From an optimization exercise on the open Yosys and OpenROAD flow, aimed at a short achievable clock period and few clock cycles; shortcuts taken in it are not production practice. Function was checked by simulation only, so behaviour that the tests miss may differ from the original. The series may have gaps, and a smaller design here may also do less where the tests do not look.

==> design.v <==
module ALU(
    output reg [31:0] alu_out,
    output flag_z, flag_v, flag_n,
    input [31:0] in0, in1,      
    input [4:0] shamt,
    input [15:0] perf_cnt,  
    input alu_ctrl0, alu_ctrl1, alu_ctrl2, alu_ctrl3
);
localparam ADD = 4'h0, SUB = 4'h1, LUI = 4'h2, MOV = 4'h3;
localparam AND = 4'h4, SLL = 4'h5, SRA = 4'h6, SRL = 4'h7; 
localparam NOT = 4'h8, OR = 4'h9, XOR = 4'ha, ADDB = 4'hb;
localparam ADDBI = 4'hc, SUBB = 4'hd, SUBBI = 4'he, LDC = 4'hf;  
wire [3:0] alu_ctrl = {alu_ctrl3, alu_ctrl2, alu_ctrl1, alu_ctrl0};
wire [31:0] dsll0, dsll1, dsll2, dsll3, dsll4;
wire [31:0] dsrl0, dsrl1, dsrl2, dsrl3, dsrl4;
wire [31:0] dsra0, dsra1, dsra2, dsra3, dsra4;
wire [8:0] addb0_int, addb1_int, addb2_int, addb3_int; 
wire [7:0] addb0, addb1, addb2, addb3;       
wire [7:0] subb0, subb1, subb2, subb3;
always @(*) begin
    case (alu_ctrl)
        ADD: alu_out = in0 + in1;
        SUB: alu_out = in0 - in1;
        LUI: alu_out = {in1[15:0], 16'h0000};    
        MOV: alu_out = in0;
        AND: alu_out = in0 & in1;
        SLL: alu_out = dsll4;
        SRA: alu_out = dsra4;
        SRL: alu_out = dsrl4;
        NOT: alu_out = ~in0;
        OR: alu_out = in0 | in1;
        XOR: alu_out = in0 ^ in1;
        ADDB: alu_out = {addb3, addb2, addb1, addb0};          
        ADDBI: alu_out = {addb3, addb2, addb1, addb0};
        SUBB: alu_out = {subb3, subb2, subb1, subb0};
        SUBBI: alu_out = {subb3, subb2, subb1, subb0};
        LDC: alu_out = {16'h0000, perf_cnt};
    endcase
end
assign flag_z = ~(|alu_out);
assign flag_n = alu_out[31];
assign flag_v = (in0[31] & in1[31] & ~alu_out[31]) || (~in0[31] & ~in1[31] & alu_out[31]);
assign dsll0 = shamt[0] ? {in0[30:0], 1'b0} : in0;         
assign dsll1 = shamt[1] ? {dsll0[29:0], 2'b00} : dsll0;
assign dsll2 = shamt[2] ? {dsll1[27:0], 4'h0} : dsll1;
assign dsll3 = shamt[3] ? {dsll2[23:0], 8'h00} : dsll2;
assign dsll4 = shamt[4] ? {dsll3[15:0], 16'h0000} : dsll3;
assign dsrl0 = shamt[0] ? {1'b0, in0[31:1]} : in0;     
assign dsrl1 = shamt[1] ? {2'b00, dsrl0[31:2]} : dsrl0;  
assign dsrl2 = shamt[2] ? {4'h0, dsrl1[31:4]} : dsrl1;
assign dsrl3 = shamt[3] ? {8'h00, dsrl2[31:8]} : dsrl2;
assign dsrl4 = shamt[4] ? {16'h0000, dsrl3[31:16]} : dsrl3;
assign dsra0 = shamt[0] ? { in0[31], in0[31:1]} : in0;
assign dsra1 = shamt[1] ? { {2{dsra0[31]}} , dsra0[31:2]} : dsra0;   
assign dsra2 = shamt[2] ? { {4{dsra1[31]}} , dsra1[31:4]} : dsra1;
assign dsra3 = shamt[3] ? { {8{dsra2[31]}} , dsra2[31:8]} : dsra2;
assign dsra4 = shamt[4] ? { {16{dsra3[31]}} , dsra3[31:16]} : dsra3;
assign addb0_int = in0[7:0] + in1[7:0];
assign addb1_int = (alu_ctrl == ADDBI) ? in0[15:8] + in1[7:0] : in0[15:8] + in1[15:8];
assign addb2_int = (alu_ctrl == ADDBI) ? in0[15:8] + in1[7:0] : in0[23:16] + in1[23:16];
assign addb3_int = (alu_ctrl == ADDBI) ? in0[15:8] + in1[7:0] : in0[31:24] + in1[31:24];
assign addb0 = addb0_int[8] ? 8'hFF : addb0_int[7:0];
assign addb1 = addb1_int[8] ? 8'hFF : addb1_int[7:0];
assign addb2 = addb2_int[8] ? 8'hFF : addb2_int[7:0];
assign addb3 = addb3_int[8] ? 8'hFF : addb3_int[7:0];
assign subb0 = in0[7:0] - in1[7:0];
assign subb1 = (alu_ctrl == SUBBI) ? in0[15:8] - in1[7:0] : in0[15:8] - in1[15:8];
assign subb2 = (alu_ctrl == SUBBI) ? in0[15:8] - in1[7:0] : in0[23:16] - in1[23:16];
assign subb3 = (alu_ctrl == SUBBI) ? in0[15:8] - in1[7:0] : in0[31:24] - in1[31:24];
endmodule
module branch_gen(
    output reg isBranch,
    input [5:0] opcode,
    input flag_z, flag_n, flag_v
);
localparam B = 6'b010011;
localparam BEQ = 6'b010100;
localparam BGT = 6'b010101;
localparam BGE = 6'b010110;
localparam BLE = 6'b010111;
localparam BLT = 6'b011000;  
localparam BNE = 6'b011001; 
always @(opcode or flag_n or flag_z or flag_v) begin
    case (opcode)
        B: isBranch = 1;
        BEQ: isBranch = flag_z;
        BGT: isBranch = (~flag_z) && (~flag_n);    
        BGE: isBranch = (~flag_n);
        BLE: isBranch = flag_z | flag_n;
        BLT: isBranch = flag_n;
        BNE: isBranch = ~flag_z;
        default: isBranch = 0;
    endcase
end
endmodule
module branch_pred(
    output pred_taken,    
    output [31:0] pred_addr,      
    input [31:0] pc_1, 
    input branch,           
    input taken, not_taken,   
    input [15:0] offset,     
    input clk, rst_n   
);
localparam TT = 2'b00;   
localparam T = 2'b01;     
localparam NT = 2'b10;    
localparam NNT = 2'b11;   
reg [1:0] state, nstate;
reg pred_taken_int;
always @(posedge clk or negedge rst_n) begin   
    if (!rst_n) 
        state <= T;    
    else 
        state <= nstate; 
end
always @(state or taken or not_taken) begin
    pred_taken_int = 0;
    nstate = T;
    case (state)
        TT: begin
            pred_taken_int = 1;
            if (not_taken) nstate = T;
            else nstate = TT;
            end
        T: begin
            pred_taken_int = 1;
            if (not_taken) nstate = NT;
            else if (taken) nstate = TT;
            else nstate = T;
           end
        NT: begin
             if (not_taken) nstate = NNT;
             else if (taken) nstate = T;
             else nstate = NT;
            end
       default: begin
             if (not_taken) nstate = NNT;
             else if (taken) nstate = NT;
             else nstate = NNT;
            end
    endcase
end
assign pred_taken = pred_taken_int && branch;
assign pred_addr = pc_1 + {{16{offset[15]}}, offset[15:0]};
endmodule
module decoder(
    input [5:0] opcode,
    output reg writeRd,
    output reg isSignEx,
    output reg ldic,
    output reg immed,
    output reg alu_ctrl3,
    output reg alu_ctrl2,
    output reg alu_ctrl1,
    output reg alu_ctrl0,
    output reg isJump,
    output reg isJR,
    output reg rs_read,
    output reg rt_read,
    output reg mem_ren,
    output reg mem_wen,
    output reg lw,
    output reg link,
    output reg reg_wen,
    output reg strcnt,
    output reg stpcnt,
    output reg halt,
    output reg inc_instr
 );
localparam NOP = 6'b000000;
localparam ADD = 6'b000001;
localparam ADDI = 6'b000010;
localparam SUB = 6'b000011;
localparam LUI = 6'b000100;
localparam MOV = 6'b000101;
localparam SLL = 6'b000110;
localparam SRA = 6'b000111;
localparam SRL = 6'b001000;
localparam AND = 6'b001001;
localparam ANDI = 6'b001010;
localparam NOT = 6'b001011;
localparam OR = 6'b001100;
localparam ORI = 6'b001101;
localparam XOR = 6'b001110;
localparam XORI = 6'b001111;
localparam LW = 6'b010001;
localparam SW = 6'b010010;
localparam B = 6'b010011;
localparam BEQ = 6'b010100;
localparam BGT = 6'b010101;
localparam BGE = 6'b010110;
localparam BLE = 6'b010111;
localparam BLT = 6'b011000;
localparam BNE = 6'b011001;
localparam J = 6'b011010;
localparam JAL = 6'b011011;
localparam JALR = 6'b011100;
localparam JR = 6'b011101;
localparam STRCNT = 6'b100000;
localparam STPCNT = 6'b100001;
localparam LDCC = 6'b100010;
localparam LDIC = 6'b100011;
localparam TX = 6'b110000;
localparam HALT = 6'b110001;
localparam ADDB = 6'b010100;
localparam ADDBI = 6'b010101;
localparam SUBB = 6'b010110;
localparam SUBBI = 6'b010111;
wire [5:0] ctrl_codes = opcode;
always @(ctrl_codes) begin
    case(ctrl_codes)
        NOP: begin
            writeRd = 0;
             isSignEx = 0;
             ldic = 0;
             immed = 0;
             alu_ctrl3 = 0;
             alu_ctrl2 = 0;
             alu_ctrl1 = 0;
             alu_ctrl0 = 0;
             isJump = 0;
             isJR = 0;
             rs_read = 0;
             rt_read = 0;
             mem_ren = 0;
             mem_wen = 0;
             lw = 0;
             link = 0;
             reg_wen = 0;
             strcnt = 0;
             stpcnt = 0;
             halt = 0;
             inc_instr = 0;
         end
        ADD: begin
            writeRd = 1;
             isSignEx = 0;
             ldic = 0;
             immed = 0;
             alu_ctrl3 = 0;
             alu_ctrl2 = 0;
             alu_ctrl1 = 0;
             alu_ctrl0 = 0;
             isJump = 0;
             isJR = 0;
             rs_read = 1;
             rt_read = 1;
             mem_ren = 0;
             mem_wen = 0;
             lw = 0;
             link = 0;
             reg_wen = 1;
             strcnt = 0;
             stpcnt = 0;
             halt = 0;
             inc_instr = 1;
         end
        ADDI: begin
            writeRd = 0;
             isSignEx = 1;
             ldic = 0;
             immed = 1;
             alu_ctrl3 = 0;
             alu_ctrl2 = 0;
             alu_ctrl1 = 0;
             alu_ctrl0 = 0;
             isJump = 0;
             isJR = 0;
             rs_read = 1;
             rt_read = 0;
             mem_ren = 0;
             mem_wen = 0;
             lw = 0;
             link = 0;
             reg_wen = 1;
             strcnt = 0;
             stpcnt = 0;
             halt = 0;
             inc_instr = 1;
         end
        SUB: begin
            writeRd = 1;
             isSignEx = 0;
             ldic = 0;
             immed = 0;
             alu_ctrl3 = 0;
             alu_ctrl2 = 0;
             alu_ctrl1 = 0;
             alu_ctrl0 = 1;
             isJump = 0;
             isJR = 0;
             rs_read = 1;
             rt_read = 1;
             mem_ren = 0;
             mem_wen = 0;
             lw = 0;
             link = 0;
             reg_wen = 1;
             strcnt = 0;
             stpcnt = 0;
             halt = 0;
             inc_instr = 1;
         end
        LUI: begin
            writeRd = 0;
             isSignEx = 0;
             ldic = 0;
             immed = 1;
             alu_ctrl3 = 0;
             alu_ctrl2 = 0;
             alu_ctrl1 = 1;
             alu_ctrl0 = 0;
             isJump = 0;
             isJR = 0;
             rs_read = 0;
             rt_read = 0;
             mem_ren = 0;
             mem_wen = 0;
             lw = 0;
             link = 0;
             reg_wen = 1;
             strcnt = 0;
             stpcnt = 0;
             halt = 0;
             inc_instr = 1;
         end
        MOV: begin
            writeRd = 0;
             isSignEx = 0;
             ldic = 0;
             immed = 0;
             alu_ctrl3 = 0;
             alu_ctrl2 = 0;
             alu_ctrl1 = 1;
             alu_ctrl0 = 1;
             isJump = 0;
             isJR = 0;
             rs_read = 1;
             rt_read = 0;
             mem_ren = 0;
             mem_wen = 0;
             lw = 0;
             link = 0;
             reg_wen = 1;
             strcnt = 0;
             stpcnt = 0;
             halt = 0;
             inc_instr = 1;
         end
        SLL: begin
            writeRd = 1;
             isSignEx = 0;
             ldic = 0;
             immed = 0;
             alu_ctrl3 = 0;
             alu_ctrl2 = 1;
             alu_ctrl1 = 0;
             alu_ctrl0 = 1;
             isJump = 0;
             isJR = 0;
             rs_read = 1;
             rt_read = 0;
             mem_ren = 0;
             mem_wen = 0;
             lw = 0;
             link = 0;
             reg_wen = 1;
             strcnt = 0;
             stpcnt = 0;
             halt = 0;
             inc_instr = 1;
         end
        SRA: begin
            writeRd = 1;
             isSignEx = 0;
             ldic = 0;
             immed = 0;
             alu_ctrl3 = 0;
             alu_ctrl2 = 1;
             alu_ctrl1 = 1;
             alu_ctrl0 = 0;
             isJump = 0;
             isJR = 0;
             rs_read = 1;
             rt_read = 0;
             mem_ren = 0;
             mem_wen = 0;
             lw = 0;
             link = 0;
             reg_wen = 1;
             strcnt = 0;
             stpcnt = 0;
             halt = 0;
             inc_instr = 1;
         end
        SRL: begin
            writeRd = 1;
             isSignEx = 0;
             ldic = 0;
             immed = 0;
             alu_ctrl3 = 0;
             alu_ctrl2 = 1;
             alu_ctrl1 = 1;
             alu_ctrl0 = 1;
             isJump = 0;
             isJR = 0;
             rs_read = 1;
             rt_read = 0;
             mem_ren = 0;
             mem_wen = 0;
             lw = 0;
             link = 0;
             reg_wen = 1;
             strcnt = 0;
             stpcnt = 0;
             halt = 0;
             inc_instr = 1;
         end
        AND: begin
            writeRd = 1;
             isSignEx = 0;
             ldic = 0;
             immed = 0;
             alu_ctrl3 = 0;
             alu_ctrl2 = 1;
             alu_ctrl1 = 0;
             alu_ctrl0 = 0;
             isJump = 0;
             isJR = 0;
             rs_read = 1;
             rt_read = 1;
             mem_ren = 0;
             mem_wen = 0;
             lw = 0;
             link = 0;
             reg_wen = 1;
             strcnt = 0;
             stpcnt = 0;
             halt = 0;
             inc_instr = 1;
         end
        ANDI: begin
            writeRd = 0;
             isSignEx = 0;
             ldic = 0;
             immed = 1;
             alu_ctrl3 = 0;
             alu_ctrl2 = 1;
             alu_ctrl1 = 0;
             alu_ctrl0 = 0;
             isJump = 0;
             isJR = 0;
             rs_read = 1;
             rt_read = 0;
             mem_ren = 0;
             mem_wen = 0;
             lw = 0;
             link = 0;
             reg_wen = 1;
             strcnt = 0;
             stpcnt = 0;
             halt = 0;
             inc_instr = 1;
         end
        NOT: begin
            writeRd = 0;
             isSignEx = 0;
             ldic = 0;
             immed = 0;
             alu_ctrl3 = 1;
             alu_ctrl2 = 0;
             alu_ctrl1 = 0;
             alu_ctrl0 = 0;
             isJump = 0;
             isJR = 0;
             rs_read = 1;
             rt_read = 0;
             mem_ren = 0;
             mem_wen = 0;
             lw = 0;
             link = 0;
             reg_wen = 1;
             strcnt = 0;
             stpcnt = 0;
             halt = 0;
             inc_instr = 1;
         end
        OR: begin
            writeRd = 1;
             isSignEx = 0;
             ldic = 0;
             immed = 0;
             alu_ctrl3 = 1;
             alu_ctrl2 = 0;
             alu_ctrl1 = 0;
             alu_ctrl0 = 1;
             isJump = 0;
             isJR = 0;
             rs_read = 1;
             rt_read = 1;
             mem_ren = 0;
             mem_wen = 0;
             lw = 0;
             link = 0;
             reg_wen = 1;
             strcnt = 0;
             stpcnt = 0;
             halt = 0;
             inc_instr = 1;
         end
        ORI: begin
            writeRd = 0;
             isSignEx = 0;
             ldic = 0;
             immed = 1;
             alu_ctrl3 = 1;
             alu_ctrl2 = 0;
             alu_ctrl1 = 0;
             alu_ctrl0 = 1;
             isJump = 0;
             isJR = 0;
             rs_read = 1;
             rt_read = 0;
             mem_ren = 0;
             mem_wen = 0;
             lw = 0;
             link = 0;
             reg_wen = 1;
             strcnt = 0;
             stpcnt = 0;
             halt = 0;
             inc_instr = 1;
         end
        XOR: begin
            writeRd = 1;
             isSignEx = 0;
             ldic = 0;
             immed = 0;
             alu_ctrl3 = 1;
             alu_ctrl2 = 0;
             alu_ctrl1 = 1;
             alu_ctrl0 = 0;
             isJump = 0;
             isJR = 0;
             rs_read = 1;
             rt_read = 1;
             mem_ren = 0;
             mem_wen = 0;
             lw = 0;
             link = 0;
             reg_wen = 1;
             strcnt = 0;
             stpcnt = 0;
             halt = 0;
             inc_instr = 1;
         end
        XORI: begin
            writeRd = 0;
             isSignEx = 0;
             ldic = 0;
             immed = 1;
             alu_ctrl3 = 1;
             alu_ctrl2 = 0;
             alu_ctrl1 = 1;
             alu_ctrl0 = 0;
             isJump = 0;
             isJR = 0;
             rs_read = 1;
             rt_read = 0;
             mem_ren = 0;
             mem_wen = 0;
             lw = 0;
             link = 0;
             reg_wen = 1;
             strcnt = 0;
             stpcnt = 0;
             halt = 0;
             inc_instr = 1;
         end
        LW: begin
            writeRd = 0;
             isSignEx = 0;
             ldic = 0;
             immed = 0;
             alu_ctrl3 = 0;
             alu_ctrl2 = 0;
             alu_ctrl1 = 0;
             alu_ctrl0 = 0;
             isJump = 0;
             isJR = 0;
             rs_read = 1;
             rt_read = 0;
             mem_ren = 1;
             mem_wen = 0;
             lw = 1;
             link = 0;
             reg_wen = 1;
             strcnt = 0;
             stpcnt = 0;
             halt = 0;
             inc_instr = 1;
         end
        SW: begin
            writeRd = 0;
             isSignEx = 0;
             ldic = 0;
             immed = 0;
             alu_ctrl3 = 0;
             alu_ctrl2 = 0;
             alu_ctrl1 = 0;
             alu_ctrl0 = 1;
             isJump = 0;
             isJR = 0;
             rs_read = 1;
             rt_read = 1;
             mem_ren = 0;
             mem_wen = 1;
             lw = 0;
             link = 0;
             reg_wen = 0;
             strcnt = 0;
             stpcnt = 0;
             halt = 0;
             inc_instr = 1;
         end
        B: begin
            writeRd = 0;
             isSignEx = 0;
             ldic = 0;
             immed = 0;
             alu_ctrl3 = 0;
             alu_ctrl2 = 0;
             alu_ctrl1 = 0;
             alu_ctrl0 = 1;
             isJump = 0;
             isJR = 0;
             rs_read = 1;
             rt_read = 1;
             mem_ren = 0;
             mem_wen = 0;
             lw = 0;
             link = 0;
             reg_wen = 0;
             strcnt = 0;
             stpcnt = 0;
             halt = 0;
             inc_instr = 1;
         end
        BEQ: begin
            writeRd = 0;
             isSignEx = 0;
             ldic = 0;
             immed = 0;
             alu_ctrl3 = 0;
             alu_ctrl2 = 0;
             alu_ctrl1 = 0;
             alu_ctrl0 = 1;
             isJump = 0;
             isJR = 0;
             rs_read = 1;
             rt_read = 1;
             mem_ren = 0;
             mem_wen = 0;
             lw = 0;
             link = 0;
             reg_wen = 0;
             strcnt = 0;
             stpcnt = 0;
             halt = 0;
             inc_instr = 1;
         end
        BGT: begin
            writeRd = 0;
             isSignEx = 0;
             ldic = 0;
             immed = 0;
             alu_ctrl3 = 0;
             alu_ctrl2 = 0;
             alu_ctrl1 = 0;
             alu_ctrl0 = 1;
             isJump = 0;
             isJR = 0;
             rs_read = 1;
             rt_read = 1;
             mem_ren = 0;
             mem_wen = 0;
             lw = 0;
             link = 0;
             reg_wen = 0;
             strcnt = 0;
             stpcnt = 0;
             halt = 0;
             inc_instr = 1;
         end
        BGE: begin
            writeRd = 0;
             isSignEx = 0;
             ldic = 0;
             immed = 0;
             alu_ctrl3 = 0;
             alu_ctrl2 = 0;
             alu_ctrl1 = 0;
             alu_ctrl0 = 1;
             isJump = 0;
             isJR = 0;
             rs_read = 1;
             rt_read = 1;
             mem_ren = 0;
             mem_wen = 0;
             lw = 0;
             link = 0;
             reg_wen = 0;
             strcnt = 0;
             stpcnt = 0;
             halt = 0;
             inc_instr = 1;
         end
        BLE: begin
            writeRd = 0;
             isSignEx = 0;
             ldic = 0;
             immed = 0;
             alu_ctrl3 = 0;
             alu_ctrl2 = 0;
             alu_ctrl1 = 0;
             alu_ctrl0 = 1;
             isJump = 0;
             isJR = 0;
             rs_read = 1;
             rt_read = 1;
             mem_ren = 0;
             mem_wen = 0;
             lw = 0;
             link = 0;
             reg_wen = 0;
             strcnt = 0;
             stpcnt = 0;
             halt = 0;
             inc_instr = 1;
         end
        BLT: begin
            writeRd = 0;
             isSignEx = 0;
             ldic = 0;
             immed = 0;
             alu_ctrl3 = 0;
             alu_ctrl2 = 0;
             alu_ctrl1 = 0;
             alu_ctrl0 = 1;
             isJump = 0;
             isJR = 0;
             rs_read = 1;
             rt_read = 1;
             mem_ren = 0;
             mem_wen = 0;
             lw = 0;
             link = 0;
             reg_wen = 0;
             strcnt = 0;
             stpcnt = 0;
             halt = 0;
             inc_instr = 1;
         end
        BNE: begin
            writeRd = 0;
             isSignEx = 0;
             ldic = 0;
             immed = 0;
             alu_ctrl3 = 0;
             alu_ctrl2 = 0;
             alu_ctrl1 = 0;
             alu_ctrl0 = 1;
             isJump = 0;
             isJR = 0;
             rs_read = 1;
             rt_read = 1;
             mem_ren = 0;
             mem_wen = 0;
             lw = 0;
             link = 0;
             reg_wen = 0;
             strcnt = 0;
             stpcnt = 0;
             halt = 0;
             inc_instr = 1;
         end
        J: begin
            writeRd = 0;
             isSignEx = 0;
             ldic = 0;
             immed = 0;
             alu_ctrl3 = 0;
             alu_ctrl2 = 0;
             alu_ctrl1 = 0;
             alu_ctrl0 = 0;
             isJump = 1;
             isJR = 0;
             rs_read = 0;
             rt_read = 0;
             mem_ren = 0;
             mem_wen = 0;
             lw = 0;
             link = 0;
             reg_wen = 0;
             strcnt = 0;
             stpcnt = 0;
             halt = 0;
             inc_instr = 1;
         end
        JAL: begin
            writeRd = 0;
             isSignEx = 0;
             ldic = 0;
             immed = 0;
             alu_ctrl3 = 0;
             alu_ctrl2 = 0;
             alu_ctrl1 = 0;
             alu_ctrl0 = 0;
             isJump = 1;
             isJR = 0;
             rs_read = 0;
             rt_read = 0;
             mem_ren = 0;
             mem_wen = 0;
             lw = 0;
             link = 1;
             reg_wen = 1;
             strcnt = 0;
             stpcnt = 0;
             halt = 0;
             inc_instr = 1;
         end
        JALR: begin
            writeRd = 0;
             isSignEx = 0;
             ldic = 0;
             immed = 0;
             alu_ctrl3 = 0;
             alu_ctrl2 = 0;
             alu_ctrl1 = 0;
             alu_ctrl0 = 0;
             isJump = 1;
             isJR = 1;
             rs_read = 1;
             rt_read = 0;
             mem_ren = 0;
             mem_wen = 0;
             lw = 0;
             link = 1;
             reg_wen = 1;
             strcnt = 0;
             stpcnt = 0;
             halt = 0;
             inc_instr = 1;
         end
        JR: begin
            writeRd = 0;
             isSignEx = 0;
             ldic = 0;
             immed = 0;
             alu_ctrl3 = 0;
             alu_ctrl2 = 0;
             alu_ctrl1 = 0;
             alu_ctrl0 = 0;
             isJump = 1;
             isJR = 1;
             rs_read = 1;
             rt_read = 0;
             mem_ren = 0;
             mem_wen = 0;
             lw = 0;
             link = 0;
             reg_wen = 0;
             strcnt = 0;
             stpcnt = 0;
             halt = 0;
             inc_instr = 1;
         end
        STRCNT: begin
            writeRd = 0;
             isSignEx = 0;
             ldic = 0;
             immed = 0;
             alu_ctrl3 = 0;
             alu_ctrl2 = 0;
             alu_ctrl1 = 0;
             alu_ctrl0 = 0;
             isJump = 0;
             isJR = 0;
             rs_read = 0;
             rt_read = 0;
             mem_ren = 0;
             mem_wen = 0;
             lw = 0;
             link = 0;
             reg_wen = 0;
             strcnt = 1;
             stpcnt = 0;
             halt = 0;
             inc_instr = 1;
         end
        STPCNT: begin
            writeRd = 0;
             isSignEx = 0;
             ldic = 0;
             immed = 0;
             alu_ctrl3 = 0;
             alu_ctrl2 = 0;
             alu_ctrl1 = 0;
             alu_ctrl0 = 0;
             isJump = 0;
             isJR = 0;
             rs_read = 0;
             rt_read = 0;
             mem_ren = 0;
             mem_wen = 0;
             lw = 0;
             link = 0;
             reg_wen = 0;
             strcnt = 0;
             stpcnt = 1;
             halt = 0;
             inc_instr = 1;
         end
        LDCC: begin
            writeRd = 0;
             isSignEx = 0;
             ldic = 0;
             immed = 0;
             alu_ctrl3 = 1;
             alu_ctrl2 = 1;
             alu_ctrl1 = 1;
             alu_ctrl0 = 1;
             isJump = 0;
             isJR = 0;
             rs_read = 0;
             rt_read = 0;
             mem_ren = 0;
             mem_wen = 0;
             lw = 0;
             link = 0;
             reg_wen = 1;
             strcnt = 0;
             stpcnt = 0;
             halt = 0;
             inc_instr = 1;
         end
        LDIC: begin
            writeRd = 0;
             isSignEx = 0;
             ldic = 1;
             immed = 0;
             alu_ctrl3 = 1;
             alu_ctrl2 = 1;
             alu_ctrl1 = 1;
             alu_ctrl0 = 1;
             isJump = 0;
             isJR = 0;
             rs_read = 0;
             rt_read = 0;
             mem_ren = 0;
             mem_wen = 0;
             lw = 0;
             link = 0;
             reg_wen = 1;
             strcnt = 0;
             stpcnt = 0;
             halt = 0;
             inc_instr = 1;
         end
        TX: begin
            writeRd = 0;
             isSignEx = 0;
             ldic = 0;
             immed = 0;
             alu_ctrl3 = 0;
             alu_ctrl2 = 0;
             alu_ctrl1 = 0;
             alu_ctrl0 = 0;
             isJump = 0;
             isJR = 0;
             rs_read = 0;
             rt_read = 0;
             mem_ren = 0;
             mem_wen = 0;
             lw = 0;
             link = 0;
             reg_wen = 0;
             strcnt = 0;
             stpcnt = 0;
             halt = 0;
             inc_instr = 1;
         end
        HALT: begin
            writeRd = 0;
             isSignEx = 0;
             ldic = 0;
             immed = 0;
             alu_ctrl3 = 0;
             alu_ctrl2 = 0;
             alu_ctrl1 = 0;
             alu_ctrl0 = 0;
             isJump = 0;
             isJR = 0;
             rs_read = 0;
             rt_read = 0;
             mem_ren = 0;
             mem_wen = 0;
             lw = 0;
             link = 0;
             reg_wen = 0;
             strcnt = 0;
             stpcnt = 0;
             halt = 1;
             inc_instr = 1;
         end
        ADDB: begin
            writeRd = 1;
             isSignEx = 0;
             ldic = 0;
             immed = 0;
             alu_ctrl3 = 1;
             alu_ctrl2 = 0;
             alu_ctrl1 = 1;
             alu_ctrl0 = 1;
             isJump = 0;
             isJR = 0;
             rs_read = 1;
             rt_read = 1;
             mem_ren = 0;
             mem_wen = 0;
             lw = 0;
             link = 0;
             reg_wen = 1;
             strcnt = 0;
             stpcnt = 0;
             halt = 0;
             inc_instr = 1;
         end
        ADDBI: begin
            writeRd = 0;
             isSignEx = 0;
             ldic = 0;
             immed = 1;
             alu_ctrl3 = 1;
             alu_ctrl2 = 1;
             alu_ctrl1 = 0;
             alu_ctrl0 = 0;
             isJump = 0;
             isJR = 0;
             rs_read = 1;
             rt_read = 0;
             mem_ren = 0;
             mem_wen = 0;
             lw = 0;
             link = 0;
             reg_wen = 1;
             strcnt = 0;
             stpcnt = 0;
             halt = 0;
             inc_instr = 1;
         end
        SUBB: begin
            writeRd = 1;
             isSignEx = 0;
             ldic = 0;
             immed = 0;
             alu_ctrl3 = 1;
             alu_ctrl2 = 1;
             alu_ctrl1 = 0;
             alu_ctrl0 = 1;
             isJump = 0;
             isJR = 0;
             rs_read = 1;
             rt_read = 1;
             mem_ren = 0;
             mem_wen = 0;
             lw = 0;
             link = 0;
             reg_wen = 1;
             strcnt = 0;
             stpcnt = 0;
             halt = 0;
             inc_instr = 1;
         end
        SUBBI: begin
            writeRd = 0;
             isSignEx = 0;
             ldic = 0;
             immed = 1;
             alu_ctrl3 = 1;
             alu_ctrl2 = 1;
             alu_ctrl1 = 1;
             alu_ctrl0 = 0;
             isJump = 0;
             isJR = 0;
             rs_read = 1;
             rt_read = 0;
             mem_ren = 0;
             mem_wen = 0;
             lw = 0;
             link = 0;
             reg_wen = 1;
             strcnt = 0;
             stpcnt = 0;
             halt = 0;
             inc_instr = 1;
         end
        default: begin
            writeRd = 0;
             isSignEx = 0;
             ldic = 0;
             immed = 0;
             alu_ctrl3 = 0;
             alu_ctrl2 = 0;
             alu_ctrl1 = 0;
             alu_ctrl0 = 0;
             isJump = 0;
             isJR = 0;
             rs_read = 0;
             rt_read = 0;
             mem_ren = 0;
             mem_wen = 0;
             lw = 0;
             link = 0;
             reg_wen = 0;
             strcnt = 0;
             stpcnt = 0;
             halt = 0;
             inc_instr = 0;
         end
    endcase
end
endmodule
module register_file(
    input [4:0] raddr0, raddr1,
    input we,
    input [4:0] waddr,
    input [31:0] din,
    input clk,
    output [31:0] dout0,
    output [31:0] dout1
);
reg [31:0] mem [0:31];
wire [31:0] dout0_int, dout1_int;
always @(posedge clk) begin
   if (we)
       mem[waddr] <= din;
end
assign dout0 = (we && raddr0 == waddr) ? din : mem[raddr0];
assign dout1 = (we && raddr1 == waddr) ? din : mem[raddr1];
endmodule
module hazard_detect(
    input changeFlow,  
    input [4:0] ID_rs, ID_rt,
    input rs_read, rt_read,
    input [4:0] EX_dst_reg, MEM_dst_reg,
    input EX_reg_wen, MEM_reg_wen,
    output flush_ID, flush_EX,    
    output stall_PC_ID
);
wire ex_dep, mem_dep;
assign ex_dep = (((ID_rs == EX_dst_reg) && rs_read) ||
                ((ID_rt == EX_dst_reg) && rt_read)) && EX_reg_wen;
assign mem_dep = (((ID_rs == MEM_dst_reg) && rs_read) ||
                ((ID_rt == MEM_dst_reg) && rt_read)) && MEM_reg_wen;
assign flush_ID = changeFlow;         
assign flush_EX = changeFlow || ex_dep || mem_dep;
assign stall_PC_ID = (ex_dep || mem_dep) && !changeFlow;    
endmodule
module IF_stage(
    input clk, rst,
    input changeFlow,
    input [31:0] jb_addr,
    input stall_PC,
    input taken, not_taken,    
    output [31:0] instr,
    output [31:0] pc_1,
    output pred_taken,
    output [9:0] imem_addr,
    input [31:0] imem_data
);
reg [31:0] pc;
wire [31:0] nxt_pc;
wire [31:0] pred_addr;
wire branch;    
always @(posedge clk or posedge rst) begin
    if (rst) 
        pc <= 32'h00000000;
    else if (!stall_PC)
        pc <= nxt_pc;
end
assign pc_1 = pc + 1;
assign nxt_pc = changeFlow ? jb_addr : (pred_taken ? pred_addr : pc_1);
assign imem_addr = pc[9:0];
assign instr = imem_data;
assign branch = (instr[31:26] == 6'b010011) |
                (instr[31:26] == 6'b010100) |
                (instr[31:26] == 6'b010101) |
                (instr[31:26] == 6'b010110) |
                (instr[31:26] == 6'b010111) |
                (instr[31:26] == 6'b011000) |
                (instr[31:26] == 6'b011001);
branch_pred i_branch_pred(
                          .branch(branch),
                          .taken(taken),
                          .not_taken(not_taken),
                          .pc_1(pc_1),
                          .offset(instr[15:0]),
                          .clk(clk),
                          .rst_n(rst),
                          .pred_taken(pred_taken),
                          .pred_addr(pred_addr));
endmodule
module ID_stage(
    input [31:0] instr,
    input clk,
    input [31:0] wdata,
    input [4:0] waddr,
    input reg_wen_WB,   
    output [31:0] rs_data, rt_data,
    output writeRd, ldic, isSignEx, immed,
    output alu_ctrl0, alu_ctrl1, alu_ctrl2, alu_ctrl3,
    output isJump, isJR, 
    output rs_read, rt_read,
    output mem_ren, mem_wen,
    output lw, link, reg_wen,
    output halt, strcnt, stpcnt,
    output inc_instr   
);
register_file i_register_file(
                              .raddr0(instr[25:21]),    
                              .raddr1(instr[20:16]),    
                              .we(reg_wen_WB),
                              .waddr(waddr),
                              .din(wdata),
                              .clk(clk),
                              .dout0(rs_data),
                              .dout1(rt_data));
decoder i_decoder(
                  .opcode(instr[31:26]),
                  .writeRd(writeRd),
                  .isSignEx(isSignEx),
                  .ldic(ldic),
                  .immed(immed),
                  .alu_ctrl3(alu_ctrl3),
                  .alu_ctrl2(alu_ctrl2),
                  .alu_ctrl1(alu_ctrl1),
                  .alu_ctrl0(alu_ctrl0),
                  .isJump(isJump),
                  .isJR(isJR),
                  .rs_read(rs_read),
                  .rt_read(rt_read),
                  .mem_ren(mem_ren),
                  .mem_wen(mem_wen),
                  .lw(lw),
                  .link(link),
                  .reg_wen(reg_wen),
                  .strcnt(strcnt),
                  .stpcnt(stpcnt),
                  .halt(halt),
                  .inc_instr(inc_instr));
endmodule
module EX_stage(              
    input [31:0] rs_data, rt_data,
    input [31:0] instr,
    input [15:0] instr_cnt, cycle_cnt,
    input [31:0] pc_1,
    input writeRd,    
    input ldic,     
    input isSignEx,   
    input immed,    
    input alu_ctrl0, alu_ctrl1, alu_ctrl2, alu_ctrl3,
    input isJump, isJR,
    input pred_taken,
    output [31:0] alu_result,
    output [31:0] mem_addr,
    output [31:0] jb_addr,    
    output [4:0] dst_reg,
    output changeFlow,    
    output taken, not_taken
);
wire flag_z, flag_n, flag_v;
wire [31:0] alu_in0, alu_in1;
wire [15:0] perf_cnt;
wire [4:0] shamt;
wire isBranch;
wire [31:0] branch_addr;
assign alu_in0 = rs_data;
assign alu_in1 = immed ? (isSignEx ? {{16{instr[15]}}, instr[15:0]} : {16'h0000, instr[15:0]}) : rt_data;
assign perf_cnt = ldic ? instr_cnt : cycle_cnt;
assign shamt = instr[10:6];
ALU iALU(.alu_out(alu_result), .flag_z(flag_z), .flag_v(flag_v), .flag_n(flag_n), .in1(alu_in1), .in0(alu_in0), .shamt(shamt),
         .perf_cnt(perf_cnt), .alu_ctrl0(alu_ctrl0), .alu_ctrl1(alu_ctrl1), .alu_ctrl2(alu_ctrl2), .alu_ctrl3(alu_ctrl3));
assign mem_addr = rs_data + {{16{instr[15]}}, instr[15:0]};
assign dst_reg = writeRd ? instr[15:11] : instr[20:16];
wire mispred_taken, mispred_nottaken;
branch_gen ibranch_gen(.isBranch(isBranch), .opcode(instr[31:26]), .flag_n(flag_n), .flag_z(flag_z), .flag_v(flag_v));
assign branch_addr = mispred_nottaken ? (pc_1 + {{16{instr[15]}}, instr[15:0]}) : pc_1;
assign mispred_taken = pred_taken && ~isBranch;   
assign mispred_nottaken = ~pred_taken && isBranch;
assign taken = isBranch;
assign not_taken = !isBranch;
assign jb_addr = (mispred_taken|mispred_nottaken) ? branch_addr : (isJR ? rs_data : {pc_1[31:26], instr[25:0]});
assign changeFlow = (mispred_taken|mispred_nottaken) | isJump;    
endmodule
module WB_stage(
    input [31:0] pc_1, alu_result, mem_rdata,
    input [4:0] dst_reg,
    input lw, link,
    output [31:0] wb_data,
    output [4:0] wb_addr
);
    assign wb_data = lw ? mem_rdata : (link ? pc_1 : alu_result);
    assign wb_addr = link ? 5'b11111 : dst_reg;
endmodule
module in_order_cpu(
    input clk, rst,
    output spart_wrt_en,
    output [31:0] spart_wrt_add,
    output [31:0] spart_wrt_data,
    output [9:0] imem_addr,
    input [31:0] imem_data,
    output dmem_ren,
    input [31:0] dmem_rdata
);
wire changeFlow;   
wire [31:0] jb_addr;   
wire [31:0] instr_IF;  
wire [31:0] pc_1_IF;    
wire flush_ID, flush_EX, stall_PC_ID;
wire taken, not_taken;    
wire pred_taken;
IF_stage i_IF_stage(.instr(instr_IF), .pc_1(pc_1_IF), .jb_addr(jb_addr), .changeFlow(changeFlow), 
                    .clk(clk), .rst(rst), .stall_PC(stall_PC_ID), .taken(taken), .not_taken(not_taken),
                    .pred_taken(pred_taken), .imem_addr(imem_addr), .imem_data(imem_data));
reg [31:0] instr_IF_ID;    
reg [31:0] pc_1_IF_ID;    
reg pred_taken_IF_ID;
always @(posedge clk or posedge rst) begin
    if (rst)
        {instr_IF_ID, pc_1_IF_ID, pred_taken_IF_ID} <= 0;
    else if (flush_ID) 
        {instr_IF_ID, pc_1_IF_ID, pred_taken_IF_ID} <= 0; 
    else if (!stall_PC_ID)
        {instr_IF_ID, pc_1_IF_ID, pred_taken_IF_ID} <= {instr_IF, pc_1_IF, pred_taken};
end
wire [31:0] rs_data, rt_data;
wire [31:0] wdata_WB;
wire [4:0] waddr_WB;
reg reg_wen_WB;
wire writeRd, ldic, isSignEx, immed;
wire alu_ctrl0, alu_ctrl1, alu_ctrl2, alu_ctrl3;
wire isJump, isJR;
wire rs_read, rt_read;
wire mem_ren, mem_wen;
wire lw, link, reg_wen;
wire halt, strcnt, stpcnt;
wire inc_instr;
ID_stage i_ID_stage(
                    .instr(instr_IF_ID),
                    .clk(clk),
                    .wdata(wdata_WB),
                    .waddr(waddr_WB),
                    .reg_wen_WB(reg_wen_WB),
                    .rs_data(rs_data),
                    .rt_data(rt_data),
                    .rs_read(rs_read),
                    .rt_read(rt_read),
                    .writeRd(writeRd),
                    .ldic(ldic),
                    .isSignEx(isSignEx),
                    .immed(immed),
                    .alu_ctrl0(alu_ctrl0),
                    .alu_ctrl1(alu_ctrl1),
                    .alu_ctrl2(alu_ctrl2),
                    .alu_ctrl3(alu_ctrl3),
                    .isJump(isJump),
                    .isJR(isJR),
                    .mem_ren(mem_ren),
                    .mem_wen(mem_wen),
                    .lw(lw),
                    .link(link),
                    .reg_wen(reg_wen),
                    .halt(halt),
                    .strcnt(strcnt),
                    .stpcnt(stpcnt),
                    .inc_instr(inc_instr));
reg [31:0] instr_ID_EX;    
reg [31:0] pc_1_ID_EX;    
reg writeRd_ID_EX, ldic_ID_EX, isSignEx_ID_EX, immed_ID_EX;
reg alu_ctrl0_ID_EX, alu_ctrl1_ID_EX, alu_ctrl2_ID_EX, alu_ctrl3_ID_EX;
reg isJump_ID_EX, isJR_ID_EX;
reg mem_ren_ID_EX, mem_wen_ID_EX;
reg lw_ID_EX, link_ID_EX, reg_wen_ID_EX;
reg strcnt_ID_EX, stpcnt_ID_EX;     
reg inc_instr_ID_EX;
reg pred_taken_ID_EX;
reg [31:0] rs_data_ID_EX, rt_data_ID_EX;
always @(posedge clk or posedge rst) begin
    if (rst) begin
        {rs_data_ID_EX, rt_data_ID_EX} <= 0;
    end
    else begin
        {rs_data_ID_EX, rt_data_ID_EX} <= {rs_data, rt_data};
    end
end
always @(posedge clk or posedge rst) begin
    if (rst) begin
        {writeRd_ID_EX, ldic_ID_EX, isSignEx_ID_EX, immed_ID_EX} <= 0;
        {alu_ctrl0_ID_EX, alu_ctrl1_ID_EX, alu_ctrl2_ID_EX, alu_ctrl3_ID_EX} <= 0;
        {isJump_ID_EX, isJR_ID_EX} <= 0;
        {mem_ren_ID_EX, mem_wen_ID_EX} <= 0;
        {lw_ID_EX, link_ID_EX, reg_wen_ID_EX} <= 0;
        {instr_ID_EX, pc_1_ID_EX} <= 0;
        {strcnt_ID_EX, stpcnt_ID_EX, inc_instr_ID_EX} <= 0;
        pred_taken_ID_EX <= 0;
   end
   else if (flush_EX) begin
        {writeRd_ID_EX, ldic_ID_EX, isSignEx_ID_EX, immed_ID_EX} <= 0;
        {alu_ctrl0_ID_EX, alu_ctrl1_ID_EX, alu_ctrl2_ID_EX, alu_ctrl3_ID_EX} <= 0;
        {isJump_ID_EX, isJR_ID_EX} <= 0;
        {mem_ren_ID_EX, mem_wen_ID_EX} <= 0;
        {lw_ID_EX, link_ID_EX, reg_wen_ID_EX} <= 0;
        {instr_ID_EX, pc_1_ID_EX} <= 0;
        {strcnt_ID_EX, stpcnt_ID_EX, inc_instr_ID_EX} <= 0;
        pred_taken_ID_EX <= 0;
   end
   else begin
        {writeRd_ID_EX, ldic_ID_EX, isSignEx_ID_EX, immed_ID_EX} <= {writeRd, ldic, isSignEx, immed};
        {alu_ctrl0_ID_EX, alu_ctrl1_ID_EX, alu_ctrl2_ID_EX, alu_ctrl3_ID_EX} <= {alu_ctrl0, alu_ctrl1, alu_ctrl2, alu_ctrl3};
        {isJump_ID_EX, isJR_ID_EX} <= {isJump, isJR};
        {mem_ren_ID_EX, mem_wen_ID_EX} <= {mem_ren, mem_wen};
        {lw_ID_EX, link_ID_EX, reg_wen_ID_EX} <= {lw, link, reg_wen};
        {instr_ID_EX, pc_1_ID_EX} <= {instr_IF_ID, pc_1_IF_ID};
        {strcnt_ID_EX, stpcnt_ID_EX, inc_instr_ID_EX} <= {strcnt, stpcnt, inc_instr};
        pred_taken_ID_EX <= pred_taken_IF_ID;
   end
end
wire [31:0] alu_result;
wire [31:0] mem_addr;
wire [4:0] dst_reg;
wire [15:0] instr_cnt, cycle_cnt;
EX_stage i_EX_stage(
                    .rs_data(rs_data_ID_EX),
                    .rt_data(rt_data_ID_EX),
                    .instr(instr_ID_EX),
                    .instr_cnt(instr_cnt),
                    .cycle_cnt(cycle_cnt),
                    .pc_1(pc_1_ID_EX),
                    .writeRd(writeRd_ID_EX),
                    .ldic(ldic_ID_EX),
                    .isSignEx(isSignEx_ID_EX),
                    .immed(immed_ID_EX),
                    .alu_ctrl0(alu_ctrl0_ID_EX),
                    .alu_ctrl1(alu_ctrl1_ID_EX),
                    .alu_ctrl2(alu_ctrl2_ID_EX),
                    .alu_ctrl3(alu_ctrl3_ID_EX),
                    .isJump(isJump_ID_EX),
                    .isJR(isJR_ID_EX),
                    .pred_taken(pred_taken_ID_EX),
                    .alu_result(alu_result),
                    .mem_addr(mem_addr),
                    .jb_addr(jb_addr),
                    .dst_reg(dst_reg),
                    .changeFlow(changeFlow),
                    .taken(taken),
                    .not_taken(not_taken));
reg [31:0] store_data;
reg [31:0] pc_1_EX_MEM; 
reg [31:0] alu_result_EX_MEM;
reg [31:0] mem_addr_EX_MEM;
reg [4:0] dst_reg_EX_MEM;
reg mem_ren_EX_MEM, mem_wen_EX_MEM;
reg lw_EX_MEM, link_EX_MEM, reg_wen_EX_MEM; 
reg strcnt_EX_MEM, stpcnt_EX_MEM;
reg inc_instr_EX_MEM;
always @(posedge clk or posedge rst) begin
    if (rst) begin 
        {store_data, pc_1_EX_MEM, alu_result_EX_MEM, mem_addr_EX_MEM, dst_reg_EX_MEM} <= 0;    
        {mem_ren_EX_MEM, mem_wen_EX_MEM} <= 0;           
        {lw_EX_MEM, link_EX_MEM, reg_wen_EX_MEM} <= 0;    
        {strcnt_EX_MEM, stpcnt_EX_MEM, inc_instr_EX_MEM} <= 0;
    end
    else begin
        {store_data, pc_1_EX_MEM, alu_result_EX_MEM}  <= {rt_data_ID_EX, pc_1_ID_EX, alu_result};    
        {mem_addr_EX_MEM, dst_reg_EX_MEM} <= {mem_addr, dst_reg};        
        {mem_ren_EX_MEM, mem_wen_EX_MEM} <= {mem_ren_ID_EX, mem_wen_ID_EX};           
        {lw_EX_MEM, link_EX_MEM, reg_wen_EX_MEM} <= {lw_ID_EX, link_ID_EX, reg_wen_ID_EX};    
        {strcnt_EX_MEM, stpcnt_EX_MEM, inc_instr_EX_MEM} <= {strcnt_ID_EX, stpcnt_ID_EX, inc_instr_ID_EX};
    end
end
hazard_detect i_hazard_detect(
                              .changeFlow(changeFlow),
                              .ID_rs(instr_IF_ID[25:21]),
                              .ID_rt(instr_IF_ID[20:16]),
                              .rs_read(rs_read),
                              .rt_read(rt_read),
                              .EX_dst_reg(dst_reg),
                              .MEM_dst_reg(dst_reg_EX_MEM),
                              .EX_reg_wen(reg_wen_ID_EX),
                              .MEM_reg_wen(reg_wen_EX_MEM),
                              .flush_ID(flush_ID),
                              .flush_EX(flush_EX),
                              .stall_PC_ID(stall_PC_ID));
wire [31:0] mem_rdata_MEM_WB;
assign dmem_ren = mem_ren_EX_MEM;
assign mem_rdata_MEM_WB = dmem_rdata;
assign spart_wrt_en = mem_wen_EX_MEM;
assign spart_wrt_add = mem_addr_EX_MEM;
assign spart_wrt_data = store_data;
reg [31:0] pc_1_MEM_WB;
reg [31:0] alu_result_MEM_WB;
reg [4:0] dst_reg_MEM_WB;
reg lw_MEM_WB, link_MEM_WB;   
reg strcnt_MEM_WB, stpcnt_MEM_WB;
reg inc_instr_MEM_WB;
always @(posedge clk or posedge rst) begin
    if (rst) begin
        {pc_1_MEM_WB, alu_result_MEM_WB, dst_reg_MEM_WB} <= 0;
        {lw_MEM_WB, link_MEM_WB, reg_wen_WB} <= 0;
        {strcnt_MEM_WB, stpcnt_MEM_WB} <= 0;
    end
    else begin
        {pc_1_MEM_WB, alu_result_MEM_WB, dst_reg_MEM_WB} <= {pc_1_EX_MEM, alu_result_EX_MEM, dst_reg_EX_MEM};
        {lw_MEM_WB, link_MEM_WB, reg_wen_WB} <= {lw_EX_MEM, link_EX_MEM, reg_wen_EX_MEM};
        {strcnt_MEM_WB, stpcnt_MEM_WB, inc_instr_MEM_WB} <= {strcnt_EX_MEM, stpcnt_EX_MEM, inc_instr_EX_MEM};
    end
end
WB_stage i_WB_stage(
                    .pc_1(pc_1_MEM_WB),
                    .alu_result(alu_result_MEM_WB),
                    .mem_rdata(mem_rdata_MEM_WB),
                    .dst_reg(dst_reg_MEM_WB),
                    .lw(lw_MEM_WB),
                    .link(link_MEM_WB),
                    .wb_data(wdata_WB),
                    .wb_addr(waddr_WB));
assign instr_cnt = 16'h0000;
assign cycle_cnt = 16'h0000;
endmodule
==> run.sh <==
#!/bin/bash
# synth_recipe.tcl (not shown) runs the flow's synth.tcl, then flattens the netlist and writes it again
# the make line also repeats each setting of config.mk as NAME=value (left out here)
make -C /OpenROAD-flow-scripts/flow DESIGN_CONFIG=/design/flow/config.mk WORK_HOME=/design/flow/orfs CLKGATE_MAP_FILE= SYNTH_SCRIPT=/design/flow/synth_recipe.tcl finish
==> config.mk <==
export PLATFORM = sky130hd
export DESIGN_NAME = in_order_cpu
export DESIGN_NICKNAME = in_order_cpu
export VERILOG_FILES = /design/flow/design.v
export SDC_FILE = /design/flow/constraint.sdc
export NUM_CORES = 4
export LEC_CHECK = 0
export CAP_MARGIN = 20
export CORE_MARGIN = 2
export CORE_UTILIZATION = 40
export SLEW_MARGIN = 20
==> constraint.sdc <==
create_clock -name core_clock -period 10.5 [get_ports {clk}]
set_input_delay 2.1000 -clock core_clock [delete_from_list [all_inputs] [get_ports {clk}]]
set_output_delay 2.1000 -clock core_clock [all_outputs]
set_load 0.01 [all_outputs]
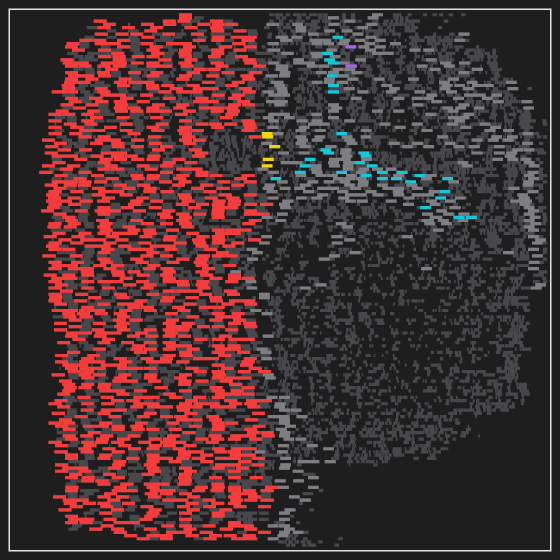
Figure 1: run 1, register map, names as in the netlist.
Other sequential cells in the stronger gray, the rest of the logic in the fainter gray.
[cyan] `pc_1_EX_MEM` | placed flops: 32
[red] `i_ID_stage.i_register_file.mem` | placed flops: 1024
[yellow] `dst_reg_MEM_WB` | placed flops: 5 | where: north
[purple] `i_IF_stage.i_branch_pred.state` | placed flops: 2

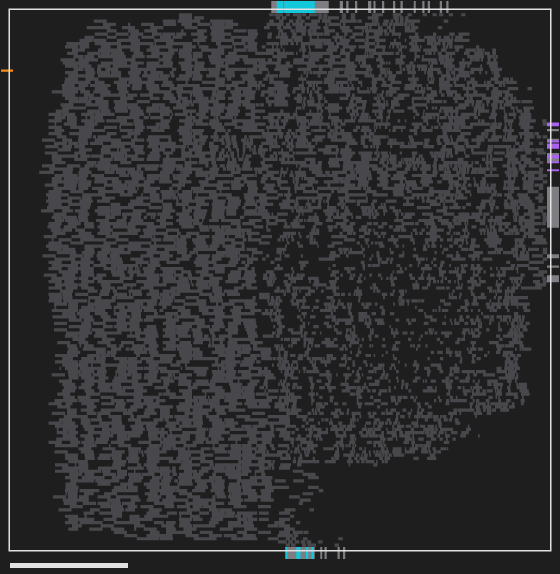
Figure 2: run 1, ports around the boundary.
The bar under the picture is 100 um long. Pins as bars across the die edge, other pins in gray.
[orange] `clk` | pins: 1 | direction: input | edge: west
[cyan] `dmem_rdata` | pins: 32 | direction: input | edge: 26 north, 6 south
[purple] `imem_addr` | pins: 10 | direction: output | edge: east
all pins by edge: 64 north, 47 east, 30 south, 1 west
port bufs: 141
Die Wd: 456.9 um

==> summary.txt, run 1 <==
Outcome
  • Outcome: no timing/DRC/antenna violations

Yosys
  • Post-synth top area share: 0.3748
  • Cells after Synth: approximately 6000
  • Largest family of logic cells by synthesized area: multiplexers
  • Post-synthesis mux area share: 0.2212
  • Seq cells post-synth: 1474
  • Simple-gate share of the synthesized area: 0.07345
  • EDFF count, synth: 1024
  • Top cells by area, synth: edfxtp_1 37%, mux4_2 18%, dfrtp_1 14%
  • Main synth FF type: edfxtp_1

Layout
  • Clock-cell share: 0.05573
  • Number of flip-flops under the largest register name: 1024
  • Register Area: 42060 um^2
  • Bufs w/o clock: around 320
  • Top cell category: flip-flops and latches
  • Multi-input combinational cell area: 37800 um^2

Drt
  • Top sig layer: met5
  • Via count: 58000
  • Final wirelength: around 310 mm
  • Number of DRC markers in iteration 0: 7511

Worst setup path
  • Worst setup SP type: flop
  • Critical Path AT: 10.66 ns
  • Worst path depth: 30
  • Reg2Reg Setup Slack: 0.53 ns

Die
  • Well-Tap Cells: 2688

Clock network
  • Longest Clk Path Bufs: 3
  • # hold bufs at CTS: 0

Timing
  • Final WS setup: 0.5252 ns
Testbench counts for the RTL of run 1, summed over its fixed seeds: cycles 172,265.
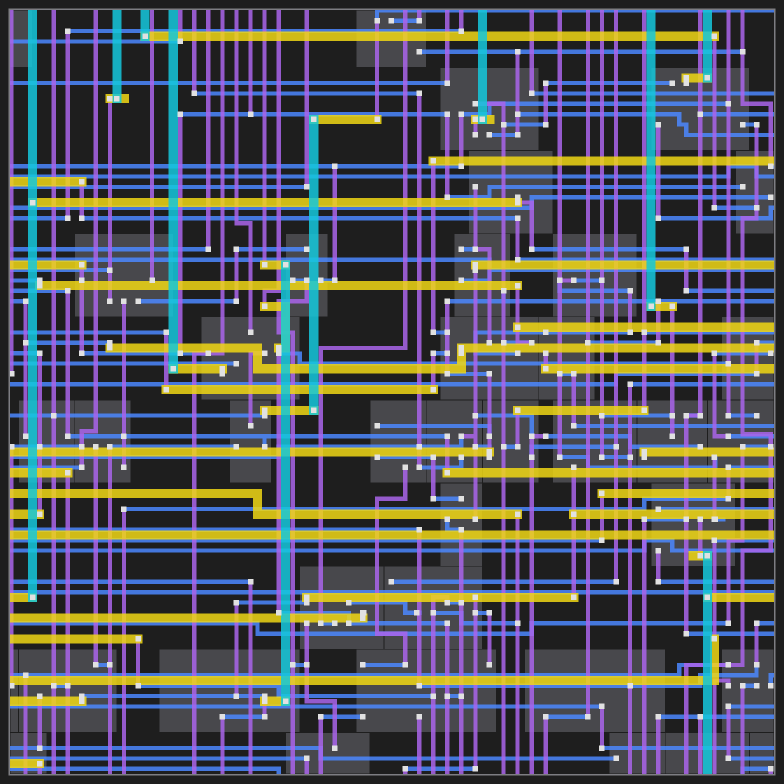
Figure 3: run 1, a small window of the routed layout.
Region (330, 102) to (355, 127) um. Cells in gray, sequential cells in the stronger gray; small squares are vias.
[yellow] M3
[cyan] M4
[purple] M2
[blue] M1
cells with their middle in the window: 33
sequential cells in the window: 0

Figure 4. Clock wires, drivers and flops (run 1).
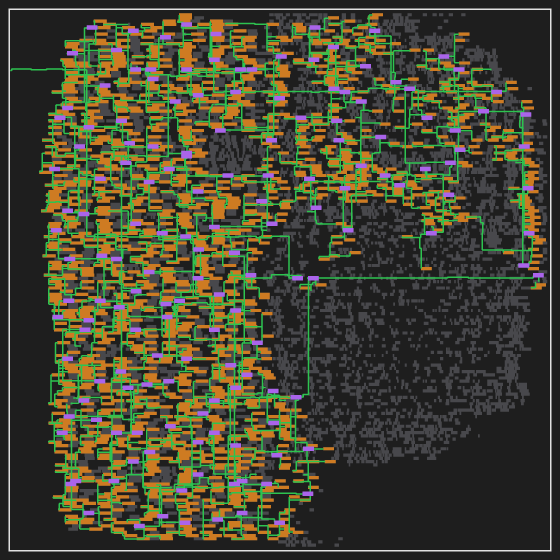

==> run 2: a larger rewrite; changed files in full <==
==> design.v <==
module in_order_cpu(
    input clk, rst,
    output spart_wrt_en,
    output [31:0] spart_wrt_add,
    output [31:0] spart_wrt_data,
    output [9:0] imem_addr,
    input [31:0] imem_data,
    output dmem_ren,
    input [31:0] dmem_rdata
);
localparam NB = 8;    
localparam A_ADD = 0, A_SUB = 1, A_AND = 2, A_OR = 3, A_XOR = 4, A_SLL = 5, A_SRL = 6, A_SRA = 7;
reg [31:0] pc;
reg        d_valid;
reg [31:0] d_instr;
reg [31:0] d_pc;
reg [31:0] d_pc1;
reg        d_hit;      
reg        e_valid;
reg [31:0] e_a, e_b, e_sd;
reg [7:0]  e_op;
reg [4:0]  e_sh;
reg [4:0]  e_dst;
reg        e_regw, e_lw, e_sw, e_br, e_jr;
reg [2:0]  e_cond;
reg [31:0] e_pc1;
reg [31:0] m_res, m_sd;
reg [4:0]  m_dst;
reg        m_regw, m_lw, m_sw;
reg [31:0] w_res;
reg [4:0]  w_dst;
reg        w_regw, w_lw;
reg [31:0] x_val;
reg [4:0]  x_dst;
reg        x_regw;
reg [31:0] rf [0:31];
reg [NB-1:0] bt_v;
reg [31:0]   bt_tag [0:NB-1];
reg [31:0]   bt_tgt [0:NB-1];
reg [2:0]    bt_ptr;
assign imem_addr = pc[9:0];
wire [31:0] pc_inc = pc + 32'd1;
reg [NB-1:0] bt_hitv;
reg [31:0]   bt_target;
integer bi;
always @(*) begin
    bt_target = 32'd0;
    for (bi = 0; bi < NB; bi = bi + 1) begin
        bt_hitv[bi] = bt_v[bi] && (bt_tag[bi] == pc);
        bt_target = bt_target | ({32{bt_hitv[bi]}} & bt_tgt[bi]);
    end
end
wire bt_hit = |bt_hitv;
wire [5:0] op  = d_instr[31:26];
wire [4:0] rs  = d_instr[25:21];
wire [4:0] rt  = d_instr[20:16];
wire [4:0] rd  = d_instr[15:11];
wire [15:0] imm = d_instr[15:0];
wire op_add  = op == 6'h01;
wire op_addi = op == 6'h02;
wire op_sub  = op == 6'h03;
wire op_lui  = op == 6'h04;
wire op_mov  = op == 6'h05;
wire op_sll  = op == 6'h06;
wire op_sra  = op == 6'h07;
wire op_srl  = op == 6'h08;
wire op_and  = op == 6'h09;
wire op_andi = op == 6'h0a;
wire op_not  = op == 6'h0b;
wire op_or   = op == 6'h0c;
wire op_ori  = op == 6'h0d;
wire op_xor  = op == 6'h0e;
wire op_xori = op == 6'h0f;
wire op_lw   = op == 6'h11;
wire op_sw   = op == 6'h12;
wire op_b    = op == 6'h13;
wire op_bc   = (op >= 6'h14) && (op <= 6'h19);    
wire op_j    = op == 6'h1a;
wire op_jal  = op == 6'h1b;
wire op_jalr = op == 6'h1c;
wire op_jr   = op == 6'h1d;
wire op_ldc  = (op == 6'h22) || (op == 6'h23);
wire is_br   = op_b || op_bc;
wire is_ctrl = is_br || op_j || op_jal;        
wire link    = op_jal || op_jalr;
wire wr_rd   = op_add || op_sub || op_sll || op_sra || op_srl || op_and || op_or || op_xor;
wire wr_rt   = op_addi || op_lui || op_mov || op_andi || op_not || op_ori || op_xori || op_lw || op_ldc;
wire regw    = wr_rd || wr_rt || link;
wire [4:0] dst = link ? 5'd31 : (wr_rd ? rd : rt);
wire use_rs = op_add || op_addi || op_sub || op_mov || op_sll || op_sra || op_srl || op_and ||
              op_andi || op_not || op_or || op_ori || op_xor || op_xori || op_lw || op_sw ||
              op_bc || op_jalr || op_jr;
wire use_rt = op_add || op_sub || op_and || op_or || op_xor || op_sw || op_bc;
wire dep_e = e_valid && e_lw && ((use_rs && rs == e_dst) || (use_rt && rt == e_dst));
wire dep_m = m_lw && ((use_rs && rs == m_dst) || (use_rt && rt == m_dst));
wire stall = d_valid && (dep_e || dep_m);
wire [31:0] alu_res;
wire [31:0] w_val = w_lw ? dmem_rdata : w_res;
function [31:0] fwd;
    input [4:0] r;
    input [31:0] rfv, ev, mv, wv, xv;
    input e_hit_en, m_hit_en, w_hit_en, x_hit_en;
    input [4:0] ed, md, wd, xd;
    begin
        if (e_hit_en && ed == r)      fwd = ev;
        else if (m_hit_en && md == r) fwd = mv;
        else if (w_hit_en && wd == r) fwd = wv;
        else if (x_hit_en && xd == r) fwd = xv;
        else                             fwd = rfv;
    end
endfunction
wire e_fw = e_valid && e_regw;
wire [31:0] rs_val = fwd(rs, rf[rs], alu_res, m_res, w_val, x_val, e_fw, m_regw, w_regw, x_regw,
                     e_dst, m_dst, w_dst, x_dst);
wire [31:0] rt_val = fwd(rt, rf[rt], alu_res, m_res, w_val, x_val, e_fw, m_regw, w_regw, x_regw,
                     e_dst, m_dst, w_dst, x_dst);
wire [31:0] sext = {{16{imm[15]}}, imm};
wire [31:0] zext = {16'h0000, imm};
wire a_zero = op_lui || op_ldc || link;
wire [31:0] a_next = a_zero ? 32'd0 : rs_val;
wire [31:0] b_next = (op_addi || op_lw || op_sw)          ? sext :
                     (op_andi || op_ori || op_xori)       ? zext :
                     op_lui                               ? {imm, 16'h0000} :
                     op_not                               ? 32'hffffffff :
                     link                                 ? d_pc1 :
                     (op_mov || op_ldc)                   ? 32'd0 :
                     rt_val;
wire [7:0] op_next;
assign op_next[A_ADD] = op_add || op_addi || op_lw || op_sw;
assign op_next[A_SUB] = op_sub;
assign op_next[A_AND] = op_and || op_andi;
assign op_next[A_OR]  = op_or || op_ori || op_lui || op_mov || op_ldc || link;
assign op_next[A_XOR] = op_xor || op_xori || op_not;
assign op_next[A_SLL] = op_sll;
assign op_next[A_SRL] = op_srl;
assign op_next[A_SRA] = op_sra;
wire [31:0] br_tgt = d_pc1 + sext;
wire [31:0] d_tgt  = is_ctrl ? ((op_j || op_jal) ? {d_pc1[31:26], d_instr[25:0]} : br_tgt) : d_pc1;
wire d_go   = d_valid && !stall;
wire redir_d = d_go && (is_ctrl != d_hit);
wire bt_alloc = d_go && is_ctrl && !d_hit;
wire [31:0] sum  = e_a + e_b;
wire [31:0] diff = e_a - e_b;
wire [31:0] sll_r = e_a << e_sh;
wire [63:0] sr_w  = {{32{e_op[A_SRA] & e_a[31]}}, e_a} >> e_sh;
wire [31:0] sr_r  = sr_w[31:0];
assign alu_res = ({32{e_op[A_ADD]}} & sum) |
                 ({32{e_op[A_SUB]}} & diff) |
                 ({32{e_op[A_AND]}} & (e_a & e_b)) |
                 ({32{e_op[A_OR]}}  & (e_a | e_b)) |
                 ({32{e_op[A_XOR]}} & (e_a ^ e_b)) |
                 ({32{e_op[A_SLL]}} & sll_r) |
                 ({32{e_op[A_SRL] | e_op[A_SRA]}} & sr_r);
wire br_z = (e_a == e_b);
wire br_n = diff[31];
reg br_taken;
always @(*) begin
    case (e_cond)
        3'd0: br_taken = 1'b1;             
        3'd1: br_taken = br_z;             
        3'd2: br_taken = !br_z && !br_n;   
        3'd3: br_taken = !br_n;            
        3'd4: br_taken = br_z || br_n;     
        3'd5: br_taken = br_n;             
        3'd6: br_taken = !br_z;            
        default: br_taken = 1'b1;
    endcase
end
wire redir_e = e_valid && ((e_br && !br_taken) || e_jr);
wire [31:0] e_tgt = e_jr ? e_sd : e_pc1;    
always @(posedge clk or posedge rst) begin
    if (rst) begin
        pc <= 32'd0;
        d_valid <= 1'b0;
        d_instr <= 32'd0;
        d_pc <= 32'd0;
        d_pc1 <= 32'd0;
        d_hit <= 1'b0;
    end else if (redir_e) begin
        pc <= e_tgt;
        d_valid <= 1'b0;
    end else if (stall) begin
    end else if (redir_d) begin
        pc <= d_tgt;
        d_valid <= 1'b0;
    end else begin
        pc <= bt_hit ? bt_target : pc_inc;
        d_valid <= 1'b1;
        d_instr <= imem_data;
        d_pc <= pc;
        d_pc1 <= pc_inc;
        d_hit <= bt_hit;
    end
end
always @(posedge clk or posedge rst) begin
    if (rst) begin
        bt_v <= {NB{1'b0}};
        bt_ptr <= 3'd0;
    end else if (bt_alloc && !redir_e) begin
        bt_v[bt_ptr] <= 1'b1;
        bt_ptr <= bt_ptr + 3'd1;
    end
end
always @(posedge clk) begin
    if (bt_alloc && !redir_e) begin
        bt_tag[bt_ptr] <= d_pc;
        bt_tgt[bt_ptr] <= d_tgt;
    end
end
always @(posedge clk or posedge rst) begin
    if (rst) begin
        e_valid <= 1'b0;
        e_regw <= 1'b0; e_lw <= 1'b0; e_sw <= 1'b0; e_br <= 1'b0; e_jr <= 1'b0;
        e_a <= 32'd0; e_b <= 32'd0; e_sd <= 32'd0;
        e_op <= 8'd0; e_sh <= 5'd0; e_dst <= 5'd0; e_cond <= 3'd0; e_pc1 <= 32'd0;
    end else begin
        e_valid <= d_valid && !stall && !redir_e;
        e_regw <= regw;
        e_lw <= op_lw;
        e_sw <= op_sw;
        e_br <= is_br;
        e_jr <= op_jr || op_jalr;
        e_a <= a_next;
        e_b <= b_next;
        e_sd <= (op_jr || op_jalr) ? rs_val : rt_val;
        e_op <= op_next;
        e_sh <= d_instr[10:6];
        e_dst <= dst;
        e_cond <= op - 6'h13;
        e_pc1 <= d_pc1;
    end
end
always @(posedge clk or posedge rst) begin
    if (rst) begin
        m_res <= 32'd0; m_sd <= 32'd0; m_dst <= 5'd0; m_regw <= 1'b0; m_lw <= 1'b0; m_sw <= 1'b0;
        w_res <= 32'd0; w_dst <= 5'd0; w_regw <= 1'b0; w_lw <= 1'b0;
        x_val <= 32'd0; x_dst <= 5'd0; x_regw <= 1'b0;
    end else begin
        m_res <= alu_res;
        m_sd <= e_sd;
        m_dst <= e_dst;
        m_regw <= e_valid && e_regw;
        m_lw <= e_valid && e_lw;
        m_sw <= e_valid && e_sw;
        w_res <= m_res;
        w_dst <= m_dst;
        w_regw <= m_regw;
        w_lw <= m_lw;
        x_val <= w_val;
        x_dst <= w_dst;
        x_regw <= w_regw;
    end
end
always @(posedge clk) begin
    if (x_regw)
        rf[x_dst] <= x_val;
end
assign spart_wrt_en = m_sw;
assign spart_wrt_add = m_res;
assign spart_wrt_data = m_sd;
assign dmem_ren = m_lw;
endmodule
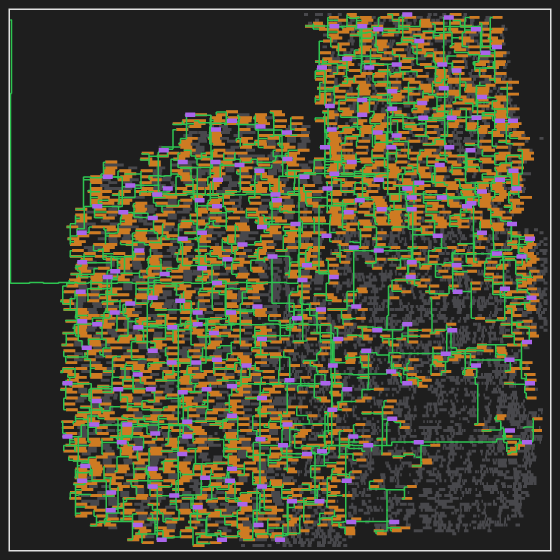
Figure 5: run 2, clock wires, drivers and flops.
[green] clock wires | length: 24.4 mm
[orange] flip-flops | count: 1981
[purple] clock-net drivers | count: 205
routed clock nets: 206
flops lie: spread over the die

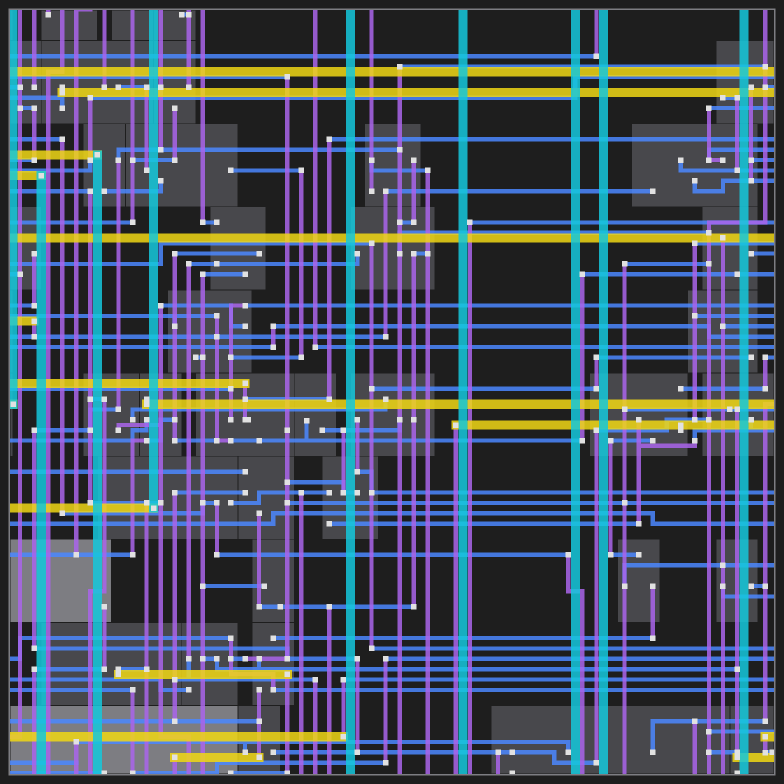
Figure 6: run 2, a small window of the routed layout.
Region (361, 112) to (386, 137) um. Cells in gray, sequential cells in the stronger gray; small squares are vias.
[purple] M2
[blue] M1
[cyan] M4
[yellow] M3
sequential cells in the window: 1
netlist names of flops here include: `e_a` (1)
most frequent: a21oi_1 (7), nand2_1 (4), nor2_1 (3)
cells with their middle in the window: 32

==> summary.txt, run 2 <==
Yosys
  • Largest family of logic cells by synthesized area: multiplexers (unchanged)
  • Post-synth top area share: 0.4730 (was 0.3748)
  • EDFF count, synth: 1536 (was 1024)
  • Seq cells post-synth: 1981 (was 1474)
  • Main synth FF type: edfxtp_1 (unchanged)

Layout
  • Register Area: 57330 um^2 (was 42060 um^2)
  • Multi-input combinational cell area: 37740 um^2 (was 37800 um^2)
  • Clock-cell share: 0.06375 (was 0.05573)
  • Bufs w/o clock: 326 (was 319)
  • Number of flip-flops under the largest register name: 1024 (unchanged)

Drt
  • Final wirelength: 339.0 mm (was 313.4 mm)
  • Number of DRC markers in iteration 0: 8545 (was 7511)
  • Via count: 63840 (was 58000)
  • Top sig layer: met5 (unchanged)

Timing
  • Final WS setup: 4.028 ns (was 0.5252 ns)

Worst setup path
  • Reg2Reg Setup Slack: 4.03 ns (was 0.53 ns)
  • Worst path depth: 14 (was 30)
  • Worst setup SP type: flop (unchanged)
  • Critical Path AT: 6.97 ns (was 10.66 ns)

Outcome
  • Outcome: no timing/DRC/antenna violations (unchanged)

Clock network
  • # hold bufs at CTS: 0 (unchanged)
  • Longest Clk Path Bufs: 3 (unchanged)

Placed design
  • Port bufs: 141 (unchanged)

Die
  • Well-Tap Cells: 3202 (was 2688)
Testbench counts for the RTL of run 2, summed over its fixed seeds: cycles 120,764.
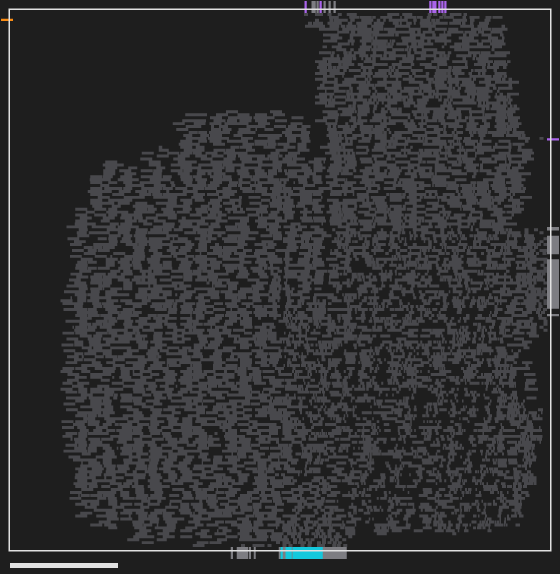
Figure 7: run 2, ports around the boundary.
The bar under the picture is 100 um long. Pins as bars across the die edge, other pins in gray.
[cyan] `dmem_rdata` | pins: 32 | direction: input | edge: south
[purple] `imem_addr` | pins: 10 | direction: output | edge: 9 north, 1 east
[orange] `clk` | pins: 1 | direction: input | edge: west
Die Wd: 497.8 um
chip height: 497.8 um

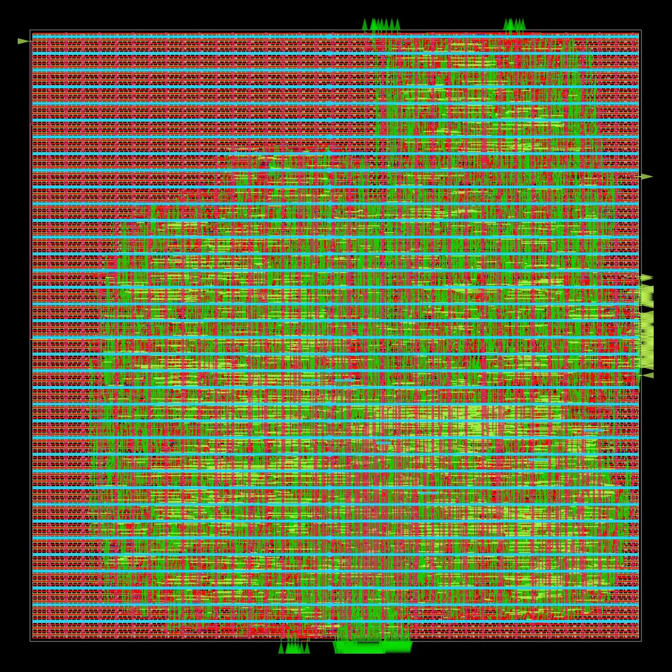
Figure 8: run 2, the whole layout, all layers.
FP Rows: 181
Die Footprint: 247800 um^2

Figure 9. Register map, names as in the netlist (run 2).
Other sequential cells in the stronger gray, the rest of the logic in the fainter gray.
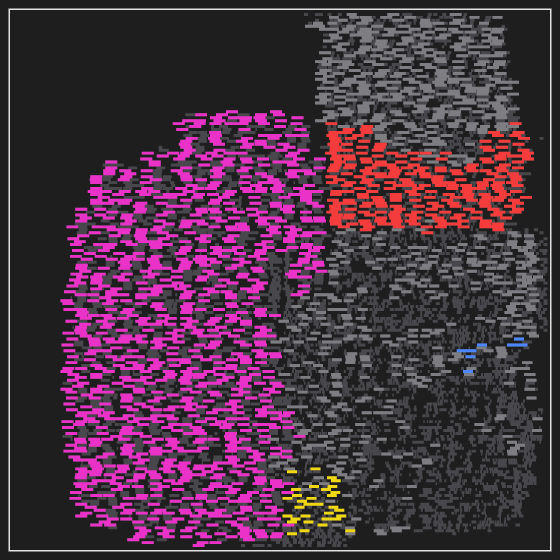

--- run 3 (changed files replaced; the others as in run 2) ---
removed: run.sh
==> design.v <==
module in_order_cpu(
    input clk, rst,
    output spart_wrt_en,
    output [31:0] spart_wrt_add,
    output [31:0] spart_wrt_data,
    output [9:0] imem_addr,
    input [31:0] imem_data,
    output dmem_ren,
    input [31:0] dmem_rdata
);
localparam A_ADD = 0, A_SUB = 1, A_AND = 2, A_OR = 3, A_XOR = 4, A_SLL = 5, A_SRL = 6, A_SRA = 7;
reg [31:0] pc;
reg        d_valid;
reg [31:0] d_instr;
reg [31:0] d_pc;
reg [31:0] d_pc1;
reg        d_pjr;      
reg [31:0] d_ptgt;
reg        e_valid;
reg [31:0] e_a, e_b, e_sd;
reg [7:0]  e_op;
reg [4:0]  e_sh;
reg [4:0]  e_dst;
reg        e_regw, e_lw, e_sw, e_br, e_jr;    
reg [2:0]  e_cond;
reg [31:0] e_pc1;
reg        e_pjr, e_link;
reg [31:0] e_ptgt;
reg [31:0] mr_addr, mr_data;
reg        mr_wen, mr_ren;
reg [31:0] m_res;
reg [4:0]  m_dst;
reg        m_regw, m_lw;
reg [31:0] w_res;
reg [4:0]  w_dst;
reg        w_regw;
reg [31:0] rf [0:31];
reg        ra_v;
reg [31:0] ra_val;
assign imem_addr = pc[9:0];
wire [31:0] pc_inc = pc + 32'd1;
wire [5:0] f_op = imem_data[31:26];
wire f_br  = (f_op >= 6'h13) && (f_op <= 6'h19);
wire f_j   = (f_op == 6'h1a) || (f_op == 6'h1b);
wire f_ret = (f_op == 6'h1d) && (imem_data[25:21] == 5'd31) && ra_v;
wire [31:0] f_brt = pc_inc + {{16{imem_data[15]}}, imem_data[15:0]};
wire [31:0] f_next = f_br  ? f_brt :
                     f_j   ? {pc_inc[31:26], imem_data[25:0]} :
                     f_ret ? ra_val : pc_inc;
wire [5:0] op  = d_instr[31:26];
wire [4:0] rs  = d_instr[25:21];
wire [4:0] rt  = d_instr[20:16];
wire [4:0] rd  = d_instr[15:11];
wire [15:0] imm = d_instr[15:0];
wire op_add  = op == 6'h01;
wire op_addi = op == 6'h02;
wire op_sub  = op == 6'h03;
wire op_lui  = op == 6'h04;
wire op_mov  = op == 6'h05;
wire op_sll  = op == 6'h06;
wire op_sra  = op == 6'h07;
wire op_srl  = op == 6'h08;
wire op_and  = op == 6'h09;
wire op_andi = op == 6'h0a;
wire op_not  = op == 6'h0b;
wire op_or   = op == 6'h0c;
wire op_ori  = op == 6'h0d;
wire op_xor  = op == 6'h0e;
wire op_xori = op == 6'h0f;
wire op_lw   = op == 6'h11;
wire op_sw   = op == 6'h12;
wire op_b    = op == 6'h13;
wire op_bc   = (op >= 6'h14) && (op <= 6'h19);    
wire op_j    = op == 6'h1a;
wire op_jal  = op == 6'h1b;
wire op_jalr = op == 6'h1c;
wire op_jr   = op == 6'h1d;
wire op_ldc  = (op == 6'h22) || (op == 6'h23);
wire is_br   = op_b || op_bc;
wire is_ctrl = is_br || op_j || op_jal;        
wire link    = op_jal || op_jalr;
wire wr_rd   = op_add || op_sub || op_sll || op_sra || op_srl || op_and || op_or || op_xor;
wire wr_rt   = op_addi || op_lui || op_mov || op_andi || op_not || op_ori || op_xori || op_lw || op_ldc;
wire regw    = wr_rd || wr_rt || link;
wire [4:0] dst = link ? 5'd31 : (wr_rd ? rd : rt);
wire use_rs = op_add || op_addi || op_sub || op_mov || op_sll || op_sra || op_srl || op_and ||
              op_andi || op_not || op_or || op_ori || op_xor || op_xori || op_lw || op_sw ||
              op_bc || op_jalr || op_jr;
wire use_rt = op_add || op_sub || op_and || op_or || op_xor || op_sw || op_bc;
wire e_fw = e_valid && e_regw;
wire dep_e = e_valid && e_lw && ((use_rs && rs == e_dst) || (use_rt && rt == e_dst));
wire agu_haz = op_lw && ((e_fw && rs == e_dst) || (m_lw && rs == m_dst));
wire sw_early = op_sw && !(e_fw && (rs == e_dst || rt == e_dst)) && !(m_lw && rs == m_dst);
wire mem_busy = (op_lw || sw_early) && e_valid && e_sw;
wire stall = d_valid && (dep_e || agu_haz || mem_busy);
wire [31:0] alu_res;
wire [31:0] m_val = m_lw ? dmem_rdata : m_res;
function [31:0] fwd;
    input [4:0] r;
    input [31:0] rfv, ev, mv, wv;
    input e_hit_en, m_hit_en, w_hit_en;
    input [4:0] ed, md, wd;
    begin
        if (e_hit_en && ed == r)      fwd = ev;
        else if (m_hit_en && md == r) fwd = mv;
        else if (w_hit_en && wd == r) fwd = wv;
        else                          fwd = rfv;
    end
endfunction
wire [31:0] rs_val = fwd(rs, rf[rs], alu_res, m_val, w_res, e_fw, m_regw, w_regw, e_dst, m_dst, w_dst);
wire [31:0] rt_val = fwd(rt, rf[rt], alu_res, m_val, w_res, e_fw, m_regw, w_regw, e_dst, m_dst, w_dst);
wire [31:0] base_val = fwd(rs, rf[rs], 32'd0, m_res, w_res, 1'b0, m_regw, w_regw, e_dst, m_dst, w_dst);
wire [31:0] ag_addr = base_val + {{16{imm[15]}}, imm};
wire [31:0] sd_early = fwd(rt, rf[rt], 32'd0, m_val, w_res, 1'b0, m_regw, w_regw, e_dst, m_dst, w_dst);
wire ld_go = d_valid && op_lw && !stall;
wire st_go = d_valid && sw_early && !stall && !redir_e;
wire [31:0] sext = {{16{imm[15]}}, imm};
wire [31:0] zext = {16'h0000, imm};
wire a_zero = op_lui || op_ldc || link;
wire [31:0] a_next = a_zero ? 32'd0 : rs_val;
wire [31:0] b_next = (op_addi || op_lw || op_sw)          ? sext :
                     (op_andi || op_ori || op_xori)       ? zext :
                     op_lui                               ? {imm, 16'h0000} :
                     op_not                               ? 32'hffffffff :
                     link                                 ? d_pc1 :
                     (op_mov || op_ldc)                   ? 32'd0 :
                     rt_val;
wire [7:0] op_next;
assign op_next[A_ADD] = op_add || op_addi || op_lw || op_sw;
assign op_next[A_SUB] = op_sub;
assign op_next[A_AND] = op_and || op_andi;
assign op_next[A_OR]  = op_or || op_ori || op_lui || op_mov || op_ldc || link;
assign op_next[A_XOR] = op_xor || op_xori || op_not;
assign op_next[A_SLL] = op_sll;
assign op_next[A_SRL] = op_srl;
assign op_next[A_SRA] = op_sra;
wire [31:0] sum  = e_a + e_b;
wire [31:0] diff = e_a - e_b;
wire [31:0] sll_r = e_a << e_sh;
wire [63:0] sr_w  = {{32{e_op[A_SRA] & e_a[31]}}, e_a} >> e_sh;
wire [31:0] sr_r  = sr_w[31:0];
assign alu_res = ({32{e_op[A_ADD]}} & sum) |
                 ({32{e_op[A_SUB]}} & diff) |
                 ({32{e_op[A_AND]}} & (e_a & e_b)) |
                 ({32{e_op[A_OR]}}  & (e_a | e_b)) |
                 ({32{e_op[A_XOR]}} & (e_a ^ e_b)) |
                 ({32{e_op[A_SLL]}} & sll_r) |
                 ({32{e_op[A_SRL] | e_op[A_SRA]}} & sr_r);
wire br_z = (e_a == e_b);
wire br_n = diff[31];
reg br_taken;
always @(*) begin
    case (e_cond)
        3'd0: br_taken = 1'b1;             
        3'd1: br_taken = br_z;             
        3'd2: br_taken = !br_z && !br_n;   
        3'd3: br_taken = !br_n;            
        3'd4: br_taken = br_z || br_n;     
        3'd5: br_taken = br_n;             
        3'd6: br_taken = !br_z;            
        default: br_taken = 1'b1;
    endcase
end
wire jr_ok = e_pjr && (e_ptgt == e_sd);
wire redir_e = e_valid && ((e_br && !br_taken) || (e_jr && !jr_ok));
wire [31:0] e_tgt = e_jr ? e_sd : e_pc1;    
always @(posedge clk or posedge rst) begin
    if (rst) begin
        pc <= 32'd0;
        d_valid <= 1'b0;
        d_instr <= 32'd0;
        d_pc <= 32'd0;
        d_pc1 <= 32'd0;
        d_pjr <= 1'b0;
        d_ptgt <= 32'd0;
    end else if (redir_e) begin
        pc <= e_tgt;
        d_valid <= 1'b0;
    end else if (stall) begin
    end else begin
        pc <= f_next;
        d_valid <= 1'b1;
        d_instr <= imem_data;
        d_pc <= pc;
        d_pc1 <= pc_inc;
        d_pjr <= f_ret;
        d_ptgt <= ra_val;
    end
end
always @(posedge clk or posedge rst) begin
    if (rst) begin
        ra_v <= 1'b0;
        ra_val <= 32'd0;
    end else if (e_valid && e_link) begin
        ra_v <= 1'b1;
        ra_val <= e_pc1;
    end
end
always @(posedge clk or posedge rst) begin
    if (rst) begin
        e_valid <= 1'b0;
        e_regw <= 1'b0; e_lw <= 1'b0; e_sw <= 1'b0; e_br <= 1'b0; e_jr <= 1'b0;
        e_a <= 32'd0; e_b <= 32'd0; e_sd <= 32'd0;
        e_op <= 8'd0; e_sh <= 5'd0; e_dst <= 5'd0; e_cond <= 3'd0; e_pc1 <= 32'd0;
        e_pjr <= 1'b0; e_link <= 1'b0; e_ptgt <= 32'd0;
    end else begin
        e_valid <= d_valid && !stall && !redir_e;
        e_regw <= regw;
        e_lw <= op_lw;
        e_sw <= op_sw && !sw_early;
        e_br <= is_br;
        e_jr <= op_jr || op_jalr;
        e_a <= a_next;
        e_b <= b_next;
        e_sd <= (op_jr || op_jalr) ? rs_val : rt_val;
        e_op <= op_next;
        e_sh <= d_instr[10:6];
        e_dst <= dst;
        e_cond <= op - 6'h13;
        e_pc1 <= d_pc1;
        e_pjr <= d_pjr;
        e_link <= link;
        e_ptgt <= d_ptgt;
    end
end
wire e_st = e_valid && e_sw;
always @(posedge clk or posedge rst) begin
    if (rst) begin
        mr_addr <= 32'd0; mr_data <= 32'd0; mr_wen <= 1'b0; mr_ren <= 1'b0;
    end else begin
        mr_wen <= e_st || st_go;
        mr_ren <= !e_st && ld_go;
        mr_addr <= e_st ? alu_res : ag_addr;
        mr_data <= e_st ? e_sd : sd_early;
    end
end
always @(posedge clk or posedge rst) begin
    if (rst) begin
        m_res <= 32'd0; m_dst <= 5'd0; m_regw <= 1'b0; m_lw <= 1'b0;
        w_res <= 32'd0; w_dst <= 5'd0; w_regw <= 1'b0;
    end else begin
        m_res <= alu_res;
        m_dst <= e_dst;
        m_regw <= e_valid && e_regw;
        m_lw <= e_valid && e_lw;
        w_res <= m_val;
        w_dst <= m_dst;
        w_regw <= m_regw;
    end
end
always @(posedge clk) begin
    if (w_regw)
        rf[w_dst] <= w_res;
end
assign spart_wrt_en = mr_wen;
assign spart_wrt_add = mr_addr;
assign spart_wrt_data = mr_data;
assign dmem_ren = mr_ren;
endmodule
==> flow/run.sh <==
#!/bin/bash
set -euo pipefail
bash standard.sh SETUP_SLACK_MARGIN=7.0 finish > standard_flow.log 2>&1
==> standard.sh <==
#!/bin/bash
# synth_recipe.tcl (not shown) runs the flow's synth.tcl, then flattens the netlist and writes it again
# the make line also repeats each setting of config.mk as NAME=value (left out here)
make -C /OpenROAD-flow-scripts/flow DESIGN_CONFIG=/design/flow/config.mk WORK_HOME=/design/flow/orfs CLKGATE_MAP_FILE= SYNTH_SCRIPT=/design/flow/synth_recipe.tcl "${@:-finish}"
==> config.mk <==
export PLATFORM = sky130hd
export DESIGN_NAME = in_order_cpu
export DESIGN_NICKNAME = in_order_cpu
export VERILOG_FILES = /design/flow/design.v
export SDC_FILE = /design/flow/constraint.sdc
export NUM_CORES = 4
export LEC_CHECK = 0
export ABC_CLOCK_PERIOD_IN_PS = 3500
export CAP_MARGIN = 20
export CORE_MARGIN = 2
export CORE_UTILIZATION = 45
export SLEW_MARGIN = 20
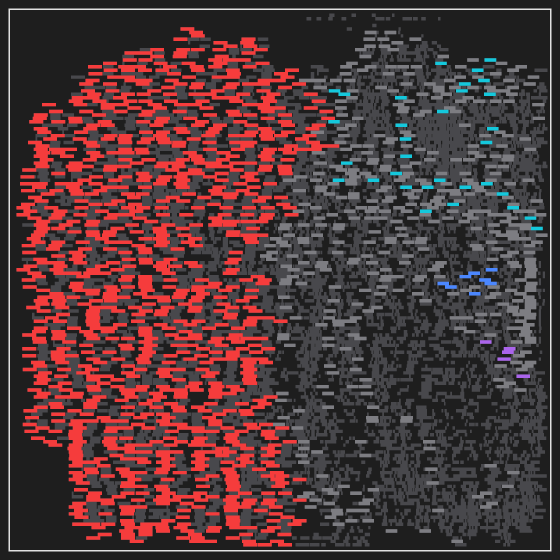
Figure 10: run 3, register map, names as in the netlist.
Other sequential cells in the stronger gray, the rest of the logic in the fainter gray.
[red] `rf` | placed flops: 1024
[blue] `e_op` | placed flops: 8 | where: east
[purple] `e_sh` | placed flops: 5
[cyan] `d_ptgt` | placed flops: 32 | where: north-east

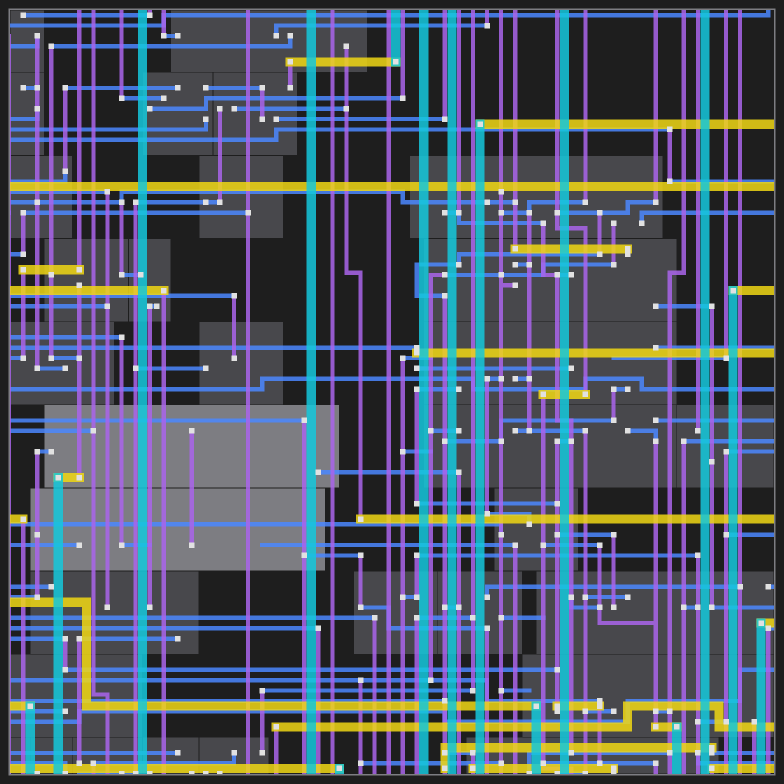
Figure 11: run 3, a small window of the routed layout.
Region (308, 94) to (333, 119) um. Cells in gray, sequential cells in the stronger gray; small squares are vias.
[yellow] M3
[blue] M1
[purple] M2
[cyan] M4
netlist names of flops here include: `e_a` (2)
most frequent: mux4_2 (6), buf_4 (6), dfrtp_2 (2)
sequential cells in the window: 2
cells with their middle in the window: 23

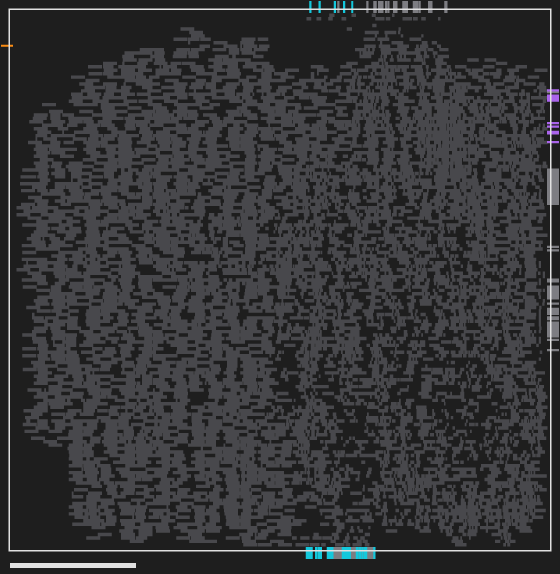
Figure 12: run 3, ports around the boundary.
The bar under the picture is 100 um long. Pins as bars across the die edge, other pins in gray.
[purple] `imem_addr` | pins: 10 | direction: output | edge: east
[orange] `clk` | pins: 1 | direction: input | edge: west
[cyan] `dmem_rdata` | pins: 32 | direction: input | edge: 27 south, 5 north
all pins by edge: 62 east, 50 south, 29 north, 1 west
chip height: 427.1 um
Die Wd: 427.1 um

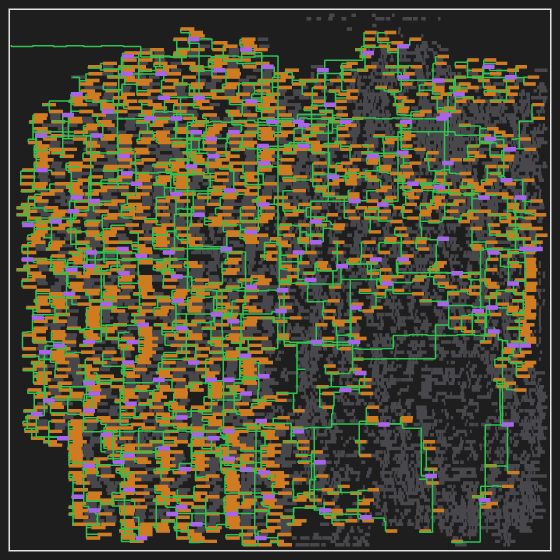
Figure 13: run 3, clock wires, drivers and flops.

==> summary.txt, run 3 <==
Yosys
  • Seq cells post-synth: 1519 (was 1981)
  • EDFF count, synth: 1024 (was 1536)
  • Main synth FF type: edfxtp_1 (unchanged)
  • Top cells by area, synth: edfxtp_1 38%, mux4_2 20%, dfrtp_1 15% (was edfxtp_1 47%, mux4_2 16%, dfrtp_1 11%)
  • Cells after Synth: 5583 (was 6456)
  • Simple-gate share of the synthesized area: 0.05495 (was 0.05353)

Timing
  • Final WS setup: 5.476 ns (was 4.028 ns)

Layout
  • Bufs w/o clock: 738 (was 326)
  • Register Area: 43290 um^2 (was 57330 um^2)
  • Multi-input combinational cell area: 39780 um^2 (was 37740 um^2)
  • Clock-cell share: 0.05440 (was 0.06375)
  • Number of flip-flops under the largest register name: 1024 (unchanged)

Die
  • FP Rows: 155 (was 181)
  • Die Footprint: 182400 um^2 (was 247800 um^2)
  • Well-Tap Cells: 2355 (was 3202)

Drt
  • Final wirelength: 315.2 mm (was 339.0 mm)
  • Via count: 58430 (was 63840)
  • Top sig layer: met5 (unchanged)

Worst setup path
  • Critical Path AT: 5.70 ns (was 6.97 ns)
  • Worst path depth: 20 (was 14)
  • Worst setup SP type: flop (unchanged)

Clock network
  • # hold bufs at CTS: 0 (unchanged)
  • Longest Clk Path Bufs: 3 (unchanged)

Outcome
  • Outcome: no timing/DRC/antenna violations (unchanged)
Testbench counts for the RTL of run 3, summed over its fixed seeds: cycles 112,264.
Figure 14. The whole layout, all layers (run 3).
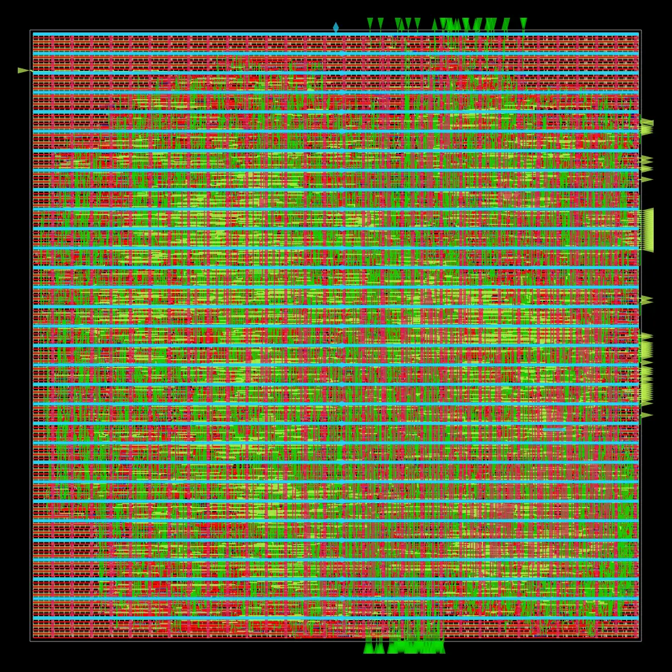

## Run 4: what changed since run 3
--- a/design.v
+++ b/design.v
@@ -13,6 +13,6 @@
 reg        d_valid;
 reg [31:0] d_instr;
-reg [31:0] d_pc;
 reg [31:0] d_pc1;
+reg [31:0] d_rs_oh, d_rt_oh;    
 reg        d_pjr;      
 reg [31:0] d_ptgt;
@@ -108,9 +108,19 @@
     end
 endfunction
-wire [31:0] rs_val = fwd(rs, rf[rs], alu_res, m_val, w_res, e_fw, m_regw, w_regw, e_dst, m_dst, w_dst);
-wire [31:0] rt_val = fwd(rt, rf[rt], alu_res, m_val, w_res, e_fw, m_regw, w_regw, e_dst, m_dst, w_dst);
-wire [31:0] base_val = fwd(rs, rf[rs], 32'd0, m_res, w_res, 1'b0, m_regw, w_regw, e_dst, m_dst, w_dst);
+reg [31:0] rf_rs, rf_rt;
+integer ri;
+always @(*) begin
+    rf_rs = 32'd0;
+    rf_rt = 32'd0;
+    for (ri = 0; ri < 32; ri = ri + 1) begin
+        rf_rs = rf_rs | ({32{d_rs_oh[ri]}} & rf[ri]);
+        rf_rt = rf_rt | ({32{d_rt_oh[ri]}} & rf[ri]);
+    end
+end
+wire [31:0] rs_val = fwd(rs, rf_rs, alu_res, m_val, w_res, e_fw, m_regw, w_regw, e_dst, m_dst, w_dst);
+wire [31:0] rt_val = fwd(rt, rf_rt, alu_res, m_val, w_res, e_fw, m_regw, w_regw, e_dst, m_dst, w_dst);
+wire [31:0] base_val = fwd(rs, rf_rs, 32'd0, m_res, w_res, 1'b0, m_regw, w_regw, e_dst, m_dst, w_dst);
 wire [31:0] ag_addr = base_val + {{16{imm[15]}}, imm};
-wire [31:0] sd_early = fwd(rt, rf[rt], 32'd0, m_val, w_res, 1'b0, m_regw, w_regw, e_dst, m_dst, w_dst);
+wire [31:0] sd_early = fwd(rt, rf_rt, 32'd0, m_val, w_res, 1'b0, m_regw, w_regw, e_dst, m_dst, w_dst);
 wire ld_go = d_valid && op_lw && !stall;
 wire st_go = d_valid && sw_early && !stall && !redir_e;
@@ -169,18 +179,17 @@
         pc <= 32'd0;
         d_valid <= 1'b0;
-        d_instr <= 32'd0;
-        d_pc <= 32'd0;
-        d_pc1 <= 32'd0;
-        d_pjr <= 1'b0;
-        d_ptgt <= 32'd0;
     end else if (redir_e) begin
         pc <= e_tgt;
         d_valid <= 1'b0;
-    end else if (stall) begin
-    end else begin
+    end else if (!stall) begin
         pc <= f_next;
         d_valid <= 1'b1;
+    end
+end
+always @(posedge clk) begin
+    if (!redir_e && !stall) begin
         d_instr <= imem_data;
-        d_pc <= pc;
+        d_rs_oh <= 32'd1 << imem_data[25:21];
+        d_rt_oh <= 32'd1 << imem_data[20:16];
         d_pc1 <= pc_inc;
         d_pjr <= f_ret;
@@ -189,63 +198,66 @@
 end
 always @(posedge clk or posedge rst) begin
+    if (rst)
+        ra_v <= 1'b0;
+    else if (e_valid && e_link)
+        ra_v <= 1'b1;
+end
+always @(posedge clk) begin
+    if (e_valid && e_link)
+        ra_val <= e_pc1;
+end
+always @(posedge clk or posedge rst) begin
+    if (rst)
+        e_valid <= 1'b0;
+    else
+        e_valid <= d_valid && !stall && !redir_e;
+end
+always @(posedge clk) begin
+    e_regw <= regw;
+    e_lw <= op_lw;
+    e_sw <= op_sw && !sw_early;
+    e_br <= is_br;
+    e_jr <= op_jr || op_jalr;
+    e_a <= a_next;
+    e_b <= b_next;
+    e_sd <= (op_jr || op_jalr) ? rs_val : rt_val;
+    e_op <= op_next;
+    e_sh <= d_instr[10:6];
+    e_dst <= dst;
+    e_cond <= op - 6'h13;
+    e_pc1 <= d_pc1;
+    e_pjr <= d_pjr;
+    e_link <= link;
+    e_ptgt <= d_ptgt;
+end
+wire e_st = e_valid && e_sw;
+always @(posedge clk or posedge rst) begin
     if (rst) begin
-        ra_v <= 1'b0;
-        ra_val <= 32'd0;
-    end else if (e_valid && e_link) begin
-        ra_v <= 1'b1;
-        ra_val <= e_pc1;
-    end
-end
-always @(posedge clk or posedge rst) begin
-    if (rst) begin
-        e_valid <= 1'b0;
-        e_regw <= 1'b0; e_lw <= 1'b0; e_sw <= 1'b0; e_br <= 1'b0; e_jr <= 1'b0;
-        e_a <= 32'd0; e_b <= 32'd0; e_sd <= 32'd0;
-        e_op <= 8'd0; e_sh <= 5'd0; e_dst <= 5'd0; e_cond <= 3'd0; e_pc1 <= 32'd0;
-        e_pjr <= 1'b0; e_link <= 1'b0; e_ptgt <= 32'd0;
-    end else begin
-        e_valid <= d_valid && !stall && !redir_e;
-        e_regw <= regw;
-        e_lw <= op_lw;
-        e_sw <= op_sw && !sw_early;
-        e_br <= is_br;
-        e_jr <= op_jr || op_jalr;
-        e_a <= a_next;
-        e_b <= b_next;
-        e_sd <= (op_jr || op_jalr) ? rs_val : rt_val;
-        e_op <= op_next;
-        e_sh <= d_instr[10:6];
-        e_dst <= dst;
-        e_cond <= op - 6'h13;
-        e_pc1 <= d_pc1;
-        e_pjr <= d_pjr;
-        e_link <= link;
-        e_ptgt <= d_ptgt;
-    end
-end
-wire e_st = e_valid && e_sw;
-always @(posedge clk or posedge rst) begin
-    if (rst) begin
-        mr_addr <= 32'd0; mr_data <= 32'd0; mr_wen <= 1'b0; mr_ren <= 1'b0;
+        mr_wen <= 1'b0;
+        mr_ren <= 1'b0;
     end else begin
         mr_wen <= e_st || st_go;
         mr_ren <= !e_st && ld_go;
-        mr_addr <= e_st ? alu_res : ag_addr;
-        mr_data <= e_st ? e_sd : sd_early;
-    end
+    end
+end
+always @(posedge clk) begin
+    mr_addr <= e_st ? alu_res : ag_addr;
+    mr_data <= e_st ? e_sd : sd_early;
 end
 always @(posedge clk or posedge rst) begin
     if (rst) begin
-        m_res <= 32'd0; m_dst <= 5'd0; m_regw <= 1'b0; m_lw <= 1'b0;
-        w_res <= 32'd0; w_dst <= 5'd0; w_regw <= 1'b0;
+        m_regw <= 1'b0; m_lw <= 1'b0;
+        w_regw <= 1'b0;
     end else begin
-        m_res <= alu_res;
-        m_dst <= e_dst;
         m_regw <= e_valid && e_regw;
         m_lw <= e_valid && e_lw;
-        w_res <= m_val;
-        w_dst <= m_dst;
         w_regw <= m_regw;
     end
+end
+always @(posedge clk) begin
+    m_res <= alu_res;
+    m_dst <= e_dst;
+    w_res <= m_val;
+    w_dst <= m_dst;
 end
 always @(posedge clk) begin
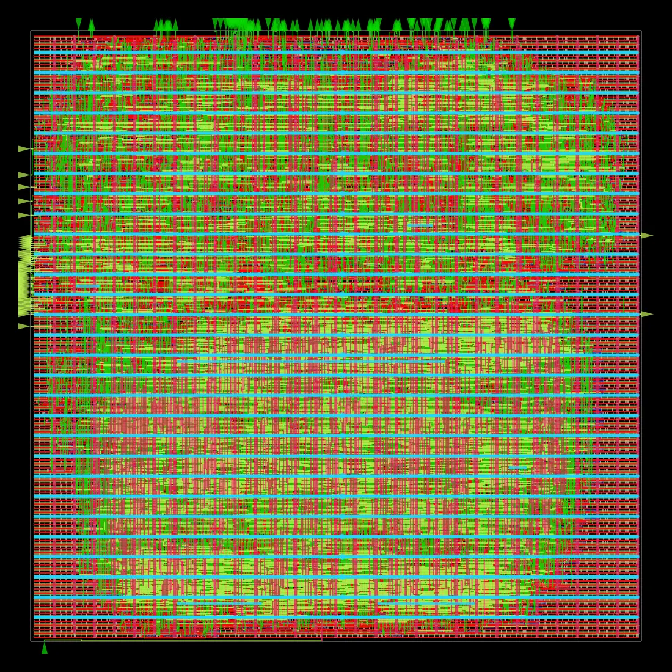
Figure 15: run 4, the whole layout, all layers.
num ports: 142
post-layout instance area: 93430 um^2

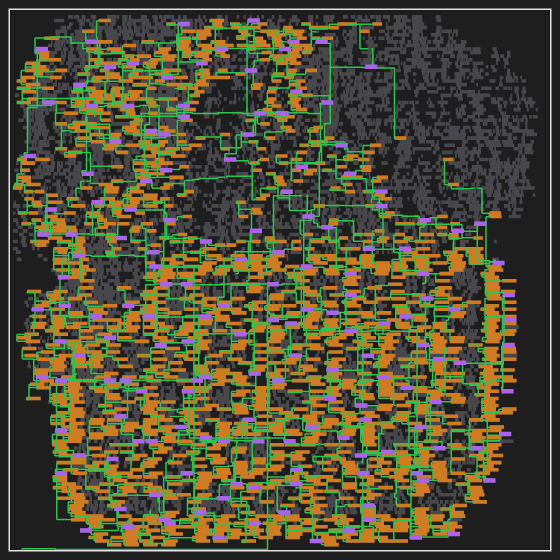
Figure 16: run 4, clock wires, drivers and flops.
worst skew pair latency: 0.86 ns
worst clock skew: 0.06114 ns

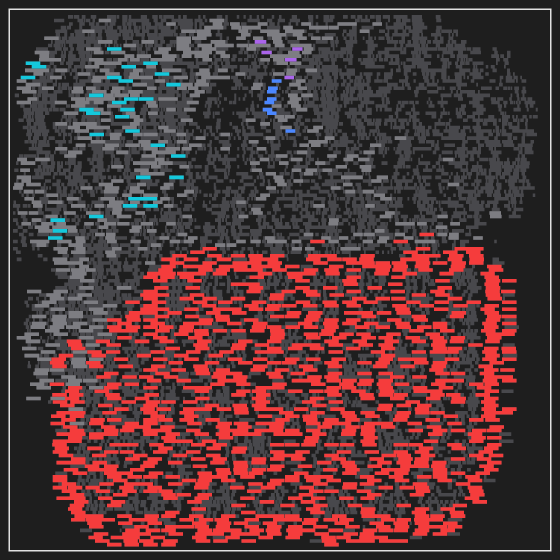
Figure 17: run 4, register map, names as in the netlist.
Other sequential cells in the stronger gray, the rest of the logic in the fainter gray.
[purple] `e_sh` | placed flops: 5 | where: north
[cyan] `d_ptgt` | placed flops: 32 | where: north-west
[red] `rf` | placed flops: 1024
[blue] `e_op` | placed flops: 8 | where: north
not colored: 514

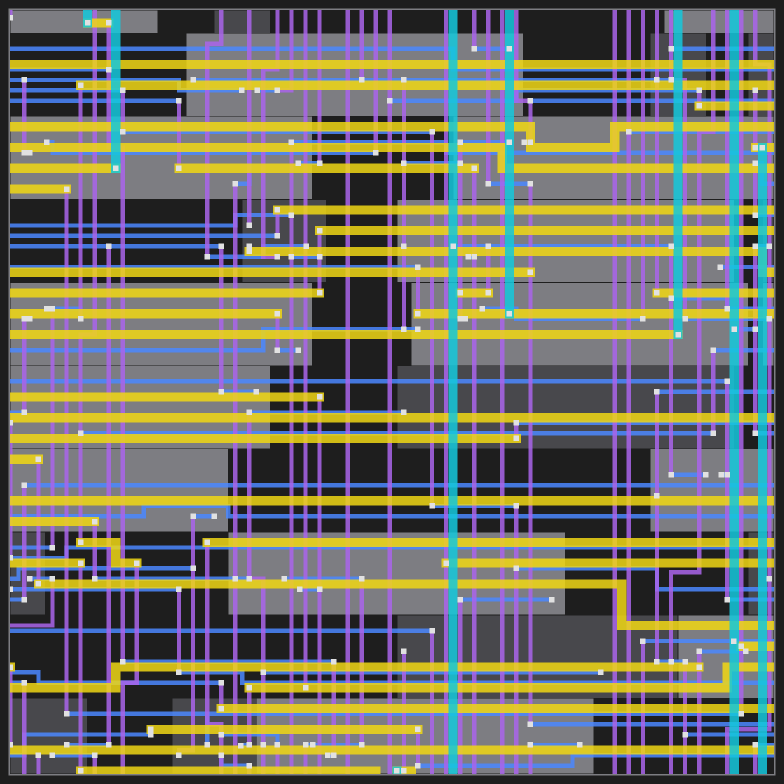
Figure 18: run 4, a small window of the routed layout.
Region (296, 90) to (321, 115) um. Cells in gray, sequential cells in the stronger gray; small squares are vias.

==> summary.txt, run 4 <==
Outcome
  • Outcome: no timing/DRC/antenna violations (unchanged)

Timing
  • Final WS setup: 5.538 ns (was 5.476 ns)
  • Final hold slack: 0.3408 ns (was 0.3655 ns)
  • Final setup fails: 0 (unchanged)
  • Least-Margin Pin Slew: 1.208 ns (was 1.197 ns)

Worst setup path
  • Critical Path AT: 5.59 ns (was 5.70 ns)
  • Worst setup SP type: flop (unchanged)
  • CP cell instances: buf_6, buf_6, a22o_1, a221oi_2, nand3_1, nor4_4, nand2_1, o211ai_1, nand2_2, ha_4, buf_4, a311o_1, a22oi_2, o21ai_4, o21ai_2, a21boi_2, buf_4, or2_4, a41oi_2, xor2_1, a21oi_2 (was buf_12, buf_16, buf_12, buf_12, mux4_2, mux4_2, mux2i_4, a211oi_2, a21o_1, ha_4, a21o_1, a21oi_2, o21ai_2, a221o_1, a41oi_4, o21ai_4, a221oi_4, nor2_1, a41oi_1, nand3_1)
  • Worst path depth: 21 (was 20)
  • Reg2Reg Setup Slack: 5.54 ns (was 5.48 ns)
  • Slowest CP cell: nor4_4 (was mux4_2)
  • CP max stage delay: 0.58 ns (was 0.52 ns)
  • CP required: 11.13 ns (was 11.17 ns)

Yosys
  • Largest family of logic cells by synthesized area: compound AO/OA/AOI/OAI gates (was multiplexers)
  • Post-synthesis compound-gate area fraction: 0.2008 (was 0.09290)
  • Seq cells post-synth: 1583 (was 1519)
  • Post-synthesis mux area share: 0.03815 (was 0.2442)
  • Main synth FF type: edfxtp_1 (unchanged)
  • Cells after Synth: 6302 (was 5583)
  • Mapped Area: 74870 um^2 (was 80550 um^2)
  • Top cells by area, synth: edfxtp_1 49%, dfxtp_1 8.7%, a22oi_1 7.8% (was edfxtp_1 38%, mux4_2 20%, dfrtp_1 15%)
  • XOR/XNOR Fraction of Synth Area: 0.01696 (was 0.01740)
  • EDFF count, synth: 1217 (was 1024)

Placed design
  • Port bufs: 141 (unchanged)
  • Cell Count Post-Placement: 8412 (was 7815)
  • Dpl ws: 4.286 ns (was 3.986 ns)
  • Cell area after placement: 79760 um^2 (was 85300 um^2)

Clock network
  • # hold bufs at CTS: 0 (unchanged)
  • Longest Clk Path Bufs: 3 (unchanged)
  • Num CTS Buffers: 164 (was 165)
  • CTS tree: done (unchanged)

Layout
  • Multi-input combinational cell area: 32510 um^2 (was 39780 um^2)
  • Clock-cell share: 0.06217 (was 0.05440)
  • Bufs w/o clock: 728 (was 738)
  • Register Area: 44290 um^2 (was 43290 um^2)
  • Nets: 7006 (was 6325)
  • Top cell category: flip-flops and latches (unchanged)
  • Number of flip-flops under the largest register name: 1024 (unchanged)

Die
  • Well-Tap Cells: 2189 (was 2355)
  • Die Footprint: 169700 um^2 (was 182400 um^2)
  • Initial Utilization: 0.4533 (was 0.4520)
  • Die Wd: 411.9 um (was 427.1 um)
  • Chip height: 411.9 um (was 427.1 um)
  • FP Rows: 149 (was 155)

Global route
  • First-pass GRT wire length: 503.4 mm (was 436.1 mm)

Min path
  • Min-Delay Path Class: reg -> reg (unchanged)

Drt
  • Drt drc: 0 (unchanged)
  • Top sig layer: met5 (unchanged)
  • Number of DRC markers in iteration 0: 15750 (was 8384)
  • Final ANT Viol Nets: 0 (unchanged)
  • Via count: 68250 (was 58430)
  • Final wirelength: 378.3 mm (was 315.2 mm)
Testbench counts for the RTL of run 4, summed over its fixed seeds: cycles 112,264.
Figure 19. Ports around the boundary (run 4).
The bar under the picture is 100 um long. Pins as bars across the die edge, other pins in gray.
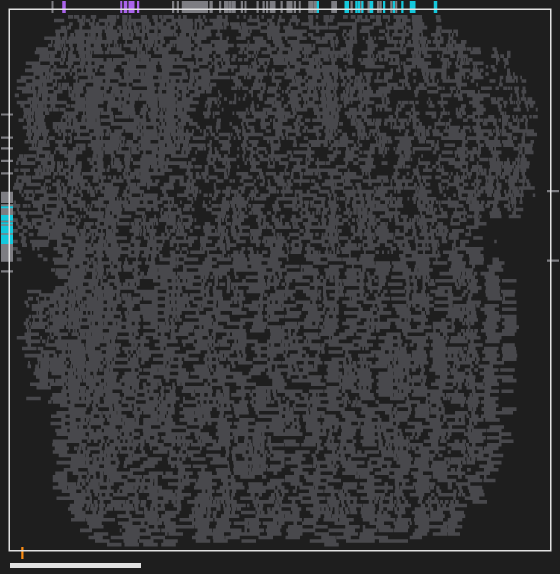

## Run 5: what changed since run 4
--- a/design.v
+++ b/design.v
@@ -1,2 +1,48 @@
+module ks_add #(parameter W = 32) (
+    input  [W-1:0] a, b,
+    input          cin,
+    output [W-1:0] s,
+    output         cout
+);
+localparam N = W + 1;               
+localparam L = (N <= 2) ? 1 : (N <= 4) ? 2 : (N <= 8) ? 3 : (N <= 16) ? 4 : (N <= 32) ? 5 : (N <= 64) ? 6 : 7;
+genvar l, i;
+generate
+    for (l = 0; l <= L; l = l + 1) begin : lv
+        wire [N-1:0] g, p;
+        if (l == 0) begin : first
+            assign g = {a & b, cin};
+            assign p = {a ^ b, 1'b0};
+        end else begin : next
+            for (i = 0; i < N; i = i + 1) begin : bt
+                if (i >= (1 << (l-1))) begin : cmb
+                    assign g[i] = lv[l-1].g[i] | (lv[l-1].p[i] & lv[l-1].g[i-(1<<(l-1))]);
+                    assign p[i] = lv[l-1].p[i] & lv[l-1].p[i-(1<<(l-1))];
+                end else begin : pas
+                    assign g[i] = lv[l-1].g[i];
+                    assign p[i] = lv[l-1].p[i];
+                end
+            end
+        end
+    end
+endgenerate
+assign s = (a ^ b) ^ lv[L].g[W-1:0];
+assign cout = lv[L].g[W];
+endmodule
+module add_sext16 (
+    input  [31:0] a,
+    input  [15:0] imm,
+    input         cin,
+    output [31:0] s
+);
+wire [15:0] lo;
+wire        c;
+wire [15:0] hi_p1, hi_m1;
+ks_add #(16) i_lo (.a(a[15:0]), .b(imm), .cin(cin), .s(lo), .cout(c));
+ks_add #(16) i_p1 (.a(a[31:16]), .b(16'h0000), .cin(1'b1), .s(hi_p1), .cout());
+ks_add #(16) i_m1 (.a(a[31:16]), .b(16'hffff), .cin(1'b0), .s(hi_m1), .cout());
+assign s[15:0] = lo;
+assign s[31:16] = (c == imm[15]) ? a[31:16] : (c ? hi_p1 : hi_m1);
+endmodule
 module in_order_cpu(
     input clk, rst,
@@ -15,4 +61,6 @@
 reg [31:0] d_pc1;
 reg [31:0] d_rs_oh, d_rt_oh;    
+reg        d_pt;       
+reg [31:0] d_brt;      
 reg        d_pjr;      
 reg [31:0] d_ptgt;
@@ -24,5 +72,7 @@
 reg        e_regw, e_lw, e_sw, e_br, e_jr;    
 reg [2:0]  e_cond;
-reg [31:0] e_pc1;
+reg [31:0] e_alt;      
+reg        e_pt, e_sdm;    
+reg        e_brv, e_jrv;   
 reg        e_pjr, e_link;
 reg [31:0] e_ptgt;
@@ -39,11 +89,16 @@
 reg [31:0] ra_val;
 assign imem_addr = pc[9:0];
-wire [31:0] pc_inc = pc + 32'd1;
+wire [31:0] pc_inc;
+ks_add #(32) i_pc_inc (.a(pc), .b(32'd0), .cin(1'b1), .s(pc_inc), .cout());
 wire [5:0] f_op = imem_data[31:26];
 wire f_br  = (f_op >= 6'h13) && (f_op <= 6'h19);
 wire f_j   = (f_op == 6'h1a) || (f_op == 6'h1b);
 wire f_ret = (f_op == 6'h1d) && (imem_data[25:21] == 5'd31) && ra_v;
-wire [31:0] f_brt = pc_inc + {{16{imem_data[15]}}, imem_data[15:0]};
-wire [31:0] f_next = f_br  ? f_brt :
+wire [31:0] f_brt;       
+add_sext16 i_f_brt (.a(pc), .imm(imem_data[15:0]), .cin(1'b1), .s(f_brt));
+wire f_same = imem_data[25:21] == imem_data[20:16];
+wire f_pt  = f_br && !(f_same && (f_op == 6'h15 || f_op == 6'h18 || f_op == 6'h19)) &&
+             !(!f_same && f_op == 6'h14 && !imem_data[15]);
+wire [31:0] f_next = f_pt  ? f_brt :
                      f_j   ? {pc_inc[31:26], imem_data[25:0]} :
                      f_ret ? ra_val : pc_inc;
@@ -89,5 +144,5 @@
 wire use_rt = op_add || op_sub || op_and || op_or || op_xor || op_sw || op_bc;
 wire e_fw = e_valid && e_regw;
-wire dep_e = e_valid && e_lw && ((use_rs && rs == e_dst) || (use_rt && rt == e_dst));
+wire dep_e = e_valid && e_lw && ((use_rs && rs == e_dst) || (use_rt && !op_sw && rt == e_dst));
 wire agu_haz = op_lw && ((e_fw && rs == e_dst) || (m_lw && rs == m_dst));
 wire sw_early = op_sw && !(e_fw && (rs == e_dst || rt == e_dst)) && !(m_lw && rs == m_dst);
@@ -121,8 +176,10 @@
 wire [31:0] rt_val = fwd(rt, rf_rt, alu_res, m_val, w_res, e_fw, m_regw, w_regw, e_dst, m_dst, w_dst);
 wire [31:0] base_val = fwd(rs, rf_rs, 32'd0, m_res, w_res, 1'b0, m_regw, w_regw, e_dst, m_dst, w_dst);
-wire [31:0] ag_addr = base_val + {{16{imm[15]}}, imm};
+wire [31:0] ag_addr;
+add_sext16 i_ag (.a(base_val), .imm(imm), .cin(1'b0), .s(ag_addr));
 wire [31:0] sd_early = fwd(rt, rf_rt, 32'd0, m_val, w_res, 1'b0, m_regw, w_regw, e_dst, m_dst, w_dst);
 wire ld_go = d_valid && op_lw && !stall;
 wire st_go = d_valid && sw_early && !stall && !redir_e;
+wire jr_d = d_valid && (op_jr || op_jalr) && !d_pjr && !stall;
 wire [31:0] sext = {{16{imm[15]}}, imm};
 wire [31:0] zext = {16'h0000, imm};
@@ -145,6 +202,7 @@
 assign op_next[A_SRL] = op_srl;
 assign op_next[A_SRA] = op_sra;
-wire [31:0] sum  = e_a + e_b;
-wire [31:0] diff = e_a - e_b;
+wire [31:0] sum, diff;
+ks_add #(32) i_sum (.a(e_a), .b(e_b), .cin(1'b0), .s(sum), .cout());
+ks_add #(32) i_diff (.a(e_a), .b(~e_b), .cin(1'b1), .s(diff), .cout());
 wire [31:0] sll_r = e_a << e_sh;
 wire [63:0] sr_w  = {{32{e_op[A_SRA] & e_a[31]}}, e_a} >> e_sh;
@@ -173,6 +231,6 @@
 end
 wire jr_ok = e_pjr && (e_ptgt == e_sd);
-wire redir_e = e_valid && ((e_br && !br_taken) || (e_jr && !jr_ok));
-wire [31:0] e_tgt = e_jr ? e_sd : e_pc1;    
+wire redir_e = (e_brv && (br_taken != e_pt)) || (e_jrv && !jr_ok);
+wire [31:0] e_tgt = e_jr ? e_sd : e_alt;    
 always @(posedge clk or posedge rst) begin
     if (rst) begin
@@ -182,4 +240,7 @@
         pc <= e_tgt;
         d_valid <= 1'b0;
+    end else if (jr_d) begin
+        pc <= rs_val;
+        d_valid <= 1'b0;
     end else if (!stall) begin
         pc <= f_next;
@@ -188,9 +249,11 @@
 end
 always @(posedge clk) begin
-    if (!redir_e && !stall) begin
+    if (!stall) begin
         d_instr <= imem_data;
         d_rs_oh <= 32'd1 << imem_data[25:21];
         d_rt_oh <= 32'd1 << imem_data[20:16];
         d_pc1 <= pc_inc;
+        d_pt <= f_pt;
+        d_brt <= f_brt;
         d_pjr <= f_ret;
         d_ptgt <= ra_val;
@@ -205,11 +268,16 @@
 always @(posedge clk) begin
     if (e_valid && e_link)
-        ra_val <= e_pc1;
+        ra_val <= e_b;    
 end
 always @(posedge clk or posedge rst) begin
-    if (rst)
+    if (rst) begin
         e_valid <= 1'b0;
-    else
+        e_brv <= 1'b0;
+        e_jrv <= 1'b0;
+    end else begin
         e_valid <= d_valid && !stall && !redir_e;
+        e_brv <= d_valid && !stall && !redir_e && is_br;
+        e_jrv <= d_valid && !stall && !redir_e && (op_jr || op_jalr) && d_pjr;
+    end
 end
 always @(posedge clk) begin
@@ -218,5 +286,5 @@
     e_sw <= op_sw && !sw_early;
     e_br <= is_br;
-    e_jr <= op_jr || op_jalr;
+    e_jr <= (op_jr || op_jalr) && d_pjr;
     e_a <= a_next;
     e_b <= b_next;
@@ -226,5 +294,7 @@
     e_dst <= dst;
     e_cond <= op - 6'h13;
-    e_pc1 <= d_pc1;
+    e_alt <= d_pt ? d_pc1 : d_brt;
+    e_pt <= d_pt;
+    e_sdm <= op_sw && e_valid && e_lw && rt == e_dst;
     e_pjr <= d_pjr;
     e_link <= link;
@@ -243,5 +313,5 @@
 always @(posedge clk) begin
     mr_addr <= e_st ? alu_res : ag_addr;
-    mr_data <= e_st ? e_sd : sd_early;
+    mr_data <= e_st ? (e_sdm ? m_val : e_sd) : sd_early;
 end
 always @(posedge clk or posedge rst) begin
==> flow/run.sh (replaced) <==
#!/bin/bash
# The standard layout (standard.sh), with two changes:
#  * synthesis: the standard flow's synthesis script, but abc maps the logic with a
#    delay-driven script (flow/abc_fast.script) and the adders are left to abc
#    (ADDER_MAP_FILE empty); registers are mapped exactly as in the standard
#    synthesis;
#  * timing repair aims below the design's period (SETUP_SLACK_MARGIN).
# The constraints (constraint.sdc) are the design's, unchanged.
set -euo pipefail
export FAST_ABC_SCRIPT="$PWD/flow/abc_fast.script"
bash standard.sh SYNTH_SCRIPT="$PWD/flow/synth.tcl" ADDER_MAP_FILE= SETUP_SLACK_MARGIN=7.0 finish > standard_flow.log 2>&1
==> flow/abc_fast.script (new file) <==
strash
dch
map -D 500
buffer
upsize -D 500
dnsize -D 500
==> flow/synth.tcl (new file) <==
# The standard flow's synthesis script (synth_recipe.tcl) with one change: abc maps the
# logic with abc_fast.script (delay-driven map) instead of ORFS's speed script.
# Registers are mapped before abc, as in the standard synthesis.
proc synth {args} { yosys synth -nofsm -noshare {*}$args }
proc abc {args} {
  set i [lsearch -exact $args -script]
  if { $i >= 0 } { lset args [expr { $i + 1 }] $::env(FAST_ABC_SCRIPT) }
  yosys abc {*}$args
}
source $::env(SCRIPTS_DIR)/synth.tcl
# left out here: clear keep_hierarchy, flatten, clean up, hide names made inside functions, write 1_2_yosys.v
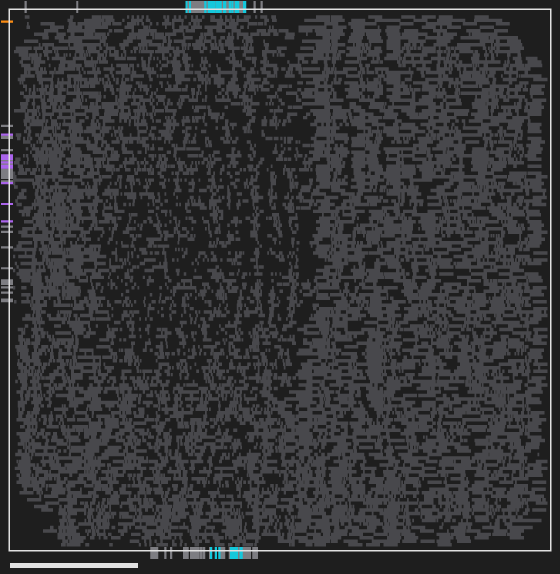
Figure 20: run 5, ports around the boundary.
The bar under the picture is 100 um long. Pins as bars across the die edge, other pins in gray.
[cyan] `dmem_rdata` | pins: 32 | direction: input | edge: 21 north, 11 south
[purple] `imem_addr` | pins: 10 | direction: output | edge: west
[orange] `clk` | pins: 1 | direction: input | edge: west
all pins by edge: 55 north, 52 south, 35 west

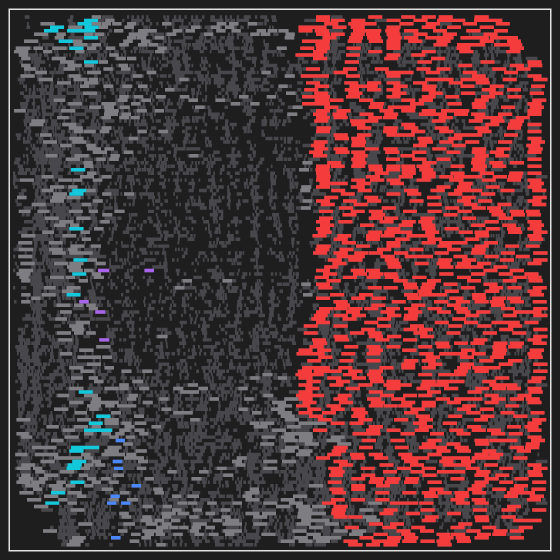
Figure 21: run 5, register map, names as in the netlist.
Other sequential cells in the stronger gray, the rest of the logic in the fainter gray.
[purple] `e_sh` | placed flops: 5 | where: west
[red] `rf` | placed flops: 1024
[cyan] `d_ptgt` | placed flops: 32 | where: a vertical strip on the left
[blue] `e_op` | placed flops: 8 | where: south-west

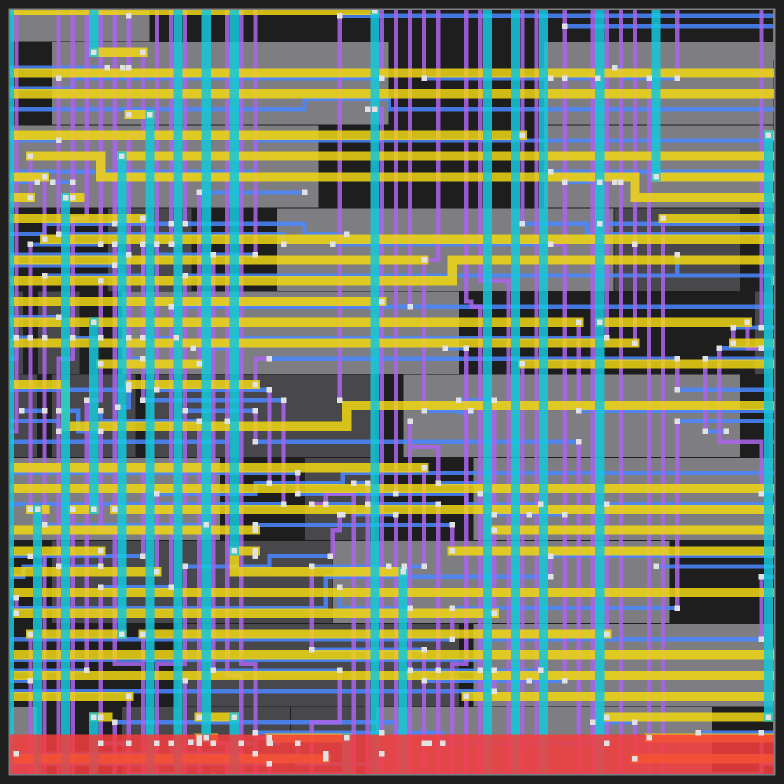
Figure 22: run 5, a small window of the routed layout.
Region (305, 93) to (330, 118) um. Cells in gray, sequential cells in the stronger gray; small squares are vias.

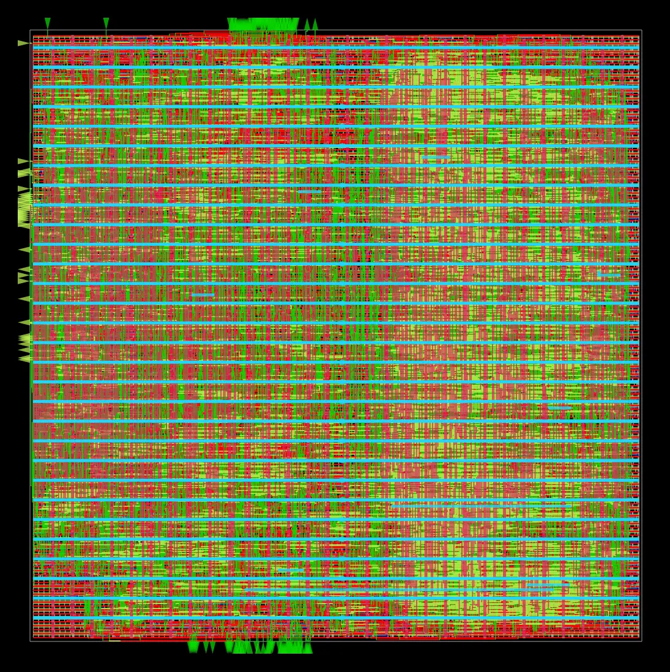
Figure 23: run 5, the whole layout, all layers.
FP Rows: 153
final wirelength: 456.2 mm
chip height: 422.9 um

==> summary.txt, run 5 <==
Outcome
  • Outcome: no timing/DRC/antenna violations (unchanged)

Yosys
  • Simple-gate share of the synthesized area: 0.1784 (was 0.09624)
  • Post-synth top area share: 0.4753 (was 0.4881)
  • Cells after Synth: 8201 (was 6302)
  • EDFF count, synth: 1250 (was 1217)
  • YS warnings: 1 (unchanged)
  • Top cells by area, synth: edfxtp_1 48%, dfxtp_1 8.3%, nand2_1 7.6% (was edfxtp_1 49%, dfxtp_1 8.7%, a22oi_1 7.8%)
  • Count of cell types in the netlist: 84 (was 92)
  • XOR/XNOR Fraction of Synth Area: 0.008936 (was 0.01696)
  • Main synth FF type: edfxtp_1 (unchanged)
  • Post-synthesis compound-gate area fraction: 0.1876 (was 0.2008)
  • Post-synthesis mux area share: 0.004800 (was 0.03815)
  • Largest family of logic cells by synthesized area: compound AO/OA/AOI/OAI gates (unchanged)
  • Seq cells post-synth: 1619 (was 1583)
  • Mapped Area: 78970 um^2 (was 74870 um^2)

Worst setup path
  • Worst path depth: 19 (was 21)
  • CP cell instances: buf_6, buf_16, a22oi_1, nand2_1, nor2_1, nand4_1, nand2_1, o211ai_2, o211ai_2, nand2_1, nor2_4, nand4_1, buf_12, buf_6, o211ai_4, buf_12, a22oi_2, o22ai_1, nand2_1 (was buf_6, buf_6, a22o_1, a221oi_2, nand3_1, nor4_4, nand2_1, o211ai_1, nand2_2, ha_4, buf_4, a311o_1, a22oi_2, o21ai_4, o21ai_2, a21boi_2, buf_4, or2_4, a41oi_2, xor2_1, a21oi_2)
  • Reg2Reg Setup Slack: 6.38 ns (was 5.54 ns)
  • CP max stage delay: 0.56 ns (was 0.58 ns)
  • Worst setup SP type: flop (unchanged)
  • Slowest CP cell: nand4_1 (was nor4_4)
  • CP required: 11.20 ns (was 11.13 ns)

Layout
  • Number of flip-flops under the largest register name: 1024 (unchanged)
  • Bufs w/o clock: 709 (was 728)
  • Post-layout instance area: 97470 um^2 (was 93430 um^2)
  • Multi-input combinational cell area: 33570 um^2 (was 32510 um^2)
  • Clock-cell share: 0.05931 (was 0.06217)
  • Nets: 8728 (was 7006)
  • Register Area: 45250 um^2 (was 44290 um^2)

Placed design
  • Cell area after placement: 83940 um^2 (was 79760 um^2)
  • Cell Count Post-Placement: 10480 (was 8412)
  • Dpl ws: 4.333 ns (was 4.286 ns)

Clock network
  • Longest Clk Path Bufs: 3 (unchanged)
  • Worst skew pair latency: 0.90 ns (was 0.86 ns)
  • # hold bufs at CTS: 0 (unchanged)
  • Num CTS Buffers: 174 (was 164)

Die
  • Initial Utilization: 0.4533 (about the same)
  • Num ports: 142 (unchanged)
  • Die Footprint: 178900 um^2 (was 169700 um^2)
  • Die Wd: 422.9 um (was 411.9 um)
  • Well-Tap Cells: 2325 (was 2189)

Drt
  • Via count: 79660 (was 68250)
  • Number of DRC markers in iteration 0: 16160 (was 15750)
  • Drt drc: 0 (unchanged)
  • Top sig layer: met5 (unchanged)

Timing
  • Worst clock skew: 0.09144 ns (was 0.06114 ns)
  • Final hold slack: 0.3357 ns (was 0.3408 ns)
  • Final setup fails: 0 (unchanged)

Global route
  • First-pass GRT wire length: 600.4 mm (was 503.4 mm)
Testbench counts for the RTL of run 5, summed over its fixed seeds: cycles 110,994.
Figure 24. Clock wires, drivers and flops (run 5).
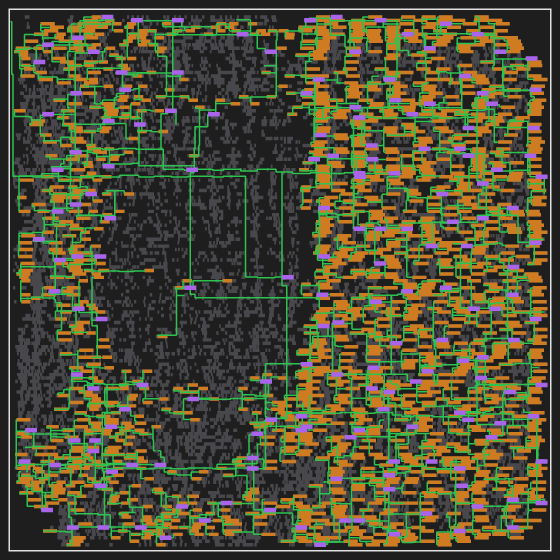

## Run 6: what changed since run 5
--- a/design.v
+++ b/design.v
@@ -145,6 +145,6 @@
 wire e_fw = e_valid && e_regw;
 wire dep_e = e_valid && e_lw && ((use_rs && rs == e_dst) || (use_rt && !op_sw && rt == e_dst));
-wire agu_haz = op_lw && ((e_fw && rs == e_dst) || (m_lw && rs == m_dst));
-wire sw_early = op_sw && !(e_fw && (rs == e_dst || rt == e_dst)) && !(m_lw && rs == m_dst);
+wire agu_haz = op_lw && ((e_fw && rs == e_dst) || (m_regw && rs == m_dst));
+wire sw_early = op_sw && !(e_fw && (rs == e_dst || rt == e_dst)) && !(m_regw && rs == m_dst);
 wire mem_busy = (op_lw || sw_early) && e_valid && e_sw;
 wire stall = d_valid && (dep_e || agu_haz || mem_busy);
@@ -175,5 +175,5 @@
 wire [31:0] rs_val = fwd(rs, rf_rs, alu_res, m_val, w_res, e_fw, m_regw, w_regw, e_dst, m_dst, w_dst);
 wire [31:0] rt_val = fwd(rt, rf_rt, alu_res, m_val, w_res, e_fw, m_regw, w_regw, e_dst, m_dst, w_dst);
-wire [31:0] base_val = fwd(rs, rf_rs, 32'd0, m_res, w_res, 1'b0, m_regw, w_regw, e_dst, m_dst, w_dst);
+wire [31:0] base_val = fwd(rs, rf_rs, 32'd0, 32'd0, w_res, 1'b0, 1'b0, w_regw, e_dst, m_dst, w_dst);
 wire [31:0] ag_addr;
 add_sext16 i_ag (.a(base_val), .imm(imm), .cin(1'b0), .s(ag_addr));
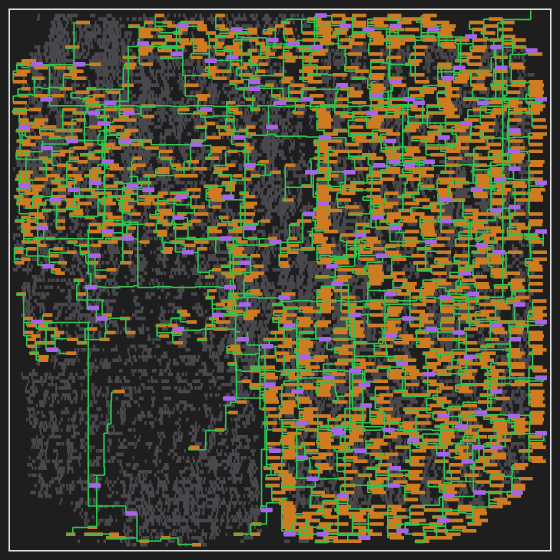
Figure 25: run 6, clock wires, drivers and flops.
[purple] clock-net drivers | count: 172
[green] clock wires | length: 20.4 mm
[orange] flip-flops | count: 1619
flops lie: spread over the die
routed clock nets: 173

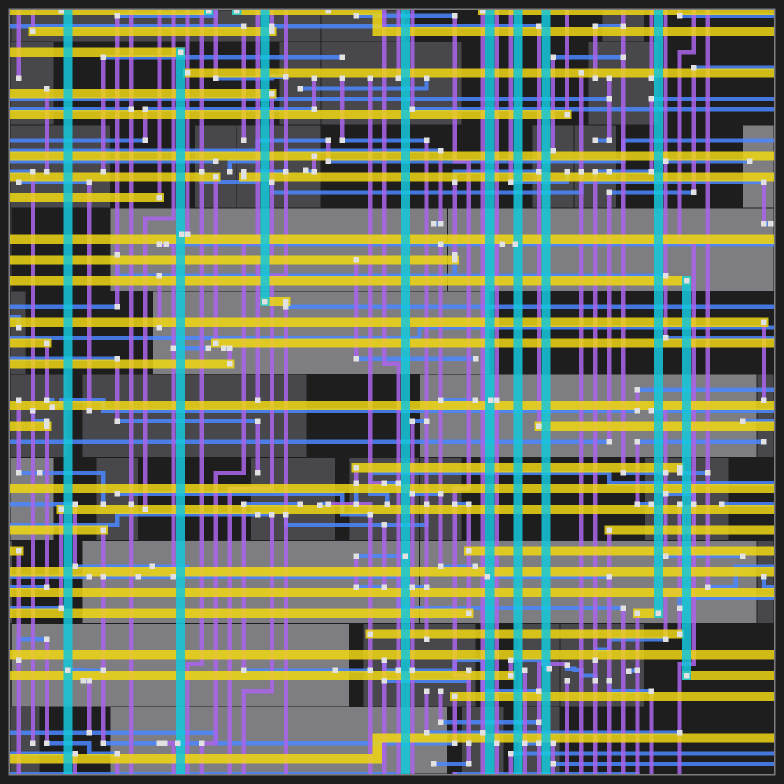
Figure 26: run 6, a small window of the routed layout.
Region (304, 93) to (329, 118) um. Cells in gray, sequential cells in the stronger gray; small squares are vias.

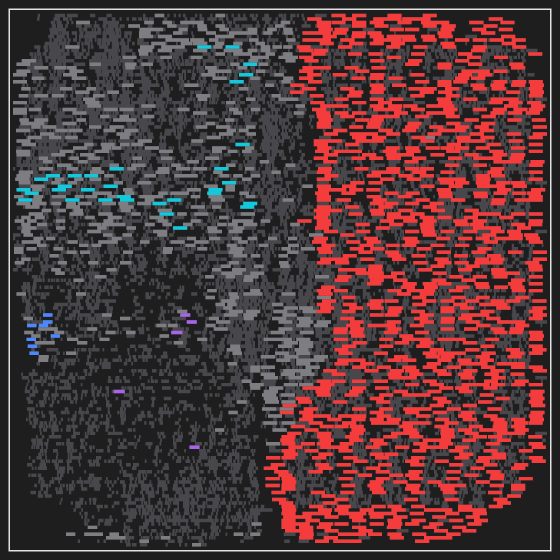
Figure 27: run 6, register map, names as in the netlist.
Other sequential cells in the stronger gray, the rest of the logic in the fainter gray.
[blue] `e_op` | placed flops: 8 | where: west
[purple] `e_sh` | placed flops: 5
[cyan] `d_ptgt` | placed flops: 32
[red] `rf` | placed flops: 1024

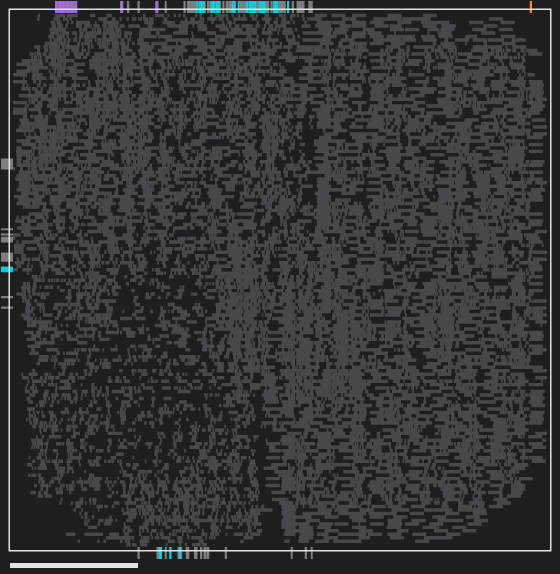
Figure 28: run 6, ports around the boundary.
The bar under the picture is 100 um long. Pins as bars across the die edge, other pins in gray.
[purple] `imem_addr` | pins: 10 | direction: output | edge: north
[cyan] `dmem_rdata` | pins: 32 | direction: input | edge: 25 north, 4 south, 3 west
[orange] `clk` | pins: 1 | direction: input | edge: north
all pins by edge: 99 north, 22 south, 21 west

==> summary.txt, run 6 <==
Yosys
  • Simple-gate share of the synthesized area: 0.1817 (was 0.1784)
  • Top cells by area, synth: edfxtp_1 48%, dfxtp_1 8.3%, nand2_1 8.2% (was edfxtp_1 48%, dfxtp_1 8.3%, nand2_1 7.6%)
  • Count of cell types in the netlist: 78 (was 84)
  • YS warnings: 1 (unchanged)
  • Mapped Area: 78580 um^2 (was 78970 um^2)
  • Post-synth top area share: 0.4777 (was 0.4753)
  • Largest family of logic cells by synthesized area: compound AO/OA/AOI/OAI gates (unchanged)
  • Cells after Synth: 8191 (was 8201)

Clock network
  • # hold bufs at CTS: 0 (unchanged)

Layout
  • Multi-input combinational cell area: 34010 um^2 (was 33570 um^2)
  • Top cell category: flip-flops and latches (unchanged)
  • Clock-cell share: 0.05859 (was 0.05931)
  • Register Area: 45290 um^2 (was 45250 um^2)
  • Post-layout instance area: 98000 um^2 (was 97470 um^2)
  • Bufs w/o clock: 754 (was 709)

Worst setup path
  • Critical Path AT: 4.70 ns (was 4.82 ns)
  • Slowest CP cell: edfxtp_1 (was nand4_1)
  • Worst setup SP type: flop (unchanged)

Timing
  • Final setup fails: 0 (unchanged)
  • Final WS setup: 6.511 ns (was 6.382 ns)
  • Final hold slack: 0.3154 ns (was 0.3357 ns)

Die
  • FP Rows: 153 (unchanged)
  • Die Wd: 421.9 um (was 422.9 um)
  • Chip height: 421.9 um (was 422.9 um)
  • Die Footprint: 178000 um^2 (was 178900 um^2)

Drt
  • Number of DRC markers in iteration 0: 16930 (was 16160)
  • Top sig layer: met5 (unchanged)

Placed design
  • Dpl ws: 3.678 ns (was 4.333 ns)
  • Cell Count Post-Placement: 10460 (was 10480)

Min path
  • Min-Delay Path Class: reg -> reg (unchanged)

Outcome
  • Outcome: no timing/DRC/antenna violations (unchanged)

Global route
  • First-pass GRT wire length: 604.4 mm (was 600.4 mm)
Testbench counts for the RTL of run 6, summed over its fixed seeds: cycles 111,201.
## Run 7: what changed since run 6
--- a/design.v
+++ b/design.v
@@ -61,4 +61,5 @@
 reg [31:0] d_pc1;
 reg [31:0] d_rs_oh, d_rt_oh;    
+reg [31:0] d_rs_rf, d_rt_rf;    
 reg        d_pt;       
 reg [31:0] d_brt;      
@@ -85,4 +86,7 @@
 reg [4:0]  w_dst;
 reg        w_regw;
+reg [31:0] x_res;
+reg [4:0]  x_dst;
+reg        x_regw;
 reg [31:0] rf [0:31];
 reg        ra_v;
@@ -145,6 +149,6 @@
 wire e_fw = e_valid && e_regw;
 wire dep_e = e_valid && e_lw && ((use_rs && rs == e_dst) || (use_rt && !op_sw && rt == e_dst));
-wire agu_haz = op_lw && ((e_fw && rs == e_dst) || (m_regw && rs == m_dst));
-wire sw_early = op_sw && !(e_fw && (rs == e_dst || rt == e_dst)) && !(m_regw && rs == m_dst);
+wire agu_haz = op_lw && ((e_fw && rs == e_dst) || (m_lw && rs == m_dst));
+wire sw_early = op_sw && !(e_fw && (rs == e_dst || rt == e_dst)) && !(m_lw && rs == m_dst);
 wire mem_busy = (op_lw || sw_early) && e_valid && e_sw;
 wire stall = d_valid && (dep_e || agu_haz || mem_busy);
@@ -153,14 +157,19 @@
 function [31:0] fwd;
     input [4:0] r;
-    input [31:0] rfv, ev, mv, wv;
-    input e_hit_en, m_hit_en, w_hit_en;
-    input [4:0] ed, md, wd;
+    input [31:0] rfv, ev, mv, wv, xv;
+    input e_hit_en, m_hit_en, w_hit_en, x_hit_en;
+    input [4:0] ed, md, wd, xd;
     begin
         if (e_hit_en && ed == r)      fwd = ev;
         else if (m_hit_en && md == r) fwd = mv;
         else if (w_hit_en && wd == r) fwd = wv;
+        else if (x_hit_en && xd == r) fwd = xv;
         else                          fwd = rfv;
     end
 endfunction
+wire [31:0] f_rs_oh = 32'd1 << imem_data[25:21];
+wire [31:0] f_rt_oh = 32'd1 << imem_data[20:16];
+wire [31:0] rd_rs_oh = stall ? d_rs_oh : f_rs_oh;
+wire [31:0] rd_rt_oh = stall ? d_rt_oh : f_rt_oh;
 reg [31:0] rf_rs, rf_rt;
 integer ri;
@@ -169,14 +178,18 @@
     rf_rt = 32'd0;
     for (ri = 0; ri < 32; ri = ri + 1) begin
-        rf_rs = rf_rs | ({32{d_rs_oh[ri]}} & rf[ri]);
-        rf_rt = rf_rt | ({32{d_rt_oh[ri]}} & rf[ri]);
+        rf_rs = rf_rs | ({32{rd_rs_oh[ri]}} & rf[ri]);
+        rf_rt = rf_rt | ({32{rd_rt_oh[ri]}} & rf[ri]);
     end
 end
-wire [31:0] rs_val = fwd(rs, rf_rs, alu_res, m_val, w_res, e_fw, m_regw, w_regw, e_dst, m_dst, w_dst);
-wire [31:0] rt_val = fwd(rt, rf_rt, alu_res, m_val, w_res, e_fw, m_regw, w_regw, e_dst, m_dst, w_dst);
-wire [31:0] base_val = fwd(rs, rf_rs, 32'd0, 32'd0, w_res, 1'b0, 1'b0, w_regw, e_dst, m_dst, w_dst);
+wire [31:0] rs_val = fwd(rs, d_rs_rf, alu_res, m_val, w_res, x_res, e_fw, m_regw, w_regw, x_regw,
+                         e_dst, m_dst, w_dst, x_dst);
+wire [31:0] rt_val = fwd(rt, d_rt_rf, alu_res, m_val, w_res, x_res, e_fw, m_regw, w_regw, x_regw,
+                         e_dst, m_dst, w_dst, x_dst);
+wire [31:0] base_val = fwd(rs, d_rs_rf, 32'd0, m_res, w_res, x_res, 1'b0, m_regw, w_regw, x_regw,
+                           e_dst, m_dst, w_dst, x_dst);
 wire [31:0] ag_addr;
 add_sext16 i_ag (.a(base_val), .imm(imm), .cin(1'b0), .s(ag_addr));
-wire [31:0] sd_early = fwd(rt, rf_rt, 32'd0, m_val, w_res, 1'b0, m_regw, w_regw, e_dst, m_dst, w_dst);
+wire [31:0] sd_early = fwd(rt, d_rt_rf, 32'd0, m_val, w_res, x_res, 1'b0, m_regw, w_regw, x_regw,
+                           e_dst, m_dst, w_dst, x_dst);
 wire ld_go = d_valid && op_lw && !stall;
 wire st_go = d_valid && sw_early && !stall && !redir_e;
@@ -249,8 +262,10 @@
 end
 always @(posedge clk) begin
+    d_rs_rf <= rf_rs;
+    d_rt_rf <= rf_rt;
     if (!stall) begin
         d_instr <= imem_data;
-        d_rs_oh <= 32'd1 << imem_data[25:21];
-        d_rt_oh <= 32'd1 << imem_data[20:16];
+        d_rs_oh <= f_rs_oh;
+        d_rt_oh <= f_rt_oh;
         d_pc1 <= pc_inc;
         d_pt <= f_pt;
@@ -319,8 +334,10 @@
         m_regw <= 1'b0; m_lw <= 1'b0;
         w_regw <= 1'b0;
+        x_regw <= 1'b0;
     end else begin
         m_regw <= e_valid && e_regw;
         m_lw <= e_valid && e_lw;
         w_regw <= m_regw;
+        x_regw <= w_regw;
     end
 end
@@ -330,4 +347,6 @@
     w_res <= m_val;
     w_dst <= m_dst;
+    x_res <= w_res;
+    x_dst <= w_dst;
 end
 always @(posedge clk) begin
--- a/config.mk
+++ b/config.mk
@@ -6,7 +6,6 @@
 export NUM_CORES = 4
 export LEC_CHECK = 0
-export ABC_CLOCK_PERIOD_IN_PS = 3500
 export CAP_MARGIN = 20
 export CORE_MARGIN = 2
-export CORE_UTILIZATION = 45
+export CORE_UTILIZATION = 58
 export SLEW_MARGIN = 20
==> summary.txt, run 7 <==
Yosys
  • Net count after synthesis: 9889 (was 8257)
  • Commonest cells post-synth: 2174 x o21ai_0, 1186 x edfxtp_1, 1089 x nand2_1 (was 1716 x nand2_1, 1250 x edfxtp_1, 717 x nor2_1)
  • Top cells by area, synth: edfxtp_1 41%, o21ai_0 12%, dfxtp_1 11% (was edfxtp_1 48%, dfxtp_1 8.3%, nand2_1 8.2%)
  • Largest family of logic cells by synthesized area: compound AO/OA/AOI/OAI gates (unchanged)
  • Seq/Total Area, Yosys: 0.5346 (was 0.5743)
  • Main synth FF type: edfxtp_1 (unchanged)
  • XOR/XNOR Fraction of Synth Area: 0.007301 (was 0.008088)
  • Count of cell types in the netlist: 95 (was 78)
  • Avg Synthesized Cell Area: 8.862 um^2 (was 9.594 um^2)
  • Post-synthesis mux area share: 0.004729 (was 0.008327)
  • Mapped Area: 87050 um^2 (was 78580 um^2)
  • Count leader, synth: o21ai_0 (was nand2_1)
  • Post-synthesis compound-gate area fraction: 0.2212 (was 0.1818)
  • Post-synth top area share: 0.4091 (was 0.4777)
  • Synth Area in Adders: 0 (unchanged)
  • Cells after Synth: 9823 (was 8191)
  • Simple-gate share of the synthesized area: 0.1698 (was 0.1817)
  • EDFF count, synth: 1186 (was 1250)
  • Yosys top cell by area: edfxtp_1 (unchanged)
  • YS warnings: 1 (unchanged)
  • Ys async rst share: 0.02499 (was 0.02594)
  • Seq cells post-synth: 1721 (was 1619)

Die
  • Initial Utilization: 0.5826 (was 0.4526)
  • Chip height: 391.4 um (was 421.9 um)
  • Die Wd: 391.4 um (was 421.9 um)
  • FP Rows: 142 (was 153)
  • Num ports: 142 (unchanged)

Outcome
  • Stop stage: 5_1_grt
  • Error: [ERROR GRT-0116] Global routing finished with congestion. Check the congestion regions in the DRC Viewer.
  • Outcome: aborted with a tool error (was no timing/DRC/antenna violations)

Global route
  • Grt met3 use: 0.6323
  • First-pass GRT wire length: 819.1 mm
  • GRT met2 Usage: 0.8923
  • Total grt overflow: 2
  • All-layer global routing usage: 0.7645
  • Grt peak-use layer: met2
  • GR Layer Usage met1: 0.7895
  • Pin count of the biggest net entering global routing: 65
  • Vias in the first global route: 101100

Placed design
  • Routability Congestion: 1.113 (was 1.080)
  • Final HPWL DP: 314.0 mm (was 281.5 mm)
  • Dpl ws: 4.532 ns (was 3.678 ns)
  • Cell Count Post-Placement: 11640 (was 10460)
  • Cell area after placement: 91940 um^2 (was 83590 um^2)
  • Port bufs: 141 (unchanged)

Clock network
  • Number of H-tree levels: 4 (unchanged)
  • Num CTS Buffers: 178 (was 172)
  • CTS Root Cell: clkbuf_16 (unchanged)
  • # Post-CTS Setup Buffers: 301 (was 256)
  • # hold bufs at CTS: 0 (unchanged)
  • CTS resizes: 1530 (was 1272)
  • Longest Clk Path Bufs: 3 (unchanged)
  • # clock sinks: 1721 (was 1619)
Testbench counts for the RTL of run 7, summed over its fixed seeds: cycles 110,994.
## Run 8: what changed since run 7
--- a/design.v
+++ b/design.v
@@ -60,6 +60,6 @@
 reg [31:0] d_instr;
 reg [31:0] d_pc1;
-reg [31:0] d_rs_oh, d_rt_oh;    
 reg [31:0] d_rs_rf, d_rt_rf;    
+reg [4:0]  d_rs_sel, d_rt_sel;  
 reg        d_pt;       
 reg [31:0] d_brt;      
@@ -148,28 +148,15 @@
 wire use_rt = op_add || op_sub || op_and || op_or || op_xor || op_sw || op_bc;
 wire e_fw = e_valid && e_regw;
-wire dep_e = e_valid && e_lw && ((use_rs && rs == e_dst) || (use_rt && !op_sw && rt == e_dst));
-wire agu_haz = op_lw && ((e_fw && rs == e_dst) || (m_lw && rs == m_dst));
-wire sw_early = op_sw && !(e_fw && (rs == e_dst || rt == e_dst)) && !(m_lw && rs == m_dst);
+wire rs_e = d_rs_sel[4], rs_m = d_rs_sel[3];    
+wire rt_e = d_rt_sel[4];
+wire dep_e = e_lw && ((use_rs && rs_e) || (use_rt && !op_sw && rt_e));
+wire agu_haz = op_lw && (rs_e || (m_lw && rs_m));
+wire sw_early = op_sw && !(rs_e || rt_e) && !(m_lw && rs_m);
 wire mem_busy = (op_lw || sw_early) && e_valid && e_sw;
 wire stall = d_valid && (dep_e || agu_haz || mem_busy);
 wire [31:0] alu_res;
 wire [31:0] m_val = m_lw ? dmem_rdata : m_res;
-function [31:0] fwd;
-    input [4:0] r;
-    input [31:0] rfv, ev, mv, wv, xv;
-    input e_hit_en, m_hit_en, w_hit_en, x_hit_en;
-    input [4:0] ed, md, wd, xd;
-    begin
-        if (e_hit_en && ed == r)      fwd = ev;
-        else if (m_hit_en && md == r) fwd = mv;
-        else if (w_hit_en && wd == r) fwd = wv;
-        else if (x_hit_en && xd == r) fwd = xv;
-        else                          fwd = rfv;
-    end
-endfunction
 wire [31:0] f_rs_oh = 32'd1 << imem_data[25:21];
 wire [31:0] f_rt_oh = 32'd1 << imem_data[20:16];
-wire [31:0] rd_rs_oh = stall ? d_rs_oh : f_rs_oh;
-wire [31:0] rd_rt_oh = stall ? d_rt_oh : f_rt_oh;
 reg [31:0] rf_rs, rf_rt;
 integer ri;
@@ -178,18 +165,38 @@
     rf_rt = 32'd0;
     for (ri = 0; ri < 32; ri = ri + 1) begin
-        rf_rs = rf_rs | ({32{rd_rs_oh[ri]}} & rf[ri]);
-        rf_rt = rf_rt | ({32{rd_rt_oh[ri]}} & rf[ri]);
+        rf_rs = rf_rs | ({32{f_rs_oh[ri]}} & rf[ri]);
+        rf_rt = rf_rt | ({32{f_rt_oh[ri]}} & rf[ri]);
     end
 end
-wire [31:0] rs_val = fwd(rs, d_rs_rf, alu_res, m_val, w_res, x_res, e_fw, m_regw, w_regw, x_regw,
-                         e_dst, m_dst, w_dst, x_dst);
-wire [31:0] rt_val = fwd(rt, d_rt_rf, alu_res, m_val, w_res, x_res, e_fw, m_regw, w_regw, x_regw,
-                         e_dst, m_dst, w_dst, x_dst);
-wire [31:0] base_val = fwd(rs, d_rs_rf, 32'd0, m_res, w_res, x_res, 1'b0, m_regw, w_regw, x_regw,
-                           e_dst, m_dst, w_dst, x_dst);
+function [31:0] pick;
+    input [4:0] sel;
+    input [31:0] ev, mv, wv, xv, rfv;
+    begin
+        pick = ({32{sel[4]}} & ev) | ({32{sel[3]}} & mv) | ({32{sel[2]}} & wv) |
+               ({32{sel[1]}} & xv) | ({32{sel[0]}} & rfv);
+    end
+endfunction
+wire [31:0] rs_val = pick(d_rs_sel, alu_res, m_val, w_res, x_res, d_rs_rf);
+wire [31:0] rt_val = pick(d_rt_sel, alu_res, m_val, w_res, x_res, d_rt_rf);
+wire [31:0] base_val = pick(d_rs_sel, 32'd0, m_res, w_res, x_res, d_rs_rf);
 wire [31:0] ag_addr;
 add_sext16 i_ag (.a(base_val), .imm(imm), .cin(1'b0), .s(ag_addr));
-wire [31:0] sd_early = fwd(rt, d_rt_rf, 32'd0, m_val, w_res, x_res, 1'b0, m_regw, w_regw, x_regw,
-                           e_dst, m_dst, w_dst, x_dst);
+wire [31:0] sd_early = pick(d_rt_sel, 32'd0, m_val, w_res, x_res, d_rt_rf);
+wire [4:0] n_rs = stall ? rs : imem_data[25:21];
+wire [4:0] n_rt = stall ? rt : imem_data[20:16];
+wire n_e_fw = d_valid && !stall && regw;
+function [4:0] src;
+    input [4:0] r, ed, md, wd, xd;
+    input e_en, m_en, w_en, x_en;
+    begin
+        if (e_en && ed == r)      src = 5'b10000;
+        else if (m_en && md == r) src = 5'b01000;
+        else if (w_en && wd == r) src = 5'b00100;
+        else if (x_en && xd == r) src = 5'b00010;
+        else                      src = 5'b00001;
+    end
+endfunction
+wire [4:0] n_rs_sel = src(n_rs, dst, e_dst, m_dst, w_dst, n_e_fw, e_fw, m_regw, w_regw);
+wire [4:0] n_rt_sel = src(n_rt, dst, e_dst, m_dst, w_dst, n_e_fw, e_fw, m_regw, w_regw);
 wire ld_go = d_valid && op_lw && !stall;
 wire st_go = d_valid && sw_early && !stall && !redir_e;
@@ -262,10 +269,15 @@
 end
 always @(posedge clk) begin
-    d_rs_rf <= rf_rs;
-    d_rt_rf <= rf_rt;
+    d_rs_sel <= n_rs_sel;
+    d_rt_sel <= n_rt_sel;
+    if (!stall) begin
+        d_rs_rf <= rf_rs;
+        d_rt_rf <= rf_rt;
+    end else begin
+        if (x_regw && x_dst == rs) d_rs_rf <= x_res;
+        if (x_regw && x_dst == rt) d_rt_rf <= x_res;
+    end
     if (!stall) begin
         d_instr <= imem_data;
-        d_rs_oh <= f_rs_oh;
-        d_rt_oh <= f_rt_oh;
         d_pc1 <= pc_inc;
         d_pt <= f_pt;
@@ -311,5 +323,5 @@
     e_alt <= d_pt ? d_pc1 : d_brt;
     e_pt <= d_pt;
-    e_sdm <= op_sw && e_valid && e_lw && rt == e_dst;
+    e_sdm <= op_sw && e_lw && rt_e;
     e_pjr <= d_pjr;
     e_link <= link;
==> summary.txt, run 8 <==
Global route
  • GR Layer Usage met1: 0.7942
  • Grt peak-use layer: met2
  • Total grt overflow: 224
  • GRT met2 Usage: 0.9104
  • Grt met3 use: 0.6509
  • Pin count of the biggest net entering global routing: 152
  • All-layer global routing usage: 0.7772
  • First-pass GRT wire length: 793.1 mm

Clock network
  • # Post-CTS Setup Buffers: 428 (was 301)
  • CTS resizes: 1308 (was 1530)
  • CTS Root Cell: clkbuf_16 (unchanged)
  • Num CTS Buffers: 167 (was 178)
  • # clock sinks: 1667 (was 1721)
  • Number of H-tree levels: 4 (unchanged)
  • # hold bufs at CTS: 0 (unchanged)

Die
  • Die Wd: 382.1 um (was 391.4 um)
  • Initial Utilization: 0.5851 (was 0.5826)
  • FP Rows: 138 (was 142)
  • Chip height: 382.1 um (was 391.4 um)
  • Num ports: 142 (unchanged)

Yosys
  • Avg Synthesized Cell Area: 9.422 um^2 (was 8.862 um^2)
  • YS warnings: 1 (unchanged)
  • Largest family of logic cells by synthesized area: compound AO/OA/AOI/OAI gates (unchanged)
  • Seq/Total Area, Yosys: 0.5558 (was 0.5346)
  • Count of cell types in the netlist: 91 (was 95)
  • Top cells by area, synth: edfxtp_1 45%, dfxtp_1 9.0%, nand2_1 5.9% (was edfxtp_1 41%, o21ai_0 12%, dfxtp_1 11%)
  • EDFF count, synth: 1250 (was 1186)
  • Seq cells post-synth: 1667 (was 1721)
  • XOR/XNOR Fraction of Synth Area: 0.008660 (was 0.007301)
  • Commonest cells post-synth: 1293 x nand2_1, 1250 x edfxtp_1, 1077 x inv_1 (was 2174 x o21ai_0, 1186 x edfxtp_1, 1089 x nand2_1)
  • Synth Area in Adders: 0 (unchanged)
  • Yosys top cell by area: edfxtp_1 (unchanged)
  • Post-synthesis compound-gate area fraction: 0.2095 (was 0.2212)
  • Post-synthesis mux area share: 0.005190 (was 0.004729)
  • Ys async rst share: 0.02579 (was 0.02499)
  • Main synth FF type: edfxtp_1 (unchanged)
  • Cells after Synth: 8802 (was 9823)
  • Simple-gate share of the synthesized area: 0.1492 (was 0.1698)
  • Count leader, synth: nand2_1 (was o21ai_0)
  • Net count after synthesis: 8868 (was 9889)

Placed design
  • Routability Congestion: 1.183 (was 1.113)
  • Port bufs: 141 (unchanged)
  • Final HPWL DP: 291.1 mm (was 314.0 mm)
  • Dpl ws: 3.866 ns (was 4.532 ns)
  • Cell Count Post-Placement: 10610 (was 11640)

Outcome
  • Error: [ERROR GRT-0116] Global routing finished with congestion. Check the congestion regions in the DRC Viewer. (unchanged)
  • Outcome: aborted with a tool error (unchanged)
  • Stop stage: 5_1_grt (unchanged)
Testbench counts for the RTL of run 8, summed over its fixed seeds: cycles 110,994.
## Run 9: what changed since run 8
--- a/design.v
+++ b/design.v
@@ -60,5 +60,7 @@
 reg [31:0] d_instr;
 reg [31:0] d_pc1;
+reg [31:0] d_rs_oh, d_rt_oh;    
 reg [31:0] d_rs_rf, d_rt_rf;    
+reg        d_lw, d_sw, d_use_rs, d_use_rtx;    
 reg [4:0]  d_rs_sel, d_rt_sel;  
 reg        d_pt;       
@@ -150,8 +152,8 @@
 wire rs_e = d_rs_sel[4], rs_m = d_rs_sel[3];    
 wire rt_e = d_rt_sel[4];
-wire dep_e = e_lw && ((use_rs && rs_e) || (use_rt && !op_sw && rt_e));
-wire agu_haz = op_lw && (rs_e || (m_lw && rs_m));
-wire sw_early = op_sw && !(rs_e || rt_e) && !(m_lw && rs_m);
-wire mem_busy = (op_lw || sw_early) && e_valid && e_sw;
+wire dep_e = e_lw && ((d_use_rs && rs_e) || (d_use_rtx && rt_e));
+wire agu_haz = d_lw && (rs_e || (m_lw && rs_m));
+wire sw_early = d_sw && !(rs_e || rt_e) && !(m_lw && rs_m);
+wire mem_busy = (d_lw || sw_early) && e_valid && e_sw;
 wire stall = d_valid && (dep_e || agu_haz || mem_busy);
 wire [31:0] alu_res;
@@ -159,4 +161,13 @@
 wire [31:0] f_rs_oh = 32'd1 << imem_data[25:21];
 wire [31:0] f_rt_oh = 32'd1 << imem_data[20:16];
+wire [31:0] rd_rs_oh = stall ? d_rs_oh : f_rs_oh;
+wire [31:0] rd_rt_oh = stall ? d_rt_oh : f_rt_oh;
+wire [5:0] fo = imem_data[31:26];
+wire f_lw = fo == 6'h11;
+wire f_sw = fo == 6'h12;
+wire f_use_rs = (fo >= 6'h01 && fo <= 6'h0f && fo != 6'h04) || f_lw || f_sw ||
+                (fo >= 6'h14 && fo <= 6'h19) || fo == 6'h1c || fo == 6'h1d;
+wire f_use_rtx = fo == 6'h01 || fo == 6'h03 || fo == 6'h09 || fo == 6'h0c || fo == 6'h0e ||
+                 (fo >= 6'h14 && fo <= 6'h19);
 reg [31:0] rf_rs, rf_rt;
 integer ri;
@@ -165,6 +176,6 @@
     rf_rt = 32'd0;
     for (ri = 0; ri < 32; ri = ri + 1) begin
-        rf_rs = rf_rs | ({32{f_rs_oh[ri]}} & rf[ri]);
-        rf_rt = rf_rt | ({32{f_rt_oh[ri]}} & rf[ri]);
+        rf_rs = rf_rs | ({32{rd_rs_oh[ri]}} & rf[ri]);
+        rf_rt = rf_rt | ({32{rd_rt_oh[ri]}} & rf[ri]);
     end
 end
@@ -271,13 +282,14 @@
     d_rs_sel <= n_rs_sel;
     d_rt_sel <= n_rt_sel;
-    if (!stall) begin
-        d_rs_rf <= rf_rs;
-        d_rt_rf <= rf_rt;
-    end else begin
-        if (x_regw && x_dst == rs) d_rs_rf <= x_res;
-        if (x_regw && x_dst == rt) d_rt_rf <= x_res;
-    end
+    d_rs_rf <= rf_rs;
+    d_rt_rf <= rf_rt;
     if (!stall) begin
         d_instr <= imem_data;
+        d_rs_oh <= f_rs_oh;
+        d_rt_oh <= f_rt_oh;
+        d_lw <= f_lw;
+        d_sw <= f_sw;
+        d_use_rs <= f_use_rs;
+        d_use_rtx <= f_use_rtx;
         d_pc1 <= pc_inc;
         d_pt <= f_pt;
--- a/config.mk
+++ b/config.mk
@@ -8,4 +8,4 @@
 export CAP_MARGIN = 20
 export CORE_MARGIN = 2
-export CORE_UTILIZATION = 58
+export CORE_UTILIZATION = 45
 export SLEW_MARGIN = 20
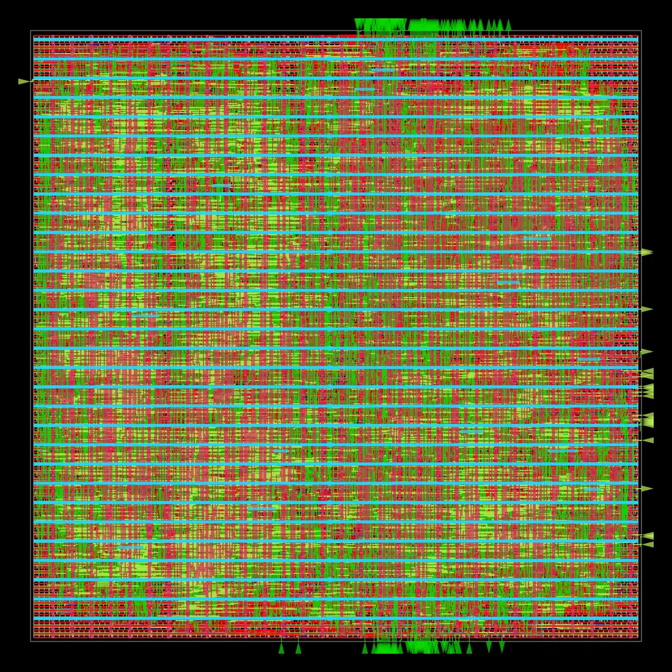
Figure 29: run 9, the whole layout, all layers.
Die Footprint: 185500 um^2
post-layout instance area: 103600 um^2
Die Wd: 430.7 um
fin cells: 11430
FP Rows: 156

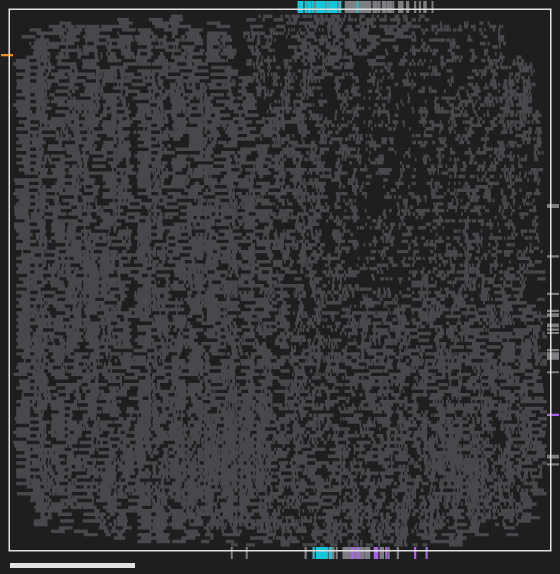
Figure 30: run 9, ports around the boundary.
The bar under the picture is 100 um long. Pins as bars across the die edge, other pins in gray.
chip height: 430.7 um

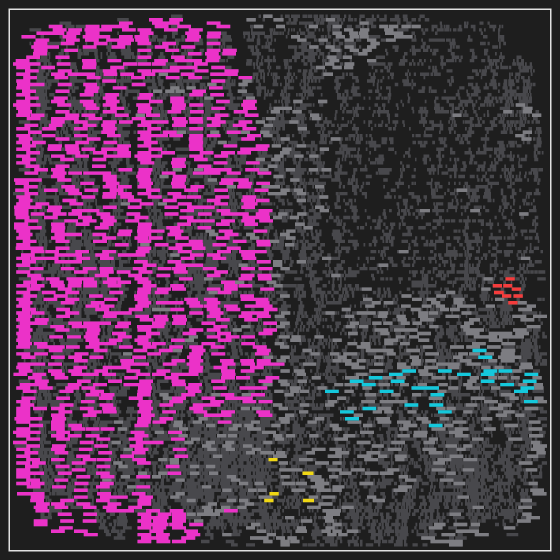
Figure 31: run 9, register map, names as in the netlist.
Other sequential cells in the stronger gray, the rest of the logic in the fainter gray.
[cyan] `d_ptgt` | placed flops: 32
[magenta] `rf` | placed flops: 1024
[yellow] `d_rs_sel` | placed flops: 5 | where: south
[red] `e_op` | placed flops: 8 | where: east
not colored: 660

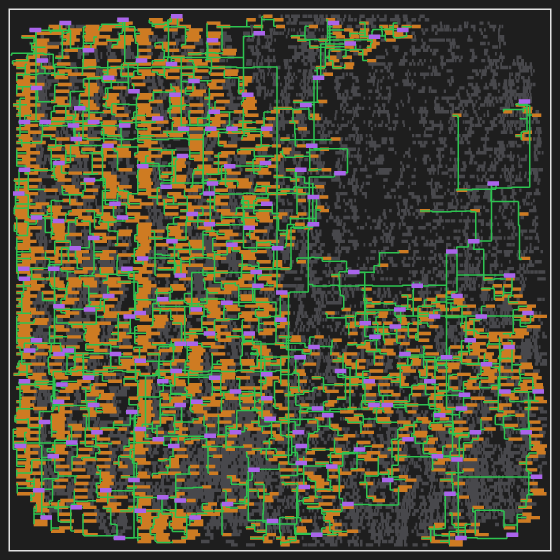
Figure 32: run 9, clock wires, drivers and flops.
[purple] clock-net drivers | count: 183
[orange] flip-flops | count: 1729
[green] clock wires | length: 21.9 mm
flops lie: spread over the die

==> summary.txt, run 9 <==
Outcome
  • Outcome: no timing/DRC/antenna violations (was aborted with a tool error)

Worst setup path
  • Reg2Reg Setup Slack: 6.84 ns
  • Worst setup SP type: input port
  • CP cell instances: buf_8, buf_12, clkinvlp_4, buf_8, buf_12, o31ai_4, buf_12, buf_4, buf_12, a221oi_2, nand4_1, or4_1
  • CP max stage delay: 0.53 ns
  • Worst path depth: 12

Timing
  • Worst clock skew: 0.08073 ns
  • Final WS setup: 6.787 ns
  • Final hold slack: 0.3400 ns
  • Final setup fails: 0

Yosys
  • Cells after Synth: 8354 (was 8802)
  • Yosys top cell by area: edfxtp_1 (unchanged)
  • Ys async rst share: 0.02429 (was 0.02579)
  • Post-synth top area share: 0.4362 (was 0.4526)
  • EDFF count, synth: 1190 (was 1250)
  • Post-synthesis mux area share: 0.006323 (was 0.005190)

Global route
  • Grt peak-use layer: met2

Clock network
  • Number of H-tree levels: 4 (unchanged)
  • CTS tree: done
  • # Post-CTS Setup Buffers: 224 (was 428)
  • Longest Clk Path Bufs: 3 (unchanged)
  • Num CTS Buffers: 183 (was 167)

Drt
  • Top sig layer: met5
  • Final wirelength: 436.1 mm
  • Final ANT Viol Nets: 0

Layout
  • Bufs w/o clock: 775
Testbench counts for the RTL of run 9, summed over its fixed seeds: cycles 110,994.
Figure 33. A small window of the routed layout (run 9).
Region (311, 95) to (336, 120) um. Cells in gray, sequential cells in the stronger gray; small squares are vias.
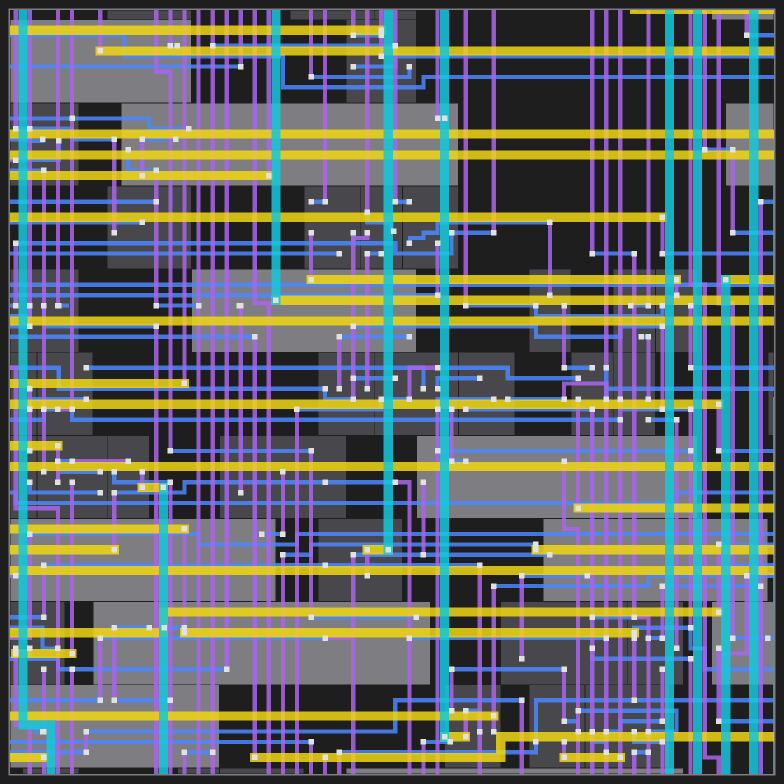

## Run 10: what changed since run 9
--- a/design.v
+++ b/design.v
@@ -60,5 +60,4 @@
 reg [31:0] d_instr;
 reg [31:0] d_pc1;
-reg [31:0] d_rs_oh, d_rt_oh;    
 reg [31:0] d_rs_rf, d_rt_rf;    
 reg        d_lw, d_sw, d_use_rs, d_use_rtx;    
@@ -159,8 +158,6 @@
 wire [31:0] alu_res;
 wire [31:0] m_val = m_lw ? dmem_rdata : m_res;
-wire [31:0] f_rs_oh = 32'd1 << imem_data[25:21];
-wire [31:0] f_rt_oh = 32'd1 << imem_data[20:16];
-wire [31:0] rd_rs_oh = stall ? d_rs_oh : f_rs_oh;
-wire [31:0] rd_rt_oh = stall ? d_rt_oh : f_rt_oh;
+wire [4:0] rd_rs = stall ? rs : imem_data[25:21];
+wire [4:0] rd_rt = stall ? rt : imem_data[20:16];
 wire [5:0] fo = imem_data[31:26];
 wire f_lw = fo == 6'h11;
@@ -170,14 +167,6 @@
 wire f_use_rtx = fo == 6'h01 || fo == 6'h03 || fo == 6'h09 || fo == 6'h0c || fo == 6'h0e ||
                  (fo >= 6'h14 && fo <= 6'h19);
-reg [31:0] rf_rs, rf_rt;
-integer ri;
-always @(*) begin
-    rf_rs = 32'd0;
-    rf_rt = 32'd0;
-    for (ri = 0; ri < 32; ri = ri + 1) begin
-        rf_rs = rf_rs | ({32{rd_rs_oh[ri]}} & rf[ri]);
-        rf_rt = rf_rt | ({32{rd_rt_oh[ri]}} & rf[ri]);
-    end
-end
+wire [31:0] rf_rs = rf[rd_rs];
+wire [31:0] rf_rt = rf[rd_rt];
 function [31:0] pick;
     input [4:0] sel;
@@ -286,6 +275,4 @@
     if (!stall) begin
         d_instr <= imem_data;
-        d_rs_oh <= f_rs_oh;
-        d_rt_oh <= f_rt_oh;
         d_lw <= f_lw;
         d_sw <= f_sw;
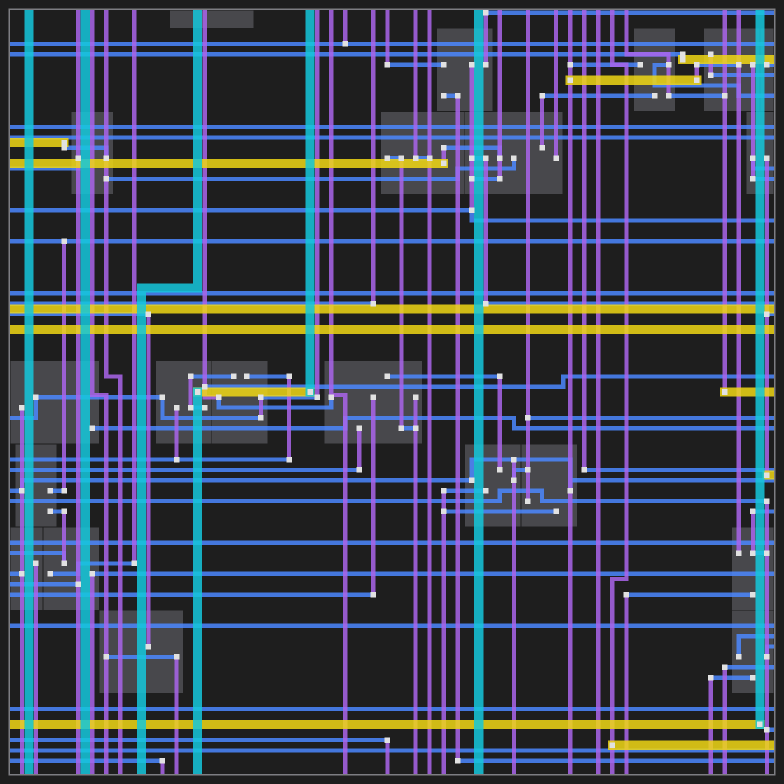
Figure 34: run 10, a small window of the routed layout.
Region (320, 98) to (345, 123) um. Cells in gray, sequential cells in the stronger gray; small squares are vias.

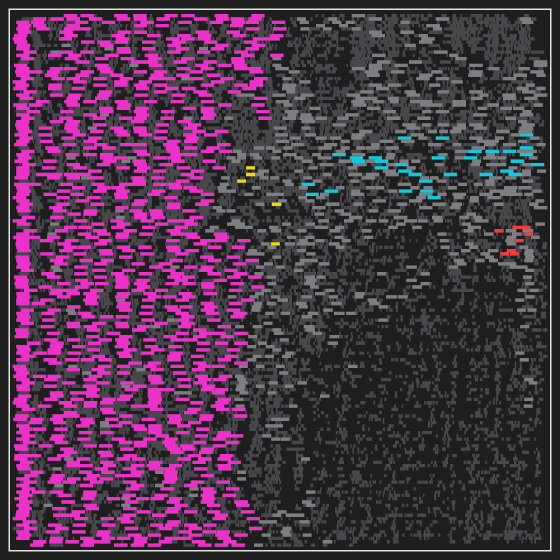
Figure 35: run 10, register map, names as in the netlist.
Other sequential cells in the stronger gray, the rest of the logic in the fainter gray.
Core Util, Final: 0.5459
sequential share of cell area: 0.4348

==> summary.txt, run 10 <==
Clock network
  • # Post-CTS Setup Buffers: 159 (was 224)
  • # clock sinks: 1665 (was 1729)
  • # hold bufs at CTS: 0 (unchanged)
  • Number of H-tree levels: 4 (unchanged)

Layout
  • Multi-input combinational cell area: 38960 um^2 (was 36410 um^2)
  • Clock-cell share: 0.05907 (was 0.05808)
  • Nets: 10220 (was 8953)
  • Register Area: 45670 um^2 (was 46880 um^2)
  • Number of flip-flops under the largest register name: 1024 (unchanged)
  • Bufs w/o clock: 655 (was 775)

Yosys
  • Commonest cells post-synth: 1555 x o21ai_0, 1190 x edfxtp_1, 1102 x nand2_1 (was 1429 x nand2_1, 1190 x edfxtp_1, 726 x a22oi_1)
  • Post-synth top area share: 0.4103 (was 0.4362)
  • Simple-gate share of the synthesized area: 0.1492 (was 0.1564)
  • YS warnings: 1 (unchanged)
  • Cells after Synth: 9960 (was 8354)
  • Yosys top cell by area: edfxtp_1 (unchanged)
  • Mapped Area: 87100 um^2 (was 81920 um^2)
  • XOR/XNOR Fraction of Synth Area: 0.008633 (was 0.007896)
  • Top cells by area, synth: edfxtp_1 41%, dfxtp_1 10%, o21ai_0 8.9% (was edfxtp_1 44%, dfxtp_1 12%, a22oi_1 6.7%)
  • Avg Synthesized Cell Area: 8.745 um^2 (was 9.807 um^2)
  • Net count after synthesis: 10030 (was 8420)
  • Seq/Total Area, Yosys: 0.5218 (was 0.5705)

Global route
  • GRT met2 Usage: 0.6656 (was 0.6765)
  • Grt met3 use: 0.1293 (was 0.1164)
  • GR Layer Usage met1: 0.5898 (was 0.5218)

Worst setup path
  • Critical Path AT: 4.46 ns (about the same)
  • CP max stage delay: 0.41 ns (was 0.53 ns)
  • CP cell instances: inv_1, nand2_1, nand2_2, nand4_1, nor2_1, nand2_1, a21oi_1, o21ai_0, nand3_2, buf_12, nand4_2, nand2_4, o22ai_4, buf_6, o41ai_2, buf_4 (was buf_8, buf_12, clkinvlp_4, buf_8, buf_12, o31ai_4, buf_12, buf_4, buf_12, a221oi_2, nand4_1, or4_1)
  • CP required: 11.28 ns (was 11.24 ns)
  • Worst setup SP type: flop (was input port)

Drt
  • Final ANT Viol Nets: 0 (unchanged)
  • Top sig layer: met5 (unchanged)
  • Via count: 89880 (was 79120)
  • Number of DRC markers in iteration 0: 16580 (was 12900)

Placed design
  • Cell area after placement: 90990 um^2 (was 88120 um^2)
  • Dpl ws: 4.620 ns (was 4.074 ns)

Die
  • FP Rows: 161 (was 156)
  • Well-Tap Cells: 2526 (was 2370)
  • Initial Utilization: 0.4528 (was 0.4533)

Outcome
  • Outcome: no timing/DRC/antenna violations (unchanged)
Testbench counts for the RTL of run 10, summed over its fixed seeds: cycles 110,994.
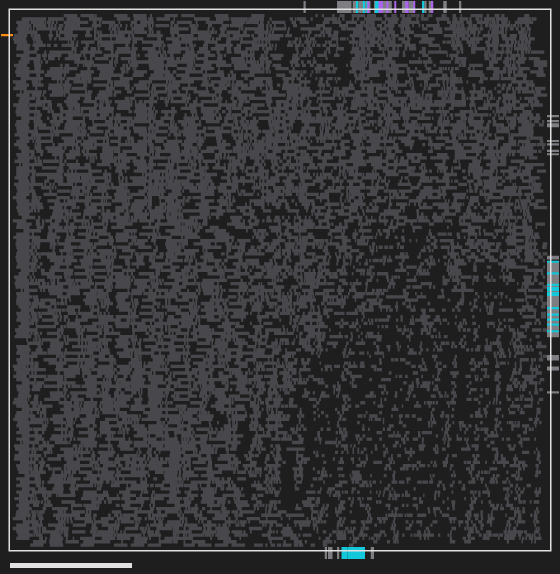
Figure 36: run 10, ports around the boundary.
The bar under the picture is 100 um long. Pins as bars across the die edge, other pins in gray.
[orange] `clk` | pins: 1 | direction: input | edge: west
[cyan] `dmem_rdata` | pins: 32 | direction: input | edge: 14 south, 12 east, 6 north
[purple] `imem_addr` | pins: 10 | direction: output | edge: north
all pins by edge: 62 east, 55 north, 24 south, 1 west

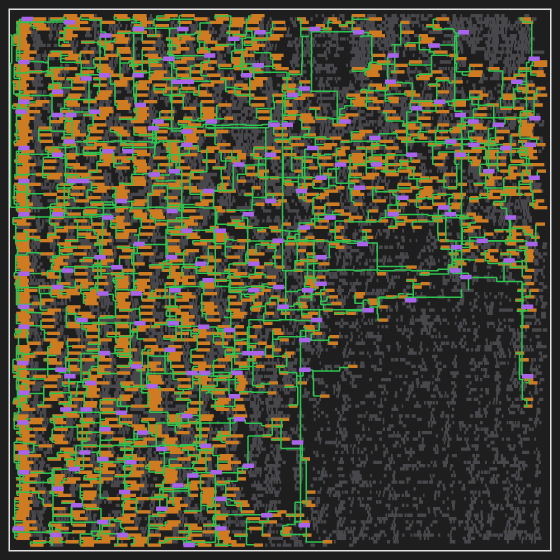
Figure 37: run 10, clock wires, drivers and flops.
worst skew pair latency: 0.88 ns
worst clock skew: 0.08142 ns

Figure 38. The whole layout, all layers (run 10).
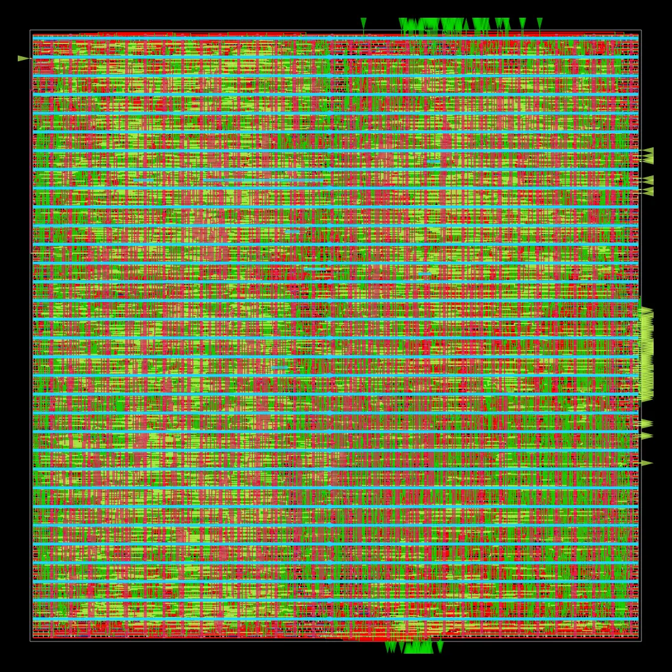

## Run 11: what changed since run 10
--- a/design.v
+++ b/design.v
@@ -57,4 +57,5 @@
 localparam A_ADD = 0, A_SUB = 1, A_AND = 2, A_OR = 3, A_XOR = 4, A_SLL = 5, A_SRL = 6, A_SRA = 7;
 reg [31:0] pc;
+reg [9:0]  fa;         
 reg        d_valid;
 reg [31:0] d_instr;
@@ -93,5 +94,5 @@
 reg        ra_v;
 reg [31:0] ra_val;
-assign imem_addr = pc[9:0];
+assign imem_addr = fa;
 wire [31:0] pc_inc;
 ks_add #(32) i_pc_inc (.a(pc), .b(32'd0), .cin(1'b1), .s(pc_inc), .cout());
@@ -253,4 +254,11 @@
 wire redir_e = (e_brv && (br_taken != e_pt)) || (e_jrv && !jr_ok);
 wire [31:0] e_tgt = e_jr ? e_sd : e_alt;    
+wire [9:0] fa_next = redir_e ? e_tgt[9:0] : jr_d ? rs_val[9:0] : stall ? pc[9:0] : f_next[9:0];
+always @(posedge clk or posedge rst) begin
+    if (rst)
+        fa <= 10'd0;
+    else
+        fa <= fa_next;
+end
 always @(posedge clk or posedge rst) begin
     if (rst) begin
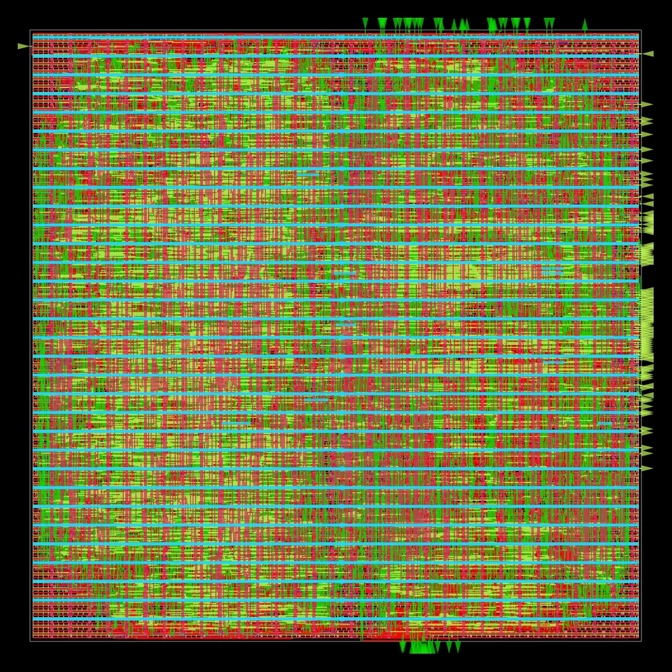
Figure 39: run 11, the whole layout, all layers.
post-layout instance area: 103500 um^2
Die Footprint: 196500 um^2

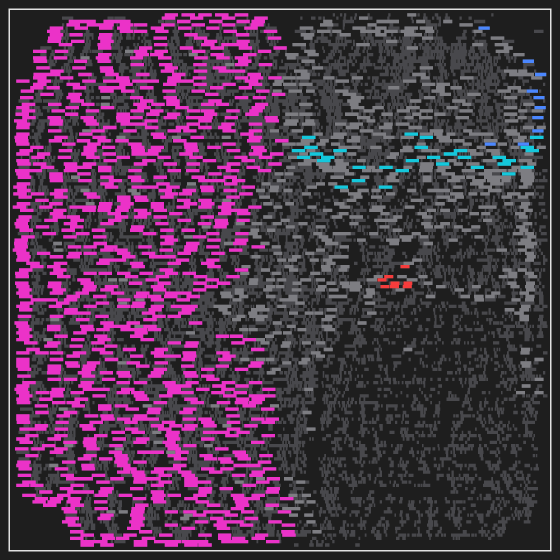
Figure 40: run 11, register map, names as in the netlist.
Other sequential cells in the stronger gray, the rest of the logic in the fainter gray.
[blue] `fa` | placed flops: 10 | where: north-east
[cyan] `d_ptgt` | placed flops: 32
[magenta] `rf` | placed flops: 1024
[red] `e_op` | placed flops: 8

==> summary.txt, run 11 <==
Yosys
  • Simple-gate share of the synthesized area: 0.1579 (was 0.1492)
  • Synth Area in Adders: 0 (unchanged)
  • Ys async rst share: 0.03104 (was 0.02523)
  • Avg Synthesized Cell Area: 8.821 um^2 (was 8.745 um^2)
  • Net count after synthesis: 9910 (was 10030)
  • Post-synthesis mux area share: 0.006427 (was 0.004525)
  • Post-synth top area share: 0.4115 (was 0.4103)
  • Post-synthesis compound-gate area fraction: 0.2393 (was 0.2484)

Layout
  • Multi-input combinational cell area: 38670 um^2 (was 38960 um^2)
  • Register Area: 45890 um^2 (was 45670 um^2)
  • Number of flip-flops under the largest register name: 1024 (unchanged)
  • Sequential share of cell area: 0.4433 (was 0.4348)
  • Top cell category: flip-flops and latches (unchanged)
  • Nets: 10040 (was 10220)

Clock network
  • CTS resizes: 1047 (was 1081)
  • Num CTS Buffers: 182 (unchanged)
  • # clock sinks: 1675 (was 1665)
  • CTS Root Cell: clkbuf_16 (unchanged)
  • # hold bufs at CTS: 0 (unchanged)
  • # Post-CTS Setup Buffers: 132 (was 159)

Die
  • Initial Utilization: 0.4518 (was 0.4528)
  • Die Wd: 443.3 um (was 444.0 um)
  • Well-Tap Cells: 2526 (unchanged)

Global route
  • GR Layer Usage met1: 0.5476 (was 0.5898)

Placed design
  • Routability Congestion: 1.032 (was 1.075)
  • Port bufs: 141 (unchanged)

Timing
  • Least-Margin Pin Slew: 1.365 ns (was 1.178 ns)
  • Worst clock skew: 0.04589 ns (was 0.08142 ns)
  • Final WS setup: 6.837 ns (was 6.824 ns)

Drt
  • Final wirelength: 458.3 mm (was 479.7 mm)
  • Drt drc: 0 (unchanged)

Min path
  • Min-Delay Path Class: reg -> reg (unchanged)

Worst setup path
  • CP max stage delay: 0.27 ns (was 0.41 ns)
  • Worst path depth: 17 (was 16)

Outcome
  • Outcome: no timing/DRC/antenna violations (unchanged)
Testbench counts for the RTL of run 11, summed over its fixed seeds: cycles 110,994.
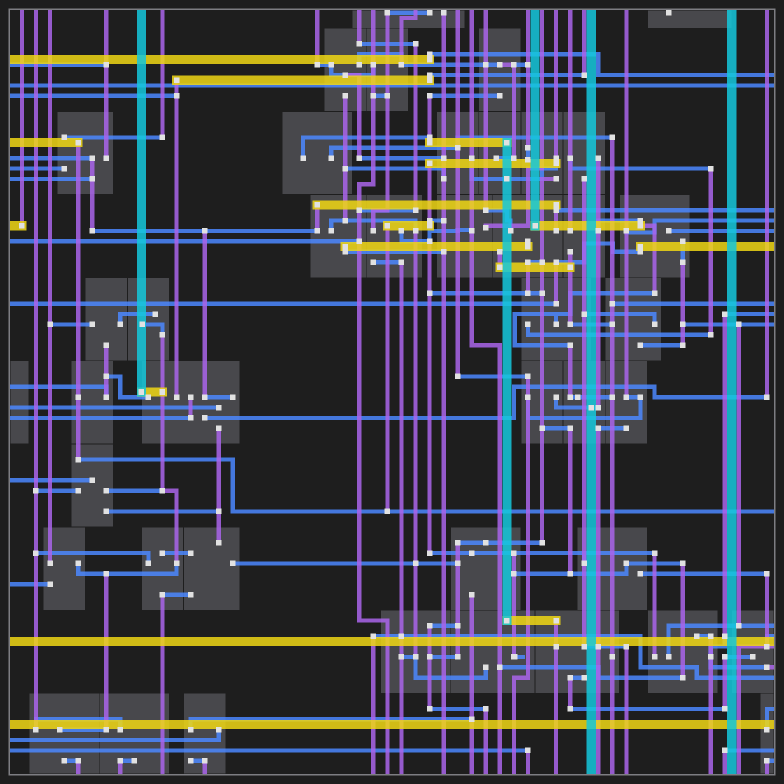
Figure 41: run 11, a small window of the routed layout.
Region (320, 98) to (345, 123) um. Cells in gray, sequential cells in the stronger gray; small squares are vias.
[cyan] M4
[yellow] M3
[purple] M2
[blue] M1
sequential cells in the window: 0
cells with their middle in the window: 37
most frequent: nand2_1 (10)

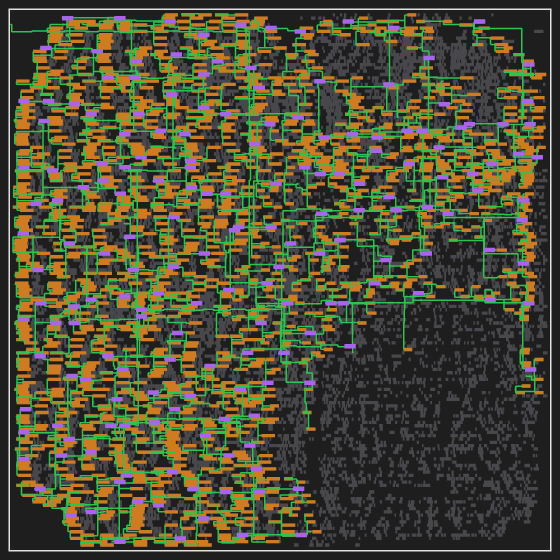
Figure 42: run 11, clock wires, drivers and flops.
[green] clock wires | length: 21.3 mm
[purple] clock-net drivers | count: 182
[orange] flip-flops | count: 1675
flops lie: spread over the die
worst skew pair latency: 0.87 ns

Figure 43. Ports around the boundary (run 11).
The bar under the picture is 100 um long. Pins as bars across the die edge, other pins in gray.
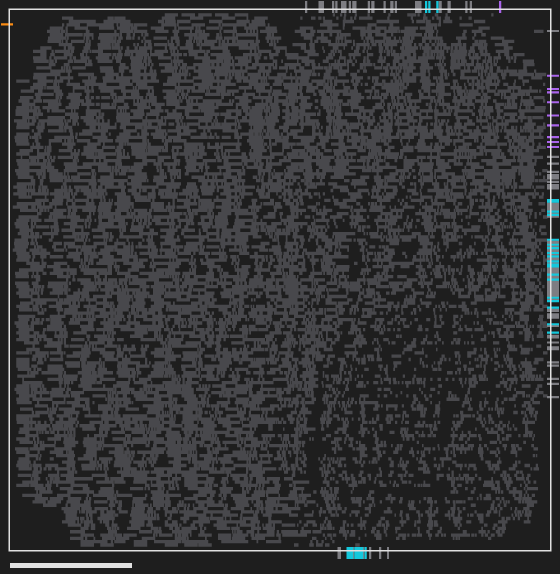

## Run 12: what changed since run 11
--- a/design.v
+++ b/design.v
@@ -61,5 +61,8 @@
 reg [31:0] d_instr;
 reg [31:0] d_pc1;
-reg [31:0] d_rs_rf, d_rt_rf;    
+reg [31:0] d_rs_oh, d_rt_oh;    
+reg [31:0] d_rs_rfl, d_rs_rfh, d_rt_rfl, d_rt_rfh;
+wire [31:0] d_rs_rf = d_rs_rfl | d_rs_rfh;
+wire [31:0] d_rt_rf = d_rt_rfl | d_rt_rfh;
 reg        d_lw, d_sw, d_use_rs, d_use_rtx;    
 reg [4:0]  d_rs_sel, d_rt_sel;  
@@ -159,6 +162,8 @@
 wire [31:0] alu_res;
 wire [31:0] m_val = m_lw ? dmem_rdata : m_res;
-wire [4:0] rd_rs = stall ? rs : imem_data[25:21];
-wire [4:0] rd_rt = stall ? rt : imem_data[20:16];
+wire [31:0] f_rs_oh = 32'd1 << imem_data[25:21];
+wire [31:0] f_rt_oh = 32'd1 << imem_data[20:16];
+wire [31:0] rd_rs_oh = stall ? d_rs_oh : f_rs_oh;
+wire [31:0] rd_rt_oh = stall ? d_rt_oh : f_rt_oh;
 wire [5:0] fo = imem_data[31:26];
 wire f_lw = fo == 6'h11;
@@ -168,6 +173,18 @@
 wire f_use_rtx = fo == 6'h01 || fo == 6'h03 || fo == 6'h09 || fo == 6'h0c || fo == 6'h0e ||
                  (fo >= 6'h14 && fo <= 6'h19);
-wire [31:0] rf_rs = rf[rd_rs];
-wire [31:0] rf_rt = rf[rd_rt];
+reg [31:0] rf_rsl, rf_rsh, rf_rtl, rf_rth;
+integer ri;
+always @(*) begin
+    rf_rsl = 32'd0;
+    rf_rsh = 32'd0;
+    rf_rtl = 32'd0;
+    rf_rth = 32'd0;
+    for (ri = 0; ri < 16; ri = ri + 1) begin
+        rf_rsl = rf_rsl | ({32{rd_rs_oh[ri]}} & rf[ri]);
+        rf_rtl = rf_rtl | ({32{rd_rt_oh[ri]}} & rf[ri]);
+        rf_rsh = rf_rsh | ({32{rd_rs_oh[ri+16]}} & rf[ri+16]);
+        rf_rth = rf_rth | ({32{rd_rt_oh[ri+16]}} & rf[ri+16]);
+    end
+end
 function [31:0] pick;
     input [4:0] sel;
@@ -279,8 +296,12 @@
     d_rs_sel <= n_rs_sel;
     d_rt_sel <= n_rt_sel;
-    d_rs_rf <= rf_rs;
-    d_rt_rf <= rf_rt;
+    d_rs_rfl <= rf_rsl;
+    d_rs_rfh <= rf_rsh;
+    d_rt_rfl <= rf_rtl;
+    d_rt_rfh <= rf_rth;
     if (!stall) begin
         d_instr <= imem_data;
+        d_rs_oh <= f_rs_oh;
+        d_rt_oh <= f_rt_oh;
         d_lw <= f_lw;
         d_sw <= f_sw;
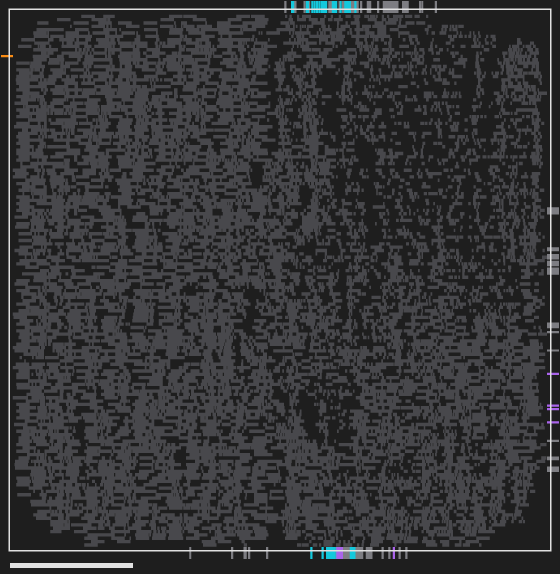
Figure 44: run 12, ports around the boundary.
The bar under the picture is 100 um long. Pins as bars across the die edge, other pins in gray.
chip height: 439.0 um
Die Wd: 439.0 um

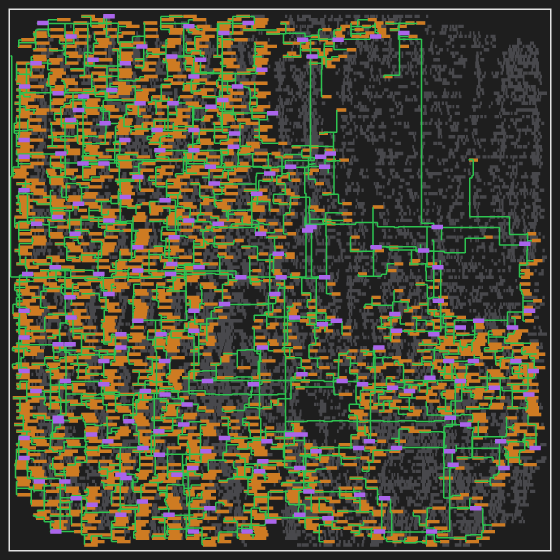
Figure 45: run 12, clock wires, drivers and flops.
[orange] flip-flops | count: 1803
[purple] clock-net drivers | count: 190
[green] clock wires | length: 22.6 mm
routed clock nets: 191
flops lie: spread over the die
worst skew pair latency: 0.90 ns
worst clock skew: 0.07437 ns

==> summary.txt, run 12 <==
Global route
  • Grt peak-use layer: met2 (unchanged)
  • All-layer global routing usage: 0.4586 (was 0.4412)

Worst setup path
  • CP max stage delay: 0.58 ns (was 0.27 ns)
  • Slowest CP cell: dfxtp_2 (was a21oi_2)
  • Critical Path AT: 4.44 ns (was 4.37 ns)
  • Worst path depth: 13 (was 17)
  • Worst setup SP type: flop (was input port)
  • CP required: 11.23 ns (was 11.21 ns)

Clock network
  • CTS Root Cell: clkbuf_16 (unchanged)
  • Num CTS Buffers: 190 (was 182)
  • # hold bufs at CTS: 0 (unchanged)
  • # Post-CTS Setup Buffers: 225 (was 132)
  • CTS resizes: 1088 (was 1047)

Layout
  • Nets: 9367 (was 10040)

Placed design
  • Port bufs: 141 (unchanged)
  • Routability Congestion: 1.095 (was 1.032)

Timing
  • Final setup fails: 0 (unchanged)

Drt
  • Top sig layer: met5 (unchanged)

Yosys
  • Synth Area in Adders: 0 (unchanged)
  • Post-synthesis mux area share: 0.006040 (was 0.006427)
  • EDFF count, synth: 1190 (unchanged)
  • YS warnings: 1 (unchanged)
  • Yosys top cell by area: edfxtp_1 (unchanged)
  • Top cells by area, synth: edfxtp_1 42%, dfxtp_1 13%, nand2_1 5.7% (was edfxtp_1 41%, dfxtp_1 10%, o21ai_0 9.2%)
  • Count of cell types in the netlist: 98 (was 83)

Outcome
  • Outcome: no timing/DRC/antenna violations (unchanged)
Testbench counts for the RTL of run 12, summed over its fixed seeds: cycles 110,994.
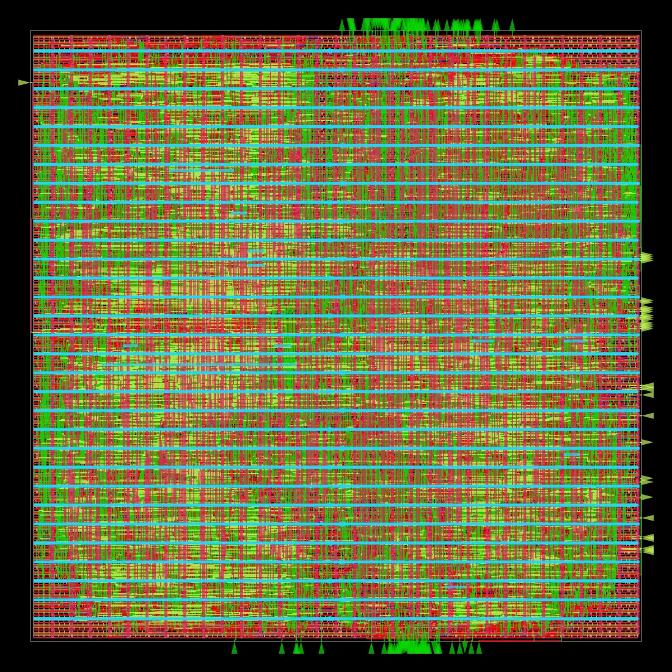
Figure 46: run 12, the whole layout, all layers.
Die Footprint: 192700 um^2
post-layout instance area: 104400 um^2
fin cells: 11980
final wirelength: 458.2 mm
Core Util, Final: 0.5557

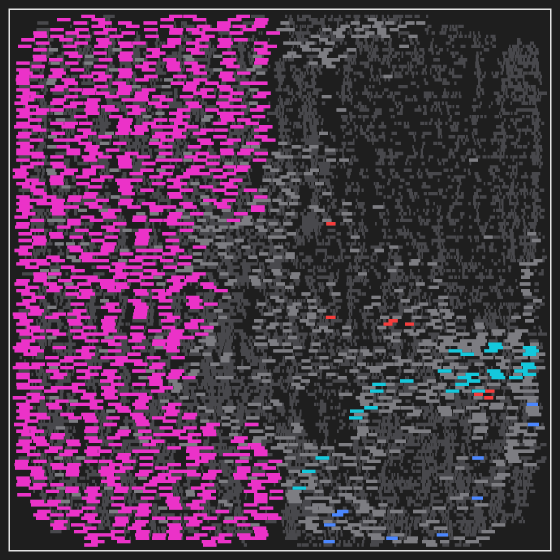
Figure 47: run 12, register map, names as in the netlist.
Other sequential cells in the stronger gray, the rest of the logic in the fainter gray.
sequential share of cell area: 0.4637
Register Area: 48390 um^2

Figure 48. A small window of the routed layout (run 12).
Region (317, 97) to (342, 122) um. Cells in gray, sequential cells in the stronger gray; small squares are vias.
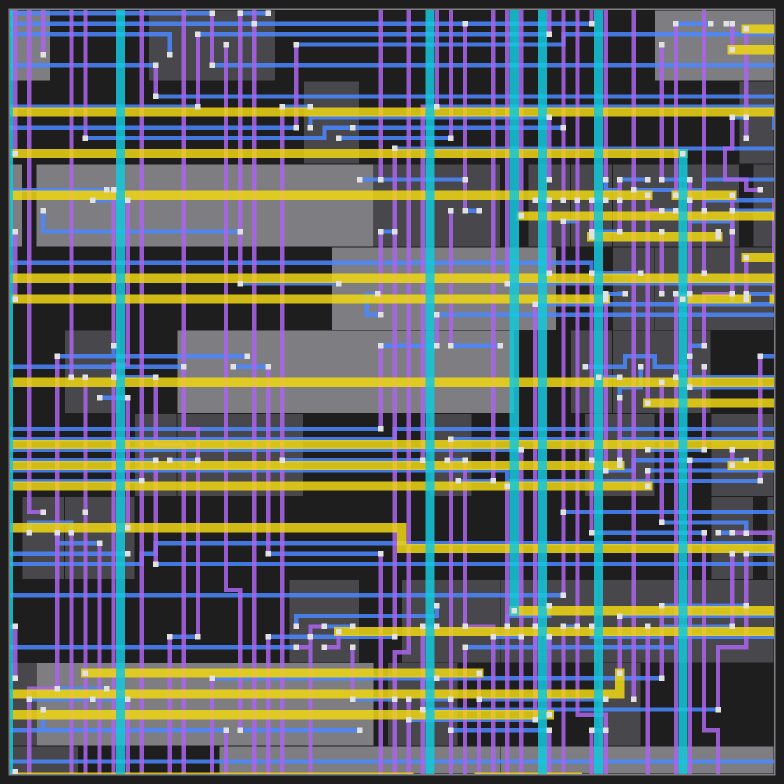

## Run 13: what changed since run 12
--- a/design.v
+++ b/design.v
@@ -57,5 +57,4 @@
 localparam A_ADD = 0, A_SUB = 1, A_AND = 2, A_OR = 3, A_XOR = 4, A_SLL = 5, A_SRL = 6, A_SRA = 7;
 reg [31:0] pc;
-reg [9:0]  fa;         
 reg        d_valid;
 reg [31:0] d_instr;
@@ -97,5 +96,5 @@
 reg        ra_v;
 reg [31:0] ra_val;
-assign imem_addr = fa;
+assign imem_addr = pc[9:0];
 wire [31:0] pc_inc;
 ks_add #(32) i_pc_inc (.a(pc), .b(32'd0), .cin(1'b1), .s(pc_inc), .cout());
@@ -271,11 +270,4 @@
 wire redir_e = (e_brv && (br_taken != e_pt)) || (e_jrv && !jr_ok);
 wire [31:0] e_tgt = e_jr ? e_sd : e_alt;    
-wire [9:0] fa_next = redir_e ? e_tgt[9:0] : jr_d ? rs_val[9:0] : stall ? pc[9:0] : f_next[9:0];
-always @(posedge clk or posedge rst) begin
-    if (rst)
-        fa <= 10'd0;
-    else
-        fa <= fa_next;
-end
 always @(posedge clk or posedge rst) begin
     if (rst) begin
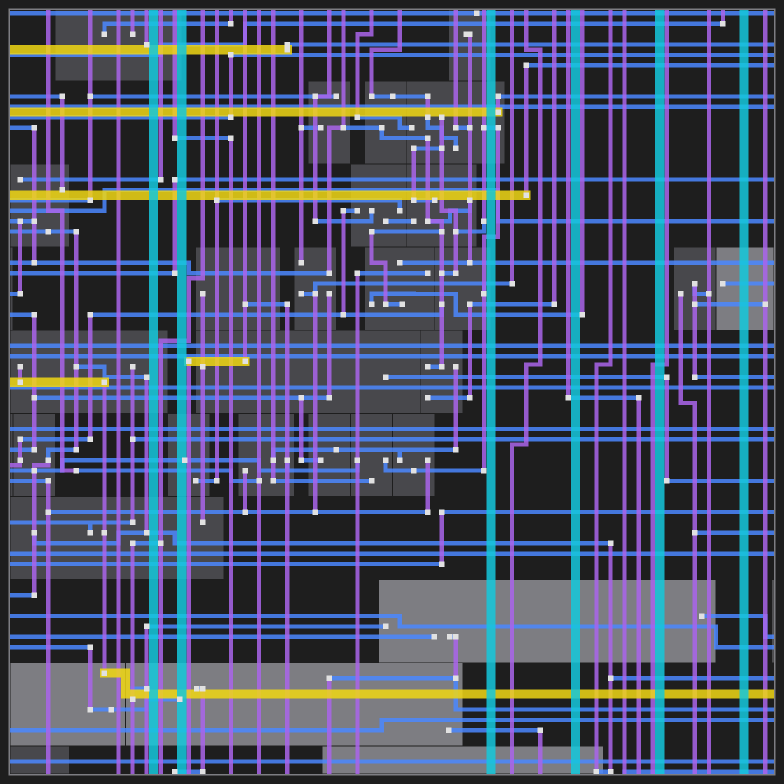
Figure 49: run 13, a small window of the routed layout.
Region (315, 97) to (340, 122) um. Cells in gray, sequential cells in the stronger gray; small squares are vias.
[cyan] M4
[purple] M2
[yellow] M3
[blue] M1
cells with their middle in the window: 25
netlist names of flops here include: `d_ptgt` (2)
most frequent: inv_1 (5), nor2_1 (5), edfxtp_1 (2)
sequential cells in the window: 2

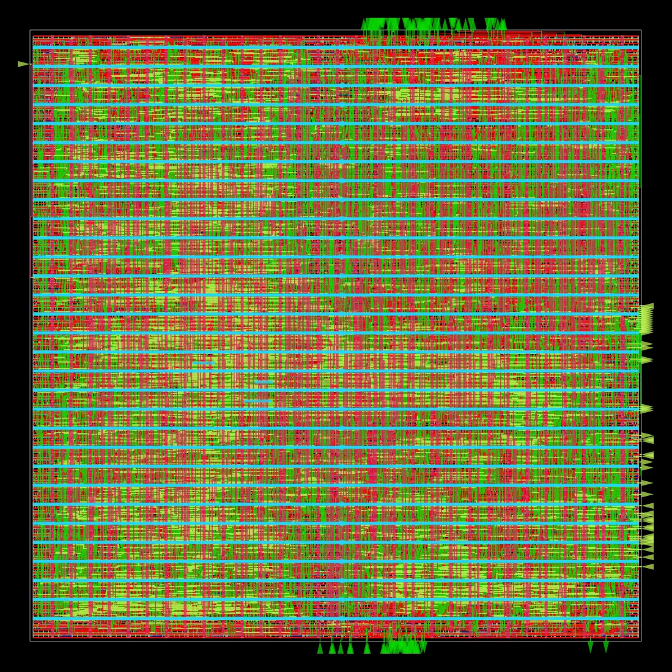
Figure 50: run 13, the whole layout, all layers.
post-layout instance area: 101600 um^2
Die Footprint: 190800 um^2
Core Util, Final: 0.5469
FP Rows: 158
fin cells: 11780

==> summary.txt, run 13 <==
Outcome
  • Outcome: no timing/DRC/antenna violations (unchanged)

Yosys
  • Commonest cells post-synth: 1247 x nand2_1, 1190 x edfxtp_1, 910 x inv_1 (was 1295 x nand2_1, 1190 x edfxtp_1, 867 x inv_1)
  • EDFF count, synth: 1190 (unchanged)
  • Synth Area in Adders: 0 (unchanged)
  • Count of cell types in the netlist: 93 (was 98)
  • Seq cells post-synth: 1793 (was 1803)
  • Mapped Area: 84290 um^2 (was 85140 um^2)
  • Seq/Total Area, Yosys: 0.5697 (was 0.5669)
  • Simple-gate share of the synthesized area: 0.1370 (was 0.1415)
  • YS warnings: 1 (unchanged)
  • Ys async rst share: 0.02342 (was 0.02884)
  • Count leader, synth: nand2_1 (unchanged)
  • Post-synthesis compound-gate area fraction: 0.2143 (was 0.2161)

Placed design
  • Final HPWL DP: 299.6 mm (was 303.2 mm)
  • Port bufs: 141 (unchanged)
  • Routability Congestion: 1.066 (was 1.095)
  • Dpl ws: 4.155 ns (was 4.104 ns)

Worst setup path
  • Critical Path AT: 4.44 ns (about the same)
  • Slowest CP cell: o21ai_1 (was dfxtp_2)
  • CP required: 11.31 ns (was 11.23 ns)
  • Worst setup SP type: input port (was flop)
  • CP cell instances: buf_6, clkinvlp_4, buf_12, buf_4, o21ai_1, o21ai_2, buf_8, inv_8, nand2_1, o21ai_0, a221oi_1, nand4_1 (was nand2b_1, nand2_2, nor2_1, nand4_1, a21oi_4, nor2_1, o21ai_0, o2111ai_1, buf_4, nand2_1, nand2_2, o2111ai_1, o221ai_1)
  • Reg2Reg Setup Slack: 6.90 ns (was 6.79 ns)

Clock network
  • Longest Clk Path Bufs: 3 (unchanged)
  • # hold bufs at CTS: 0 (unchanged)
  • Num CTS Buffers: 185 (was 190)
  • Worst skew pair latency: 0.91 ns (was 0.90 ns)
  • CTS resizes: 1051 (was 1088)
  • CTS Root Cell: clkbuf_16 (unchanged)
  • Number of H-tree levels: 4 (unchanged)
  • CTS tree: done (unchanged)

Global route
  • Grt peak-use layer: met2 (unchanged)
  • GRT met2 Usage: 0.6552 (was 0.6726)
  • First-pass GRT wire length: 595.1 mm (was 611.6 mm)
  • All-layer global routing usage: 0.4506 (was 0.4586)
  • Vias in the first global route: 72820 (was 75770)

Layout
  • Nets: 9186 (was 9367)
  • Multi-input combinational cell area: 34310 um^2 (was 35230 um^2)
  • Bufs w/o clock: 609 (was 709)

Die
  • Initial Utilization: 0.4536 (was 0.4533)
  • Well-Tap Cells: 2480 (was 2495)
  • Num ports: 142 (unchanged)

Timing
  • Worst clock skew: 0.05615 ns (was 0.07437 ns)
  • Final hold slack: 0.3407 ns (was 0.2935 ns)
  • Least-Margin Pin Slew: 1.129 ns (was 1.341 ns)

Drt
  • Number of DRC markers in iteration 0: 13330 (was 13990)
  • Via count: 79740 (was 82500)
  • Drt drc: 0 (unchanged)
  • Top sig layer: met5 (unchanged)
  • Final ANT Viol Nets: 0 (unchanged)

Min path
  • Min-Delay Path Class: reg -> reg (unchanged)
Testbench counts for the RTL of run 13, summed over its fixed seeds: cycles 110,994.
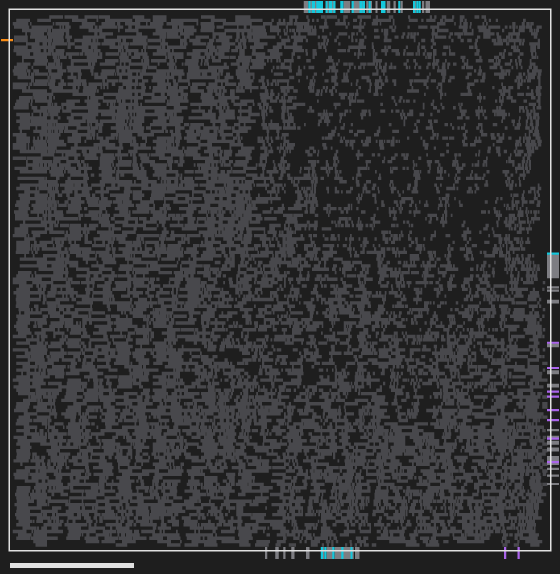
Figure 51: run 13, ports around the boundary.
The bar under the picture is 100 um long. Pins as bars across the die edge, other pins in gray.
Die Wd: 436.8 um
chip height: 436.8 um

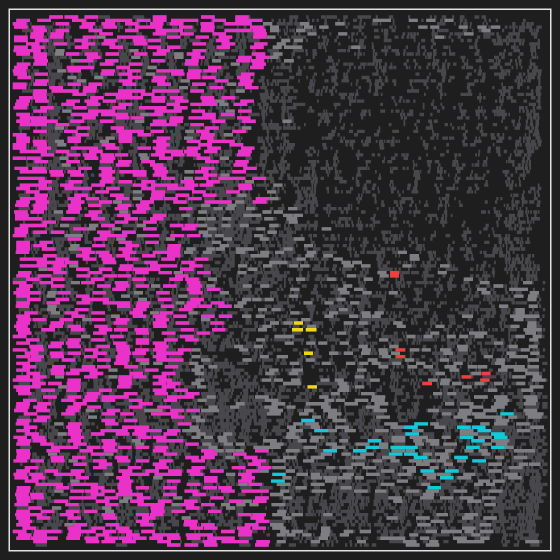
Figure 52: run 13, register map, names as in the netlist.
Other sequential cells in the stronger gray, the rest of the logic in the fainter gray.
[red] `e_op` | placed flops: 8
[cyan] `d_ptgt` | placed flops: 32 | where: south-east
[yellow] `d_rs_sel` | placed flops: 5 | where: center
[magenta] `rf` | placed flops: 1024
sequential share of cell area: 0.4737
Register Area: 48140 um^2

-- separate check: timing with driven ports --
The results above use ideal ports. As a check the final layouts listed here were re-extracted and re-timed, cells and wires unchanged.
Step 1 assumes that a clkbuf_16 drives the clock port and a buf_2 every other input.
Step 2, shift: input delay + t, output delay - t, t = (earliest + latest rising clock arrival at the registers) / 2. This alone moves slack from input paths to output paths.
Three values: no drivers, after step 1, after step 2; two values: the first two.
| run | shift t [ns] | setup slack, ns | worst hold slack (ns) | worst setup path at the end |
|---|---|---|---|---|
| run 1 | 0.930 | 0.525 / 0.525 / 0.525 | 0.330 / 0.330 / 0.330 | register to register |
| run 2 | 0.938 | 4.028 / 4.028 / 4.028 | 0.447 / 0.447 / 0.447 | register to register |
| run 3 | 0.905 | 5.476 / 5.476 / 5.476 | 0.366 / 0.366 / 0.366 | register to register |
| run 4 | 0.910 | 5.538 / 5.538 / 5.430 | 0.341 / 0.341 / 0.341 | input to register |
| run 5 | 0.958 | 6.382 / 6.382 / 5.901 | 0.336 / 0.336 / 0.336 | input to register |
| run 6 | 0.959 | 6.511 / 6.511 / 5.718 | 0.315 / 0.315 / 0.315 | input to register |
| run 9 | 0.953 | 6.787 / 6.827 / 5.875 | 0.340 / 0.340 / 0.340 | input to register |
| run 10 | 0.934 | 6.824 / 6.784 / 6.032 | 0.301 / 0.301 / 0.301 | input to register |
| run 11 | 0.951 | 6.837 / 6.848 / 5.936 | 0.338 / 0.338 / 0.338 | input to register |
| run 12 | 0.946 | 6.786 / 6.786 / 5.975 | 0.293 / 0.293 / 0.293 | input to register |
| run 13 | 0.970 | 6.874 / 6.845 / 5.940 | 0.341 / 0.341 / 0.341 | input to register |
After both steps setup and hold are still met in every run listed. For run 13, which loses most, drivers alone change the setup slack by -0.029 ns; drivers and shift together by -0.934 ns.
